What follows belongs to an exercise in optimizing a design on an open flow for small area; a production flow would make more cautious choices.
In this exercise RTL edits were held to simulation tests only and were not proved equivalent to the original.
Not every run is shown, and edits may drop behaviour that the tests do not exercise.

--- flow/design.v ---
module Systolic_CONV_MAC_top
(
    input clk,
    input rst_n,
    input relu,
    input [2:0] out_data_width,
    input dat_vld,
    input [127:0] dat,
    input CHinKyKx_max_now,
    input Wout_loop_start,
    input Wout_loop_end,
    input CHinKyKxWout_loop_end,
    input wt_vld,
    input [127:0] wt,
    input [2:0] wt_cnt,
    input [5:0] conv_out_shift,
    output reg conv_out_dat_vld,
    output reg [63:0] conv_out_dat
);
reg wfree, wfull;
wire wcopy = wfree & wfull;
always @(posedge clk or negedge rst_n)
if (~rst_n) begin
    wfree <= 1'b1;
    wfull <= 1'b0;
end else begin
    wfree <= (wfree & ~wcopy) | (dat_vld & Wout_loop_end);
    wfull <= (wfull & ~wcopy) | (wt_vld & (wt_cnt == 3'd7));
end
reg [127:0] wl [0:7];
reg [127:0] wa [0:7];
genvar go;
generate
    for (go = 0; go < 8; go = go + 1) begin : g_w
        always @(posedge clk) if (wt_vld & (wt_cnt == go)) wl[go] <= wt;
        always @(posedge clk) if (wcopy) wa[go] <= wl[go];
    end
endgenerate
reg [127:0] dat_r;
always @(posedge clk) dat_r <= dat;
reg v1, e1, m1, f1;
always @(posedge clk or negedge rst_n)
if (~rst_n) {v1, e1, m1, f1} <= 4'd0;
else {v1, e1, m1, f1} <= {dat_vld, Wout_loop_end, CHinKyKx_max_now, CHinKyKxWout_loop_end};
wire [9:0] lo [0:7];
wire [7:0] ci;
wire [8:0] r0 [0:7];
wire [8:0] r1 [0:7];
generate
    for (go = 0; go < 8; go = go + 1) begin : g_dot
        dotp u_dot (dat_r, wa[go], lo[go], ci[go], r0[go], r1[go]);
    end
endgenerate
reg [9:0] lo_q [0:7];
reg [7:0] ci_q;
reg [8:0] r0_q [0:7];
reg [8:0] r1_q [0:7];
integer n;
always @(posedge clk) begin
    ci_q <= ci;
    for (n = 0; n < 8; n = n + 1) begin
        lo_q[n] <= lo[n];
        r0_q[n] <= r0[n];
        r1_q[n] <= r1[n];
    end
end
reg v2, e2, m2, f2;
always @(posedge clk or negedge rst_n)
if (~rst_n) {v2, e2, m2, f2} <= 4'd0;
else {v2, e2, m2, f2} <= {v1, e1, m1, f1};
reg [2:0] ptr;
reg first;
always @(posedge clk or negedge rst_n)
if (~rst_n) begin
    ptr <= 3'd0;
    first <= 1'b1;
end else if (v2) begin
    ptr <= e2 ? 3'd0 : ptr + 3'd1;
    if (f2) first <= 1'b1;
    else if (e2) first <= 1'b0;
end
wire [4:0] sh = conv_out_shift[4:0];
wire [31:0] rnd = (sh == 5'd0) ? 32'd0 : (32'd1 << (sh - 5'd1));
wire fmt8 = (out_data_width == 3'b111);
wire fmt4 = (out_data_width == 3'b011);
wire fmt2 = (out_data_width == 3'b001);
wire fmt1 = ~(fmt8 | fmt4 | fmt2);
wire [5:0] th = {1'b0, sh} + (fmt8 ? 6'd7 : fmt4 ? 6'd3 : 6'd1);
wire [31:0] ovm;
genvar gb;
generate
    for (gb = 0; gb < 32; gb = gb + 1) begin : g_ovm
        assign ovm[gb] = (gb >= th);
    end
endgenerate
wire [7:0] vmax = fmt8 ? 8'h7f : fmt4 ? 8'h07 : 8'h01;
wire sh31 = (sh == 5'd31);
wire [8:0] rsel = first ? 9'h100 : (9'h001 << ptr);
wire [7:0] wen = v2 ? (8'h01 << ptr) : 8'h00;
wire [63:0] q;
genvar gn;
generate
    for (gn = 0; gn < 8; gn = gn + 1) begin : g_acc
        reg [31:0] acc [0:7];
        wire [31:0] base;
        for (gb = 0; gb < 32; gb = gb + 1) begin : g_rd
            wire y0, y1, y2;
            seln u0 (rsel[0], acc[0][gb], rsel[1], acc[1][gb], rsel[2], acc[2][gb], y0);
            seln u1 (rsel[3], acc[3][gb], rsel[4], acc[4][gb], rsel[5], acc[5][gb], y1);
            seln u2 (rsel[6], acc[6][gb], rsel[7], acc[7][gb], rsel[8], rnd[gb], y2);
            assign base[gb] = ~(y0 & y1 & y2);
        end
        wire [8:0] ndh = r0_q[gn] + r1_q[gn] + ci_q[gn];
        wire [18:0] nd = {ndh, lo_q[gn]};
        wire [19:0] lo = {1'b0, base[18:0]} + {1'b0, ~nd} + 20'd1;
        wire [12:0] hi = base[31:19] + {13{~lo[19] & ~nd[18]}} + {12'd0, lo[19] & nd[18]};
        wire [31:0] x = {hi, lo[18:0]};
        for (gb = 0; gb < 8; gb = gb + 1) begin : g_wr
            always @(posedge clk) if (wen[gb]) acc[gb] <= x;
        end
        wire sx = x[31] & ~sh31;
        wire [39:0] xe = {{8{sx}}, x};
        wire [14:0] wa8;
        wire [8:0] wa2;
        for (gb = 0; gb < 15; gb = gb + 1) begin : g_w8
            assign wa8[gb] = sh[4] ? (sh[3] ? xe[gb+24] : xe[gb+16]) : (sh[3] ? xe[gb+8] : xe[gb]);
        end
        for (gb = 0; gb < 9; gb = gb + 1) begin : g_w2
            assign wa2[gb] = sh[2] ? (sh[1] ? wa8[gb+6] : wa8[gb+4]) : (sh[1] ? wa8[gb+2] : wa8[gb]);
        end
        wire [7:0] win = sh[0] ? wa2[8:1] : wa2[7:0];
        wire ovf = sx ? |(~x & ovm) : |(x & ovm);
        assign q[8*gn+:8] = fmt1 ? {7'd0, sx} :
                            (relu & sx) ? 8'd0 :
                            ovf ? (sx ? ~vmax : vmax) : win;
    end
endgenerate
always @(posedge clk) conv_out_dat <= q;
always @(posedge clk or negedge rst_n)
if (~rst_n) conv_out_dat_vld <= 1'b0;
else conv_out_dat_vld <= v2 & m2;
endmodule
module fa(input a, input b, input c, output s, output co);
assign s = a ^ b ^ c;
assign co = (a & b) | (a & c) | (b & c);
endmodule
module ha(input a, input b, output s, output co);
assign s = a ^ b;
assign co = a & b;
endmodule
module seln(input a1, input a2, input b1, input b2, input c1, input c2, output y);
assign y = ~((a1 & a2) | (b1 & b2) | (c1 & c2));
endmodule
module selp(input a1, input a2, input b1, input b2, input c1, input c2, output y);
assign y = (a1 & a2) | (b1 & b2) | (c1 & c2);
endmodule
module dotp(input [127:0] d, input [127:0] w,
            output [9:0] lo, output ci, output [8:0] r0, output [8:0] r1);
wire signed [8:0] S0 = $signed(w[0+:8]) + $signed(w[8+:8]);
wire signed [8:0] S1 = $signed(w[16+:8]) + $signed(w[24+:8]);
wire signed [8:0] S2 = $signed(w[32+:8]) + $signed(w[40+:8]);
wire signed [8:0] S3 = $signed(w[48+:8]) + $signed(w[56+:8]);
wire signed [8:0] S4 = $signed(w[64+:8]) + $signed(w[72+:8]);
wire signed [8:0] S5 = $signed(w[80+:8]) + $signed(w[88+:8]);
wire signed [8:0] S6 = $signed(w[96+:8]) + $signed(w[104+:8]);
wire signed [8:0] S7 = $signed(w[112+:8]) + $signed(w[120+:8]);
wire [63:0] s01, s10, s11;
genvar gk, gi;
generate for (gk = 0; gk < 8; gk = gk + 1) begin : g_pair
    for (gi = 0; gi < 8; gi = gi + 1) begin : g_plane
        assign s01[8*gk+gi] = d[16*gk+gi] & ~d[16*gk+8+gi];
        assign s10[8*gk+gi] = ~d[16*gk+gi] & d[16*gk+8+gi];
        assign s11[8*gk+gi] = d[16*gk+gi] & d[16*gk+8+gi];
    end
end endgenerate
wire y000; seln uy000 (s01[0], w[0], s10[0], w[8], s11[0], S0[0], y000);
wire y001; seln uy001 (s01[0], w[1], s10[0], w[9], s11[0], S0[1], y001);
wire y002; seln uy002 (s01[0], w[2], s10[0], w[10], s11[0], S0[2], y002);
wire y003; seln uy003 (s01[0], w[3], s10[0], w[11], s11[0], S0[3], y003);
wire y004; seln uy004 (s01[0], w[4], s10[0], w[12], s11[0], S0[4], y004);
wire y005; seln uy005 (s01[0], w[5], s10[0], w[13], s11[0], S0[5], y005);
wire y006; seln uy006 (s01[0], w[6], s10[0], w[14], s11[0], S0[6], y006);
wire y007; seln uy007 (s01[0], w[7], s10[0], w[15], s11[0], S0[7], y007);
wire y008; selp uy008 (s01[0], w[7], s10[0], w[15], s11[0], S0[8], y008);
wire y010; seln uy010 (s01[1], w[0], s10[1], w[8], s11[1], S0[0], y010);
wire y011; seln uy011 (s01[1], w[1], s10[1], w[9], s11[1], S0[1], y011);
wire y012; seln uy012 (s01[1], w[2], s10[1], w[10], s11[1], S0[2], y012);
wire y013; seln uy013 (s01[1], w[3], s10[1], w[11], s11[1], S0[3], y013);
wire y014; seln uy014 (s01[1], w[4], s10[1], w[12], s11[1], S0[4], y014);
wire y015; seln uy015 (s01[1], w[5], s10[1], w[13], s11[1], S0[5], y015);
wire y016; seln uy016 (s01[1], w[6], s10[1], w[14], s11[1], S0[6], y016);
wire y017; seln uy017 (s01[1], w[7], s10[1], w[15], s11[1], S0[7], y017);
wire y018; selp uy018 (s01[1], w[7], s10[1], w[15], s11[1], S0[8], y018);
wire y020; seln uy020 (s01[2], w[0], s10[2], w[8], s11[2], S0[0], y020);
wire y021; seln uy021 (s01[2], w[1], s10[2], w[9], s11[2], S0[1], y021);
wire y022; seln uy022 (s01[2], w[2], s10[2], w[10], s11[2], S0[2], y022);
wire y023; seln uy023 (s01[2], w[3], s10[2], w[11], s11[2], S0[3], y023);
wire y024; seln uy024 (s01[2], w[4], s10[2], w[12], s11[2], S0[4], y024);
wire y025; seln uy025 (s01[2], w[5], s10[2], w[13], s11[2], S0[5], y025);
wire y026; seln uy026 (s01[2], w[6], s10[2], w[14], s11[2], S0[6], y026);
wire y027; seln uy027 (s01[2], w[7], s10[2], w[15], s11[2], S0[7], y027);
wire y028; selp uy028 (s01[2], w[7], s10[2], w[15], s11[2], S0[8], y028);
wire y030; seln uy030 (s01[3], w[0], s10[3], w[8], s11[3], S0[0], y030);
wire y031; seln uy031 (s01[3], w[1], s10[3], w[9], s11[3], S0[1], y031);
wire y032; seln uy032 (s01[3], w[2], s10[3], w[10], s11[3], S0[2], y032);
wire y033; seln uy033 (s01[3], w[3], s10[3], w[11], s11[3], S0[3], y033);
wire y034; seln uy034 (s01[3], w[4], s10[3], w[12], s11[3], S0[4], y034);
wire y035; seln uy035 (s01[3], w[5], s10[3], w[13], s11[3], S0[5], y035);
wire y036; seln uy036 (s01[3], w[6], s10[3], w[14], s11[3], S0[6], y036);
wire y037; seln uy037 (s01[3], w[7], s10[3], w[15], s11[3], S0[7], y037);
wire y038; selp uy038 (s01[3], w[7], s10[3], w[15], s11[3], S0[8], y038);
wire y040; seln uy040 (s01[4], w[0], s10[4], w[8], s11[4], S0[0], y040);
wire y041; seln uy041 (s01[4], w[1], s10[4], w[9], s11[4], S0[1], y041);
wire y042; seln uy042 (s01[4], w[2], s10[4], w[10], s11[4], S0[2], y042);
wire y043; seln uy043 (s01[4], w[3], s10[4], w[11], s11[4], S0[3], y043);
wire y044; seln uy044 (s01[4], w[4], s10[4], w[12], s11[4], S0[4], y044);
wire y045; seln uy045 (s01[4], w[5], s10[4], w[13], s11[4], S0[5], y045);
wire y046; seln uy046 (s01[4], w[6], s10[4], w[14], s11[4], S0[6], y046);
wire y047; seln uy047 (s01[4], w[7], s10[4], w[15], s11[4], S0[7], y047);
wire y048; selp uy048 (s01[4], w[7], s10[4], w[15], s11[4], S0[8], y048);
wire y050; seln uy050 (s01[5], w[0], s10[5], w[8], s11[5], S0[0], y050);
wire y051; seln uy051 (s01[5], w[1], s10[5], w[9], s11[5], S0[1], y051);
wire y052; seln uy052 (s01[5], w[2], s10[5], w[10], s11[5], S0[2], y052);
wire y053; seln uy053 (s01[5], w[3], s10[5], w[11], s11[5], S0[3], y053);
wire y054; seln uy054 (s01[5], w[4], s10[5], w[12], s11[5], S0[4], y054);
wire y055; seln uy055 (s01[5], w[5], s10[5], w[13], s11[5], S0[5], y055);
wire y056; seln uy056 (s01[5], w[6], s10[5], w[14], s11[5], S0[6], y056);
wire y057; seln uy057 (s01[5], w[7], s10[5], w[15], s11[5], S0[7], y057);
wire y058; selp uy058 (s01[5], w[7], s10[5], w[15], s11[5], S0[8], y058);
wire y060; seln uy060 (s01[6], w[0], s10[6], w[8], s11[6], S0[0], y060);
wire y061; seln uy061 (s01[6], w[1], s10[6], w[9], s11[6], S0[1], y061);
wire y062; seln uy062 (s01[6], w[2], s10[6], w[10], s11[6], S0[2], y062);
wire y063; seln uy063 (s01[6], w[3], s10[6], w[11], s11[6], S0[3], y063);
wire y064; seln uy064 (s01[6], w[4], s10[6], w[12], s11[6], S0[4], y064);
wire y065; seln uy065 (s01[6], w[5], s10[6], w[13], s11[6], S0[5], y065);
wire y066; seln uy066 (s01[6], w[6], s10[6], w[14], s11[6], S0[6], y066);
wire y067; seln uy067 (s01[6], w[7], s10[6], w[15], s11[6], S0[7], y067);
wire y068; selp uy068 (s01[6], w[7], s10[6], w[15], s11[6], S0[8], y068);
wire y070; selp uy070 (s01[7], w[0], s10[7], w[8], s11[7], S0[0], y070);
wire y071; selp uy071 (s01[7], w[1], s10[7], w[9], s11[7], S0[1], y071);
wire y072; selp uy072 (s01[7], w[2], s10[7], w[10], s11[7], S0[2], y072);
wire y073; selp uy073 (s01[7], w[3], s10[7], w[11], s11[7], S0[3], y073);
wire y074; selp uy074 (s01[7], w[4], s10[7], w[12], s11[7], S0[4], y074);
wire y075; selp uy075 (s01[7], w[5], s10[7], w[13], s11[7], S0[5], y075);
wire y076; selp uy076 (s01[7], w[6], s10[7], w[14], s11[7], S0[6], y076);
wire y077; selp uy077 (s01[7], w[7], s10[7], w[15], s11[7], S0[7], y077);
wire y078; seln uy078 (s01[7], w[7], s10[7], w[15], s11[7], S0[8], y078);
wire y100; seln uy100 (s01[8], w[16], s10[8], w[24], s11[8], S1[0], y100);
wire y101; seln uy101 (s01[8], w[17], s10[8], w[25], s11[8], S1[1], y101);
wire y102; seln uy102 (s01[8], w[18], s10[8], w[26], s11[8], S1[2], y102);
wire y103; seln uy103 (s01[8], w[19], s10[8], w[27], s11[8], S1[3], y103);
wire y104; seln uy104 (s01[8], w[20], s10[8], w[28], s11[8], S1[4], y104);
wire y105; seln uy105 (s01[8], w[21], s10[8], w[29], s11[8], S1[5], y105);
wire y106; seln uy106 (s01[8], w[22], s10[8], w[30], s11[8], S1[6], y106);
wire y107; seln uy107 (s01[8], w[23], s10[8], w[31], s11[8], S1[7], y107);
wire y108; selp uy108 (s01[8], w[23], s10[8], w[31], s11[8], S1[8], y108);
wire y110; seln uy110 (s01[9], w[16], s10[9], w[24], s11[9], S1[0], y110);
wire y111; seln uy111 (s01[9], w[17], s10[9], w[25], s11[9], S1[1], y111);
wire y112; seln uy112 (s01[9], w[18], s10[9], w[26], s11[9], S1[2], y112);
wire y113; seln uy113 (s01[9], w[19], s10[9], w[27], s11[9], S1[3], y113);
wire y114; seln uy114 (s01[9], w[20], s10[9], w[28], s11[9], S1[4], y114);
wire y115; seln uy115 (s01[9], w[21], s10[9], w[29], s11[9], S1[5], y115);
wire y116; seln uy116 (s01[9], w[22], s10[9], w[30], s11[9], S1[6], y116);
wire y117; seln uy117 (s01[9], w[23], s10[9], w[31], s11[9], S1[7], y117);
wire y118; selp uy118 (s01[9], w[23], s10[9], w[31], s11[9], S1[8], y118);
wire y120; seln uy120 (s01[10], w[16], s10[10], w[24], s11[10], S1[0], y120);
wire y121; seln uy121 (s01[10], w[17], s10[10], w[25], s11[10], S1[1], y121);
wire y122; seln uy122 (s01[10], w[18], s10[10], w[26], s11[10], S1[2], y122);
wire y123; seln uy123 (s01[10], w[19], s10[10], w[27], s11[10], S1[3], y123);
wire y124; seln uy124 (s01[10], w[20], s10[10], w[28], s11[10], S1[4], y124);
wire y125; seln uy125 (s01[10], w[21], s10[10], w[29], s11[10], S1[5], y125);
wire y126; seln uy126 (s01[10], w[22], s10[10], w[30], s11[10], S1[6], y126);
wire y127; seln uy127 (s01[10], w[23], s10[10], w[31], s11[10], S1[7], y127);
wire y128; selp uy128 (s01[10], w[23], s10[10], w[31], s11[10], S1[8], y128);
wire y130; seln uy130 (s01[11], w[16], s10[11], w[24], s11[11], S1[0], y130);
wire y131; seln uy131 (s01[11], w[17], s10[11], w[25], s11[11], S1[1], y131);
wire y132; seln uy132 (s01[11], w[18], s10[11], w[26], s11[11], S1[2], y132);
wire y133; seln uy133 (s01[11], w[19], s10[11], w[27], s11[11], S1[3], y133);
wire y134; seln uy134 (s01[11], w[20], s10[11], w[28], s11[11], S1[4], y134);
wire y135; seln uy135 (s01[11], w[21], s10[11], w[29], s11[11], S1[5], y135);
wire y136; seln uy136 (s01[11], w[22], s10[11], w[30], s11[11], S1[6], y136);
wire y137; seln uy137 (s01[11], w[23], s10[11], w[31], s11[11], S1[7], y137);
wire y138; selp uy138 (s01[11], w[23], s10[11], w[31], s11[11], S1[8], y138);
wire y140; seln uy140 (s01[12], w[16], s10[12], w[24], s11[12], S1[0], y140);
wire y141; seln uy141 (s01[12], w[17], s10[12], w[25], s11[12], S1[1], y141);
wire y142; seln uy142 (s01[12], w[18], s10[12], w[26], s11[12], S1[2], y142);
wire y143; seln uy143 (s01[12], w[19], s10[12], w[27], s11[12], S1[3], y143);
wire y144; seln uy144 (s01[12], w[20], s10[12], w[28], s11[12], S1[4], y144);
wire y145; seln uy145 (s01[12], w[21], s10[12], w[29], s11[12], S1[5], y145);
wire y146; seln uy146 (s01[12], w[22], s10[12], w[30], s11[12], S1[6], y146);
wire y147; seln uy147 (s01[12], w[23], s10[12], w[31], s11[12], S1[7], y147);
wire y148; selp uy148 (s01[12], w[23], s10[12], w[31], s11[12], S1[8], y148);
wire y150; seln uy150 (s01[13], w[16], s10[13], w[24], s11[13], S1[0], y150);
wire y151; seln uy151 (s01[13], w[17], s10[13], w[25], s11[13], S1[1], y151);
wire y152; seln uy152 (s01[13], w[18], s10[13], w[26], s11[13], S1[2], y152);
wire y153; seln uy153 (s01[13], w[19], s10[13], w[27], s11[13], S1[3], y153);
wire y154; seln uy154 (s01[13], w[20], s10[13], w[28], s11[13], S1[4], y154);
wire y155; seln uy155 (s01[13], w[21], s10[13], w[29], s11[13], S1[5], y155);
wire y156; seln uy156 (s01[13], w[22], s10[13], w[30], s11[13], S1[6], y156);
wire y157; seln uy157 (s01[13], w[23], s10[13], w[31], s11[13], S1[7], y157);
wire y158; selp uy158 (s01[13], w[23], s10[13], w[31], s11[13], S1[8], y158);
wire y160; seln uy160 (s01[14], w[16], s10[14], w[24], s11[14], S1[0], y160);
wire y161; seln uy161 (s01[14], w[17], s10[14], w[25], s11[14], S1[1], y161);
wire y162; seln uy162 (s01[14], w[18], s10[14], w[26], s11[14], S1[2], y162);
wire y163; seln uy163 (s01[14], w[19], s10[14], w[27], s11[14], S1[3], y163);
wire y164; seln uy164 (s01[14], w[20], s10[14], w[28], s11[14], S1[4], y164);
wire y165; seln uy165 (s01[14], w[21], s10[14], w[29], s11[14], S1[5], y165);
wire y166; seln uy166 (s01[14], w[22], s10[14], w[30], s11[14], S1[6], y166);
wire y167; seln uy167 (s01[14], w[23], s10[14], w[31], s11[14], S1[7], y167);
wire y168; selp uy168 (s01[14], w[23], s10[14], w[31], s11[14], S1[8], y168);
wire y170; selp uy170 (s01[15], w[16], s10[15], w[24], s11[15], S1[0], y170);
wire y171; selp uy171 (s01[15], w[17], s10[15], w[25], s11[15], S1[1], y171);
wire y172; selp uy172 (s01[15], w[18], s10[15], w[26], s11[15], S1[2], y172);
wire y173; selp uy173 (s01[15], w[19], s10[15], w[27], s11[15], S1[3], y173);
wire y174; selp uy174 (s01[15], w[20], s10[15], w[28], s11[15], S1[4], y174);
wire y175; selp uy175 (s01[15], w[21], s10[15], w[29], s11[15], S1[5], y175);
wire y176; selp uy176 (s01[15], w[22], s10[15], w[30], s11[15], S1[6], y176);
wire y177; selp uy177 (s01[15], w[23], s10[15], w[31], s11[15], S1[7], y177);
wire y178; seln uy178 (s01[15], w[23], s10[15], w[31], s11[15], S1[8], y178);
wire y200; seln uy200 (s01[16], w[32], s10[16], w[40], s11[16], S2[0], y200);
wire y201; seln uy201 (s01[16], w[33], s10[16], w[41], s11[16], S2[1], y201);
wire y202; seln uy202 (s01[16], w[34], s10[16], w[42], s11[16], S2[2], y202);
wire y203; seln uy203 (s01[16], w[35], s10[16], w[43], s11[16], S2[3], y203);
wire y204; seln uy204 (s01[16], w[36], s10[16], w[44], s11[16], S2[4], y204);
wire y205; seln uy205 (s01[16], w[37], s10[16], w[45], s11[16], S2[5], y205);
wire y206; seln uy206 (s01[16], w[38], s10[16], w[46], s11[16], S2[6], y206);
wire y207; seln uy207 (s01[16], w[39], s10[16], w[47], s11[16], S2[7], y207);
wire y208; selp uy208 (s01[16], w[39], s10[16], w[47], s11[16], S2[8], y208);
wire y210; seln uy210 (s01[17], w[32], s10[17], w[40], s11[17], S2[0], y210);
wire y211; seln uy211 (s01[17], w[33], s10[17], w[41], s11[17], S2[1], y211);
wire y212; seln uy212 (s01[17], w[34], s10[17], w[42], s11[17], S2[2], y212);
wire y213; seln uy213 (s01[17], w[35], s10[17], w[43], s11[17], S2[3], y213);
wire y214; seln uy214 (s01[17], w[36], s10[17], w[44], s11[17], S2[4], y214);
wire y215; seln uy215 (s01[17], w[37], s10[17], w[45], s11[17], S2[5], y215);
wire y216; seln uy216 (s01[17], w[38], s10[17], w[46], s11[17], S2[6], y216);
wire y217; seln uy217 (s01[17], w[39], s10[17], w[47], s11[17], S2[7], y217);
wire y218; selp uy218 (s01[17], w[39], s10[17], w[47], s11[17], S2[8], y218);
wire y220; seln uy220 (s01[18], w[32], s10[18], w[40], s11[18], S2[0], y220);
wire y221; seln uy221 (s01[18], w[33], s10[18], w[41], s11[18], S2[1], y221);
wire y222; seln uy222 (s01[18], w[34], s10[18], w[42], s11[18], S2[2], y222);
wire y223; seln uy223 (s01[18], w[35], s10[18], w[43], s11[18], S2[3], y223);
wire y224; seln uy224 (s01[18], w[36], s10[18], w[44], s11[18], S2[4], y224);
wire y225; seln uy225 (s01[18], w[37], s10[18], w[45], s11[18], S2[5], y225);
wire y226; seln uy226 (s01[18], w[38], s10[18], w[46], s11[18], S2[6], y226);
wire y227; seln uy227 (s01[18], w[39], s10[18], w[47], s11[18], S2[7], y227);
wire y228; selp uy228 (s01[18], w[39], s10[18], w[47], s11[18], S2[8], y228);
wire y230; seln uy230 (s01[19], w[32], s10[19], w[40], s11[19], S2[0], y230);
wire y231; seln uy231 (s01[19], w[33], s10[19], w[41], s11[19], S2[1], y231);
wire y232; seln uy232 (s01[19], w[34], s10[19], w[42], s11[19], S2[2], y232);
wire y233; seln uy233 (s01[19], w[35], s10[19], w[43], s11[19], S2[3], y233);
wire y234; seln uy234 (s01[19], w[36], s10[19], w[44], s11[19], S2[4], y234);
wire y235; seln uy235 (s01[19], w[37], s10[19], w[45], s11[19], S2[5], y235);
wire y236; seln uy236 (s01[19], w[38], s10[19], w[46], s11[19], S2[6], y236);
wire y237; seln uy237 (s01[19], w[39], s10[19], w[47], s11[19], S2[7], y237);
wire y238; selp uy238 (s01[19], w[39], s10[19], w[47], s11[19], S2[8], y238);
wire y240; seln uy240 (s01[20], w[32], s10[20], w[40], s11[20], S2[0], y240);
wire y241; seln uy241 (s01[20], w[33], s10[20], w[41], s11[20], S2[1], y241);
wire y242; seln uy242 (s01[20], w[34], s10[20], w[42], s11[20], S2[2], y242);
wire y243; seln uy243 (s01[20], w[35], s10[20], w[43], s11[20], S2[3], y243);
wire y244; seln uy244 (s01[20], w[36], s10[20], w[44], s11[20], S2[4], y244);
wire y245; seln uy245 (s01[20], w[37], s10[20], w[45], s11[20], S2[5], y245);
wire y246; seln uy246 (s01[20], w[38], s10[20], w[46], s11[20], S2[6], y246);
wire y247; seln uy247 (s01[20], w[39], s10[20], w[47], s11[20], S2[7], y247);
wire y248; selp uy248 (s01[20], w[39], s10[20], w[47], s11[20], S2[8], y248);
wire y250; seln uy250 (s01[21], w[32], s10[21], w[40], s11[21], S2[0], y250);
wire y251; seln uy251 (s01[21], w[33], s10[21], w[41], s11[21], S2[1], y251);
wire y252; seln uy252 (s01[21], w[34], s10[21], w[42], s11[21], S2[2], y252);
wire y253; seln uy253 (s01[21], w[35], s10[21], w[43], s11[21], S2[3], y253);
wire y254; seln uy254 (s01[21], w[36], s10[21], w[44], s11[21], S2[4], y254);
wire y255; seln uy255 (s01[21], w[37], s10[21], w[45], s11[21], S2[5], y255);
wire y256; seln uy256 (s01[21], w[38], s10[21], w[46], s11[21], S2[6], y256);
wire y257; seln uy257 (s01[21], w[39], s10[21], w[47], s11[21], S2[7], y257);
wire y258; selp uy258 (s01[21], w[39], s10[21], w[47], s11[21], S2[8], y258);
wire y260; seln uy260 (s01[22], w[32], s10[22], w[40], s11[22], S2[0], y260);
wire y261; seln uy261 (s01[22], w[33], s10[22], w[41], s11[22], S2[1], y261);
wire y262; seln uy262 (s01[22], w[34], s10[22], w[42], s11[22], S2[2], y262);
wire y263; seln uy263 (s01[22], w[35], s10[22], w[43], s11[22], S2[3], y263);
wire y264; seln uy264 (s01[22], w[36], s10[22], w[44], s11[22], S2[4], y264);
wire y265; seln uy265 (s01[22], w[37], s10[22], w[45], s11[22], S2[5], y265);
wire y266; seln uy266 (s01[22], w[38], s10[22], w[46], s11[22], S2[6], y266);
wire y267; seln uy267 (s01[22], w[39], s10[22], w[47], s11[22], S2[7], y267);
wire y268; selp uy268 (s01[22], w[39], s10[22], w[47], s11[22], S2[8], y268);
wire y270; selp uy270 (s01[23], w[32], s10[23], w[40], s11[23], S2[0], y270);
wire y271; selp uy271 (s01[23], w[33], s10[23], w[41], s11[23], S2[1], y271);
wire y272; selp uy272 (s01[23], w[34], s10[23], w[42], s11[23], S2[2], y272);
wire y273; selp uy273 (s01[23], w[35], s10[23], w[43], s11[23], S2[3], y273);
wire y274; selp uy274 (s01[23], w[36], s10[23], w[44], s11[23], S2[4], y274);
wire y275; selp uy275 (s01[23], w[37], s10[23], w[45], s11[23], S2[5], y275);
wire y276; selp uy276 (s01[23], w[38], s10[23], w[46], s11[23], S2[6], y276);
wire y277; selp uy277 (s01[23], w[39], s10[23], w[47], s11[23], S2[7], y277);
wire y278; seln uy278 (s01[23], w[39], s10[23], w[47], s11[23], S2[8], y278);
wire y300; seln uy300 (s01[24], w[48], s10[24], w[56], s11[24], S3[0], y300);
wire y301; seln uy301 (s01[24], w[49], s10[24], w[57], s11[24], S3[1], y301);
wire y302; seln uy302 (s01[24], w[50], s10[24], w[58], s11[24], S3[2], y302);
wire y303; seln uy303 (s01[24], w[51], s10[24], w[59], s11[24], S3[3], y303);
wire y304; seln uy304 (s01[24], w[52], s10[24], w[60], s11[24], S3[4], y304);
wire y305; seln uy305 (s01[24], w[53], s10[24], w[61], s11[24], S3[5], y305);
wire y306; seln uy306 (s01[24], w[54], s10[24], w[62], s11[24], S3[6], y306);
wire y307; seln uy307 (s01[24], w[55], s10[24], w[63], s11[24], S3[7], y307);
wire y308; selp uy308 (s01[24], w[55], s10[24], w[63], s11[24], S3[8], y308);
wire y310; seln uy310 (s01[25], w[48], s10[25], w[56], s11[25], S3[0], y310);
wire y311; seln uy311 (s01[25], w[49], s10[25], w[57], s11[25], S3[1], y311);
wire y312; seln uy312 (s01[25], w[50], s10[25], w[58], s11[25], S3[2], y312);
wire y313; seln uy313 (s01[25], w[51], s10[25], w[59], s11[25], S3[3], y313);
wire y314; seln uy314 (s01[25], w[52], s10[25], w[60], s11[25], S3[4], y314);
wire y315; seln uy315 (s01[25], w[53], s10[25], w[61], s11[25], S3[5], y315);
wire y316; seln uy316 (s01[25], w[54], s10[25], w[62], s11[25], S3[6], y316);
wire y317; seln uy317 (s01[25], w[55], s10[25], w[63], s11[25], S3[7], y317);
wire y318; selp uy318 (s01[25], w[55], s10[25], w[63], s11[25], S3[8], y318);
wire y320; seln uy320 (s01[26], w[48], s10[26], w[56], s11[26], S3[0], y320);
wire y321; seln uy321 (s01[26], w[49], s10[26], w[57], s11[26], S3[1], y321);
wire y322; seln uy322 (s01[26], w[50], s10[26], w[58], s11[26], S3[2], y322);
wire y323; seln uy323 (s01[26], w[51], s10[26], w[59], s11[26], S3[3], y323);
wire y324; seln uy324 (s01[26], w[52], s10[26], w[60], s11[26], S3[4], y324);
wire y325; seln uy325 (s01[26], w[53], s10[26], w[61], s11[26], S3[5], y325);
wire y326; seln uy326 (s01[26], w[54], s10[26], w[62], s11[26], S3[6], y326);
wire y327; seln uy327 (s01[26], w[55], s10[26], w[63], s11[26], S3[7], y327);
wire y328; selp uy328 (s01[26], w[55], s10[26], w[63], s11[26], S3[8], y328);
wire y330; seln uy330 (s01[27], w[48], s10[27], w[56], s11[27], S3[0], y330);
wire y331; seln uy331 (s01[27], w[49], s10[27], w[57], s11[27], S3[1], y331);
wire y332; seln uy332 (s01[27], w[50], s10[27], w[58], s11[27], S3[2], y332);
wire y333; seln uy333 (s01[27], w[51], s10[27], w[59], s11[27], S3[3], y333);
wire y334; seln uy334 (s01[27], w[52], s10[27], w[60], s11[27], S3[4], y334);
wire y335; seln uy335 (s01[27], w[53], s10[27], w[61], s11[27], S3[5], y335);
wire y336; seln uy336 (s01[27], w[54], s10[27], w[62], s11[27], S3[6], y336);
wire y337; seln uy337 (s01[27], w[55], s10[27], w[63], s11[27], S3[7], y337);
wire y338; selp uy338 (s01[27], w[55], s10[27], w[63], s11[27], S3[8], y338);
wire y340; seln uy340 (s01[28], w[48], s10[28], w[56], s11[28], S3[0], y340);
wire y341; seln uy341 (s01[28], w[49], s10[28], w[57], s11[28], S3[1], y341);
wire y342; seln uy342 (s01[28], w[50], s10[28], w[58], s11[28], S3[2], y342);
wire y343; seln uy343 (s01[28], w[51], s10[28], w[59], s11[28], S3[3], y343);
wire y344; seln uy344 (s01[28], w[52], s10[28], w[60], s11[28], S3[4], y344);
wire y345; seln uy345 (s01[28], w[53], s10[28], w[61], s11[28], S3[5], y345);
wire y346; seln uy346 (s01[28], w[54], s10[28], w[62], s11[28], S3[6], y346);
wire y347; seln uy347 (s01[28], w[55], s10[28], w[63], s11[28], S3[7], y347);
wire y348; selp uy348 (s01[28], w[55], s10[28], w[63], s11[28], S3[8], y348);
wire y350; seln uy350 (s01[29], w[48], s10[29], w[56], s11[29], S3[0], y350);
wire y351; seln uy351 (s01[29], w[49], s10[29], w[57], s11[29], S3[1], y351);
wire y352; seln uy352 (s01[29], w[50], s10[29], w[58], s11[29], S3[2], y352);
wire y353; seln uy353 (s01[29], w[51], s10[29], w[59], s11[29], S3[3], y353);
wire y354; seln uy354 (s01[29], w[52], s10[29], w[60], s11[29], S3[4], y354);
wire y355; seln uy355 (s01[29], w[53], s10[29], w[61], s11[29], S3[5], y355);
wire y356; seln uy356 (s01[29], w[54], s10[29], w[62], s11[29], S3[6], y356);
wire y357; seln uy357 (s01[29], w[55], s10[29], w[63], s11[29], S3[7], y357);
wire y358; selp uy358 (s01[29], w[55], s10[29], w[63], s11[29], S3[8], y358);
wire y360; seln uy360 (s01[30], w[48], s10[30], w[56], s11[30], S3[0], y360);
wire y361; seln uy361 (s01[30], w[49], s10[30], w[57], s11[30], S3[1], y361);
wire y362; seln uy362 (s01[30], w[50], s10[30], w[58], s11[30], S3[2], y362);
wire y363; seln uy363 (s01[30], w[51], s10[30], w[59], s11[30], S3[3], y363);
wire y364; seln uy364 (s01[30], w[52], s10[30], w[60], s11[30], S3[4], y364);
wire y365; seln uy365 (s01[30], w[53], s10[30], w[61], s11[30], S3[5], y365);
wire y366; seln uy366 (s01[30], w[54], s10[30], w[62], s11[30], S3[6], y366);
wire y367; seln uy367 (s01[30], w[55], s10[30], w[63], s11[30], S3[7], y367);
wire y368; selp uy368 (s01[30], w[55], s10[30], w[63], s11[30], S3[8], y368);
wire y370; selp uy370 (s01[31], w[48], s10[31], w[56], s11[31], S3[0], y370);
wire y371; selp uy371 (s01[31], w[49], s10[31], w[57], s11[31], S3[1], y371);
wire y372; selp uy372 (s01[31], w[50], s10[31], w[58], s11[31], S3[2], y372);
wire y373; selp uy373 (s01[31], w[51], s10[31], w[59], s11[31], S3[3], y373);
wire y374; selp uy374 (s01[31], w[52], s10[31], w[60], s11[31], S3[4], y374);
wire y375; selp uy375 (s01[31], w[53], s10[31], w[61], s11[31], S3[5], y375);
wire y376; selp uy376 (s01[31], w[54], s10[31], w[62], s11[31], S3[6], y376);
wire y377; selp uy377 (s01[31], w[55], s10[31], w[63], s11[31], S3[7], y377);
wire y378; seln uy378 (s01[31], w[55], s10[31], w[63], s11[31], S3[8], y378);
wire y400; seln uy400 (s01[32], w[64], s10[32], w[72], s11[32], S4[0], y400);
wire y401; seln uy401 (s01[32], w[65], s10[32], w[73], s11[32], S4[1], y401);
wire y402; seln uy402 (s01[32], w[66], s10[32], w[74], s11[32], S4[2], y402);
wire y403; seln uy403 (s01[32], w[67], s10[32], w[75], s11[32], S4[3], y403);
wire y404; seln uy404 (s01[32], w[68], s10[32], w[76], s11[32], S4[4], y404);
wire y405; seln uy405 (s01[32], w[69], s10[32], w[77], s11[32], S4[5], y405);
wire y406; seln uy406 (s01[32], w[70], s10[32], w[78], s11[32], S4[6], y406);
wire y407; seln uy407 (s01[32], w[71], s10[32], w[79], s11[32], S4[7], y407);
wire y408; selp uy408 (s01[32], w[71], s10[32], w[79], s11[32], S4[8], y408);
wire y410; seln uy410 (s01[33], w[64], s10[33], w[72], s11[33], S4[0], y410);
wire y411; seln uy411 (s01[33], w[65], s10[33], w[73], s11[33], S4[1], y411);
wire y412; seln uy412 (s01[33], w[66], s10[33], w[74], s11[33], S4[2], y412);
wire y413; seln uy413 (s01[33], w[67], s10[33], w[75], s11[33], S4[3], y413);
wire y414; seln uy414 (s01[33], w[68], s10[33], w[76], s11[33], S4[4], y414);
wire y415; seln uy415 (s01[33], w[69], s10[33], w[77], s11[33], S4[5], y415);
wire y416; seln uy416 (s01[33], w[70], s10[33], w[78], s11[33], S4[6], y416);
wire y417; seln uy417 (s01[33], w[71], s10[33], w[79], s11[33], S4[7], y417);
wire y418; selp uy418 (s01[33], w[71], s10[33], w[79], s11[33], S4[8], y418);
wire y420; seln uy420 (s01[34], w[64], s10[34], w[72], s11[34], S4[0], y420);
wire y421; seln uy421 (s01[34], w[65], s10[34], w[73], s11[34], S4[1], y421);
wire y422; seln uy422 (s01[34], w[66], s10[34], w[74], s11[34], S4[2], y422);
wire y423; seln uy423 (s01[34], w[67], s10[34], w[75], s11[34], S4[3], y423);
wire y424; seln uy424 (s01[34], w[68], s10[34], w[76], s11[34], S4[4], y424);
wire y425; seln uy425 (s01[34], w[69], s10[34], w[77], s11[34], S4[5], y425);
wire y426; seln uy426 (s01[34], w[70], s10[34], w[78], s11[34], S4[6], y426);
wire y427; seln uy427 (s01[34], w[71], s10[34], w[79], s11[34], S4[7], y427);
wire y428; selp uy428 (s01[34], w[71], s10[34], w[79], s11[34], S4[8], y428);
wire y430; seln uy430 (s01[35], w[64], s10[35], w[72], s11[35], S4[0], y430);
wire y431; seln uy431 (s01[35], w[65], s10[35], w[73], s11[35], S4[1], y431);
wire y432; seln uy432 (s01[35], w[66], s10[35], w[74], s11[35], S4[2], y432);
wire y433; seln uy433 (s01[35], w[67], s10[35], w[75], s11[35], S4[3], y433);
wire y434; seln uy434 (s01[35], w[68], s10[35], w[76], s11[35], S4[4], y434);
wire y435; seln uy435 (s01[35], w[69], s10[35], w[77], s11[35], S4[5], y435);
wire y436; seln uy436 (s01[35], w[70], s10[35], w[78], s11[35], S4[6], y436);
wire y437; seln uy437 (s01[35], w[71], s10[35], w[79], s11[35], S4[7], y437);
wire y438; selp uy438 (s01[35], w[71], s10[35], w[79], s11[35], S4[8], y438);
wire y440; seln uy440 (s01[36], w[64], s10[36], w[72], s11[36], S4[0], y440);
wire y441; seln uy441 (s01[36], w[65], s10[36], w[73], s11[36], S4[1], y441);
wire y442; seln uy442 (s01[36], w[66], s10[36], w[74], s11[36], S4[2], y442);
wire y443; seln uy443 (s01[36], w[67], s10[36], w[75], s11[36], S4[3], y443);
wire y444; seln uy444 (s01[36], w[68], s10[36], w[76], s11[36], S4[4], y444);
wire y445; seln uy445 (s01[36], w[69], s10[36], w[77], s11[36], S4[5], y445);
wire y446; seln uy446 (s01[36], w[70], s10[36], w[78], s11[36], S4[6], y446);
wire y447; seln uy447 (s01[36], w[71], s10[36], w[79], s11[36], S4[7], y447);
wire y448; selp uy448 (s01[36], w[71], s10[36], w[79], s11[36], S4[8], y448);
wire y450; seln uy450 (s01[37], w[64], s10[37], w[72], s11[37], S4[0], y450);
wire y451; seln uy451 (s01[37], w[65], s10[37], w[73], s11[37], S4[1], y451);
wire y452; seln uy452 (s01[37], w[66], s10[37], w[74], s11[37], S4[2], y452);
wire y453; seln uy453 (s01[37], w[67], s10[37], w[75], s11[37], S4[3], y453);
wire y454; seln uy454 (s01[37], w[68], s10[37], w[76], s11[37], S4[4], y454);
wire y455; seln uy455 (s01[37], w[69], s10[37], w[77], s11[37], S4[5], y455);
wire y456; seln uy456 (s01[37], w[70], s10[37], w[78], s11[37], S4[6], y456);
wire y457; seln uy457 (s01[37], w[71], s10[37], w[79], s11[37], S4[7], y457);
wire y458; selp uy458 (s01[37], w[71], s10[37], w[79], s11[37], S4[8], y458);
wire y460; seln uy460 (s01[38], w[64], s10[38], w[72], s11[38], S4[0], y460);
wire y461; seln uy461 (s01[38], w[65], s10[38], w[73], s11[38], S4[1], y461);
wire y462; seln uy462 (s01[38], w[66], s10[38], w[74], s11[38], S4[2], y462);
wire y463; seln uy463 (s01[38], w[67], s10[38], w[75], s11[38], S4[3], y463);
wire y464; seln uy464 (s01[38], w[68], s10[38], w[76], s11[38], S4[4], y464);
wire y465; seln uy465 (s01[38], w[69], s10[38], w[77], s11[38], S4[5], y465);
wire y466; seln uy466 (s01[38], w[70], s10[38], w[78], s11[38], S4[6], y466);
wire y467; seln uy467 (s01[38], w[71], s10[38], w[79], s11[38], S4[7], y467);
wire y468; selp uy468 (s01[38], w[71], s10[38], w[79], s11[38], S4[8], y468);
wire y470; selp uy470 (s01[39], w[64], s10[39], w[72], s11[39], S4[0], y470);
wire y471; selp uy471 (s01[39], w[65], s10[39], w[73], s11[39], S4[1], y471);
wire y472; selp uy472 (s01[39], w[66], s10[39], w[74], s11[39], S4[2], y472);
wire y473; selp uy473 (s01[39], w[67], s10[39], w[75], s11[39], S4[3], y473);
wire y474; selp uy474 (s01[39], w[68], s10[39], w[76], s11[39], S4[4], y474);
wire y475; selp uy475 (s01[39], w[69], s10[39], w[77], s11[39], S4[5], y475);
wire y476; selp uy476 (s01[39], w[70], s10[39], w[78], s11[39], S4[6], y476);
wire y477; selp uy477 (s01[39], w[71], s10[39], w[79], s11[39], S4[7], y477);
wire y478; seln uy478 (s01[39], w[71], s10[39], w[79], s11[39], S4[8], y478);
wire y500; seln uy500 (s01[40], w[80], s10[40], w[88], s11[40], S5[0], y500);
wire y501; seln uy501 (s01[40], w[81], s10[40], w[89], s11[40], S5[1], y501);
wire y502; seln uy502 (s01[40], w[82], s10[40], w[90], s11[40], S5[2], y502);
wire y503; seln uy503 (s01[40], w[83], s10[40], w[91], s11[40], S5[3], y503);
wire y504; seln uy504 (s01[40], w[84], s10[40], w[92], s11[40], S5[4], y504);
wire y505; seln uy505 (s01[40], w[85], s10[40], w[93], s11[40], S5[5], y505);
wire y506; seln uy506 (s01[40], w[86], s10[40], w[94], s11[40], S5[6], y506);
wire y507; seln uy507 (s01[40], w[87], s10[40], w[95], s11[40], S5[7], y507);
wire y508; selp uy508 (s01[40], w[87], s10[40], w[95], s11[40], S5[8], y508);
wire y510; seln uy510 (s01[41], w[80], s10[41], w[88], s11[41], S5[0], y510);
wire y511; seln uy511 (s01[41], w[81], s10[41], w[89], s11[41], S5[1], y511);
wire y512; seln uy512 (s01[41], w[82], s10[41], w[90], s11[41], S5[2], y512);
wire y513; seln uy513 (s01[41], w[83], s10[41], w[91], s11[41], S5[3], y513);
wire y514; seln uy514 (s01[41], w[84], s10[41], w[92], s11[41], S5[4], y514);
wire y515; seln uy515 (s01[41], w[85], s10[41], w[93], s11[41], S5[5], y515);
wire y516; seln uy516 (s01[41], w[86], s10[41], w[94], s11[41], S5[6], y516);
wire y517; seln uy517 (s01[41], w[87], s10[41], w[95], s11[41], S5[7], y517);
wire y518; selp uy518 (s01[41], w[87], s10[41], w[95], s11[41], S5[8], y518);
wire y520; seln uy520 (s01[42], w[80], s10[42], w[88], s11[42], S5[0], y520);
wire y521; seln uy521 (s01[42], w[81], s10[42], w[89], s11[42], S5[1], y521);
wire y522; seln uy522 (s01[42], w[82], s10[42], w[90], s11[42], S5[2], y522);
wire y523; seln uy523 (s01[42], w[83], s10[42], w[91], s11[42], S5[3], y523);
wire y524; seln uy524 (s01[42], w[84], s10[42], w[92], s11[42], S5[4], y524);
wire y525; seln uy525 (s01[42], w[85], s10[42], w[93], s11[42], S5[5], y525);
wire y526; seln uy526 (s01[42], w[86], s10[42], w[94], s11[42], S5[6], y526);
wire y527; seln uy527 (s01[42], w[87], s10[42], w[95], s11[42], S5[7], y527);
wire y528; selp uy528 (s01[42], w[87], s10[42], w[95], s11[42], S5[8], y528);
wire y530; seln uy530 (s01[43], w[80], s10[43], w[88], s11[43], S5[0], y530);
wire y531; seln uy531 (s01[43], w[81], s10[43], w[89], s11[43], S5[1], y531);
wire y532; seln uy532 (s01[43], w[82], s10[43], w[90], s11[43], S5[2], y532);
wire y533; seln uy533 (s01[43], w[83], s10[43], w[91], s11[43], S5[3], y533);
wire y534; seln uy534 (s01[43], w[84], s10[43], w[92], s11[43], S5[4], y534);
wire y535; seln uy535 (s01[43], w[85], s10[43], w[93], s11[43], S5[5], y535);
wire y536; seln uy536 (s01[43], w[86], s10[43], w[94], s11[43], S5[6], y536);
wire y537; seln uy537 (s01[43], w[87], s10[43], w[95], s11[43], S5[7], y537);
wire y538; selp uy538 (s01[43], w[87], s10[43], w[95], s11[43], S5[8], y538);
wire y540; seln uy540 (s01[44], w[80], s10[44], w[88], s11[44], S5[0], y540);
wire y541; seln uy541 (s01[44], w[81], s10[44], w[89], s11[44], S5[1], y541);
wire y542; seln uy542 (s01[44], w[82], s10[44], w[90], s11[44], S5[2], y542);
wire y543; seln uy543 (s01[44], w[83], s10[44], w[91], s11[44], S5[3], y543);
wire y544; seln uy544 (s01[44], w[84], s10[44], w[92], s11[44], S5[4], y544);
wire y545; seln uy545 (s01[44], w[85], s10[44], w[93], s11[44], S5[5], y545);
wire y546; seln uy546 (s01[44], w[86], s10[44], w[94], s11[44], S5[6], y546);
wire y547; seln uy547 (s01[44], w[87], s10[44], w[95], s11[44], S5[7], y547);
wire y548; selp uy548 (s01[44], w[87], s10[44], w[95], s11[44], S5[8], y548);
wire y550; seln uy550 (s01[45], w[80], s10[45], w[88], s11[45], S5[0], y550);
wire y551; seln uy551 (s01[45], w[81], s10[45], w[89], s11[45], S5[1], y551);
wire y552; seln uy552 (s01[45], w[82], s10[45], w[90], s11[45], S5[2], y552);
wire y553; seln uy553 (s01[45], w[83], s10[45], w[91], s11[45], S5[3], y553);
wire y554; seln uy554 (s01[45], w[84], s10[45], w[92], s11[45], S5[4], y554);
wire y555; seln uy555 (s01[45], w[85], s10[45], w[93], s11[45], S5[5], y555);
wire y556; seln uy556 (s01[45], w[86], s10[45], w[94], s11[45], S5[6], y556);
wire y557; seln uy557 (s01[45], w[87], s10[45], w[95], s11[45], S5[7], y557);
wire y558; selp uy558 (s01[45], w[87], s10[45], w[95], s11[45], S5[8], y558);
wire y560; seln uy560 (s01[46], w[80], s10[46], w[88], s11[46], S5[0], y560);
wire y561; seln uy561 (s01[46], w[81], s10[46], w[89], s11[46], S5[1], y561);
wire y562; seln uy562 (s01[46], w[82], s10[46], w[90], s11[46], S5[2], y562);
wire y563; seln uy563 (s01[46], w[83], s10[46], w[91], s11[46], S5[3], y563);
wire y564; seln uy564 (s01[46], w[84], s10[46], w[92], s11[46], S5[4], y564);
wire y565; seln uy565 (s01[46], w[85], s10[46], w[93], s11[46], S5[5], y565);
wire y566; seln uy566 (s01[46], w[86], s10[46], w[94], s11[46], S5[6], y566);
wire y567; seln uy567 (s01[46], w[87], s10[46], w[95], s11[46], S5[7], y567);
wire y568; selp uy568 (s01[46], w[87], s10[46], w[95], s11[46], S5[8], y568);
wire y570; selp uy570 (s01[47], w[80], s10[47], w[88], s11[47], S5[0], y570);
wire y571; selp uy571 (s01[47], w[81], s10[47], w[89], s11[47], S5[1], y571);
wire y572; selp uy572 (s01[47], w[82], s10[47], w[90], s11[47], S5[2], y572);
wire y573; selp uy573 (s01[47], w[83], s10[47], w[91], s11[47], S5[3], y573);
wire y574; selp uy574 (s01[47], w[84], s10[47], w[92], s11[47], S5[4], y574);
wire y575; selp uy575 (s01[47], w[85], s10[47], w[93], s11[47], S5[5], y575);
wire y576; selp uy576 (s01[47], w[86], s10[47], w[94], s11[47], S5[6], y576);
wire y577; selp uy577 (s01[47], w[87], s10[47], w[95], s11[47], S5[7], y577);
wire y578; seln uy578 (s01[47], w[87], s10[47], w[95], s11[47], S5[8], y578);
wire y600; seln uy600 (s01[48], w[96], s10[48], w[104], s11[48], S6[0], y600);
wire y601; seln uy601 (s01[48], w[97], s10[48], w[105], s11[48], S6[1], y601);
wire y602; seln uy602 (s01[48], w[98], s10[48], w[106], s11[48], S6[2], y602);
wire y603; seln uy603 (s01[48], w[99], s10[48], w[107], s11[48], S6[3], y603);
wire y604; seln uy604 (s01[48], w[100], s10[48], w[108], s11[48], S6[4], y604);
wire y605; seln uy605 (s01[48], w[101], s10[48], w[109], s11[48], S6[5], y605);
wire y606; seln uy606 (s01[48], w[102], s10[48], w[110], s11[48], S6[6], y606);
wire y607; seln uy607 (s01[48], w[103], s10[48], w[111], s11[48], S6[7], y607);
wire y608; selp uy608 (s01[48], w[103], s10[48], w[111], s11[48], S6[8], y608);
wire y610; seln uy610 (s01[49], w[96], s10[49], w[104], s11[49], S6[0], y610);
wire y611; seln uy611 (s01[49], w[97], s10[49], w[105], s11[49], S6[1], y611);
wire y612; seln uy612 (s01[49], w[98], s10[49], w[106], s11[49], S6[2], y612);
wire y613; seln uy613 (s01[49], w[99], s10[49], w[107], s11[49], S6[3], y613);
wire y614; seln uy614 (s01[49], w[100], s10[49], w[108], s11[49], S6[4], y614);
wire y615; seln uy615 (s01[49], w[101], s10[49], w[109], s11[49], S6[5], y615);
wire y616; seln uy616 (s01[49], w[102], s10[49], w[110], s11[49], S6[6], y616);
wire y617; seln uy617 (s01[49], w[103], s10[49], w[111], s11[49], S6[7], y617);
wire y618; selp uy618 (s01[49], w[103], s10[49], w[111], s11[49], S6[8], y618);
wire y620; seln uy620 (s01[50], w[96], s10[50], w[104], s11[50], S6[0], y620);
wire y621; seln uy621 (s01[50], w[97], s10[50], w[105], s11[50], S6[1], y621);
wire y622; seln uy622 (s01[50], w[98], s10[50], w[106], s11[50], S6[2], y622);
wire y623; seln uy623 (s01[50], w[99], s10[50], w[107], s11[50], S6[3], y623);
wire y624; seln uy624 (s01[50], w[100], s10[50], w[108], s11[50], S6[4], y624);
wire y625; seln uy625 (s01[50], w[101], s10[50], w[109], s11[50], S6[5], y625);
wire y626; seln uy626 (s01[50], w[102], s10[50], w[110], s11[50], S6[6], y626);
wire y627; seln uy627 (s01[50], w[103], s10[50], w[111], s11[50], S6[7], y627);
wire y628; selp uy628 (s01[50], w[103], s10[50], w[111], s11[50], S6[8], y628);
wire y630; seln uy630 (s01[51], w[96], s10[51], w[104], s11[51], S6[0], y630);
wire y631; seln uy631 (s01[51], w[97], s10[51], w[105], s11[51], S6[1], y631);
wire y632; seln uy632 (s01[51], w[98], s10[51], w[106], s11[51], S6[2], y632);
wire y633; seln uy633 (s01[51], w[99], s10[51], w[107], s11[51], S6[3], y633);
wire y634; seln uy634 (s01[51], w[100], s10[51], w[108], s11[51], S6[4], y634);
wire y635; seln uy635 (s01[51], w[101], s10[51], w[109], s11[51], S6[5], y635);
wire y636; seln uy636 (s01[51], w[102], s10[51], w[110], s11[51], S6[6], y636);
wire y637; seln uy637 (s01[51], w[103], s10[51], w[111], s11[51], S6[7], y637);
wire y638; selp uy638 (s01[51], w[103], s10[51], w[111], s11[51], S6[8], y638);
wire y640; seln uy640 (s01[52], w[96], s10[52], w[104], s11[52], S6[0], y640);
wire y641; seln uy641 (s01[52], w[97], s10[52], w[105], s11[52], S6[1], y641);
wire y642; seln uy642 (s01[52], w[98], s10[52], w[106], s11[52], S6[2], y642);
wire y643; seln uy643 (s01[52], w[99], s10[52], w[107], s11[52], S6[3], y643);
wire y644; seln uy644 (s01[52], w[100], s10[52], w[108], s11[52], S6[4], y644);
wire y645; seln uy645 (s01[52], w[101], s10[52], w[109], s11[52], S6[5], y645);
wire y646; seln uy646 (s01[52], w[102], s10[52], w[110], s11[52], S6[6], y646);
wire y647; seln uy647 (s01[52], w[103], s10[52], w[111], s11[52], S6[7], y647);
wire y648; selp uy648 (s01[52], w[103], s10[52], w[111], s11[52], S6[8], y648);
wire y650; seln uy650 (s01[53], w[96], s10[53], w[104], s11[53], S6[0], y650);
wire y651; seln uy651 (s01[53], w[97], s10[53], w[105], s11[53], S6[1], y651);
wire y652; seln uy652 (s01[53], w[98], s10[53], w[106], s11[53], S6[2], y652);
wire y653; seln uy653 (s01[53], w[99], s10[53], w[107], s11[53], S6[3], y653);
wire y654; seln uy654 (s01[53], w[100], s10[53], w[108], s11[53], S6[4], y654);
wire y655; seln uy655 (s01[53], w[101], s10[53], w[109], s11[53], S6[5], y655);
wire y656; seln uy656 (s01[53], w[102], s10[53], w[110], s11[53], S6[6], y656);
wire y657; seln uy657 (s01[53], w[103], s10[53], w[111], s11[53], S6[7], y657);
wire y658; selp uy658 (s01[53], w[103], s10[53], w[111], s11[53], S6[8], y658);
wire y660; seln uy660 (s01[54], w[96], s10[54], w[104], s11[54], S6[0], y660);
wire y661; seln uy661 (s01[54], w[97], s10[54], w[105], s11[54], S6[1], y661);
wire y662; seln uy662 (s01[54], w[98], s10[54], w[106], s11[54], S6[2], y662);
wire y663; seln uy663 (s01[54], w[99], s10[54], w[107], s11[54], S6[3], y663);
wire y664; seln uy664 (s01[54], w[100], s10[54], w[108], s11[54], S6[4], y664);
wire y665; seln uy665 (s01[54], w[101], s10[54], w[109], s11[54], S6[5], y665);
wire y666; seln uy666 (s01[54], w[102], s10[54], w[110], s11[54], S6[6], y666);
wire y667; seln uy667 (s01[54], w[103], s10[54], w[111], s11[54], S6[7], y667);
wire y668; selp uy668 (s01[54], w[103], s10[54], w[111], s11[54], S6[8], y668);
wire y670; selp uy670 (s01[55], w[96], s10[55], w[104], s11[55], S6[0], y670);
wire y671; selp uy671 (s01[55], w[97], s10[55], w[105], s11[55], S6[1], y671);
wire y672; selp uy672 (s01[55], w[98], s10[55], w[106], s11[55], S6[2], y672);
wire y673; selp uy673 (s01[55], w[99], s10[55], w[107], s11[55], S6[3], y673);
wire y674; selp uy674 (s01[55], w[100], s10[55], w[108], s11[55], S6[4], y674);
wire y675; selp uy675 (s01[55], w[101], s10[55], w[109], s11[55], S6[5], y675);
wire y676; selp uy676 (s01[55], w[102], s10[55], w[110], s11[55], S6[6], y676);
wire y677; selp uy677 (s01[55], w[103], s10[55], w[111], s11[55], S6[7], y677);
wire y678; seln uy678 (s01[55], w[103], s10[55], w[111], s11[55], S6[8], y678);
wire y700; seln uy700 (s01[56], w[112], s10[56], w[120], s11[56], S7[0], y700);
wire y701; seln uy701 (s01[56], w[113], s10[56], w[121], s11[56], S7[1], y701);
wire y702; seln uy702 (s01[56], w[114], s10[56], w[122], s11[56], S7[2], y702);
wire y703; seln uy703 (s01[56], w[115], s10[56], w[123], s11[56], S7[3], y703);
wire y704; seln uy704 (s01[56], w[116], s10[56], w[124], s11[56], S7[4], y704);
wire y705; seln uy705 (s01[56], w[117], s10[56], w[125], s11[56], S7[5], y705);
wire y706; seln uy706 (s01[56], w[118], s10[56], w[126], s11[56], S7[6], y706);
wire y707; seln uy707 (s01[56], w[119], s10[56], w[127], s11[56], S7[7], y707);
wire y708; selp uy708 (s01[56], w[119], s10[56], w[127], s11[56], S7[8], y708);
wire y710; seln uy710 (s01[57], w[112], s10[57], w[120], s11[57], S7[0], y710);
wire y711; seln uy711 (s01[57], w[113], s10[57], w[121], s11[57], S7[1], y711);
wire y712; seln uy712 (s01[57], w[114], s10[57], w[122], s11[57], S7[2], y712);
wire y713; seln uy713 (s01[57], w[115], s10[57], w[123], s11[57], S7[3], y713);
wire y714; seln uy714 (s01[57], w[116], s10[57], w[124], s11[57], S7[4], y714);
wire y715; seln uy715 (s01[57], w[117], s10[57], w[125], s11[57], S7[5], y715);
wire y716; seln uy716 (s01[57], w[118], s10[57], w[126], s11[57], S7[6], y716);
wire y717; seln uy717 (s01[57], w[119], s10[57], w[127], s11[57], S7[7], y717);
wire y718; selp uy718 (s01[57], w[119], s10[57], w[127], s11[57], S7[8], y718);
wire y720; seln uy720 (s01[58], w[112], s10[58], w[120], s11[58], S7[0], y720);
wire y721; seln uy721 (s01[58], w[113], s10[58], w[121], s11[58], S7[1], y721);
wire y722; seln uy722 (s01[58], w[114], s10[58], w[122], s11[58], S7[2], y722);
wire y723; seln uy723 (s01[58], w[115], s10[58], w[123], s11[58], S7[3], y723);
wire y724; seln uy724 (s01[58], w[116], s10[58], w[124], s11[58], S7[4], y724);
wire y725; seln uy725 (s01[58], w[117], s10[58], w[125], s11[58], S7[5], y725);
wire y726; seln uy726 (s01[58], w[118], s10[58], w[126], s11[58], S7[6], y726);
wire y727; seln uy727 (s01[58], w[119], s10[58], w[127], s11[58], S7[7], y727);
wire y728; selp uy728 (s01[58], w[119], s10[58], w[127], s11[58], S7[8], y728);
wire y730; seln uy730 (s01[59], w[112], s10[59], w[120], s11[59], S7[0], y730);
wire y731; seln uy731 (s01[59], w[113], s10[59], w[121], s11[59], S7[1], y731);
wire y732; seln uy732 (s01[59], w[114], s10[59], w[122], s11[59], S7[2], y732);
wire y733; seln uy733 (s01[59], w[115], s10[59], w[123], s11[59], S7[3], y733);
wire y734; seln uy734 (s01[59], w[116], s10[59], w[124], s11[59], S7[4], y734);
wire y735; seln uy735 (s01[59], w[117], s10[59], w[125], s11[59], S7[5], y735);
wire y736; seln uy736 (s01[59], w[118], s10[59], w[126], s11[59], S7[6], y736);
wire y737; seln uy737 (s01[59], w[119], s10[59], w[127], s11[59], S7[7], y737);
wire y738; selp uy738 (s01[59], w[119], s10[59], w[127], s11[59], S7[8], y738);
wire y740; seln uy740 (s01[60], w[112], s10[60], w[120], s11[60], S7[0], y740);
wire y741; seln uy741 (s01[60], w[113], s10[60], w[121], s11[60], S7[1], y741);
wire y742; seln uy742 (s01[60], w[114], s10[60], w[122], s11[60], S7[2], y742);
wire y743; seln uy743 (s01[60], w[115], s10[60], w[123], s11[60], S7[3], y743);
wire y744; seln uy744 (s01[60], w[116], s10[60], w[124], s11[60], S7[4], y744);
wire y745; seln uy745 (s01[60], w[117], s10[60], w[125], s11[60], S7[5], y745);
wire y746; seln uy746 (s01[60], w[118], s10[60], w[126], s11[60], S7[6], y746);
wire y747; seln uy747 (s01[60], w[119], s10[60], w[127], s11[60], S7[7], y747);
wire y748; selp uy748 (s01[60], w[119], s10[60], w[127], s11[60], S7[8], y748);
wire y750; seln uy750 (s01[61], w[112], s10[61], w[120], s11[61], S7[0], y750);
wire y751; seln uy751 (s01[61], w[113], s10[61], w[121], s11[61], S7[1], y751);
wire y752; seln uy752 (s01[61], w[114], s10[61], w[122], s11[61], S7[2], y752);
wire y753; seln uy753 (s01[61], w[115], s10[61], w[123], s11[61], S7[3], y753);
wire y754; seln uy754 (s01[61], w[116], s10[61], w[124], s11[61], S7[4], y754);
wire y755; seln uy755 (s01[61], w[117], s10[61], w[125], s11[61], S7[5], y755);
wire y756; seln uy756 (s01[61], w[118], s10[61], w[126], s11[61], S7[6], y756);
wire y757; seln uy757 (s01[61], w[119], s10[61], w[127], s11[61], S7[7], y757);
wire y758; selp uy758 (s01[61], w[119], s10[61], w[127], s11[61], S7[8], y758);
wire y760; seln uy760 (s01[62], w[112], s10[62], w[120], s11[62], S7[0], y760);
wire y761; seln uy761 (s01[62], w[113], s10[62], w[121], s11[62], S7[1], y761);
wire y762; seln uy762 (s01[62], w[114], s10[62], w[122], s11[62], S7[2], y762);
wire y763; seln uy763 (s01[62], w[115], s10[62], w[123], s11[62], S7[3], y763);
wire y764; seln uy764 (s01[62], w[116], s10[62], w[124], s11[62], S7[4], y764);
wire y765; seln uy765 (s01[62], w[117], s10[62], w[125], s11[62], S7[5], y765);
wire y766; seln uy766 (s01[62], w[118], s10[62], w[126], s11[62], S7[6], y766);
wire y767; seln uy767 (s01[62], w[119], s10[62], w[127], s11[62], S7[7], y767);
wire y768; selp uy768 (s01[62], w[119], s10[62], w[127], s11[62], S7[8], y768);
wire y770; selp uy770 (s01[63], w[112], s10[63], w[120], s11[63], S7[0], y770);
wire y771; selp uy771 (s01[63], w[113], s10[63], w[121], s11[63], S7[1], y771);
wire y772; selp uy772 (s01[63], w[114], s10[63], w[122], s11[63], S7[2], y772);
wire y773; selp uy773 (s01[63], w[115], s10[63], w[123], s11[63], S7[3], y773);
wire y774; selp uy774 (s01[63], w[116], s10[63], w[124], s11[63], S7[4], y774);
wire y775; selp uy775 (s01[63], w[117], s10[63], w[125], s11[63], S7[5], y775);
wire y776; selp uy776 (s01[63], w[118], s10[63], w[126], s11[63], S7[6], y776);
wire y777; selp uy777 (s01[63], w[119], s10[63], w[127], s11[63], S7[7], y777);
wire y778; seln uy778 (s01[63], w[119], s10[63], w[127], s11[63], S7[8], y778);
wire t1, t2; fa ut1 (y020, y011, y002, t1, t2);
wire t3, t4; fa ut3 (y030, y021, y012, t3, t4);
wire t5, t6; fa ut5 (y003, t2, t3, t5, t6);
wire t7, t8; fa ut7 (y040, y031, y022, t7, t8);
wire t9, t10; fa ut9 (y013, y004, t4, t9, t10);
wire t11, t12; fa ut11 (t7, t6, t9, t11, t12);
wire t13, t14; fa ut13 (y050, y041, y032, t13, t14);
wire t15, t16; fa ut15 (y023, y014, t8, t15, t16);
wire t17, t18; fa ut17 (y005, t13, t10, t17, t18);
wire t19, t20; fa ut19 (t15, t17, t12, t19, t20);
wire t21, t22; fa ut21 (y060, y051, y042, t21, t22);
wire t23, t24; fa ut23 (y033, y024, t14, t23, t24);
wire t25, t26; fa ut25 (y015, t21, y006, t25, t26);
wire t27, t28; fa ut27 (t16, t23, t25, t27, t28);
wire t29, t30; fa ut29 (t18, t27, t20, t29, t30);
wire t31, t32; fa ut31 (y061, y070, y052, t31, t32);
wire t33, t34; fa ut33 (y043, y034, t22, t33, t34);
wire t35, t36; fa ut35 (y025, t31, y016, t35, t36);
wire t37, t38; fa ut37 (y007, t24, t33, t37, t38);
wire t39, t40; fa ut39 (t26, t35, t37, t39, t40);
wire t41, t42; fa ut41 (t28, t39, t30, t41, t42);
wire t43, t44; fa ut43 (y062, y071, y053, t43, t44);
wire t45, t46; fa ut45 (y044, t32, y035, t45, t46);
wire t47, t48; fa ut47 (y026, t43, y017, t47, t48);
wire t49, t50; fa ut49 (t34, y008, t36, t49, t50);
wire t51, t52; fa ut51 (t45, t47, t38, t51, t52);
wire t53, t54; fa ut53 (t49, t40, t51, t53, t54);
wire t55, t56; fa ut55 (y063, y072, y054, t55, t56);
wire t57, t58; fa ut57 (y045, t44, y036, t57, t58);
wire t59, t60; fa ut59 (y027, t55, t46, t59, t60);
wire t61, t62; fa ut61 (y018, t48, t57, t61, t62);
wire t63, t64; fa ut63 (t59, t50, t52, t63, t64);
wire t65, t66; fa ut65 (t61, t63, t54, t65, t66);
wire t67, t68; fa ut67 (y064, y073, y055, t67, t68);
wire t69, t70; fa ut69 (y046, t56, y037, t69, t70);
wire t71, t72; fa ut71 (t67, y028, t58, t71, t72);
wire t73, t74; fa ut73 (t60, t69, t62, t73, t74);
wire t75, t76; fa ut75 (t71, t73, t64, t75, t76);
wire t77, t78; fa ut77 (y065, y074, y056, t77, t78);
wire t79, t80; fa ut79 (y047, t68, y038, t79, t80);
wire t81, t82; fa ut81 (t77, t70, t72, t81, t82);
wire t83, t84; fa ut83 (t79, t81, t74, t83, t84);
wire t85, t86; fa ut85 (y066, y075, y057, t85, t86);
wire t87, t88; fa ut87 (t78, y048, t85, t87, t88);
wire t89, t90; fa ut89 (t80, t87, t82, t89, t90);
wire t91, t92; fa ut91 (y067, y076, y058, t91, t92);
wire t93, t94; fa ut93 (t86, t91, t88, t93, t94);
wire t95, t96; fa ut95 (y077, y068, t92, t95, t96);
wire t97, t98; fa ut97 (y120, y111, y102, t97, t98);
wire t99, t100; fa ut99 (y130, y121, y112, t99, t100);
wire t101, t102; fa ut101 (y103, t98, t99, t101, t102);
wire t103, t104; fa ut103 (y140, y131, y122, t103, t104);
wire t105, t106; fa ut105 (y113, y104, t100, t105, t106);
wire t107, t108; fa ut107 (t103, t102, t105, t107, t108);
wire t109, t110; fa ut109 (y150, y141, y132, t109, t110);
wire t111, t112; fa ut111 (y123, y114, t104, t111, t112);
wire t113, t114; fa ut113 (y105, t109, t106, t113, t114);
wire t115, t116; fa ut115 (t111, t113, t108, t115, t116);
wire t117, t118; fa ut117 (y160, y151, y142, t117, t118);
wire t119, t120; fa ut119 (y133, y124, t110, t119, t120);
wire t121, t122; fa ut121 (y115, t117, y106, t121, t122);
wire t123, t124; fa ut123 (t112, t119, t121, t123, t124);
wire t125, t126; fa ut125 (t114, t123, t116, t125, t126);
wire t127, t128; fa ut127 (y161, y170, y152, t127, t128);
wire t129, t130; fa ut129 (y143, y134, t118, t129, t130);
wire t131, t132; fa ut131 (y125, t127, y116, t131, t132);
wire t133, t134; fa ut133 (y107, t120, t129, t133, t134);
wire t135, t136; fa ut135 (t122, t131, t133, t135, t136);
wire t137, t138; fa ut137 (t124, t135, t126, t137, t138);
wire t139, t140; fa ut139 (y162, y171, y153, t139, t140);
wire t141, t142; fa ut141 (y144, t128, y135, t141, t142);
wire t143, t144; fa ut143 (y126, t139, y117, t143, t144);
wire t145, t146; fa ut145 (t130, y108, t132, t145, t146);
wire t147, t148; fa ut147 (t141, t143, t134, t147, t148);
wire t149, t150; fa ut149 (t145, t136, t147, t149, t150);
wire t151, t152; fa ut151 (y163, y172, y154, t151, t152);
wire t153, t154; fa ut153 (y145, t140, y136, t153, t154);
wire t155, t156; fa ut155 (y127, t151, t142, t155, t156);
wire t157, t158; fa ut157 (y118, t144, t153, t157, t158);
wire t159, t160; fa ut159 (t155, t146, t148, t159, t160);
wire t161, t162; fa ut161 (t157, t159, t150, t161, t162);
wire t163, t164; fa ut163 (y164, y173, y155, t163, t164);
wire t165, t166; fa ut165 (y146, t152, y137, t165, t166);
wire t167, t168; fa ut167 (t163, y128, t154, t167, t168);
wire t169, t170; fa ut169 (t156, t165, t158, t169, t170);
wire t171, t172; fa ut171 (t167, t169, t160, t171, t172);
wire t173, t174; fa ut173 (y165, y174, y156, t173, t174);
wire t175, t176; fa ut175 (y147, t164, y138, t175, t176);
wire t177, t178; fa ut177 (t173, t166, t168, t177, t178);
wire t179, t180; fa ut179 (t175, t177, t170, t179, t180);
wire t181, t182; fa ut181 (y166, y175, y157, t181, t182);
wire t183, t184; fa ut183 (t174, y148, t181, t183, t184);
wire t185, t186; fa ut185 (t176, t183, t178, t185, t186);
wire t187, t188; fa ut187 (y167, y176, y158, t187, t188);
wire t189, t190; fa ut189 (t182, t187, t184, t189, t190);
wire t191, t192; fa ut191 (y177, y168, t188, t191, t192);
wire t193, t194; fa ut193 (y220, y211, y202, t193, t194);
wire t195, t196; fa ut195 (y230, y221, y212, t195, t196);
wire t197, t198; fa ut197 (y203, t194, t195, t197, t198);
wire t199, t200; fa ut199 (y240, y231, y222, t199, t200);
wire t201, t202; fa ut201 (y213, y204, t196, t201, t202);
wire t203, t204; fa ut203 (t199, t198, t201, t203, t204);
wire t205, t206; fa ut205 (y250, y241, y232, t205, t206);
wire t207, t208; fa ut207 (y223, y214, t200, t207, t208);
wire t209, t210; fa ut209 (y205, t205, t202, t209, t210);
wire t211, t212; fa ut211 (t207, t209, t204, t211, t212);
wire t213, t214; fa ut213 (y260, y251, y242, t213, t214);
wire t215, t216; fa ut215 (y233, y224, t206, t215, t216);
wire t217, t218; fa ut217 (y215, t213, y206, t217, t218);
wire t219, t220; fa ut219 (t208, t215, t217, t219, t220);
wire t221, t222; fa ut221 (t210, t219, t212, t221, t222);
wire t223, t224; fa ut223 (y261, y270, y252, t223, t224);
wire t225, t226; fa ut225 (y243, y234, t214, t225, t226);
wire t227, t228; fa ut227 (y225, t223, y216, t227, t228);
wire t229, t230; fa ut229 (y207, t216, t225, t229, t230);
wire t231, t232; fa ut231 (t218, t227, t229, t231, t232);
wire t233, t234; fa ut233 (t220, t231, t222, t233, t234);
wire t235, t236; fa ut235 (y262, y271, y253, t235, t236);
wire t237, t238; fa ut237 (y244, t224, y235, t237, t238);
wire t239, t240; fa ut239 (y226, t235, y217, t239, t240);
wire t241, t242; fa ut241 (t226, y208, t228, t241, t242);
wire t243, t244; fa ut243 (t237, t239, t230, t243, t244);
wire t245, t246; fa ut245 (t241, t232, t243, t245, t246);
wire t247, t248; fa ut247 (y263, y272, y254, t247, t248);
wire t249, t250; fa ut249 (y245, t236, y236, t249, t250);
wire t251, t252; fa ut251 (y227, t247, t238, t251, t252);
wire t253, t254; fa ut253 (y218, t240, t249, t253, t254);
wire t255, t256; fa ut255 (t251, t242, t244, t255, t256);
wire t257, t258; fa ut257 (t253, t255, t246, t257, t258);
wire t259, t260; fa ut259 (y264, y273, y255, t259, t260);
wire t261, t262; fa ut261 (y246, t248, y237, t261, t262);
wire t263, t264; fa ut263 (t259, y228, t250, t263, t264);
wire t265, t266; fa ut265 (t252, t261, t254, t265, t266);
wire t267, t268; fa ut267 (t263, t265, t256, t267, t268);
wire t269, t270; fa ut269 (y265, y274, y256, t269, t270);
wire t271, t272; fa ut271 (y247, t260, y238, t271, t272);
wire t273, t274; fa ut273 (t269, t262, t264, t273, t274);
wire t275, t276; fa ut275 (t271, t273, t266, t275, t276);
wire t277, t278; fa ut277 (y266, y275, y257, t277, t278);
wire t279, t280; fa ut279 (t270, y248, t277, t279, t280);
wire t281, t282; fa ut281 (t272, t279, t274, t281, t282);
wire t283, t284; fa ut283 (y267, y276, y258, t283, t284);
wire t285, t286; fa ut285 (t278, t283, t280, t285, t286);
wire t287, t288; fa ut287 (y277, y268, t284, t287, t288);
wire t289, t290; fa ut289 (y320, y311, y302, t289, t290);
wire t291, t292; fa ut291 (y330, y321, y312, t291, t292);
wire t293, t294; fa ut293 (y303, t290, t291, t293, t294);
wire t295, t296; fa ut295 (y340, y331, y322, t295, t296);
wire t297, t298; fa ut297 (y313, y304, t292, t297, t298);
wire t299, t300; fa ut299 (t295, t294, t297, t299, t300);
wire t301, t302; fa ut301 (y350, y341, y332, t301, t302);
wire t303, t304; fa ut303 (y323, y314, t296, t303, t304);
wire t305, t306; fa ut305 (y305, t301, t298, t305, t306);
wire t307, t308; fa ut307 (t303, t305, t300, t307, t308);
wire t309, t310; fa ut309 (y360, y351, y342, t309, t310);
wire t311, t312; fa ut311 (y333, y324, t302, t311, t312);
wire t313, t314; fa ut313 (y315, t309, y306, t313, t314);
wire t315, t316; fa ut315 (t304, t311, t313, t315, t316);
wire t317, t318; fa ut317 (t306, t315, t308, t317, t318);
wire t319, t320; fa ut319 (y361, y370, y352, t319, t320);
wire t321, t322; fa ut321 (y343, y334, t310, t321, t322);
wire t323, t324; fa ut323 (y325, t319, y316, t323, t324);
wire t325, t326; fa ut325 (y307, t312, t321, t325, t326);
wire t327, t328; fa ut327 (t314, t323, t325, t327, t328);
wire t329, t330; fa ut329 (t316, t327, t318, t329, t330);
wire t331, t332; fa ut331 (y362, y371, y353, t331, t332);
wire t333, t334; fa ut333 (y344, t320, y335, t333, t334);
wire t335, t336; fa ut335 (y326, t331, y317, t335, t336);
wire t337, t338; fa ut337 (t322, y308, t324, t337, t338);
wire t339, t340; fa ut339 (t333, t335, t326, t339, t340);
wire t341, t342; fa ut341 (t337, t328, t339, t341, t342);
wire t343, t344; fa ut343 (y363, y372, y354, t343, t344);
wire t345, t346; fa ut345 (y345, t332, y336, t345, t346);
wire t347, t348; fa ut347 (y327, t343, t334, t347, t348);
wire t349, t350; fa ut349 (y318, t336, t345, t349, t350);
wire t351, t352; fa ut351 (t347, t338, t340, t351, t352);
wire t353, t354; fa ut353 (t349, t351, t342, t353, t354);
wire t355, t356; fa ut355 (y364, y373, y355, t355, t356);
wire t357, t358; fa ut357 (y346, t344, y337, t357, t358);
wire t359, t360; fa ut359 (t355, y328, t346, t359, t360);
wire t361, t362; fa ut361 (t348, t357, t350, t361, t362);
wire t363, t364; fa ut363 (t359, t361, t352, t363, t364);
wire t365, t366; fa ut365 (y365, y374, y356, t365, t366);
wire t367, t368; fa ut367 (y347, t356, y338, t367, t368);
wire t369, t370; fa ut369 (t365, t358, t360, t369, t370);
wire t371, t372; fa ut371 (t367, t369, t362, t371, t372);
wire t373, t374; fa ut373 (y366, y375, y357, t373, t374);
wire t375, t376; fa ut375 (t366, y348, t373, t375, t376);
wire t377, t378; fa ut377 (t368, t375, t370, t377, t378);
wire t379, t380; fa ut379 (y367, y376, y358, t379, t380);
wire t381, t382; fa ut381 (t374, t379, t376, t381, t382);
wire t383, t384; fa ut383 (y377, y368, t380, t383, t384);
wire t385, t386; fa ut385 (y420, y411, y402, t385, t386);
wire t387, t388; fa ut387 (y430, y421, y412, t387, t388);
wire t389, t390; fa ut389 (y403, t386, t387, t389, t390);
wire t391, t392; fa ut391 (y440, y431, y422, t391, t392);
wire t393, t394; fa ut393 (y413, y404, t388, t393, t394);
wire t395, t396; fa ut395 (t391, t390, t393, t395, t396);
wire t397, t398; fa ut397 (y450, y441, y432, t397, t398);
wire t399, t400; fa ut399 (y423, y414, t392, t399, t400);
wire t401, t402; fa ut401 (y405, t397, t394, t401, t402);
wire t403, t404; fa ut403 (t399, t401, t396, t403, t404);
wire t405, t406; fa ut405 (y460, y451, y442, t405, t406);
wire t407, t408; fa ut407 (y433, y424, t398, t407, t408);
wire t409, t410; fa ut409 (y415, t405, y406, t409, t410);
wire t411, t412; fa ut411 (t400, t407, t409, t411, t412);
wire t413, t414; fa ut413 (t402, t411, t404, t413, t414);
wire t415, t416; fa ut415 (y461, y470, y452, t415, t416);
wire t417, t418; fa ut417 (y443, y434, t406, t417, t418);
wire t419, t420; fa ut419 (y425, t415, y416, t419, t420);
wire t421, t422; fa ut421 (y407, t408, t417, t421, t422);
wire t423, t424; fa ut423 (t410, t419, t421, t423, t424);
wire t425, t426; fa ut425 (t412, t423, t414, t425, t426);
wire t427, t428; fa ut427 (y462, y471, y453, t427, t428);
wire t429, t430; fa ut429 (y444, t416, y435, t429, t430);
wire t431, t432; fa ut431 (y426, t427, y417, t431, t432);
wire t433, t434; fa ut433 (t418, y408, t420, t433, t434);
wire t435, t436; fa ut435 (t429, t431, t422, t435, t436);
wire t437, t438; fa ut437 (t433, t424, t435, t437, t438);
wire t439, t440; fa ut439 (y463, y472, y454, t439, t440);
wire t441, t442; fa ut441 (y445, t428, y436, t441, t442);
wire t443, t444; fa ut443 (y427, t439, t430, t443, t444);
wire t445, t446; fa ut445 (y418, t432, t441, t445, t446);
wire t447, t448; fa ut447 (t443, t434, t436, t447, t448);
wire t449, t450; fa ut449 (t445, t447, t438, t449, t450);
wire t451, t452; fa ut451 (y464, y473, y455, t451, t452);
wire t453, t454; fa ut453 (y446, t440, y437, t453, t454);
wire t455, t456; fa ut455 (t451, y428, t442, t455, t456);
wire t457, t458; fa ut457 (t444, t453, t446, t457, t458);
wire t459, t460; fa ut459 (t455, t457, t448, t459, t460);
wire t461, t462; fa ut461 (y465, y474, y456, t461, t462);
wire t463, t464; fa ut463 (y447, t452, y438, t463, t464);
wire t465, t466; fa ut465 (t461, t454, t456, t465, t466);
wire t467, t468; fa ut467 (t463, t465, t458, t467, t468);
wire t469, t470; fa ut469 (y466, y475, y457, t469, t470);
wire t471, t472; fa ut471 (t462, y448, t469, t471, t472);
wire t473, t474; fa ut473 (t464, t471, t466, t473, t474);
wire t475, t476; fa ut475 (y467, y476, y458, t475, t476);
wire t477, t478; fa ut477 (t470, t475, t472, t477, t478);
wire t479, t480; fa ut479 (y477, y468, t476, t479, t480);
wire t481, t482; fa ut481 (y520, y511, y502, t481, t482);
wire t483, t484; fa ut483 (y530, y521, y512, t483, t484);
wire t485, t486; fa ut485 (y503, t482, t483, t485, t486);
wire t487, t488; fa ut487 (y540, y531, y522, t487, t488);
wire t489, t490; fa ut489 (y513, y504, t484, t489, t490);
wire t491, t492; fa ut491 (t487, t486, t489, t491, t492);
wire t493, t494; fa ut493 (y550, y541, y532, t493, t494);
wire t495, t496; fa ut495 (y523, y514, t488, t495, t496);
wire t497, t498; fa ut497 (y505, t493, t490, t497, t498);
wire t499, t500; fa ut499 (t495, t497, t492, t499, t500);
wire t501, t502; fa ut501 (y560, y551, y542, t501, t502);
wire t503, t504; fa ut503 (y533, y524, t494, t503, t504);
wire t505, t506; fa ut505 (y515, t501, y506, t505, t506);
wire t507, t508; fa ut507 (t496, t503, t505, t507, t508);
wire t509, t510; fa ut509 (t498, t507, t500, t509, t510);
wire t511, t512; fa ut511 (y561, y570, y552, t511, t512);
wire t513, t514; fa ut513 (y543, y534, t502, t513, t514);
wire t515, t516; fa ut515 (y525, t511, y516, t515, t516);
wire t517, t518; fa ut517 (y507, t504, t513, t517, t518);
wire t519, t520; fa ut519 (t506, t515, t517, t519, t520);
wire t521, t522; fa ut521 (t508, t519, t510, t521, t522);
wire t523, t524; fa ut523 (y562, y571, y553, t523, t524);
wire t525, t526; fa ut525 (y544, t512, y535, t525, t526);
wire t527, t528; fa ut527 (y526, t523, y517, t527, t528);
wire t529, t530; fa ut529 (t514, y508, t516, t529, t530);
wire t531, t532; fa ut531 (t525, t527, t518, t531, t532);
wire t533, t534; fa ut533 (t529, t520, t531, t533, t534);
wire t535, t536; fa ut535 (y563, y572, y554, t535, t536);
wire t537, t538; fa ut537 (y545, t524, y536, t537, t538);
wire t539, t540; fa ut539 (y527, t535, t526, t539, t540);
wire t541, t542; fa ut541 (y518, t528, t537, t541, t542);
wire t543, t544; fa ut543 (t539, t530, t532, t543, t544);
wire t545, t546; fa ut545 (t541, t543, t534, t545, t546);
wire t547, t548; fa ut547 (y564, y573, y555, t547, t548);
wire t549, t550; fa ut549 (y546, t536, y537, t549, t550);
wire t551, t552; fa ut551 (t547, y528, t538, t551, t552);
wire t553, t554; fa ut553 (t540, t549, t542, t553, t554);
wire t555, t556; fa ut555 (t551, t553, t544, t555, t556);
wire t557, t558; fa ut557 (y565, y574, y556, t557, t558);
wire t559, t560; fa ut559 (y547, t548, y538, t559, t560);
wire t561, t562; fa ut561 (t557, t550, t552, t561, t562);
wire t563, t564; fa ut563 (t559, t561, t554, t563, t564);
wire t565, t566; fa ut565 (y566, y575, y557, t565, t566);
wire t567, t568; fa ut567 (t558, y548, t565, t567, t568);
wire t569, t570; fa ut569 (t560, t567, t562, t569, t570);
wire t571, t572; fa ut571 (y567, y576, y558, t571, t572);
wire t573, t574; fa ut573 (t566, t571, t568, t573, t574);
wire t575, t576; fa ut575 (y577, y568, t572, t575, t576);
wire t577, t578; fa ut577 (y620, y611, y602, t577, t578);
wire t579, t580; fa ut579 (y630, y621, y612, t579, t580);
wire t581, t582; fa ut581 (y603, t578, t579, t581, t582);
wire t583, t584; fa ut583 (y640, y631, y622, t583, t584);
wire t585, t586; fa ut585 (y613, y604, t580, t585, t586);
wire t587, t588; fa ut587 (t583, t582, t585, t587, t588);
wire t589, t590; fa ut589 (y650, y641, y632, t589, t590);
wire t591, t592; fa ut591 (y623, y614, t584, t591, t592);
wire t593, t594; fa ut593 (y605, t589, t586, t593, t594);
wire t595, t596; fa ut595 (t591, t593, t588, t595, t596);
wire t597, t598; fa ut597 (y660, y651, y642, t597, t598);
wire t599, t600; fa ut599 (y633, y624, t590, t599, t600);
wire t601, t602; fa ut601 (y615, t597, y606, t601, t602);
wire t603, t604; fa ut603 (t592, t599, t601, t603, t604);
wire t605, t606; fa ut605 (t594, t603, t596, t605, t606);
wire t607, t608; fa ut607 (y661, y670, y652, t607, t608);
wire t609, t610; fa ut609 (y643, y634, t598, t609, t610);
wire t611, t612; fa ut611 (y625, t607, y616, t611, t612);
wire t613, t614; fa ut613 (y607, t600, t609, t613, t614);
wire t615, t616; fa ut615 (t602, t611, t613, t615, t616);
wire t617, t618; fa ut617 (t604, t615, t606, t617, t618);
wire t619, t620; fa ut619 (y662, y671, y653, t619, t620);
wire t621, t622; fa ut621 (y644, t608, y635, t621, t622);
wire t623, t624; fa ut623 (y626, t619, y617, t623, t624);
wire t625, t626; fa ut625 (t610, y608, t612, t625, t626);
wire t627, t628; fa ut627 (t621, t623, t614, t627, t628);
wire t629, t630; fa ut629 (t625, t616, t627, t629, t630);
wire t631, t632; fa ut631 (y663, y672, y654, t631, t632);
wire t633, t634; fa ut633 (y645, t620, y636, t633, t634);
wire t635, t636; fa ut635 (y627, t631, t622, t635, t636);
wire t637, t638; fa ut637 (y618, t624, t633, t637, t638);
wire t639, t640; fa ut639 (t635, t626, t628, t639, t640);
wire t641, t642; fa ut641 (t637, t639, t630, t641, t642);
wire t643, t644; fa ut643 (y664, y673, y655, t643, t644);
wire t645, t646; fa ut645 (y646, t632, y637, t645, t646);
wire t647, t648; fa ut647 (t643, y628, t634, t647, t648);
wire t649, t650; fa ut649 (t636, t645, t638, t649, t650);
wire t651, t652; fa ut651 (t647, t649, t640, t651, t652);
wire t653, t654; fa ut653 (y665, y674, y656, t653, t654);
wire t655, t656; fa ut655 (y647, t644, y638, t655, t656);
wire t657, t658; fa ut657 (t653, t646, t648, t657, t658);
wire t659, t660; fa ut659 (t655, t657, t650, t659, t660);
wire t661, t662; fa ut661 (y666, y675, y657, t661, t662);
wire t663, t664; fa ut663 (t654, y648, t661, t663, t664);
wire t665, t666; fa ut665 (t656, t663, t658, t665, t666);
wire t667, t668; fa ut667 (y667, y676, y658, t667, t668);
wire t669, t670; fa ut669 (t662, t667, t664, t669, t670);
wire t671, t672; fa ut671 (y677, y668, t668, t671, t672);
wire t673, t674; fa ut673 (y720, y711, y702, t673, t674);
wire t675, t676; fa ut675 (y730, y721, y712, t675, t676);
wire t677, t678; fa ut677 (y703, t674, t675, t677, t678);
wire t679, t680; fa ut679 (y740, y731, y722, t679, t680);
wire t681, t682; fa ut681 (y713, y704, t676, t681, t682);
wire t683, t684; fa ut683 (t679, t678, t681, t683, t684);
wire t685, t686; fa ut685 (y750, y741, y732, t685, t686);
wire t687, t688; fa ut687 (y723, y714, t680, t687, t688);
wire t689, t690; fa ut689 (y705, t685, t682, t689, t690);
wire t691, t692; fa ut691 (t687, t689, t684, t691, t692);
wire t693, t694; fa ut693 (y760, y751, y742, t693, t694);
wire t695, t696; fa ut695 (y733, y724, t686, t695, t696);
wire t697, t698; fa ut697 (y715, t693, y706, t697, t698);
wire t699, t700; fa ut699 (t688, t695, t697, t699, t700);
wire t701, t702; fa ut701 (t690, t699, t692, t701, t702);
wire t703, t704; fa ut703 (y761, y770, y752, t703, t704);
wire t705, t706; fa ut705 (y743, y734, t694, t705, t706);
wire t707, t708; fa ut707 (y725, t703, y716, t707, t708);
wire t709, t710; fa ut709 (y707, t696, t705, t709, t710);
wire t711, t712; fa ut711 (t698, t707, t709, t711, t712);
wire t713, t714; fa ut713 (t700, t711, t702, t713, t714);
wire t715, t716; fa ut715 (y762, y771, y753, t715, t716);
wire t717, t718; fa ut717 (y744, t704, y735, t717, t718);
wire t719, t720; fa ut719 (y726, t715, y717, t719, t720);
wire t721, t722; fa ut721 (t706, y708, t708, t721, t722);
wire t723, t724; fa ut723 (t717, t719, t710, t723, t724);
wire t725, t726; fa ut725 (t721, t712, t723, t725, t726);
wire t727, t728; fa ut727 (y763, y772, y754, t727, t728);
wire t729, t730; fa ut729 (y745, t716, y736, t729, t730);
wire t731, t732; fa ut731 (y727, t727, t718, t731, t732);
wire t733, t734; fa ut733 (y718, t720, t729, t733, t734);
wire t735, t736; fa ut735 (t731, t722, t724, t735, t736);
wire t737, t738; fa ut737 (t733, t735, t726, t737, t738);
wire t739, t740; fa ut739 (y764, y773, y755, t739, t740);
wire t741, t742; fa ut741 (y746, t728, y737, t741, t742);
wire t743, t744; fa ut743 (t739, y728, t730, t743, t744);
wire t745, t746; fa ut745 (t732, t741, t734, t745, t746);
wire t747, t748; fa ut747 (t743, t745, t736, t747, t748);
wire t749, t750; fa ut749 (y765, y774, y756, t749, t750);
wire t751, t752; fa ut751 (y747, t740, y738, t751, t752);
wire t753, t754; fa ut753 (t749, t742, t744, t753, t754);
wire t755, t756; fa ut755 (t751, t753, t746, t755, t756);
wire t757, t758; fa ut757 (y766, y775, y757, t757, t758);
wire t759, t760; fa ut759 (t750, y748, t757, t759, t760);
wire t761, t762; fa ut761 (t752, t759, t754, t761, t762);
wire t763, t764; fa ut763 (y767, y776, y758, t763, t764);
wire t765, t766; fa ut765 (t758, t763, t760, t765, t766);
wire t767, t768; fa ut767 (y777, y768, t764, t767, t768);
wire t769, t770; fa ut769 (y000, y100, y200, t769, t770);
wire t771, t772; fa ut771 (y300, y400, y500, t771, t772);
wire t773, t774; fa ut773 (y600, y700, t769, t773, t774);
wire t775, t776; fa ut775 (y010, y110, y210, t775, t776);
wire t777, t778; fa ut777 (y310, y410, y510, t777, t778);
wire t779, t780; fa ut779 (y610, y710, y001, t779, t780);
wire t781, t782; fa ut781 (y101, y201, y301, t781, t782);
wire t783, t784; fa ut783 (y401, y501, y601, t783, t784);
wire t785, t786; fa ut785 (y701, t770, t772, t785, t786);
wire t787, t788; fa ut787 (t775, t777, t779, t787, t788);
wire t789, t790; fa ut789 (t781, t783, t774, t789, t790);
wire t791, t792; ha ut791 (t785, t787, t791, t792);
wire t793, t794; fa ut793 (t776, t778, t780, t793, t794);
wire t795, t796; fa ut795 (t782, t784, t1, t795, t796);
wire t797, t798; fa ut797 (t97, t193, t289, t797, t798);
wire t799, t800; fa ut799 (t385, t481, t577, t799, t800);
wire t801, t802; fa ut801 (t673, t786, t788, t801, t802);
wire t803, t804; fa ut803 (t793, t795, t797, t803, t804);
wire t805, t806; fa ut805 (t799, t790, t792, t805, t806);
wire t807, t808; ha ut807 (t801, t803, t807, t808);
wire t809, t810; fa ut809 (1'b1, t794, t796, t809, t810);
wire t811, t812; fa ut811 (t798, t800, t5, t811, t812);
wire t813, t814; fa ut813 (t101, t197, t293, t813, t814);
wire t815, t816; fa ut815 (t389, t485, t581, t815, t816);
wire t817, t818; fa ut817 (t677, t802, t809, t817, t818);
wire t819, t820; fa ut819 (t804, t811, t813, t819, t820);
wire t821, t822; fa ut821 (t815, t806, t808, t821, t822);
wire t823, t824; ha ut823 (t817, t819, t823, t824);
wire t825, t826; fa ut825 (1'b1, t810, t812, t825, t826);
wire t827, t828; fa ut827 (t814, t816, t11, t827, t828);
wire t829, t830; fa ut829 (t107, t203, t299, t829, t830);
wire t831, t832; fa ut831 (t395, t491, t587, t831, t832);
wire t833, t834; fa ut833 (t683, t818, t825, t833, t834);
wire t835, t836; fa ut835 (t820, t827, t829, t835, t836);
wire t837, t838; fa ut837 (t831, t822, t833, t837, t838);
wire t839, t840; ha ut839 (t824, t835, t839, t840);
wire t841, t842; fa ut841 (1'b1, t826, t19, t841, t842);
wire t843, t844; fa ut843 (t115, t211, t307, t843, t844);
wire t845, t846; fa ut845 (t403, t499, t595, t845, t846);
wire t847, t848; fa ut847 (t691, t828, t830, t847, t848);
wire t849, t850; fa ut849 (t832, t834, t841, t849, t850);
wire t851, t852; fa ut851 (t843, t845, t836, t851, t852);
wire t853, t854; fa ut853 (t847, t838, t849, t853, t854);
wire t855, t856; ha ut855 (t840, t851, t855, t856);
wire t857, t858; fa ut857 (1'b1, t29, t125, t857, t858);
wire t859, t860; fa ut859 (t221, t317, t413, t859, t860);
wire t861, t862; fa ut861 (t509, t605, t701, t861, t862);
wire t863, t864; fa ut863 (t842, t844, t846, t863, t864);
wire t865, t866; fa ut865 (t848, t850, t857, t865, t866);
wire t867, t868; fa ut867 (t859, t861, t852, t867, t868);
wire t869, t870; fa ut869 (t863, t854, t856, t869, t870);
wire t871, t872; ha ut871 (t865, t867, t871, t872);
wire t873, t874; fa ut873 (1'b1, t41, t137, t873, t874);
wire t875, t876; fa ut875 (t233, t329, t425, t875, t876);
wire t877, t878; fa ut877 (t521, t617, t713, t877, t878);
wire t879, t880; fa ut879 (t858, t860, t862, t879, t880);
wire t881, t882; fa ut881 (t864, t873, t875, t881, t882);
wire t883, t884; fa ut883 (t877, t866, t879, t883, t884);
wire t885, t886; fa ut885 (t868, t872, t870, t885, t886);
wire t887, t888; ha ut887 (t881, t883, t887, t888);
wire t889, t890; fa ut889 (1'b1, t53, t149, t889, t890);
wire t891, t892; fa ut891 (t245, t341, t437, t891, t892);
wire t893, t894; fa ut893 (t533, t629, t725, t893, t894);
wire t895, t896; fa ut895 (t42, t138, t234, t895, t896);
wire t897, t898; fa ut897 (t330, t426, t522, t897, t898);
wire t899, t900; fa ut899 (t618, t714, t889, t899, t900);
wire t901, t902; fa ut901 (t891, t893, t874, t901, t902);
wire t903, t904; fa ut903 (t876, t878, t895, t903, t904);
wire t905, t906; fa ut905 (t897, t880, t899, t905, t906);
wire t907, t908; fa ut907 (t901, t882, t903, t907, t908);
wire t909, t910; fa ut909 (t884, t905, t888, t909, t910);
wire t911, t912; ha ut911 (t886, t907, t911, t912);
wire t913, t914; fa ut913 (1'b1, t65, t161, t913, t914);
wire t915, t916; fa ut915 (t257, t353, t449, t915, t916);
wire t917, t918; fa ut917 (t545, t641, t737, t917, t918);
wire t919, t920; fa ut919 (t890, t892, t894, t919, t920);
wire t921, t922; fa ut921 (t896, t898, t900, t921, t922);
wire t923, t924; fa ut923 (t913, t915, t917, t923, t924);
wire t925, t926; fa ut925 (t919, t902, t904, t925, t926);
wire t927, t928; fa ut927 (t906, t921, t923, t927, t928);
wire t929, t930; fa ut929 (t925, t908, t927, t929, t930);
wire t931, t932; ha ut931 (t910, t912, t931, t932);
wire t933, t934; fa ut933 (t66, t75, t162, t933, t934);
wire t935, t936; fa ut935 (t171, t258, t267, t935, t936);
wire t937, t938; fa ut937 (t354, t363, t450, t937, t938);
wire t939, t940; fa ut939 (t459, t546, t555, t939, t940);
wire t941, t942; fa ut941 (t642, t651, t738, t941, t942);
wire t943, t944; fa ut943 (t747, t914, t916, t943, t944);
wire t945, t946; fa ut945 (t918, t933, t935, t945, t946);
wire t947, t948; fa ut947 (t937, t939, t941, t947, t948);
wire t949, t950; fa ut949 (t920, t922, t924, t949, t950);
wire t951, t952; fa ut951 (t943, t945, t947, t951, t952);
wire t953, t954; fa ut953 (t926, t949, t928, t953, t954);
wire t955, t956; fa ut955 (t951, t932, t930, t955, t956);
wire t957, t958; fa ut957 (1'b1, t76, t83, t957, t958);
wire t959, t960; fa ut959 (t172, t179, t268, t959, t960);
wire t961, t962; fa ut961 (t275, t364, t371, t961, t962);
wire t963, t964; fa ut963 (t460, t467, t556, t963, t964);
wire t965, t966; fa ut965 (t563, t652, t659, t965, t966);
wire t967, t968; fa ut967 (t748, t755, t934, t967, t968);
wire t969, t970; fa ut969 (t936, t938, t940, t969, t970);
wire t971, t972; fa ut971 (t942, t957, t959, t971, t972);
wire t973, t974; fa ut973 (t961, t963, t965, t973, t974);
wire t975, t976; fa ut975 (t967, t944, t946, t975, t976);
wire t977, t978; fa ut977 (t948, t969, t971, t977, t978);
wire t979, t980; fa ut979 (t973, t950, t952, t979, t980);
wire t981, t982; fa ut981 (t975, t977, t954, t981, t982);
wire t983, t984; ha ut983 (t979, t956, t983, t984);
wire t985, t986; fa ut985 (t89, t185, t281, t985, t986);
wire t987, t988; fa ut987 (t377, t473, t569, t987, t988);
wire t989, t990; fa ut989 (t665, t761, t84, t989, t990);
wire t991, t992; fa ut991 (t180, t276, t372, t991, t992);
wire t993, t994; fa ut993 (t468, t564, t660, t993, t994);
wire t995, t996; fa ut995 (t756, t985, t987, t995, t996);
wire t997, t998; fa ut997 (t989, t958, t960, t997, t998);
wire t999, t1000; fa ut999 (t962, t964, t966, t999, t1000);
wire t1001, t1002; fa ut1001 (t991, t993, t968, t1001, t1002);
wire t1003, t1004; fa ut1003 (t995, t970, t972, t1003, t1004);
wire t1005, t1006; fa ut1005 (t974, t997, t999, t1005, t1006);
wire t1007, t1008; fa ut1007 (t1001, t976, t978, t1007, t1008);
wire t1009, t1010; fa ut1009 (t1003, t1005, t980, t1009, t1010);
wire t1011, t1012; fa ut1011 (t1007, t982, t1009, t1011, t1012);
wire t1013, t1014; fa ut1013 (t93, t189, t285, t1013, t1014);
wire t1015, t1016; fa ut1015 (t381, t477, t573, t1015, t1016);
wire t1017, t1018; fa ut1017 (t669, t765, t90, t1017, t1018);
wire t1019, t1020; fa ut1019 (t186, t282, t378, t1019, t1020);
wire t1021, t1022; fa ut1021 (t474, t570, t666, t1021, t1022);
wire t1023, t1024; fa ut1023 (t762, t1013, t1015, t1023, t1024);
wire t1025, t1026; fa ut1025 (t1017, t986, t988, t1025, t1026);
wire t1027, t1028; fa ut1027 (t990, t1019, t1021, t1027, t1028);
wire t1029, t1030; fa ut1029 (t992, t994, t1023, t1029, t1030);
wire t1031, t1032; fa ut1031 (t996, t1025, t1027, t1031, t1032);
wire t1033, t1034; fa ut1033 (t998, t1000, t1029, t1033, t1034);
wire t1035, t1036; fa ut1035 (t1002, t1031, t1004, t1035, t1036);
wire t1037, t1038; fa ut1037 (t1006, t1033, t1035, t1037, t1038);
wire t1039, t1040; fa ut1039 (t1008, t1037, t1010, t1039, t1040);
wire t1041, t1042; fa ut1041 (t95, t191, t287, t1041, t1042);
wire t1043, t1044; fa ut1043 (t383, t479, t575, t1043, t1044);
wire t1045, t1046; fa ut1045 (t671, t767, t94, t1045, t1046);
wire t1047, t1048; fa ut1047 (t190, t286, t382, t1047, t1048);
wire t1049, t1050; fa ut1049 (t478, t574, t670, t1049, t1050);
wire t1051, t1052; fa ut1051 (t766, t1041, t1043, t1051, t1052);
wire t1053, t1054; fa ut1053 (t1045, t1014, t1016, t1053, t1054);
wire t1055, t1056; fa ut1055 (t1047, t1049, t1018, t1055, t1056);
wire t1057, t1058; fa ut1057 (t1020, t1022, t1051, t1057, t1058);
wire t1059, t1060; fa ut1059 (t1024, t1053, t1055, t1059, t1060);
wire t1061, t1062; fa ut1061 (t1026, t1028, t1057, t1061, t1062);
wire t1063, t1064; fa ut1063 (t1030, t1059, t1032, t1063, t1064);
wire t1065, t1066; fa ut1065 (t1061, t1034, t1063, t1065, t1066);
wire t1067, t1068; fa ut1067 (t1036, t1065, t1038, t1067, t1068);
wire t1069, t1070; fa ut1069 (y078, y178, y278, t1069, t1070);
wire t1071, t1072; fa ut1071 (y378, y478, y578, t1071, t1072);
wire t1073, t1074; fa ut1073 (y678, y778, t1069, t1073, t1074);
wire t1075, t1076; fa ut1075 (t1071, t96, t192, t1075, t1076);
wire t1077, t1078; fa ut1077 (t288, t384, t480, t1077, t1078);
wire t1079, t1080; fa ut1079 (t576, t672, t768, t1079, t1080);
wire t1081, t1082; fa ut1081 (t1073, t1042, t1044, t1081, t1082);
wire t1083, t1084; fa ut1083 (t1046, t1075, t1077, t1083, t1084);
wire t1085, t1086; fa ut1085 (t1079, t1048, t1050, t1085, t1086);
wire t1087, t1088; fa ut1087 (t1052, t1081, t1083, t1087, t1088);
wire t1089, t1090; fa ut1089 (t1054, t1056, t1085, t1089, t1090);
wire t1091, t1092; fa ut1091 (t1058, t1087, t1060, t1091, t1092);
wire t1093, t1094; fa ut1093 (t1089, t1062, t1091, t1093, t1094);
wire t1095, t1096; fa ut1095 (t1064, t1093, t1066, t1095, t1096);
wire t1097, t1098; fa ut1097 (t1070, t1072, t1074, t1097, t1098);
wire t1099, t1100; fa ut1099 (t1076, t1078, t1080, t1099, t1100);
wire t1101, t1102; fa ut1101 (t1097, t1082, t1084, t1101, t1102);
wire t1103, t1104; fa ut1103 (t1099, t1086, t1088, t1103, t1104);
wire t1105, t1106; fa ut1105 (t1101, t1090, t1103, t1105, t1106);
wire t1107, t1108; fa ut1107 (t1092, t1105, t1094, t1107, t1108);
wire t1109, t1110; fa ut1109 (t1098, t1100, t1102, t1109, t1110);
wire t1111, t1112; fa ut1111 (t1109, t1104, t1106, t1111, t1112);
wire t1113, t1114; ha ut1113 (t771, t773, t1113, t1114);
wire t1115, t1116; fa ut1115 (t789, t791, t1114, t1115, t1116);
wire t1117, t1118; fa ut1117 (t805, t807, t1116, t1117, t1118);
wire t1119, t1120; fa ut1119 (t821, t823, t1118, t1119, t1120);
wire t1121, t1122; fa ut1121 (t837, t839, t1120, t1121, t1122);
wire t1123, t1124; fa ut1123 (t853, t855, t1122, t1123, t1124);
wire t1125, t1126; fa ut1125 (t871, t869, t1124, t1125, t1126);
wire t1127, t1128; fa ut1127 (t887, t885, t1126, t1127, t1128);
wire t1129, t1130; fa ut1129 (t911, t909, t1128, t1129, t1130);
wire t1131, t1132; fa ut1131 (t931, t929, t1130, t1131, t1132);
assign lo = {t1131,t1129,t1127,t1125,t1123,t1121,t1119,t1117,t1115,t1113};
assign ci = t1132;
assign r0 = {t1110,t1111,t1107,t1095,t1067,t1012,t984,t981,t953};
assign r1 = {t1112,t1108,t1096,t1068,t1040,t1039,t1011,t983,t955};
endmodule
--- flow/run.sh ---
#!/bin/bash
# synth_recipe.tcl (not shown) runs the flow's synth.tcl, then flattens the netlist and writes it again
# the make line also repeats each setting of config.mk as NAME=value (left out here)
make -C /OpenROAD-flow-scripts/flow DESIGN_CONFIG=/design/flow/config.mk WORK_HOME=/design/flow/orfs CLKGATE_MAP_FILE= SYNTH_SCRIPT=/design/flow/synth_recipe.tcl finish
--- flow/constraint.sdc ---
create_clock -name core_clock -period 8.5 [get_ports {clk}]
set_input_delay 1.7000 -clock core_clock [delete_from_list [all_inputs] [get_ports {clk}]]
set_output_delay 1.7000 -clock core_clock [all_outputs]
set_load 0.01 [all_outputs]
--- flow/config.mk ---
export PLATFORM = sky130hd
export DESIGN_NAME = Systolic_CONV_MAC_top
export DESIGN_NICKNAME = Systolic_CONV_MAC_top
export VERILOG_FILES = /design/flow/design.v
export SDC_FILE = /design/flow/constraint.sdc
export NUM_CORES = 8
export LEC_CHECK = 0
export CAP_MARGIN = 20
export CORE_MARGIN = 2
export CORE_UTILIZATION = 40
export CTS_CLUSTER_DIAMETER = 80
export CTS_CLUSTER_SIZE = 24
export PLACE_DENSITY = 0.45
export SLEW_MARGIN = 20
export SYNTH_HIERARCHICAL = 1
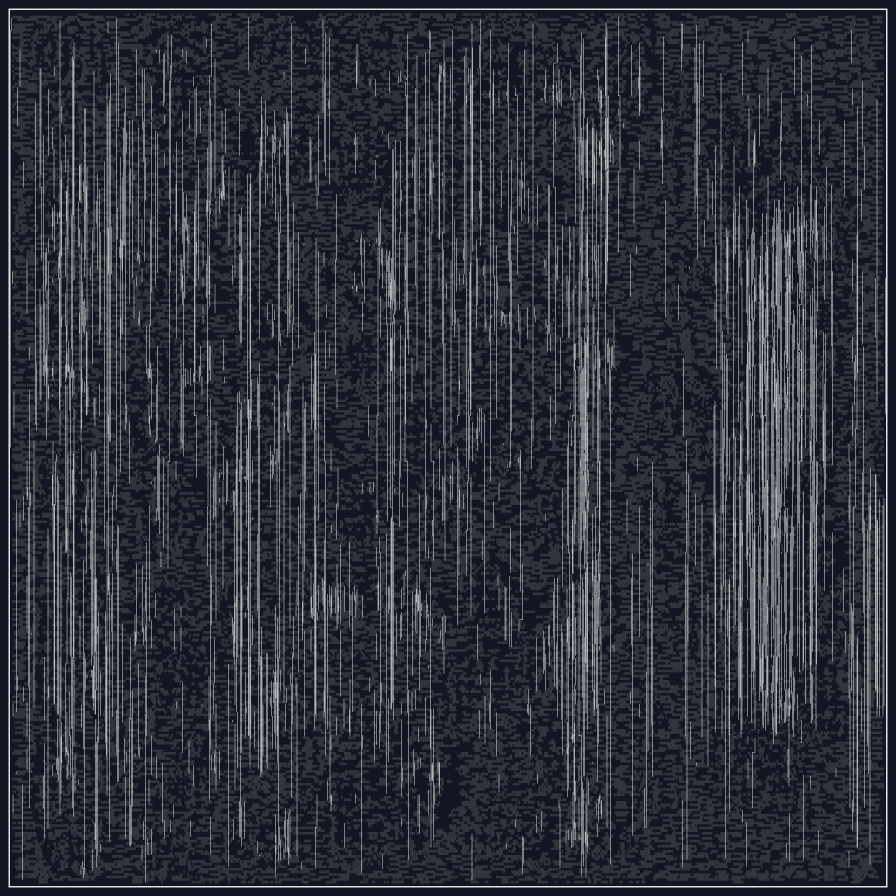
Fig. 1. M4 wires (run 1).
wire length on this layer: 129 mm
share of all routed wire: 7.6%
DR vias: 277k
final WL: 1680000 microns

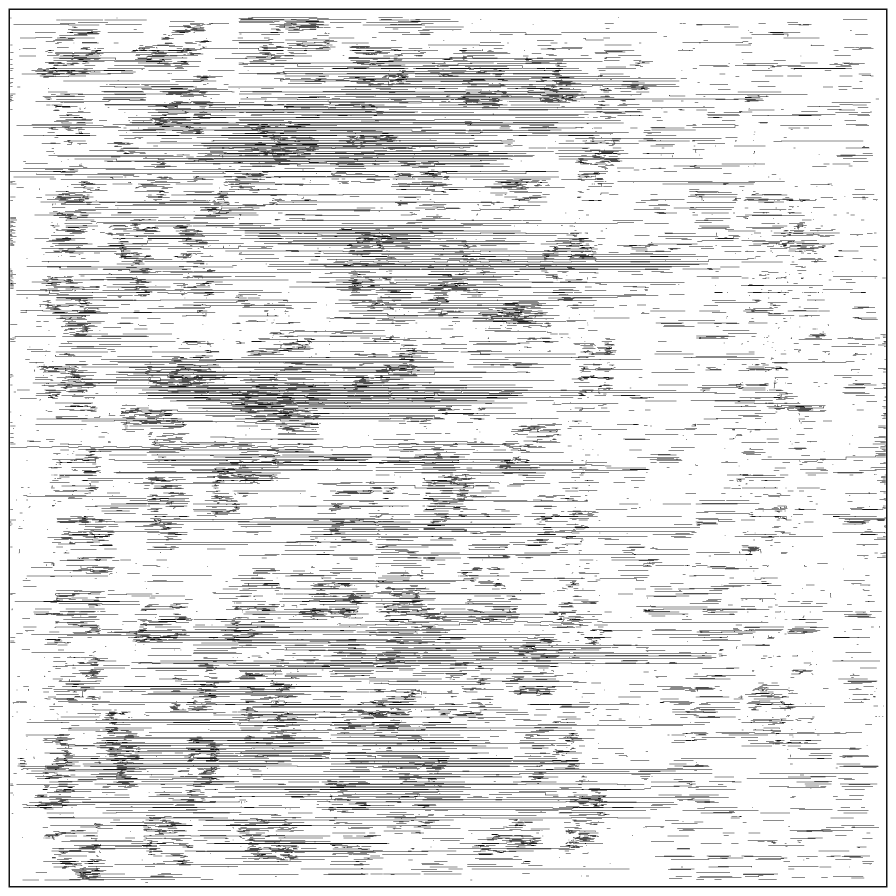
Fig. 2. The metal 3 layer (run 1).
share of all routed wire: 13%
longest straight run: 453 microns
wire length on this layer: 218 mm
nets with wire on the layer: 5710
main direction: horizontal
M3 GR Usage: 13.4%

==> impl_metrics.yaml, run 1 <==
run_status:
  outcome: "timing/DRC/antenna clean"
timing:
  finalSetupViolations: 0
  final.min_clock_period_ns: 8.31
  worst_pin_slew_ns: 1.25
  tns_ns: 0
  grt_setup_unrepaired: "no"
  fmax_mhz: 120
  hold_viol_final: 0
  slew_headroom_pct: 16.1
  post-route-period-util_pct: 97.8
  drv_slew: 0
  fin_skew_ns: 0.112
setup_path:
  cp_slowest_stage_delay_ns: 0.95
  cp-start-kind: "flop"
  worst_ep_required_time_ns: 9.47
  cpMostUsedCell: "fa_1"
  worstSetupPathType: "flop to flop"
  critPathBufInv: 0
  rr_startpoint: "wa[0][50]$_DFFE_PP_"
  cp.arrival_ns: 9.28
  crit_slowest_cell: "fa_1"
  regToRegEndpoint: "r1_q[0][2]$_DFF_P_"
cts:
  clk_latency_ns: 1.15
  cts_resized: 0
  clkSinkCount: 4535
  postCtsHoldBufs: 0
  path_clk_slew_ns: 0.10
  postCtsSetupBuffers: 0
  cts_root_buffer: "clkbuf_16"
  cts_inserted_buffers: 336
global_routing:
  first_global_vias: 267017
  grt_overflow: 0
  grt_util_all_layers_pct: 38.0
  grt_antenna_before_repair: 174
  grt.busiest_layer: "met2"
  grt_pass1_wl_microns: 2270000
  grt_max_degree: 124
logic_synthesis:
  netlist_instances: 23887
  synth_top_family_by_area: "adder cells"
  synth_seq_cells: 4535
  synthTopCellsByArea: "edfxtp_1, fa_1, a222oi_1"
  yosysSeqAreaShare_pct: 38.8
  yosys.area_share.simple_pct: 5.65
  synth-edff-count: 4096
  synth_most_common_cell: "a222oi_1"
  yosys_warnings: 33
  synth_compound_area_share_pct: 21.0
  synth_xor_area_share_pct: 1.53
layout:
  nonClockBufferCount: 2870
  layout.area.seq_sq_um: 132000
  syn_to_final_growth_pct: 14.7
  largestRegisters: "g_acc.acc: 2048 flops, wa: 1024 flops, wl: 1024 flops"
  inv_count: 1314
  design.seq.count: 4535
  area_share_nonclk_buffers_pct: 6.19
  nMultiInputCombCells: 17696
  clock_tree_area_fraction_pct: 3.16
  n_clock_buffer: 381
  finalInstanceArea_sq_um: 389000
  dominant-cell-class: "multi-input combinational cells"
  multi_input_area_share_pct: 51.7
  multi_input_area_sq_um: 201000
route:
  wl_met3_microns: 218000
  drt-wirelength-per-cell_microns: 43.7
  vias_per_cell: 7.17
  drtAntennaViolNets: 0
  drt-met1-wl_microns: 622000
  dr.pass1.iters: 27
  route.top_layer_used: "met5"
placement:
  dp_cells: 37631
  dp_slack_ns: -0.474
  hpwlAfterDp_microns: 1310000
  dpl_cell_area_sq_um: 376000
  io_buffers: 339
flow_run:
  maxCapViolCount: 0
floorplan:
  start_util_pct: 40.1
  core_area_sq_um: 847000
  ios: 342
  die_area_sq_um: 856000
  die_y_microns: 925
min_path:
  min_to: "wa[5][114]$_DFFE_PP_"
  worstHoldStart: "wl[5][114]$_DFFE_PP_"
  min_path_type: "flop to flop"
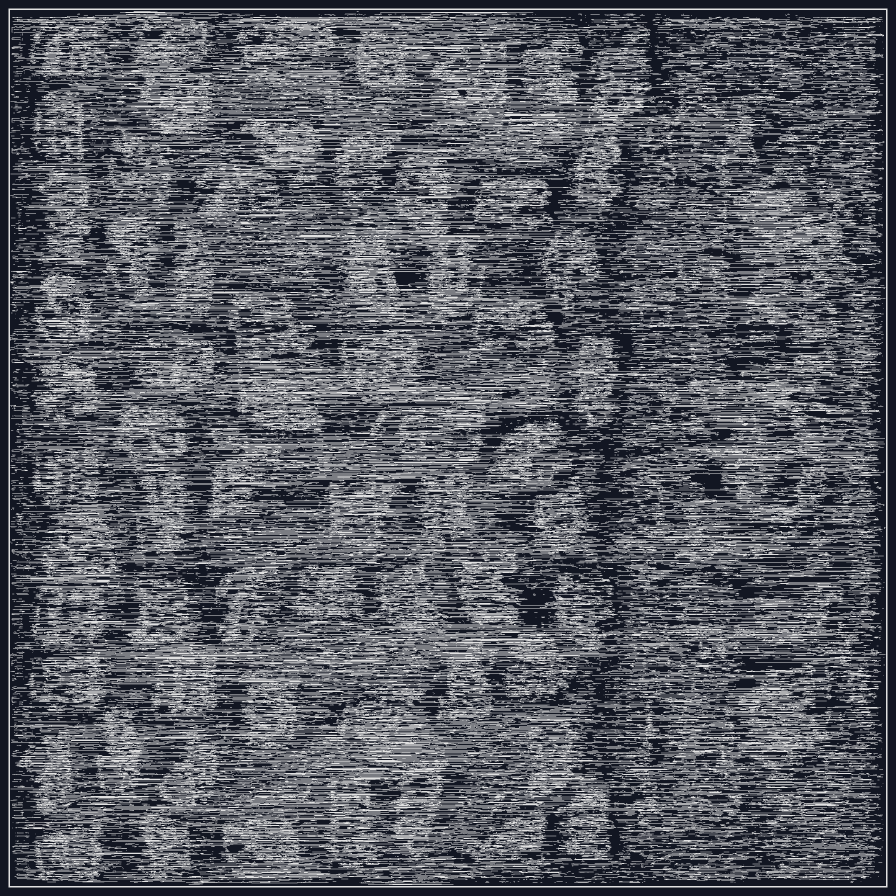
Fig. 3. M1 wires (run 1).
longest straight run: 270 microns
wire length on this layer: 622 mm
nets with wire on the layer: 30612
share of all routed wire: 37%
met1 usage in global routing: 48.4%

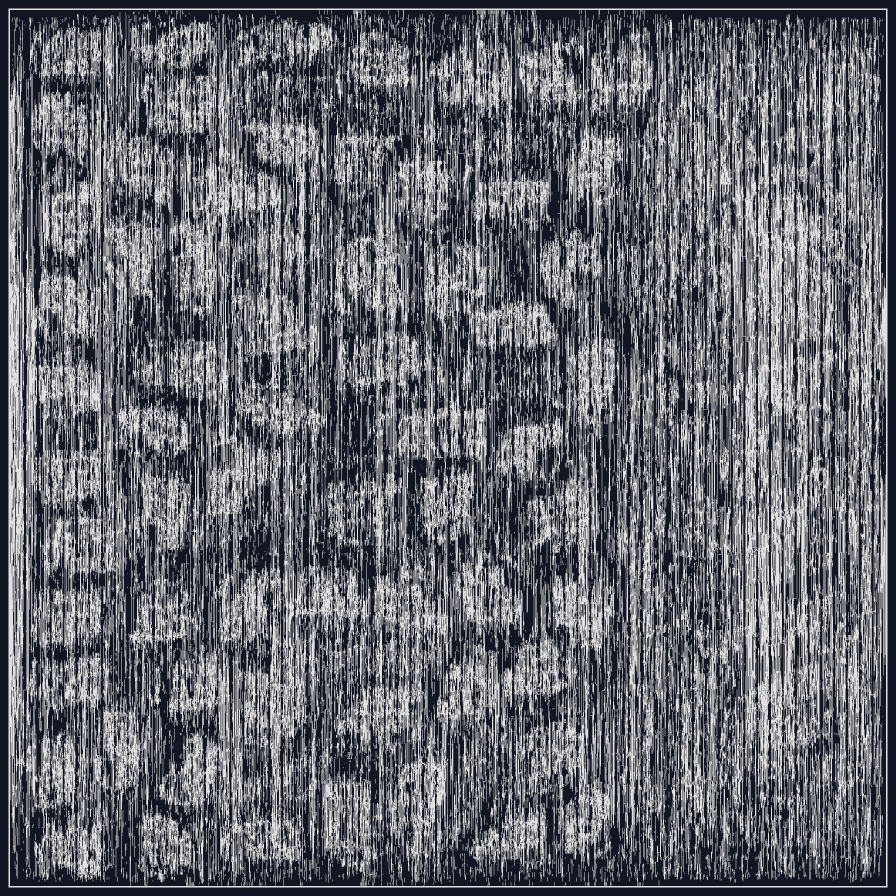
Fig. 4. Signal wires on met2 (run 1).
main direction: vertical
wire length on this layer: 715 mm
longest straight run: 275 microns
M2 GR Usage: 54.7%

Fig. 5: run 1, routing view
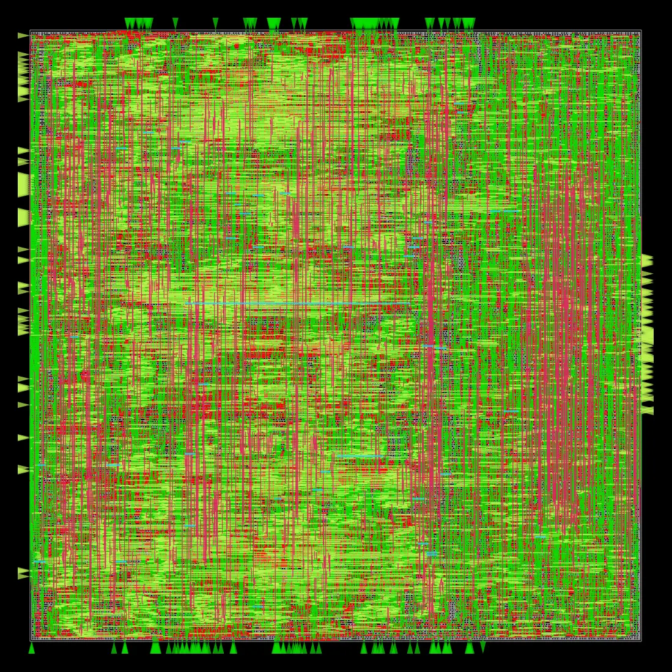

## Run 2: what changed since run 1
--- a/flow/config.mk
+++ b/flow/config.mk
@@ -8,8 +8,8 @@
 export CAP_MARGIN = 20
 export CORE_MARGIN = 2
 export CORE_UTILIZATION = 40
-export CTS_CLUSTER_DIAMETER = 80
-export CTS_CLUSTER_SIZE = 24
+export CTS_CLUSTER_DIAMETER = 110
+export CTS_CLUSTER_SIZE = 22
 export PLACE_DENSITY = 0.45
 export SLEW_MARGIN = 20
 export SYNTH_HIERARCHICAL = 1
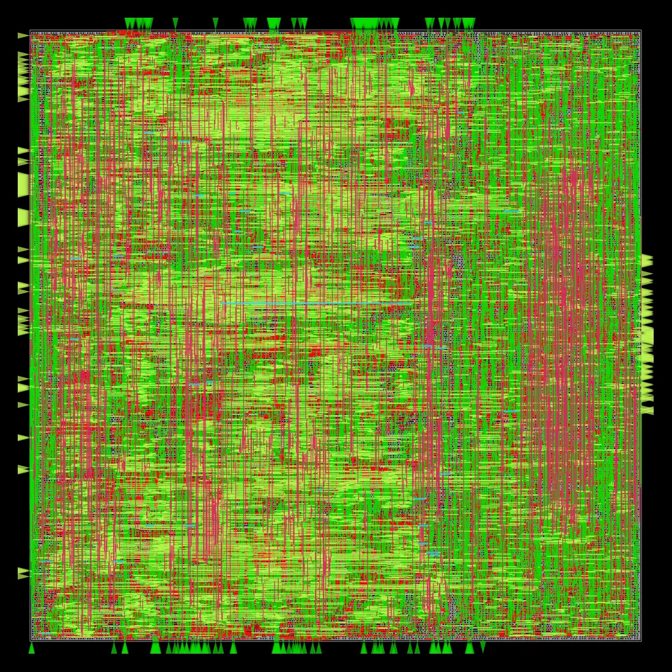
Fig. 6. Routing view (run 2).
met3 wire length: 216000 microns
post-DR wirelength/cell: 43.8 microns
met2 WL post-DR: 714000 microns
Top Layer Used: met5

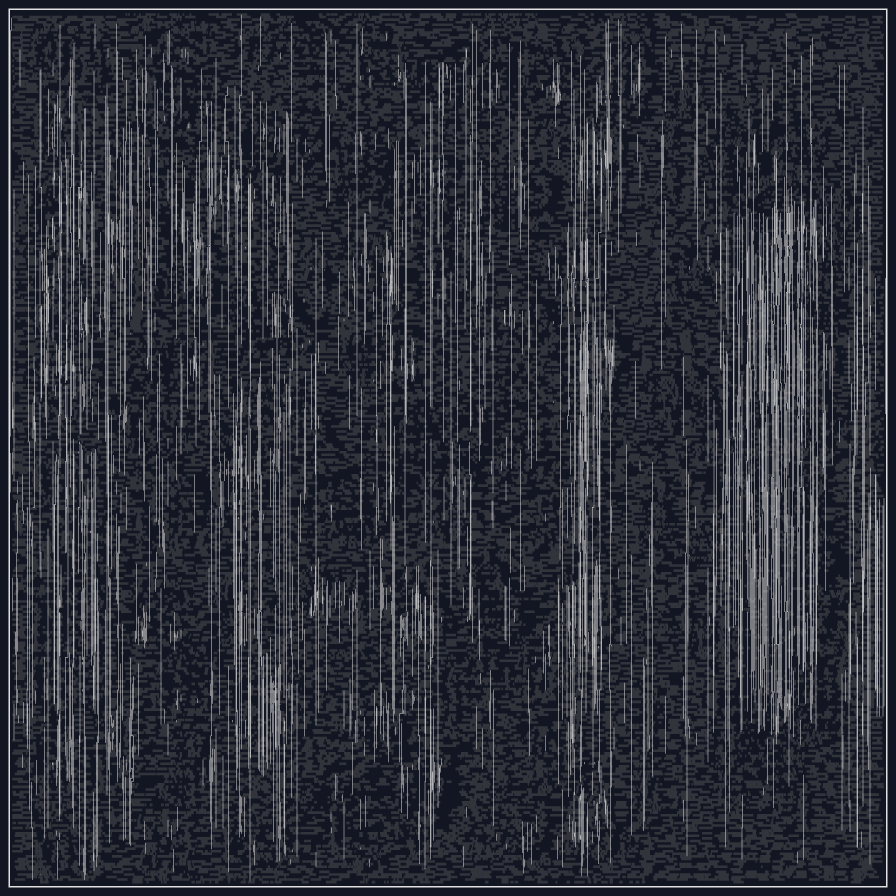
Fig. 7. M4 wires (run 2).
main direction: vertical
wire length on this layer: 129 mm
nets with wire on the layer: 960

==> run 2 against run 1 <==
Still clean on timing, DRC and antenna; core utilization down 0.35 points; setup slack better by 0.0022 ns; register-to-register slack about the same; synthesized cell count unchanged; synthesized area unchanged; flip-flop and latch count unchanged; critical path depth unchanged; die area unchanged; highest routed layer unchanged.
==> impl_metrics.yaml, run 2 <==
run_status:
  outcome: "timing/DRC/antenna clean"
layout:
  multi_input_area_sq_um: 201000
  final_cell_mix: "a222oi_1, fa_1, edfxtp_1"
  finish.utilization_pct: 45.6
  finalInstanceArea_sq_um: 386000
  clock_tree_area_fraction_pct: 2.40
  largestRegisters: "g_acc.acc: 2048 flops, wa: 1024 flops, wl: 1024 flops"
  design.seq.count: 4535
  nMultiInputCombCells: 17696
  dominant-cell-class: "multi-input combinational cells"
  layout.area.seq_sq_um: 132000
  n_clock_buffer: 390
  nonClockBufferCount: 2871
  inv_count: 1314
  top_register: "g_acc.acc"
  area_share_nonclk_buffers_pct: 6.24
  multi_input_area_share_pct: 52.1
  syn_to_final_growth_pct: 13.8
timing:
  grt_setup_unrepaired: "no"
  slew_headroom_pct: 17.2
  drv_slew: 0
  finalSetupViolations: 0
  fmax_mhz: 120
  tns_ns: 0
  worst_pin_slew_ns: 1.24
  post-route-period-util_pct: 97.7
  fin_skew_ns: 0.121
  hold_viol_final: 0
  final.min_clock_period_ns: 8.31
  holdWs_ns: 0.318
global_routing:
  grt_pass1_wl_microns: 2270000
  grt_antenna_before_repair: 174
  use_met1_pct: 48.6
  grt_overflow: 0
  grt_max_degree: 124
  grt.busiest_layer: "met2"
  met2_usage_pct: 54.5
  grt_util_all_layers_pct: 38.0
  met3_usage_pct: 13.2
  first_global_vias: 266678
logic_synthesis:
  synth_top_family_by_area: "adder cells"
  yosysSeqAreaShare_pct: 38.8
  synth_compound_area_share_pct: 21.0
  yosys.area_share.simple_pct: 5.65
  synth-edff-count: 4096
  synth_seq_cells: 4535
  synth_xor_area_share_pct: 1.53
  synth_most_common_cell: "a222oi_1"
  yosys_warnings: 33
  netlist_instances: 23887
  synthTopCellsByArea: "edfxtp_1, fa_1, a222oi_1"
route:
  drt-total-wl_microns: 1680000
  drtAntennaViolNets: 0
  dr.pass1.iters: 22
  vias_per_cell: 7.20
  via_count: 276789
  drt-met1-wl_microns: 624000
  drtIter0Drc: 68407
floorplan:
  die_area_sq_um: 856000
  die_y_microns: 925
  start_util_pct: 40.1
  ios: 342
  core_area_sq_um: 847000
  tap_cells: 11220
  num_rows: 338
setup_path:
  critPathBufInv: 0
  cpMostUsedCell: "fa_1"
  cp.arrival_ns: 9.27
  cp-start-kind: "flop"
  regToRegEndpoint: "r1_q[0][2]$_DFF_P_"
  cp_slowest_stage_delay_ns: 0.95
  rr_startpoint: "wa[0][50]$_DFFE_PP_"
  worstSetupPathType: "flop to flop"
  cp-endpoint: "r1_q[0][2]$_DFF_P_"
  worst_ep_required_time_ns: 9.47
  cp_cell_sequence: "ha_1 > o21ai_1 > nor3_1 > mux2_2 > or4_1 > a222oi_1 > fa_1 > fa_1 > fa_1 > fa_1 > fa_1 > fa_1 > fa_1 > fa_1 > fa_1 > fa_1"
  ff2ff_path_depth: 16
  crit_slowest_cell: "fa_1"
flow_run:
  maxCapViolCount: 0
cts:
  cts_resized: 0
  postCtsHoldBufs: 0
  postCtsSetupBuffers: 0
  cts_inserted_buffers: 280
  clkSinkCount: 4535
  clk_latency_ns: 1.11
  path_clk_slew_ns: 0.10
  cts_root_buffer: "clkbuf_16"
min_path:
  worstHoldStart: "wl[7][82]$_DFFE_PP_"
  min_path_type: "flop to flop"
  min_to: "wa[7][82]$_DFFE_PP_"
placement:
  dpl_cell_area_sq_um: 376000
  hpwlAfterDp_microns: 1310000
  dp_cells: 37631
  io_buffers: 339
  dp_slack_ns: -0.474
Fig. 8: run 2, M1 wires
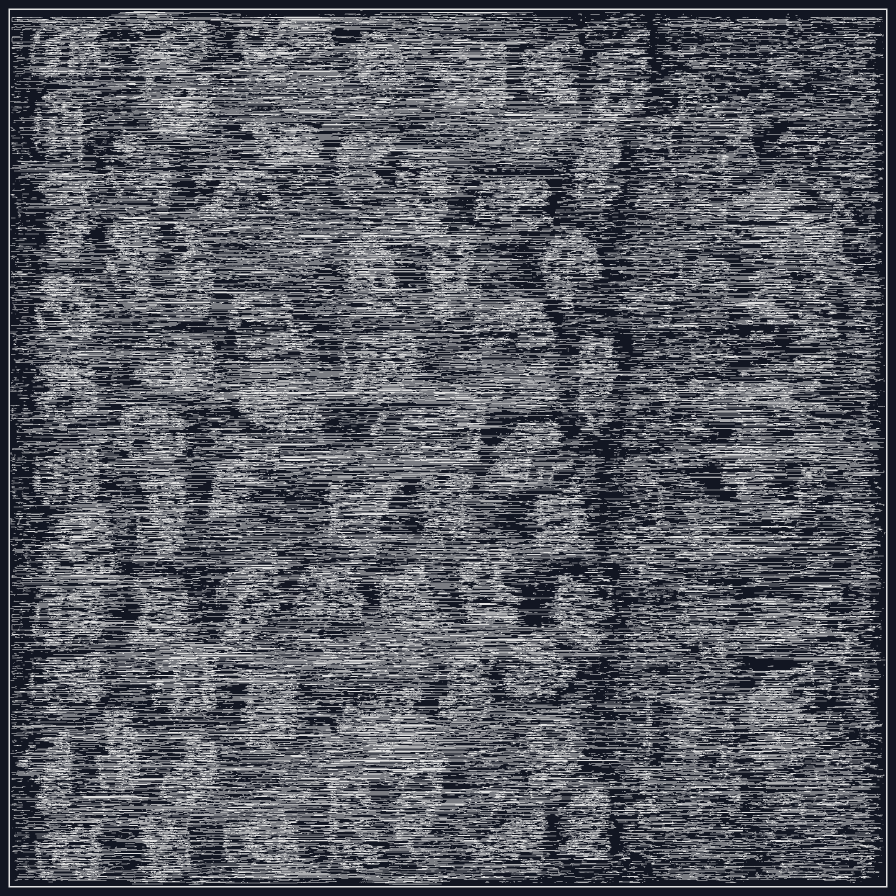

## Run 3: what changed since run 2
--- a/flow/config.mk
+++ b/flow/config.mk
@@ -8,8 +8,8 @@
 export CAP_MARGIN = 20
 export CORE_MARGIN = 2
 export CORE_UTILIZATION = 40
-export CTS_CLUSTER_DIAMETER = 110
-export CTS_CLUSTER_SIZE = 22
-export PLACE_DENSITY = 0.45
+export CTS_CLUSTER_DIAMETER = 120
+export CTS_CLUSTER_SIZE = 20
+export PLACE_DENSITY = 0.55
 export SLEW_MARGIN = 20
 export SYNTH_HIERARCHICAL = 1
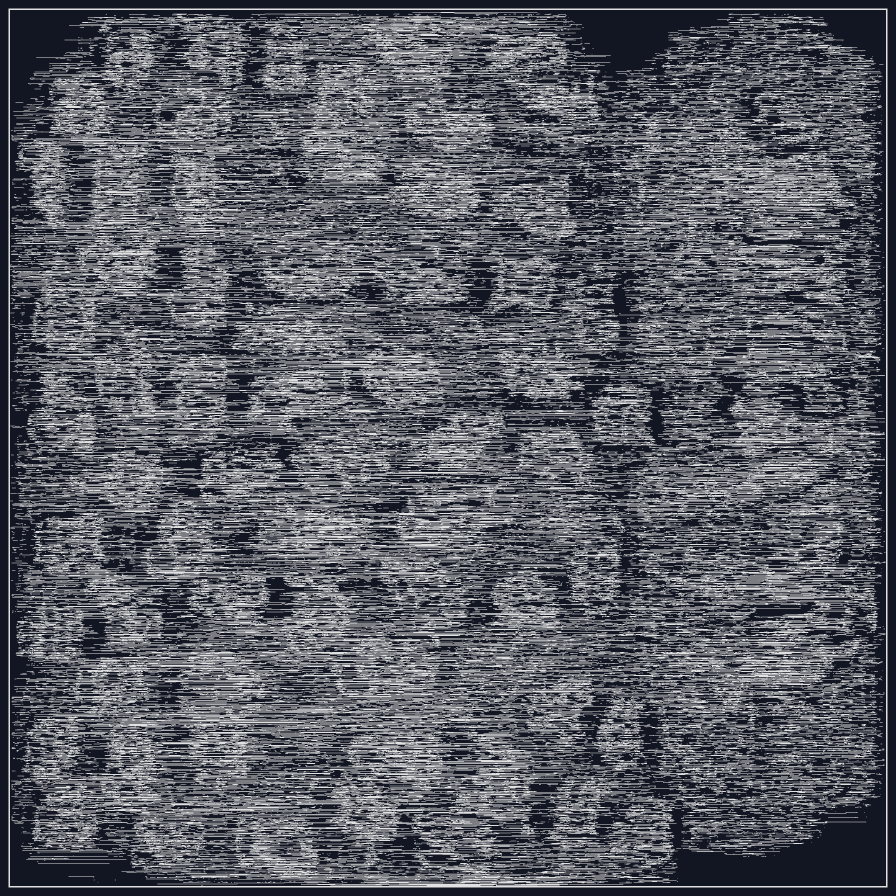
Fig. 9. M1 wires (run 3).
longest straight run: 275 microns
wire length on this layer: 628 mm
share of all routed wire: 35%

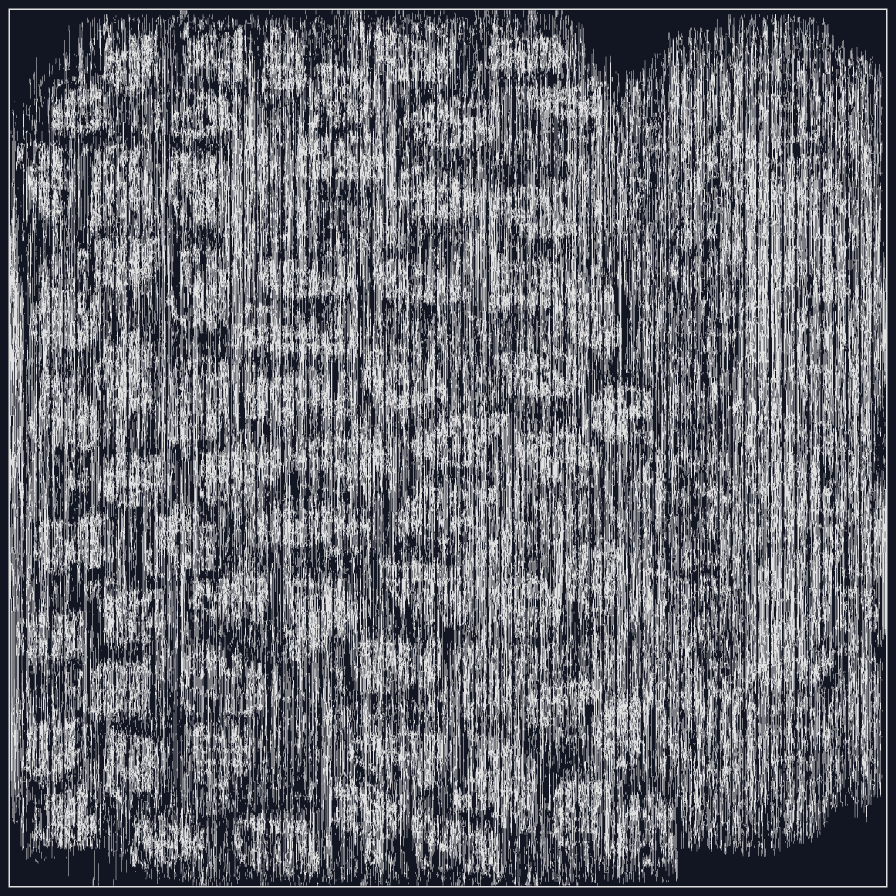
Fig. 10. Signal wires on met2 (run 3).
share of all routed wire: 41%
wire length on this layer: 737 mm
main direction: vertical
longest straight run: 276 microns
nets with wire on the layer: 28925
final WL: 1790000 microns
DR vias: 281k
M2 GR Usage: 57.0%

==> run 3 against run 2 <==
The layout now fails its checks (antenna violations); first-iteration DRC count up 5.7%; via count up 1.4%; clock skew down 0.039 ns; flip-flop and latch count unchanged; final cell count up 0.78%; synthesized area unchanged; critical path type unchanged.
==> impl_metrics.yaml, run 3 <==
run_status:
  outcome: "complete, but fails checks"
  so_faults: "antenna violations"
layout:
  nNetsFinal: 32770
  design.seq.count: 4535
  nonClockBufferCount: 3201
  finish.utilization_pct: 45.9
  multi_input_area_sq_um: 201000
  area_share_nonclk_buffers_pct: 6.75
  antenna_cells: 292
  inv_count: 1314
  sh_seq_area_pct: 34.0
  drive_gt1_share_pct: 13.5
  syn_to_final_growth_pct: 14.3
  dominant-cell-class: "multi-input combinational cells"
  final_common_cell: "a222oi_1"
  num-fill-cells: 75959
  largestRegisters: "g_acc.acc: 2048 flops, wa: 1024 flops, wl: 1024 flops"
  finalInstanceArea_sq_um: 388000
  n_clock_buffer: 427
  top_register: "g_acc.acc"
  multi_input_area_share_pct: 51.8
  fin_cells: 38764
  nMultiInputCombCells: 17696
  layout.area.seq_sq_um: 132000
  final_cell_mix: "a222oi_1, fa_1, edfxtp_1"
  largest_reg_flops: 2048
  clock_tree_area_fraction_pct: 2.35
logic_synthesis:
  synth_seq_cells: 4535
  synth_most_common_cell: "a222oi_1"
  synth_compound_area_share_pct: 21.0
  synth_xor_area_share_pct: 1.53
  synth.area.mux_share_pct: 0.650
  ys_types: 123
  yosys_warnings: 33
  async_flop_share_pct: 0.331
  yosysTopAreaCell: "edfxtp_1"
  synthTopCellsByArea: "edfxtp_1, fa_1, a222oi_1"
  synth_top_area_share_pct: 36.2
  synth_top_family_by_area: "adder cells"
  ys.flop_type: "edfxtp_1"
  yosysSeqAreaShare_pct: 38.8
  synth_fa_ha_area_share_pct: 30.1
  yosys.area_share.simple_pct: 5.65
  netlist_instances: 23887
  avgSynthCellArea_sq_um: 14.2
  synth_commonest_cells: "a222oi_1, fa_1, edfxtp_1"
  synth-edff-count: 4096
  netlist_area_sq_um: 340000
timing:
  post-route-period-util_pct: 98.7
  fmax_mhz: 119
  slew_headroom_pct: 10.1
  worst_pin_slew_ns: 1.35
  holdWs_ns: 0.354
  grt_setup_unrepaired: "no"
  hold_viol_final: 0
  final.min_clock_period_ns: 8.39
  finalSetupViolations: 0
  tns_ns: 0
  fin_skew_ns: 0.0818
  drv_slew: 0
  setup_slack_ns: 0.113
route:
  wl_met3_microns: 234000
  drc_errors: 0
  drtIter0Drc: 72279
  vias_per_cell: 7.24
  dr.pass1.iters: 31
  drt-met1-wl_microns: 628000
  route.top_layer_used: "met5"
  route.met2.wl_microns: 737000
  drt-wirelength-per-cell_microns: 46.2
  drtAntennaViolNets: 1
cts:
  cts_tree: "yes"
  clkSinkCount: 4535
  cts_root_buffer: "clkbuf_16"
  path_clk_slew_ns: 0.09
  cts_resized: 0
  h-tree-depth: 5
  postCtsSetupBuffers: 0
  clk_latency_ns: 1.12
  clock_path_buffers: 4
  cts_inserted_buffers: 292
  postCtsHoldBufs: 0
flow_run:
  maxCapViolCount: 0
setup_path:
  path_max_fanout: 9
  cp.arrival_ns: 9.36
  cp-endpoint: "r1_q[6][2]$_DFF_P_"
  cp-start-kind: "flop"
  cpMostUsedCell: "fa_1"
  critPathBufInv: 0
  end_kind: "flop"
  rr_startpoint: "wa[6][24]$_DFFE_PP_"
  reg2reg_slack_ns: 0.11
  critPathTopFamily: "adder cells"
  worst_ep_required_time_ns: 9.47
  cp.depth: 16
  crit_slowest_cell: "fa_1"
  cp_cell_sequence: "ha_1 > fa_1 > xor2_1 > a222oi_1 > fa_1 > fa_1 > fa_1 > fa_1 > fa_1 > fa_1 > fa_1 > fa_1 > fa_1 > fa_1 > fa_1 > fa_1"
  worstSetupPathType: "flop to flop"
  ff2ff_path_depth: 16
  critPathLaunch: "wa[6][24]$_DFFE_PP_"
  cp_slowest_stage_delay_ns: 0.80
  regToRegEndpoint: "r1_q[6][2]$_DFF_P_"
global_routing:
  grt_util_all_layers_pct: 40.5
  first_global_vias: 271246
  grt_antenna_before_repair: 230
  grt.busiest_layer: "met2"
  use_met1_pct: 49.7
  grt_overflow: 0
  grt_pass1_wl_microns: 2390000
  grt_max_degree: 142
  met3_usage_pct: 14.1
min_path:
  worstHoldPathCells: 0
  worstHoldStart: "v1$_DFF_PN0_"
  min_path_type: "flop to flop"
  min_to: "v2$_DFF_PN0_"
placement:
  dpl_cell_area_sq_um: 378000
  hpwlAfterDp_microns: 1400000
  dp_cells: 37960
  dp_slack_ns: -0.454
  place_congestion: 1.09
  io_buffers: 339
floorplan:
  die_area_sq_um: 856000
  ios: 342
  die_y_microns: 925
  start_util_pct: 40.1
  num_rows: 338
  tap_cells: 11220
  core_area_sq_um: 847000
  fp.dieW_microns: 925
Fig. 11: run 3, M4 wires
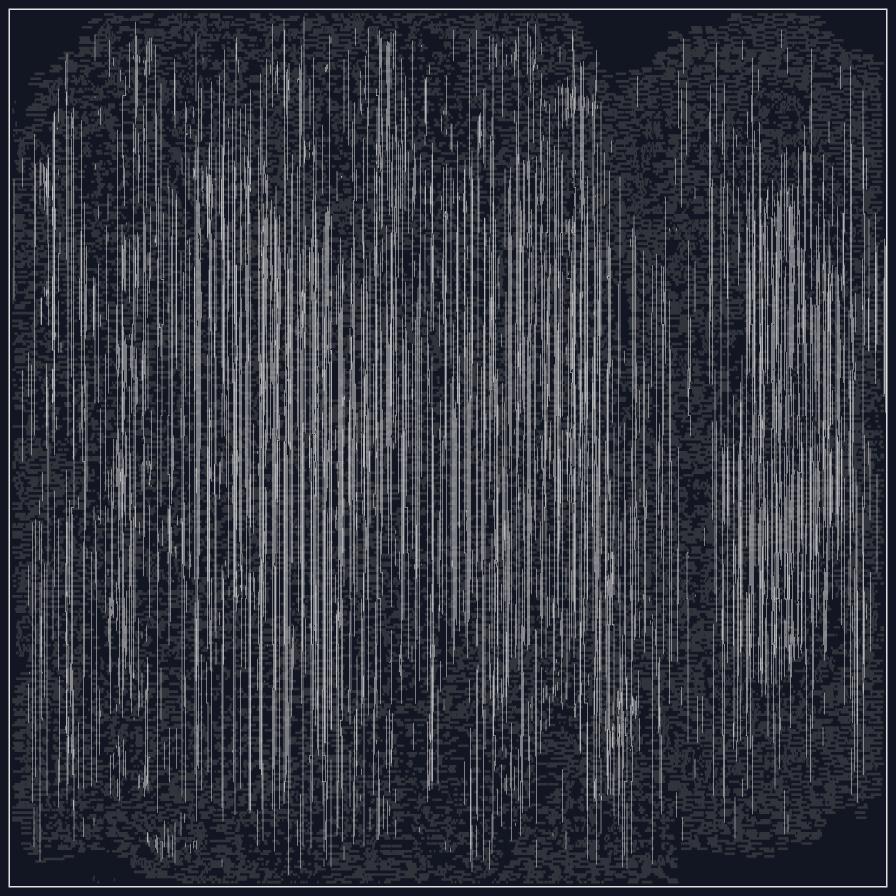

## Run 4: what changed since run 3
--- a/flow/design.v
+++ b/flow/design.v
@@ -1133,190 +1133,190 @@
 wire t763, t764; fa ut763 (y767, y776, y758, t763, t764);
 wire t765, t766; fa ut765 (t758, t763, t760, t765, t766);
 wire t767, t768; fa ut767 (y777, y768, t764, t767, t768);
-wire t769, t770; fa ut769 (y000, y100, y200, t769, t770);
-wire t771, t772; fa ut771 (y300, y400, y500, t771, t772);
-wire t773, t774; fa ut773 (y600, y700, t769, t773, t774);
-wire t775, t776; fa ut775 (y010, y110, y210, t775, t776);
-wire t777, t778; fa ut777 (y310, y410, y510, t777, t778);
-wire t779, t780; fa ut779 (y610, y710, y001, t779, t780);
-wire t781, t782; fa ut781 (y101, y201, y301, t781, t782);
-wire t783, t784; fa ut783 (y401, y501, y601, t783, t784);
-wire t785, t786; fa ut785 (y701, t770, t772, t785, t786);
-wire t787, t788; fa ut787 (t775, t777, t779, t787, t788);
-wire t789, t790; fa ut789 (t781, t783, t774, t789, t790);
-wire t791, t792; ha ut791 (t785, t787, t791, t792);
-wire t793, t794; fa ut793 (t776, t778, t780, t793, t794);
-wire t795, t796; fa ut795 (t782, t784, t1, t795, t796);
-wire t797, t798; fa ut797 (t97, t193, t289, t797, t798);
-wire t799, t800; fa ut799 (t385, t481, t577, t799, t800);
-wire t801, t802; fa ut801 (t673, t786, t788, t801, t802);
-wire t803, t804; fa ut803 (t793, t795, t797, t803, t804);
-wire t805, t806; fa ut805 (t799, t790, t792, t805, t806);
-wire t807, t808; ha ut807 (t801, t803, t807, t808);
-wire t809, t810; fa ut809 (1'b1, t794, t796, t809, t810);
-wire t811, t812; fa ut811 (t798, t800, t5, t811, t812);
-wire t813, t814; fa ut813 (t101, t197, t293, t813, t814);
-wire t815, t816; fa ut815 (t389, t485, t581, t815, t816);
-wire t817, t818; fa ut817 (t677, t802, t809, t817, t818);
-wire t819, t820; fa ut819 (t804, t811, t813, t819, t820);
-wire t821, t822; fa ut821 (t815, t806, t808, t821, t822);
-wire t823, t824; ha ut823 (t817, t819, t823, t824);
-wire t825, t826; fa ut825 (1'b1, t810, t812, t825, t826);
-wire t827, t828; fa ut827 (t814, t816, t11, t827, t828);
-wire t829, t830; fa ut829 (t107, t203, t299, t829, t830);
-wire t831, t832; fa ut831 (t395, t491, t587, t831, t832);
-wire t833, t834; fa ut833 (t683, t818, t825, t833, t834);
-wire t835, t836; fa ut835 (t820, t827, t829, t835, t836);
-wire t837, t838; fa ut837 (t831, t822, t833, t837, t838);
-wire t839, t840; ha ut839 (t824, t835, t839, t840);
-wire t841, t842; fa ut841 (1'b1, t826, t19, t841, t842);
-wire t843, t844; fa ut843 (t115, t211, t307, t843, t844);
-wire t845, t846; fa ut845 (t403, t499, t595, t845, t846);
-wire t847, t848; fa ut847 (t691, t828, t830, t847, t848);
-wire t849, t850; fa ut849 (t832, t834, t841, t849, t850);
-wire t851, t852; fa ut851 (t843, t845, t836, t851, t852);
-wire t853, t854; fa ut853 (t847, t838, t849, t853, t854);
-wire t855, t856; ha ut855 (t840, t851, t855, t856);
-wire t857, t858; fa ut857 (1'b1, t29, t125, t857, t858);
-wire t859, t860; fa ut859 (t221, t317, t413, t859, t860);
-wire t861, t862; fa ut861 (t509, t605, t701, t861, t862);
-wire t863, t864; fa ut863 (t842, t844, t846, t863, t864);
-wire t865, t866; fa ut865 (t848, t850, t857, t865, t866);
-wire t867, t868; fa ut867 (t859, t861, t852, t867, t868);
-wire t869, t870; fa ut869 (t863, t854, t856, t869, t870);
-wire t871, t872; ha ut871 (t865, t867, t871, t872);
-wire t873, t874; fa ut873 (1'b1, t41, t137, t873, t874);
-wire t875, t876; fa ut875 (t233, t329, t425, t875, t876);
-wire t877, t878; fa ut877 (t521, t617, t713, t877, t878);
-wire t879, t880; fa ut879 (t858, t860, t862, t879, t880);
-wire t881, t882; fa ut881 (t864, t873, t875, t881, t882);
-wire t883, t884; fa ut883 (t877, t866, t879, t883, t884);
-wire t885, t886; fa ut885 (t868, t872, t870, t885, t886);
-wire t887, t888; ha ut887 (t881, t883, t887, t888);
-wire t889, t890; fa ut889 (1'b1, t53, t149, t889, t890);
-wire t891, t892; fa ut891 (t245, t341, t437, t891, t892);
-wire t893, t894; fa ut893 (t533, t629, t725, t893, t894);
-wire t895, t896; fa ut895 (t42, t138, t234, t895, t896);
-wire t897, t898; fa ut897 (t330, t426, t522, t897, t898);
-wire t899, t900; fa ut899 (t618, t714, t889, t899, t900);
-wire t901, t902; fa ut901 (t891, t893, t874, t901, t902);
-wire t903, t904; fa ut903 (t876, t878, t895, t903, t904);
-wire t905, t906; fa ut905 (t897, t880, t899, t905, t906);
-wire t907, t908; fa ut907 (t901, t882, t903, t907, t908);
-wire t909, t910; fa ut909 (t884, t905, t888, t909, t910);
-wire t911, t912; ha ut911 (t886, t907, t911, t912);
-wire t913, t914; fa ut913 (1'b1, t65, t161, t913, t914);
-wire t915, t916; fa ut915 (t257, t353, t449, t915, t916);
-wire t917, t918; fa ut917 (t545, t641, t737, t917, t918);
-wire t919, t920; fa ut919 (t890, t892, t894, t919, t920);
-wire t921, t922; fa ut921 (t896, t898, t900, t921, t922);
-wire t923, t924; fa ut923 (t913, t915, t917, t923, t924);
-wire t925, t926; fa ut925 (t919, t902, t904, t925, t926);
-wire t927, t928; fa ut927 (t906, t921, t923, t927, t928);
-wire t929, t930; fa ut929 (t925, t908, t927, t929, t930);
-wire t931, t932; ha ut931 (t910, t912, t931, t932);
-wire t933, t934; fa ut933 (t66, t75, t162, t933, t934);
-wire t935, t936; fa ut935 (t171, t258, t267, t935, t936);
-wire t937, t938; fa ut937 (t354, t363, t450, t937, t938);
-wire t939, t940; fa ut939 (t459, t546, t555, t939, t940);
-wire t941, t942; fa ut941 (t642, t651, t738, t941, t942);
-wire t943, t944; fa ut943 (t747, t914, t916, t943, t944);
-wire t945, t946; fa ut945 (t918, t933, t935, t945, t946);
-wire t947, t948; fa ut947 (t937, t939, t941, t947, t948);
-wire t949, t950; fa ut949 (t920, t922, t924, t949, t950);
-wire t951, t952; fa ut951 (t943, t945, t947, t951, t952);
-wire t953, t954; fa ut953 (t926, t949, t928, t953, t954);
-wire t955, t956; fa ut955 (t951, t932, t930, t955, t956);
-wire t957, t958; fa ut957 (1'b1, t76, t83, t957, t958);
-wire t959, t960; fa ut959 (t172, t179, t268, t959, t960);
-wire t961, t962; fa ut961 (t275, t364, t371, t961, t962);
-wire t963, t964; fa ut963 (t460, t467, t556, t963, t964);
-wire t965, t966; fa ut965 (t563, t652, t659, t965, t966);
-wire t967, t968; fa ut967 (t748, t755, t934, t967, t968);
-wire t969, t970; fa ut969 (t936, t938, t940, t969, t970);
-wire t971, t972; fa ut971 (t942, t957, t959, t971, t972);
-wire t973, t974; fa ut973 (t961, t963, t965, t973, t974);
-wire t975, t976; fa ut975 (t967, t944, t946, t975, t976);
-wire t977, t978; fa ut977 (t948, t969, t971, t977, t978);
-wire t979, t980; fa ut979 (t973, t950, t952, t979, t980);
-wire t981, t982; fa ut981 (t975, t977, t954, t981, t982);
-wire t983, t984; ha ut983 (t979, t956, t983, t984);
-wire t985, t986; fa ut985 (t89, t185, t281, t985, t986);
-wire t987, t988; fa ut987 (t377, t473, t569, t987, t988);
-wire t989, t990; fa ut989 (t665, t761, t84, t989, t990);
-wire t991, t992; fa ut991 (t180, t276, t372, t991, t992);
-wire t993, t994; fa ut993 (t468, t564, t660, t993, t994);
-wire t995, t996; fa ut995 (t756, t985, t987, t995, t996);
-wire t997, t998; fa ut997 (t989, t958, t960, t997, t998);
-wire t999, t1000; fa ut999 (t962, t964, t966, t999, t1000);
-wire t1001, t1002; fa ut1001 (t991, t993, t968, t1001, t1002);
-wire t1003, t1004; fa ut1003 (t995, t970, t972, t1003, t1004);
-wire t1005, t1006; fa ut1005 (t974, t997, t999, t1005, t1006);
-wire t1007, t1008; fa ut1007 (t1001, t976, t978, t1007, t1008);
-wire t1009, t1010; fa ut1009 (t1003, t1005, t980, t1009, t1010);
-wire t1011, t1012; fa ut1011 (t1007, t982, t1009, t1011, t1012);
-wire t1013, t1014; fa ut1013 (t93, t189, t285, t1013, t1014);
-wire t1015, t1016; fa ut1015 (t381, t477, t573, t1015, t1016);
-wire t1017, t1018; fa ut1017 (t669, t765, t90, t1017, t1018);
-wire t1019, t1020; fa ut1019 (t186, t282, t378, t1019, t1020);
-wire t1021, t1022; fa ut1021 (t474, t570, t666, t1021, t1022);
-wire t1023, t1024; fa ut1023 (t762, t1013, t1015, t1023, t1024);
-wire t1025, t1026; fa ut1025 (t1017, t986, t988, t1025, t1026);
-wire t1027, t1028; fa ut1027 (t990, t1019, t1021, t1027, t1028);
-wire t1029, t1030; fa ut1029 (t992, t994, t1023, t1029, t1030);
-wire t1031, t1032; fa ut1031 (t996, t1025, t1027, t1031, t1032);
-wire t1033, t1034; fa ut1033 (t998, t1000, t1029, t1033, t1034);
-wire t1035, t1036; fa ut1035 (t1002, t1031, t1004, t1035, t1036);
-wire t1037, t1038; fa ut1037 (t1006, t1033, t1035, t1037, t1038);
-wire t1039, t1040; fa ut1039 (t1008, t1037, t1010, t1039, t1040);
-wire t1041, t1042; fa ut1041 (t95, t191, t287, t1041, t1042);
-wire t1043, t1044; fa ut1043 (t383, t479, t575, t1043, t1044);
-wire t1045, t1046; fa ut1045 (t671, t767, t94, t1045, t1046);
-wire t1047, t1048; fa ut1047 (t190, t286, t382, t1047, t1048);
-wire t1049, t1050; fa ut1049 (t478, t574, t670, t1049, t1050);
-wire t1051, t1052; fa ut1051 (t766, t1041, t1043, t1051, t1052);
-wire t1053, t1054; fa ut1053 (t1045, t1014, t1016, t1053, t1054);
-wire t1055, t1056; fa ut1055 (t1047, t1049, t1018, t1055, t1056);
-wire t1057, t1058; fa ut1057 (t1020, t1022, t1051, t1057, t1058);
-wire t1059, t1060; fa ut1059 (t1024, t1053, t1055, t1059, t1060);
-wire t1061, t1062; fa ut1061 (t1026, t1028, t1057, t1061, t1062);
-wire t1063, t1064; fa ut1063 (t1030, t1059, t1032, t1063, t1064);
-wire t1065, t1066; fa ut1065 (t1061, t1034, t1063, t1065, t1066);
-wire t1067, t1068; fa ut1067 (t1036, t1065, t1038, t1067, t1068);
-wire t1069, t1070; fa ut1069 (y078, y178, y278, t1069, t1070);
-wire t1071, t1072; fa ut1071 (y378, y478, y578, t1071, t1072);
-wire t1073, t1074; fa ut1073 (y678, y778, t1069, t1073, t1074);
-wire t1075, t1076; fa ut1075 (t1071, t96, t192, t1075, t1076);
-wire t1077, t1078; fa ut1077 (t288, t384, t480, t1077, t1078);
-wire t1079, t1080; fa ut1079 (t576, t672, t768, t1079, t1080);
-wire t1081, t1082; fa ut1081 (t1073, t1042, t1044, t1081, t1082);
-wire t1083, t1084; fa ut1083 (t1046, t1075, t1077, t1083, t1084);
-wire t1085, t1086; fa ut1085 (t1079, t1048, t1050, t1085, t1086);
-wire t1087, t1088; fa ut1087 (t1052, t1081, t1083, t1087, t1088);
-wire t1089, t1090; fa ut1089 (t1054, t1056, t1085, t1089, t1090);
-wire t1091, t1092; fa ut1091 (t1058, t1087, t1060, t1091, t1092);
-wire t1093, t1094; fa ut1093 (t1089, t1062, t1091, t1093, t1094);
-wire t1095, t1096; fa ut1095 (t1064, t1093, t1066, t1095, t1096);
-wire t1097, t1098; fa ut1097 (t1070, t1072, t1074, t1097, t1098);
-wire t1099, t1100; fa ut1099 (t1076, t1078, t1080, t1099, t1100);
-wire t1101, t1102; fa ut1101 (t1097, t1082, t1084, t1101, t1102);
-wire t1103, t1104; fa ut1103 (t1099, t1086, t1088, t1103, t1104);
-wire t1105, t1106; fa ut1105 (t1101, t1090, t1103, t1105, t1106);
-wire t1107, t1108; fa ut1107 (t1092, t1105, t1094, t1107, t1108);
-wire t1109, t1110; fa ut1109 (t1098, t1100, t1102, t1109, t1110);
-wire t1111, t1112; fa ut1111 (t1109, t1104, t1106, t1111, t1112);
-wire t1113, t1114; ha ut1113 (t771, t773, t1113, t1114);
-wire t1115, t1116; fa ut1115 (t789, t791, t1114, t1115, t1116);
-wire t1117, t1118; fa ut1117 (t805, t807, t1116, t1117, t1118);
-wire t1119, t1120; fa ut1119 (t821, t823, t1118, t1119, t1120);
-wire t1121, t1122; fa ut1121 (t837, t839, t1120, t1121, t1122);
-wire t1123, t1124; fa ut1123 (t853, t855, t1122, t1123, t1124);
-wire t1125, t1126; fa ut1125 (t871, t869, t1124, t1125, t1126);
-wire t1127, t1128; fa ut1127 (t887, t885, t1126, t1127, t1128);
-wire t1129, t1130; fa ut1129 (t911, t909, t1128, t1129, t1130);
-wire t1131, t1132; fa ut1131 (t931, t929, t1130, t1131, t1132);
+wire t769, t770; fa ut769 (y010, y110, y001, t769, t770);
+wire t771, t772; fa ut771 (t770, t1, t97, t771, t772);
+wire t773, t774; fa ut773 (t772, t5, t101, t773, t774);
+wire t775, t776; fa ut775 (t774, t11, t107, t775, t776);
+wire t777, t778; fa ut777 (t19, t115, t776, t777, t778);
+wire t779, t780; fa ut779 (t29, t125, t778, t779, t780);
+wire t781, t782; fa ut781 (t41, t137, t780, t781, t782);
+wire t783, t784; fa ut783 (t53, t149, t42, t783, t784);
+wire t785, t786; fa ut785 (t138, t783, t782, t785, t786);
+wire t787, t788; fa ut787 (t65, t161, t784, t787, t788);
+wire t789, t790; fa ut789 (t66, t75, t162, t789, t790);
+wire t791, t792; fa ut791 (t171, t788, t789, t791, t792);
+wire t793, t794; fa ut793 (t76, t83, t172, t793, t794);
+wire t795, t796; fa ut795 (t179, t790, t793, t795, t796);
+wire t797, t798; fa ut797 (t89, t185, t84, t797, t798);
+wire t799, t800; fa ut799 (t180, t797, t794, t799, t800);
+wire t801, t802; fa ut801 (t93, t189, t90, t801, t802);
+wire t803, t804; fa ut803 (t186, t801, t798, t803, t804);
+wire t805, t806; fa ut805 (t95, t191, t94, t805, t806);
+wire t807, t808; fa ut807 (t190, t805, t802, t807, t808);
+wire t809, t810; fa ut809 (y078, y178, t96, t809, t810);
+wire t811, t812; fa ut811 (t192, t809, t806, t811, t812);
+wire t813, t814; fa ut813 (y210, y310, y201, t813, t814);
+wire t815, t816; fa ut815 (t814, t193, t289, t815, t816);
+wire t817, t818; fa ut817 (t816, t197, t293, t817, t818);
+wire t819, t820; fa ut819 (t818, t203, t299, t819, t820);
+wire t821, t822; fa ut821 (t211, t307, t820, t821, t822);
+wire t823, t824; fa ut823 (t221, t317, t822, t823, t824);
+wire t825, t826; fa ut825 (t233, t329, t824, t825, t826);
+wire t827, t828; fa ut827 (t245, t341, t234, t827, t828);
+wire t829, t830; fa ut829 (t330, t827, t826, t829, t830);
+wire t831, t832; fa ut831 (t257, t353, t828, t831, t832);
+wire t833, t834; fa ut833 (t258, t267, t354, t833, t834);
+wire t835, t836; fa ut835 (t363, t832, t833, t835, t836);
+wire t837, t838; fa ut837 (t268, t275, t364, t837, t838);
+wire t839, t840; fa ut839 (t371, t834, t837, t839, t840);
+wire t841, t842; fa ut841 (t281, t377, t276, t841, t842);
+wire t843, t844; fa ut843 (t372, t841, t838, t843, t844);
+wire t845, t846; fa ut845 (t285, t381, t282, t845, t846);
+wire t847, t848; fa ut847 (t378, t845, t842, t847, t848);
+wire t849, t850; fa ut849 (t287, t383, t286, t849, t850);
+wire t851, t852; fa ut851 (t382, t849, t846, t851, t852);
+wire t853, t854; fa ut853 (y278, y378, t288, t853, t854);
+wire t855, t856; fa ut855 (t384, t853, t850, t855, t856);
+wire t857, t858; fa ut857 (y410, y510, y401, t857, t858);
+wire t859, t860; fa ut859 (t858, t385, t481, t859, t860);
+wire t861, t862; fa ut861 (t860, t389, t485, t861, t862);
+wire t863, t864; fa ut863 (t862, t395, t491, t863, t864);
+wire t865, t866; fa ut865 (t403, t499, t864, t865, t866);
+wire t867, t868; fa ut867 (t413, t509, t866, t867, t868);
+wire t869, t870; fa ut869 (t425, t521, t868, t869, t870);
+wire t871, t872; fa ut871 (t437, t533, t426, t871, t872);
+wire t873, t874; fa ut873 (t522, t871, t870, t873, t874);
+wire t875, t876; fa ut875 (t449, t545, t872, t875, t876);
+wire t877, t878; fa ut877 (t450, t459, t546, t877, t878);
+wire t879, t880; fa ut879 (t555, t876, t877, t879, t880);
+wire t881, t882; fa ut881 (t460, t467, t556, t881, t882);
+wire t883, t884; fa ut883 (t563, t878, t881, t883, t884);
+wire t885, t886; fa ut885 (t473, t569, t468, t885, t886);
+wire t887, t888; fa ut887 (t564, t885, t882, t887, t888);
+wire t889, t890; fa ut889 (t477, t573, t474, t889, t890);
+wire t891, t892; fa ut891 (t570, t889, t886, t891, t892);
+wire t893, t894; fa ut893 (t479, t575, t478, t893, t894);
+wire t895, t896; fa ut895 (t574, t893, t890, t895, t896);
+wire t897, t898; fa ut897 (y478, y578, t480, t897, t898);
+wire t899, t900; fa ut899 (t576, t897, t894, t899, t900);
+wire t901, t902; fa ut901 (y610, y710, y601, t901, t902);
+wire t903, t904; fa ut903 (t902, t577, t673, t903, t904);
+wire t905, t906; fa ut905 (t904, t581, t677, t905, t906);
+wire t907, t908; fa ut907 (t906, t587, t683, t907, t908);
+wire t909, t910; fa ut909 (t595, t691, t908, t909, t910);
+wire t911, t912; fa ut911 (t605, t701, t910, t911, t912);
+wire t913, t914; fa ut913 (t617, t713, t912, t913, t914);
+wire t915, t916; fa ut915 (t629, t725, t618, t915, t916);
+wire t917, t918; fa ut917 (t714, t915, t914, t917, t918);
+wire t919, t920; fa ut919 (t641, t737, t916, t919, t920);
+wire t921, t922; fa ut921 (t642, t651, t738, t921, t922);
+wire t923, t924; fa ut923 (t747, t920, t921, t923, t924);
+wire t925, t926; fa ut925 (t652, t659, t748, t925, t926);
+wire t927, t928; fa ut927 (t755, t922, t925, t927, t928);
+wire t929, t930; fa ut929 (t665, t761, t660, t929, t930);
+wire t931, t932; fa ut931 (t756, t929, t926, t931, t932);
+wire t933, t934; fa ut933 (t669, t765, t666, t933, t934);
+wire t935, t936; fa ut935 (t762, t933, t930, t935, t936);
+wire t937, t938; fa ut937 (t671, t767, t670, t937, t938);
+wire t939, t940; fa ut939 (t766, t937, t934, t939, t940);
+wire t941, t942; fa ut941 (y678, y778, t672, t941, t942);
+wire t943, t944; fa ut943 (t768, t941, t938, t943, t944);
+wire t945, t946; fa ut945 (y000, y100, y200, t945, t946);
+wire t947, t948; fa ut947 (y101, y301, t946, t947, t948);
+wire t949, t950; fa ut949 (t769, t813, t947, t949, t950);
+wire t951, t952; fa ut951 (t948, t950, t771, t951, t952);
+wire t953, t954; fa ut953 (t952, t773, t817, t953, t954);
+wire t955, t956; fa ut955 (t954, t775, t819, t955, t956);
+wire t957, t958; fa ut957 (t777, t821, t956, t957, t958);
+wire t959, t960; fa ut959 (t779, t823, t958, t959, t960);
+wire t961, t962; fa ut961 (t781, t825, t960, t961, t962);
+wire t963, t964; fa ut963 (t785, t829, t962, t963, t964);
+wire t965, t966; fa ut965 (t787, t831, t786, t965, t966);
+wire t967, t968; fa ut967 (t830, t965, t964, t967, t968);
+wire t969, t970; fa ut969 (t791, t835, t966, t969, t970);
+wire t971, t972; fa ut971 (t792, t795, t836, t971, t972);
+wire t973, t974; fa ut973 (t839, t970, t971, t973, t974);
+wire t975, t976; fa ut975 (t799, t843, t796, t975, t976);
+wire t977, t978; fa ut977 (t840, t975, t972, t977, t978);
+wire t979, t980; fa ut979 (t803, t847, t800, t979, t980);
+wire t981, t982; fa ut981 (t844, t979, t976, t981, t982);
+wire t983, t984; fa ut983 (t807, t851, t804, t983, t984);
+wire t985, t986; fa ut985 (t848, t983, t980, t985, t986);
+wire t987, t988; fa ut987 (t811, t855, t808, t987, t988);
+wire t989, t990; fa ut989 (t852, t987, t984, t989, t990);
+wire t991, t992; fa ut991 (t810, t854, t812, t991, t992);
+wire t993, t994; fa ut993 (t856, t991, t988, t993, t994);
+wire t995, t996; fa ut995 (y400, y500, y600, t995, t996);
+wire t997, t998; fa ut997 (y501, y701, t996, t997, t998);
+wire t999, t1000; fa ut999 (t857, t901, t997, t999, t1000);
+wire t1001, t1002; fa ut1001 (t998, t1000, t859, t1001, t1002);
+wire t1003, t1004; fa ut1003 (t1002, t861, t905, t1003, t1004);
+wire t1005, t1006; fa ut1005 (t1004, t863, t907, t1005, t1006);
+wire t1007, t1008; fa ut1007 (t865, t909, t1006, t1007, t1008);
+wire t1009, t1010; fa ut1009 (t867, t911, t1008, t1009, t1010);
+wire t1011, t1012; fa ut1011 (t869, t913, t1010, t1011, t1012);
+wire t1013, t1014; fa ut1013 (t873, t917, t1012, t1013, t1014);
+wire t1015, t1016; fa ut1015 (t875, t919, t874, t1015, t1016);
+wire t1017, t1018; fa ut1017 (t918, t1015, t1014, t1017, t1018);
+wire t1019, t1020; fa ut1019 (t879, t923, t1016, t1019, t1020);
+wire t1021, t1022; fa ut1021 (t880, t883, t924, t1021, t1022);
+wire t1023, t1024; fa ut1023 (t927, t1020, t1021, t1023, t1024);
+wire t1025, t1026; fa ut1025 (t887, t931, t884, t1025, t1026);
+wire t1027, t1028; fa ut1027 (t928, t1025, t1022, t1027, t1028);
+wire t1029, t1030; fa ut1029 (t891, t935, t888, t1029, t1030);
+wire t1031, t1032; fa ut1031 (t932, t1029, t1026, t1031, t1032);
+wire t1033, t1034; fa ut1033 (t895, t939, t892, t1033, t1034);
+wire t1035, t1036; fa ut1035 (t936, t1033, t1030, t1035, t1036);
+wire t1037, t1038; fa ut1037 (t899, t943, t896, t1037, t1038);
+wire t1039, t1040; fa ut1039 (t940, t1037, t1034, t1039, t1040);
+wire t1041, t1042; fa ut1041 (t898, t942, t900, t1041, t1042);
+wire t1043, t1044; fa ut1043 (t944, t1041, t1038, t1043, t1044);
+wire t1045, t1046; fa ut1045 (y300, y700, t945, t1045, t1046);
+wire t1047, t1048; ha ut1047 (t1046, t949, t1047, t1048);
+wire t1049, t1050; fa ut1049 (t815, t903, t1048, t1049, t1050);
+wire t1051, t1052; ha ut1051 (t951, t1001, t1051, t1052);
+wire t1053, t1054; fa ut1053 (1'b1, t1050, t1052, t1053, t1054);
+wire t1055, t1056; ha ut1055 (t953, t1003, t1055, t1056);
+wire t1057, t1058; fa ut1057 (1'b1, t1054, t1056, t1057, t1058);
+wire t1059, t1060; ha ut1059 (t955, t1005, t1059, t1060);
+wire t1061, t1062; fa ut1061 (1'b1, t1058, t1060, t1061, t1062);
+wire t1063, t1064; ha ut1063 (t957, t1007, t1063, t1064);
+wire t1065, t1066; fa ut1065 (1'b1, t1062, t1064, t1065, t1066);
+wire t1067, t1068; ha ut1067 (t959, t1009, t1067, t1068);
+wire t1069, t1070; fa ut1069 (1'b1, t1068, t1066, t1069, t1070);
+wire t1071, t1072; ha ut1071 (t961, t1011, t1071, t1072);
+wire t1073, t1074; fa ut1073 (1'b1, t1072, t1070, t1073, t1074);
+wire t1075, t1076; ha ut1075 (t963, t1013, t1075, t1076);
+wire t1077, t1078; fa ut1077 (1'b1, t1076, t1074, t1077, t1078);
+wire t1079, t1080; ha ut1079 (t967, t1017, t1079, t1080);
+wire t1081, t1082; fa ut1081 (t968, t969, t1018, t1081, t1082);
+wire t1083, t1084; fa ut1083 (t1019, t1080, t1078, t1083, t1084);
+wire t1085, t1086; fa ut1085 (1'b1, t973, t1023, t1085, t1086);
+wire t1087, t1088; ha ut1087 (t1082, t1084, t1087, t1088);
+wire t1089, t1090; fa ut1089 (t977, t1027, t974, t1089, t1090);
+wire t1091, t1092; fa ut1091 (t1024, t1089, t1086, t1091, t1092);
+wire t1093, t1094; fa ut1093 (t981, t1031, t978, t1093, t1094);
+wire t1095, t1096; fa ut1095 (t1028, t1093, t1090, t1095, t1096);
+wire t1097, t1098; fa ut1097 (t985, t1035, t982, t1097, t1098);
+wire t1099, t1100; fa ut1099 (t1032, t1097, t1094, t1099, t1100);
+wire t1101, t1102; fa ut1101 (t989, t1039, t986, t1101, t1102);
+wire t1103, t1104; fa ut1103 (t1036, t1101, t1098, t1103, t1104);
+wire t1105, t1106; fa ut1105 (t993, t1043, t990, t1105, t1106);
+wire t1107, t1108; fa ut1107 (t1040, t1105, t1102, t1107, t1108);
+wire t1109, t1110; fa ut1109 (t992, t1042, t994, t1109, t1110);
+wire t1111, t1112; fa ut1111 (t1044, t1109, t1106, t1111, t1112);
+wire t1113, t1114; ha ut1113 (t995, t1045, t1113, t1114);
+wire t1115, t1116; fa ut1115 (t999, t1047, t1114, t1115, t1116);
+wire t1117, t1118; fa ut1117 (t1049, t1051, t1116, t1117, t1118);
+wire t1119, t1120; fa ut1119 (t1053, t1055, t1118, t1119, t1120);
+wire t1121, t1122; fa ut1121 (t1057, t1059, t1120, t1121, t1122);
+wire t1123, t1124; fa ut1123 (t1063, t1061, t1122, t1123, t1124);
+wire t1125, t1126; fa ut1125 (t1067, t1065, t1124, t1125, t1126);
+wire t1127, t1128; fa ut1127 (t1071, t1069, t1126, t1127, t1128);
+wire t1129, t1130; fa ut1129 (t1075, t1073, t1128, t1129, t1130);
+wire t1131, t1132; fa ut1131 (t1079, t1077, t1130, t1131, t1132);
 assign lo = {t1131,t1129,t1127,t1125,t1123,t1121,t1119,t1117,t1115,t1113};
 assign ci = t1132;
-assign r0 = {t1110,t1111,t1107,t1095,t1067,t1012,t984,t981,t953};
-assign r1 = {t1112,t1108,t1096,t1068,t1040,t1039,t1011,t983,t955};
+assign r0 = {t1110,t1111,t1107,t1103,t1099,t1095,t1088,t1085,t1081};
+assign r1 = {t1112,t1108,t1104,t1100,t1096,t1092,t1091,t1087,t1083};
 endmodule
--- a/flow/config.mk
+++ b/flow/config.mk
@@ -6,10 +6,12 @@
 export NUM_CORES = 8
 export LEC_CHECK = 0
 export CAP_MARGIN = 20
+export CELL_PAD_IN_SITES_DETAIL_PLACEMENT = 1
+export CELL_PAD_IN_SITES_GLOBAL_PLACEMENT = 1
 export CORE_MARGIN = 2
 export CORE_UTILIZATION = 40
-export CTS_CLUSTER_DIAMETER = 120
-export CTS_CLUSTER_SIZE = 20
-export PLACE_DENSITY = 0.55
+export CTS_CLUSTER_DIAMETER = 80
+export CTS_CLUSTER_SIZE = 24
+export PLACE_DENSITY = 0.45
 export SLEW_MARGIN = 20
 export SYNTH_HIERARCHICAL = 1
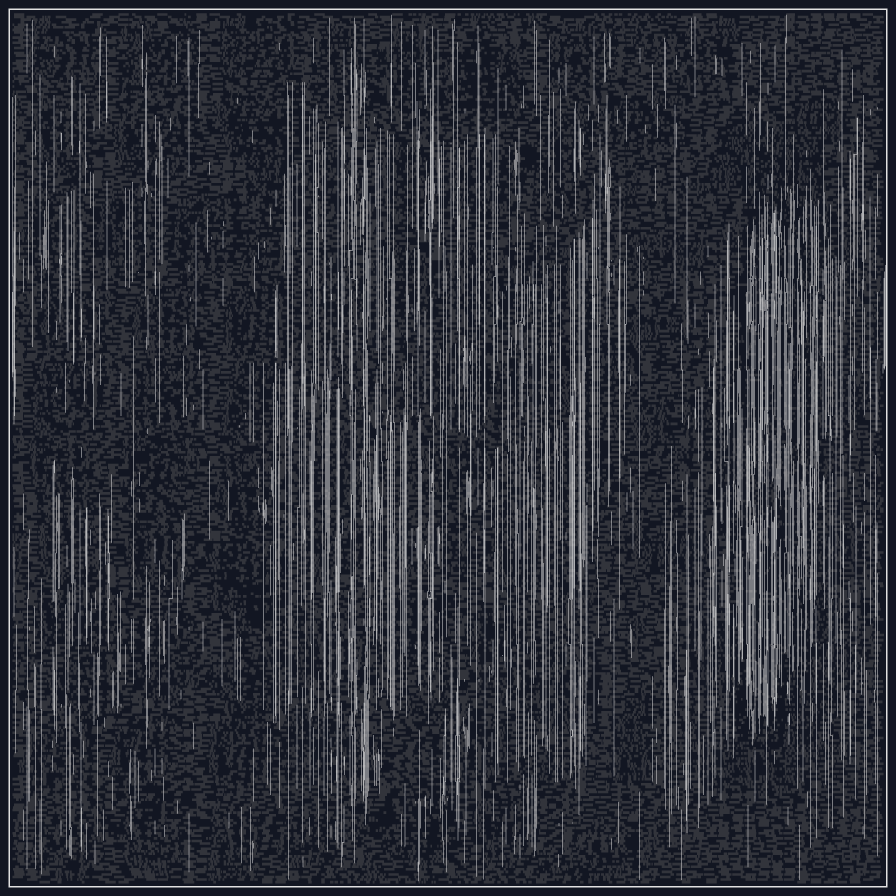
Fig. 12. M4 wires (run 4).
nets with wire on the layer: 908
main direction: vertical
longest straight run: 427 microns
DR vias: 274k
final WL: 1640000 microns

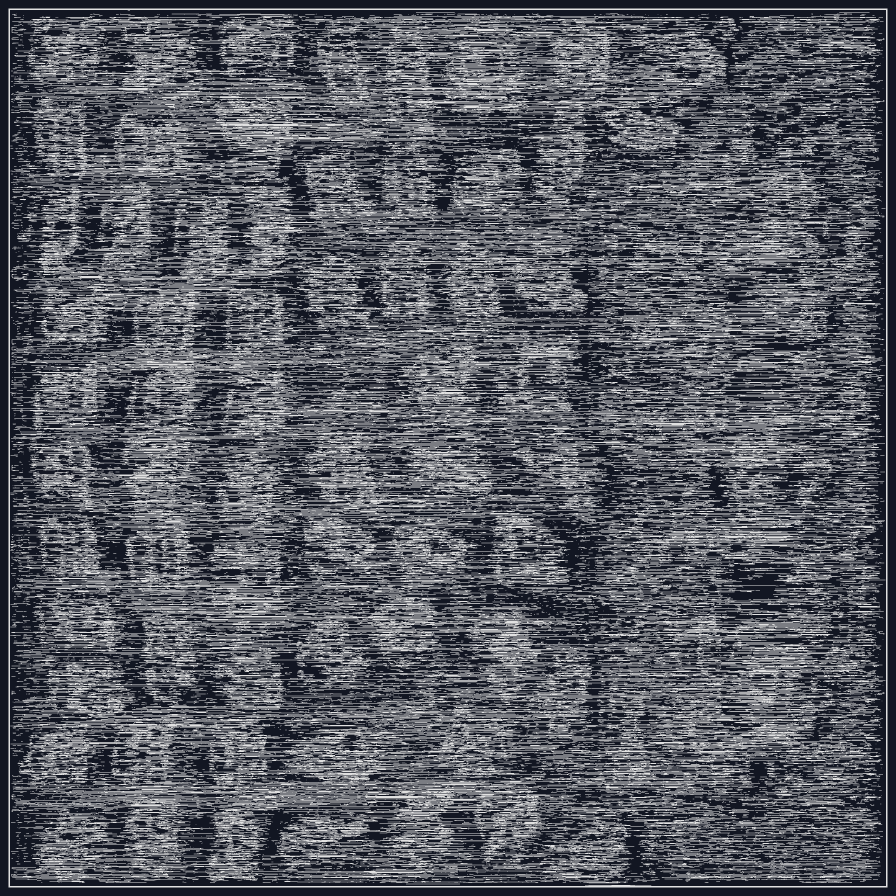
Fig. 13. M1 wires (run 4).
nets with wire on the layer: 30774
share of all routed wire: 37%
wire length on this layer: 612 mm

==> run 4 against run 3 <==
Now clean on timing, DRC and antenna; synthesized area stayed put; flip-flop and latch count unchanged; synthesized cell count unchanged.
==> impl_metrics.yaml, run 4 <==
run_status:
  outcome: "timing/DRC/antenna clean"
cts:
  clk_latency_ns: 1.15
  clkSinkCount: 4535
  cts_root_buffer: "clkbuf_16"
  h-tree-depth: 5
  cts_inserted_buffers: 324
  cts_tree: "yes"
  cts_resized: 0
  path_clk_slew_ns: 0.09
  postCtsHoldBufs: 0
  clock_path_buffers: 4
  postCtsSetupBuffers: 0
logic_synthesis:
  synth_top_family_by_area: "adder cells"
  synth.area.mux_share_pct: 0.650
  synth_top_area_share_pct: 36.2
  ys_types: 123
  yosysTopAreaCell: "edfxtp_1"
  synthTopCellsByArea: "edfxtp_1, fa_1, a222oi_1"
  synth_seq_cells: 4535
  ys.flop_type: "edfxtp_1"
  synth_compound_area_share_pct: 21.0
  netlist_instances: 23887
  synth-edff-count: 4096
  synth_most_common_cell: "a222oi_1"
  avgSynthCellArea_sq_um: 14.2
  async_flop_share_pct: 0.331
  yosys.area_share.simple_pct: 5.65
  yosys_warnings: 33
  netlist_area_sq_um: 340000
  synth_fa_ha_area_share_pct: 30.1
layout:
  syn_to_final_growth_pct: 14.9
  clock_tree_area_fraction_pct: 3.08
  multi_input_area_share_pct: 51.6
  nNetsFinal: 32644
  antenna_cells: 158
  n_clock_buffer: 369
  multi_input_area_sq_um: 201000
  final_common_cell: "a222oi_1"
  layout.area.seq_sq_um: 132000
  drive_gt1_share_pct: 13.5
  nMultiInputCombCells: 17697
  largestRegisters: "g_acc.acc: 2048 flops, wa: 1024 flops, wl: 1024 flops"
  finalInstanceArea_sq_um: 390000
  nonClockBufferCount: 3042
  top_register: "g_acc.acc"
  design.seq.count: 4535
  num-fill-cells: 84872
  largest_reg_flops: 2048
  fin_cells: 38546
  dominant-cell-class: "multi-input combinational cells"
  inv_count: 1314
  area_share_nonclk_buffers_pct: 6.51
  sh_seq_area_pct: 33.8
  final_cell_mix: "a222oi_1, fa_1, edfxtp_1"
setup_path:
  cp_cell_sequence: "buf_4 > nor2b_1 > a222oi_1 > buf_4 > fa_1 > fa_1 > fa_1 > fa_1 > fa_1 > fa_1 > fa_1 > fa_1 > fa_1 > ha_1 > fa_1 > fa_1 > fa_1"
  critPathBufInv: 2
  regToRegEndpoint: "lo_q[4][9]$_DFF_P_"
  cpMostUsedCell: "fa_1"
  reg2reg_slack_ns: 0.08
  cp_slowest_stage_delay_ns: 1.00
  worst_ep_required_time_ns: 9.46
  rr_startpoint: "dat_r[96]$_DFF_P_"
  cp.depth: 17
  end_kind: "flop"
  worstSetupPathType: "flop to flop"
  cp-start-kind: "flop"
  critPathLaunch: "dat_r[96]$_DFF_P_"
  path_max_fanout: 21
  cp-endpoint: "lo_q[4][9]$_DFF_P_"
  ff2ff_path_depth: 17
  crit_slowest_cell: "fa_1"
  cp.arrival_ns: 9.38
timing:
  slew_headroom_pct: 12.9
  drv_slew: 0
  fin_skew_ns: 0.121
  hold_viol_final: 0
  worst_pin_slew_ns: 1.30
  post-route-period-util_pct: 99.1
  final.min_clock_period_ns: 8.42
  grt_setup_unrepaired: "no"
  setup_slack_ns: 0.0805
  tns_ns: 0
  fmax_mhz: 119
  finalSetupViolations: 0
  holdWs_ns: 0.354
global_routing:
  grt_util_all_layers_pct: 37.2
  grt_max_degree: 128
  met3_usage_pct: 9.76
  grt_pass1_wl_microns: 2260000
  grt.busiest_layer: "met2"
  first_global_vias: 279568
  met2_usage_pct: 55.3
  grt_overflow: 0
  grt_antenna_before_repair: 188
route:
  dr.pass1.iters: 21
  drtAntennaViolNets: 0
  wl_met3_microns: 180000
  route.top_layer_used: "met5"
  drt-met1-wl_microns: 612000
  vias_per_cell: 7.12
  drt-wirelength-per-cell_microns: 42.6
  route.met2.wl_microns: 710000
  drc_errors: 0
  drtIter0Drc: 60373
placement:
  hpwlAfterDp_microns: 1270000
  io_buffers: 339
  dp_slack_ns: -0.618
  dpl_cell_area_sq_um: 377000
  dp_cells: 37796
floorplan:
  ios: 342
  die_area_sq_um: 856000
  tap_cells: 11220
  start_util_pct: 40.1
  fp.dieW_microns: 925
  num_rows: 338
  die_y_microns: 925
min_path:
  worstHoldStart: "f1$_DFF_PN0_"
  worstHoldPathCells: 0
  min_path_type: "flop to flop"
flow_run:
  maxCapViolCount: 0

afterwards: timing with drivers on the ports:
Ports are ideal in the flow. The routed layouts listed here were re-timed in OpenROAD.
Step 1 sets driving cells, clkbuf_16 on the clock port and buf_2 on the other inputs (assumed; they add their load-dependent delay and slew).
Step 2 moves the port delays by t, midway between the first and last clock arrival at a register: inputs arrive t later, outputs are due t later. That takes back most of the time a late clock gives input paths.
a / b / c = no drivers / after step 1 / after step 2; a / b = the first two.
run	t, ns	slack for setup (ns)	worst setup path at the end	pins driven straight from the clock port
run 1	1.268	0.189 / 0.189 / -0.575	input to register	1
run 2	1.216	0.192 / 0.192 / -0.640	input to register	1
run 3	1.259	0.113 / 0.113 / -0.591	input to register	1
run 4	1.245	0.081 / 0.081 / -0.601	input to register	1
The setup slack of run 2, which loses most, moves by 0.000 ns with the drivers and by -0.832 ns with both steps.
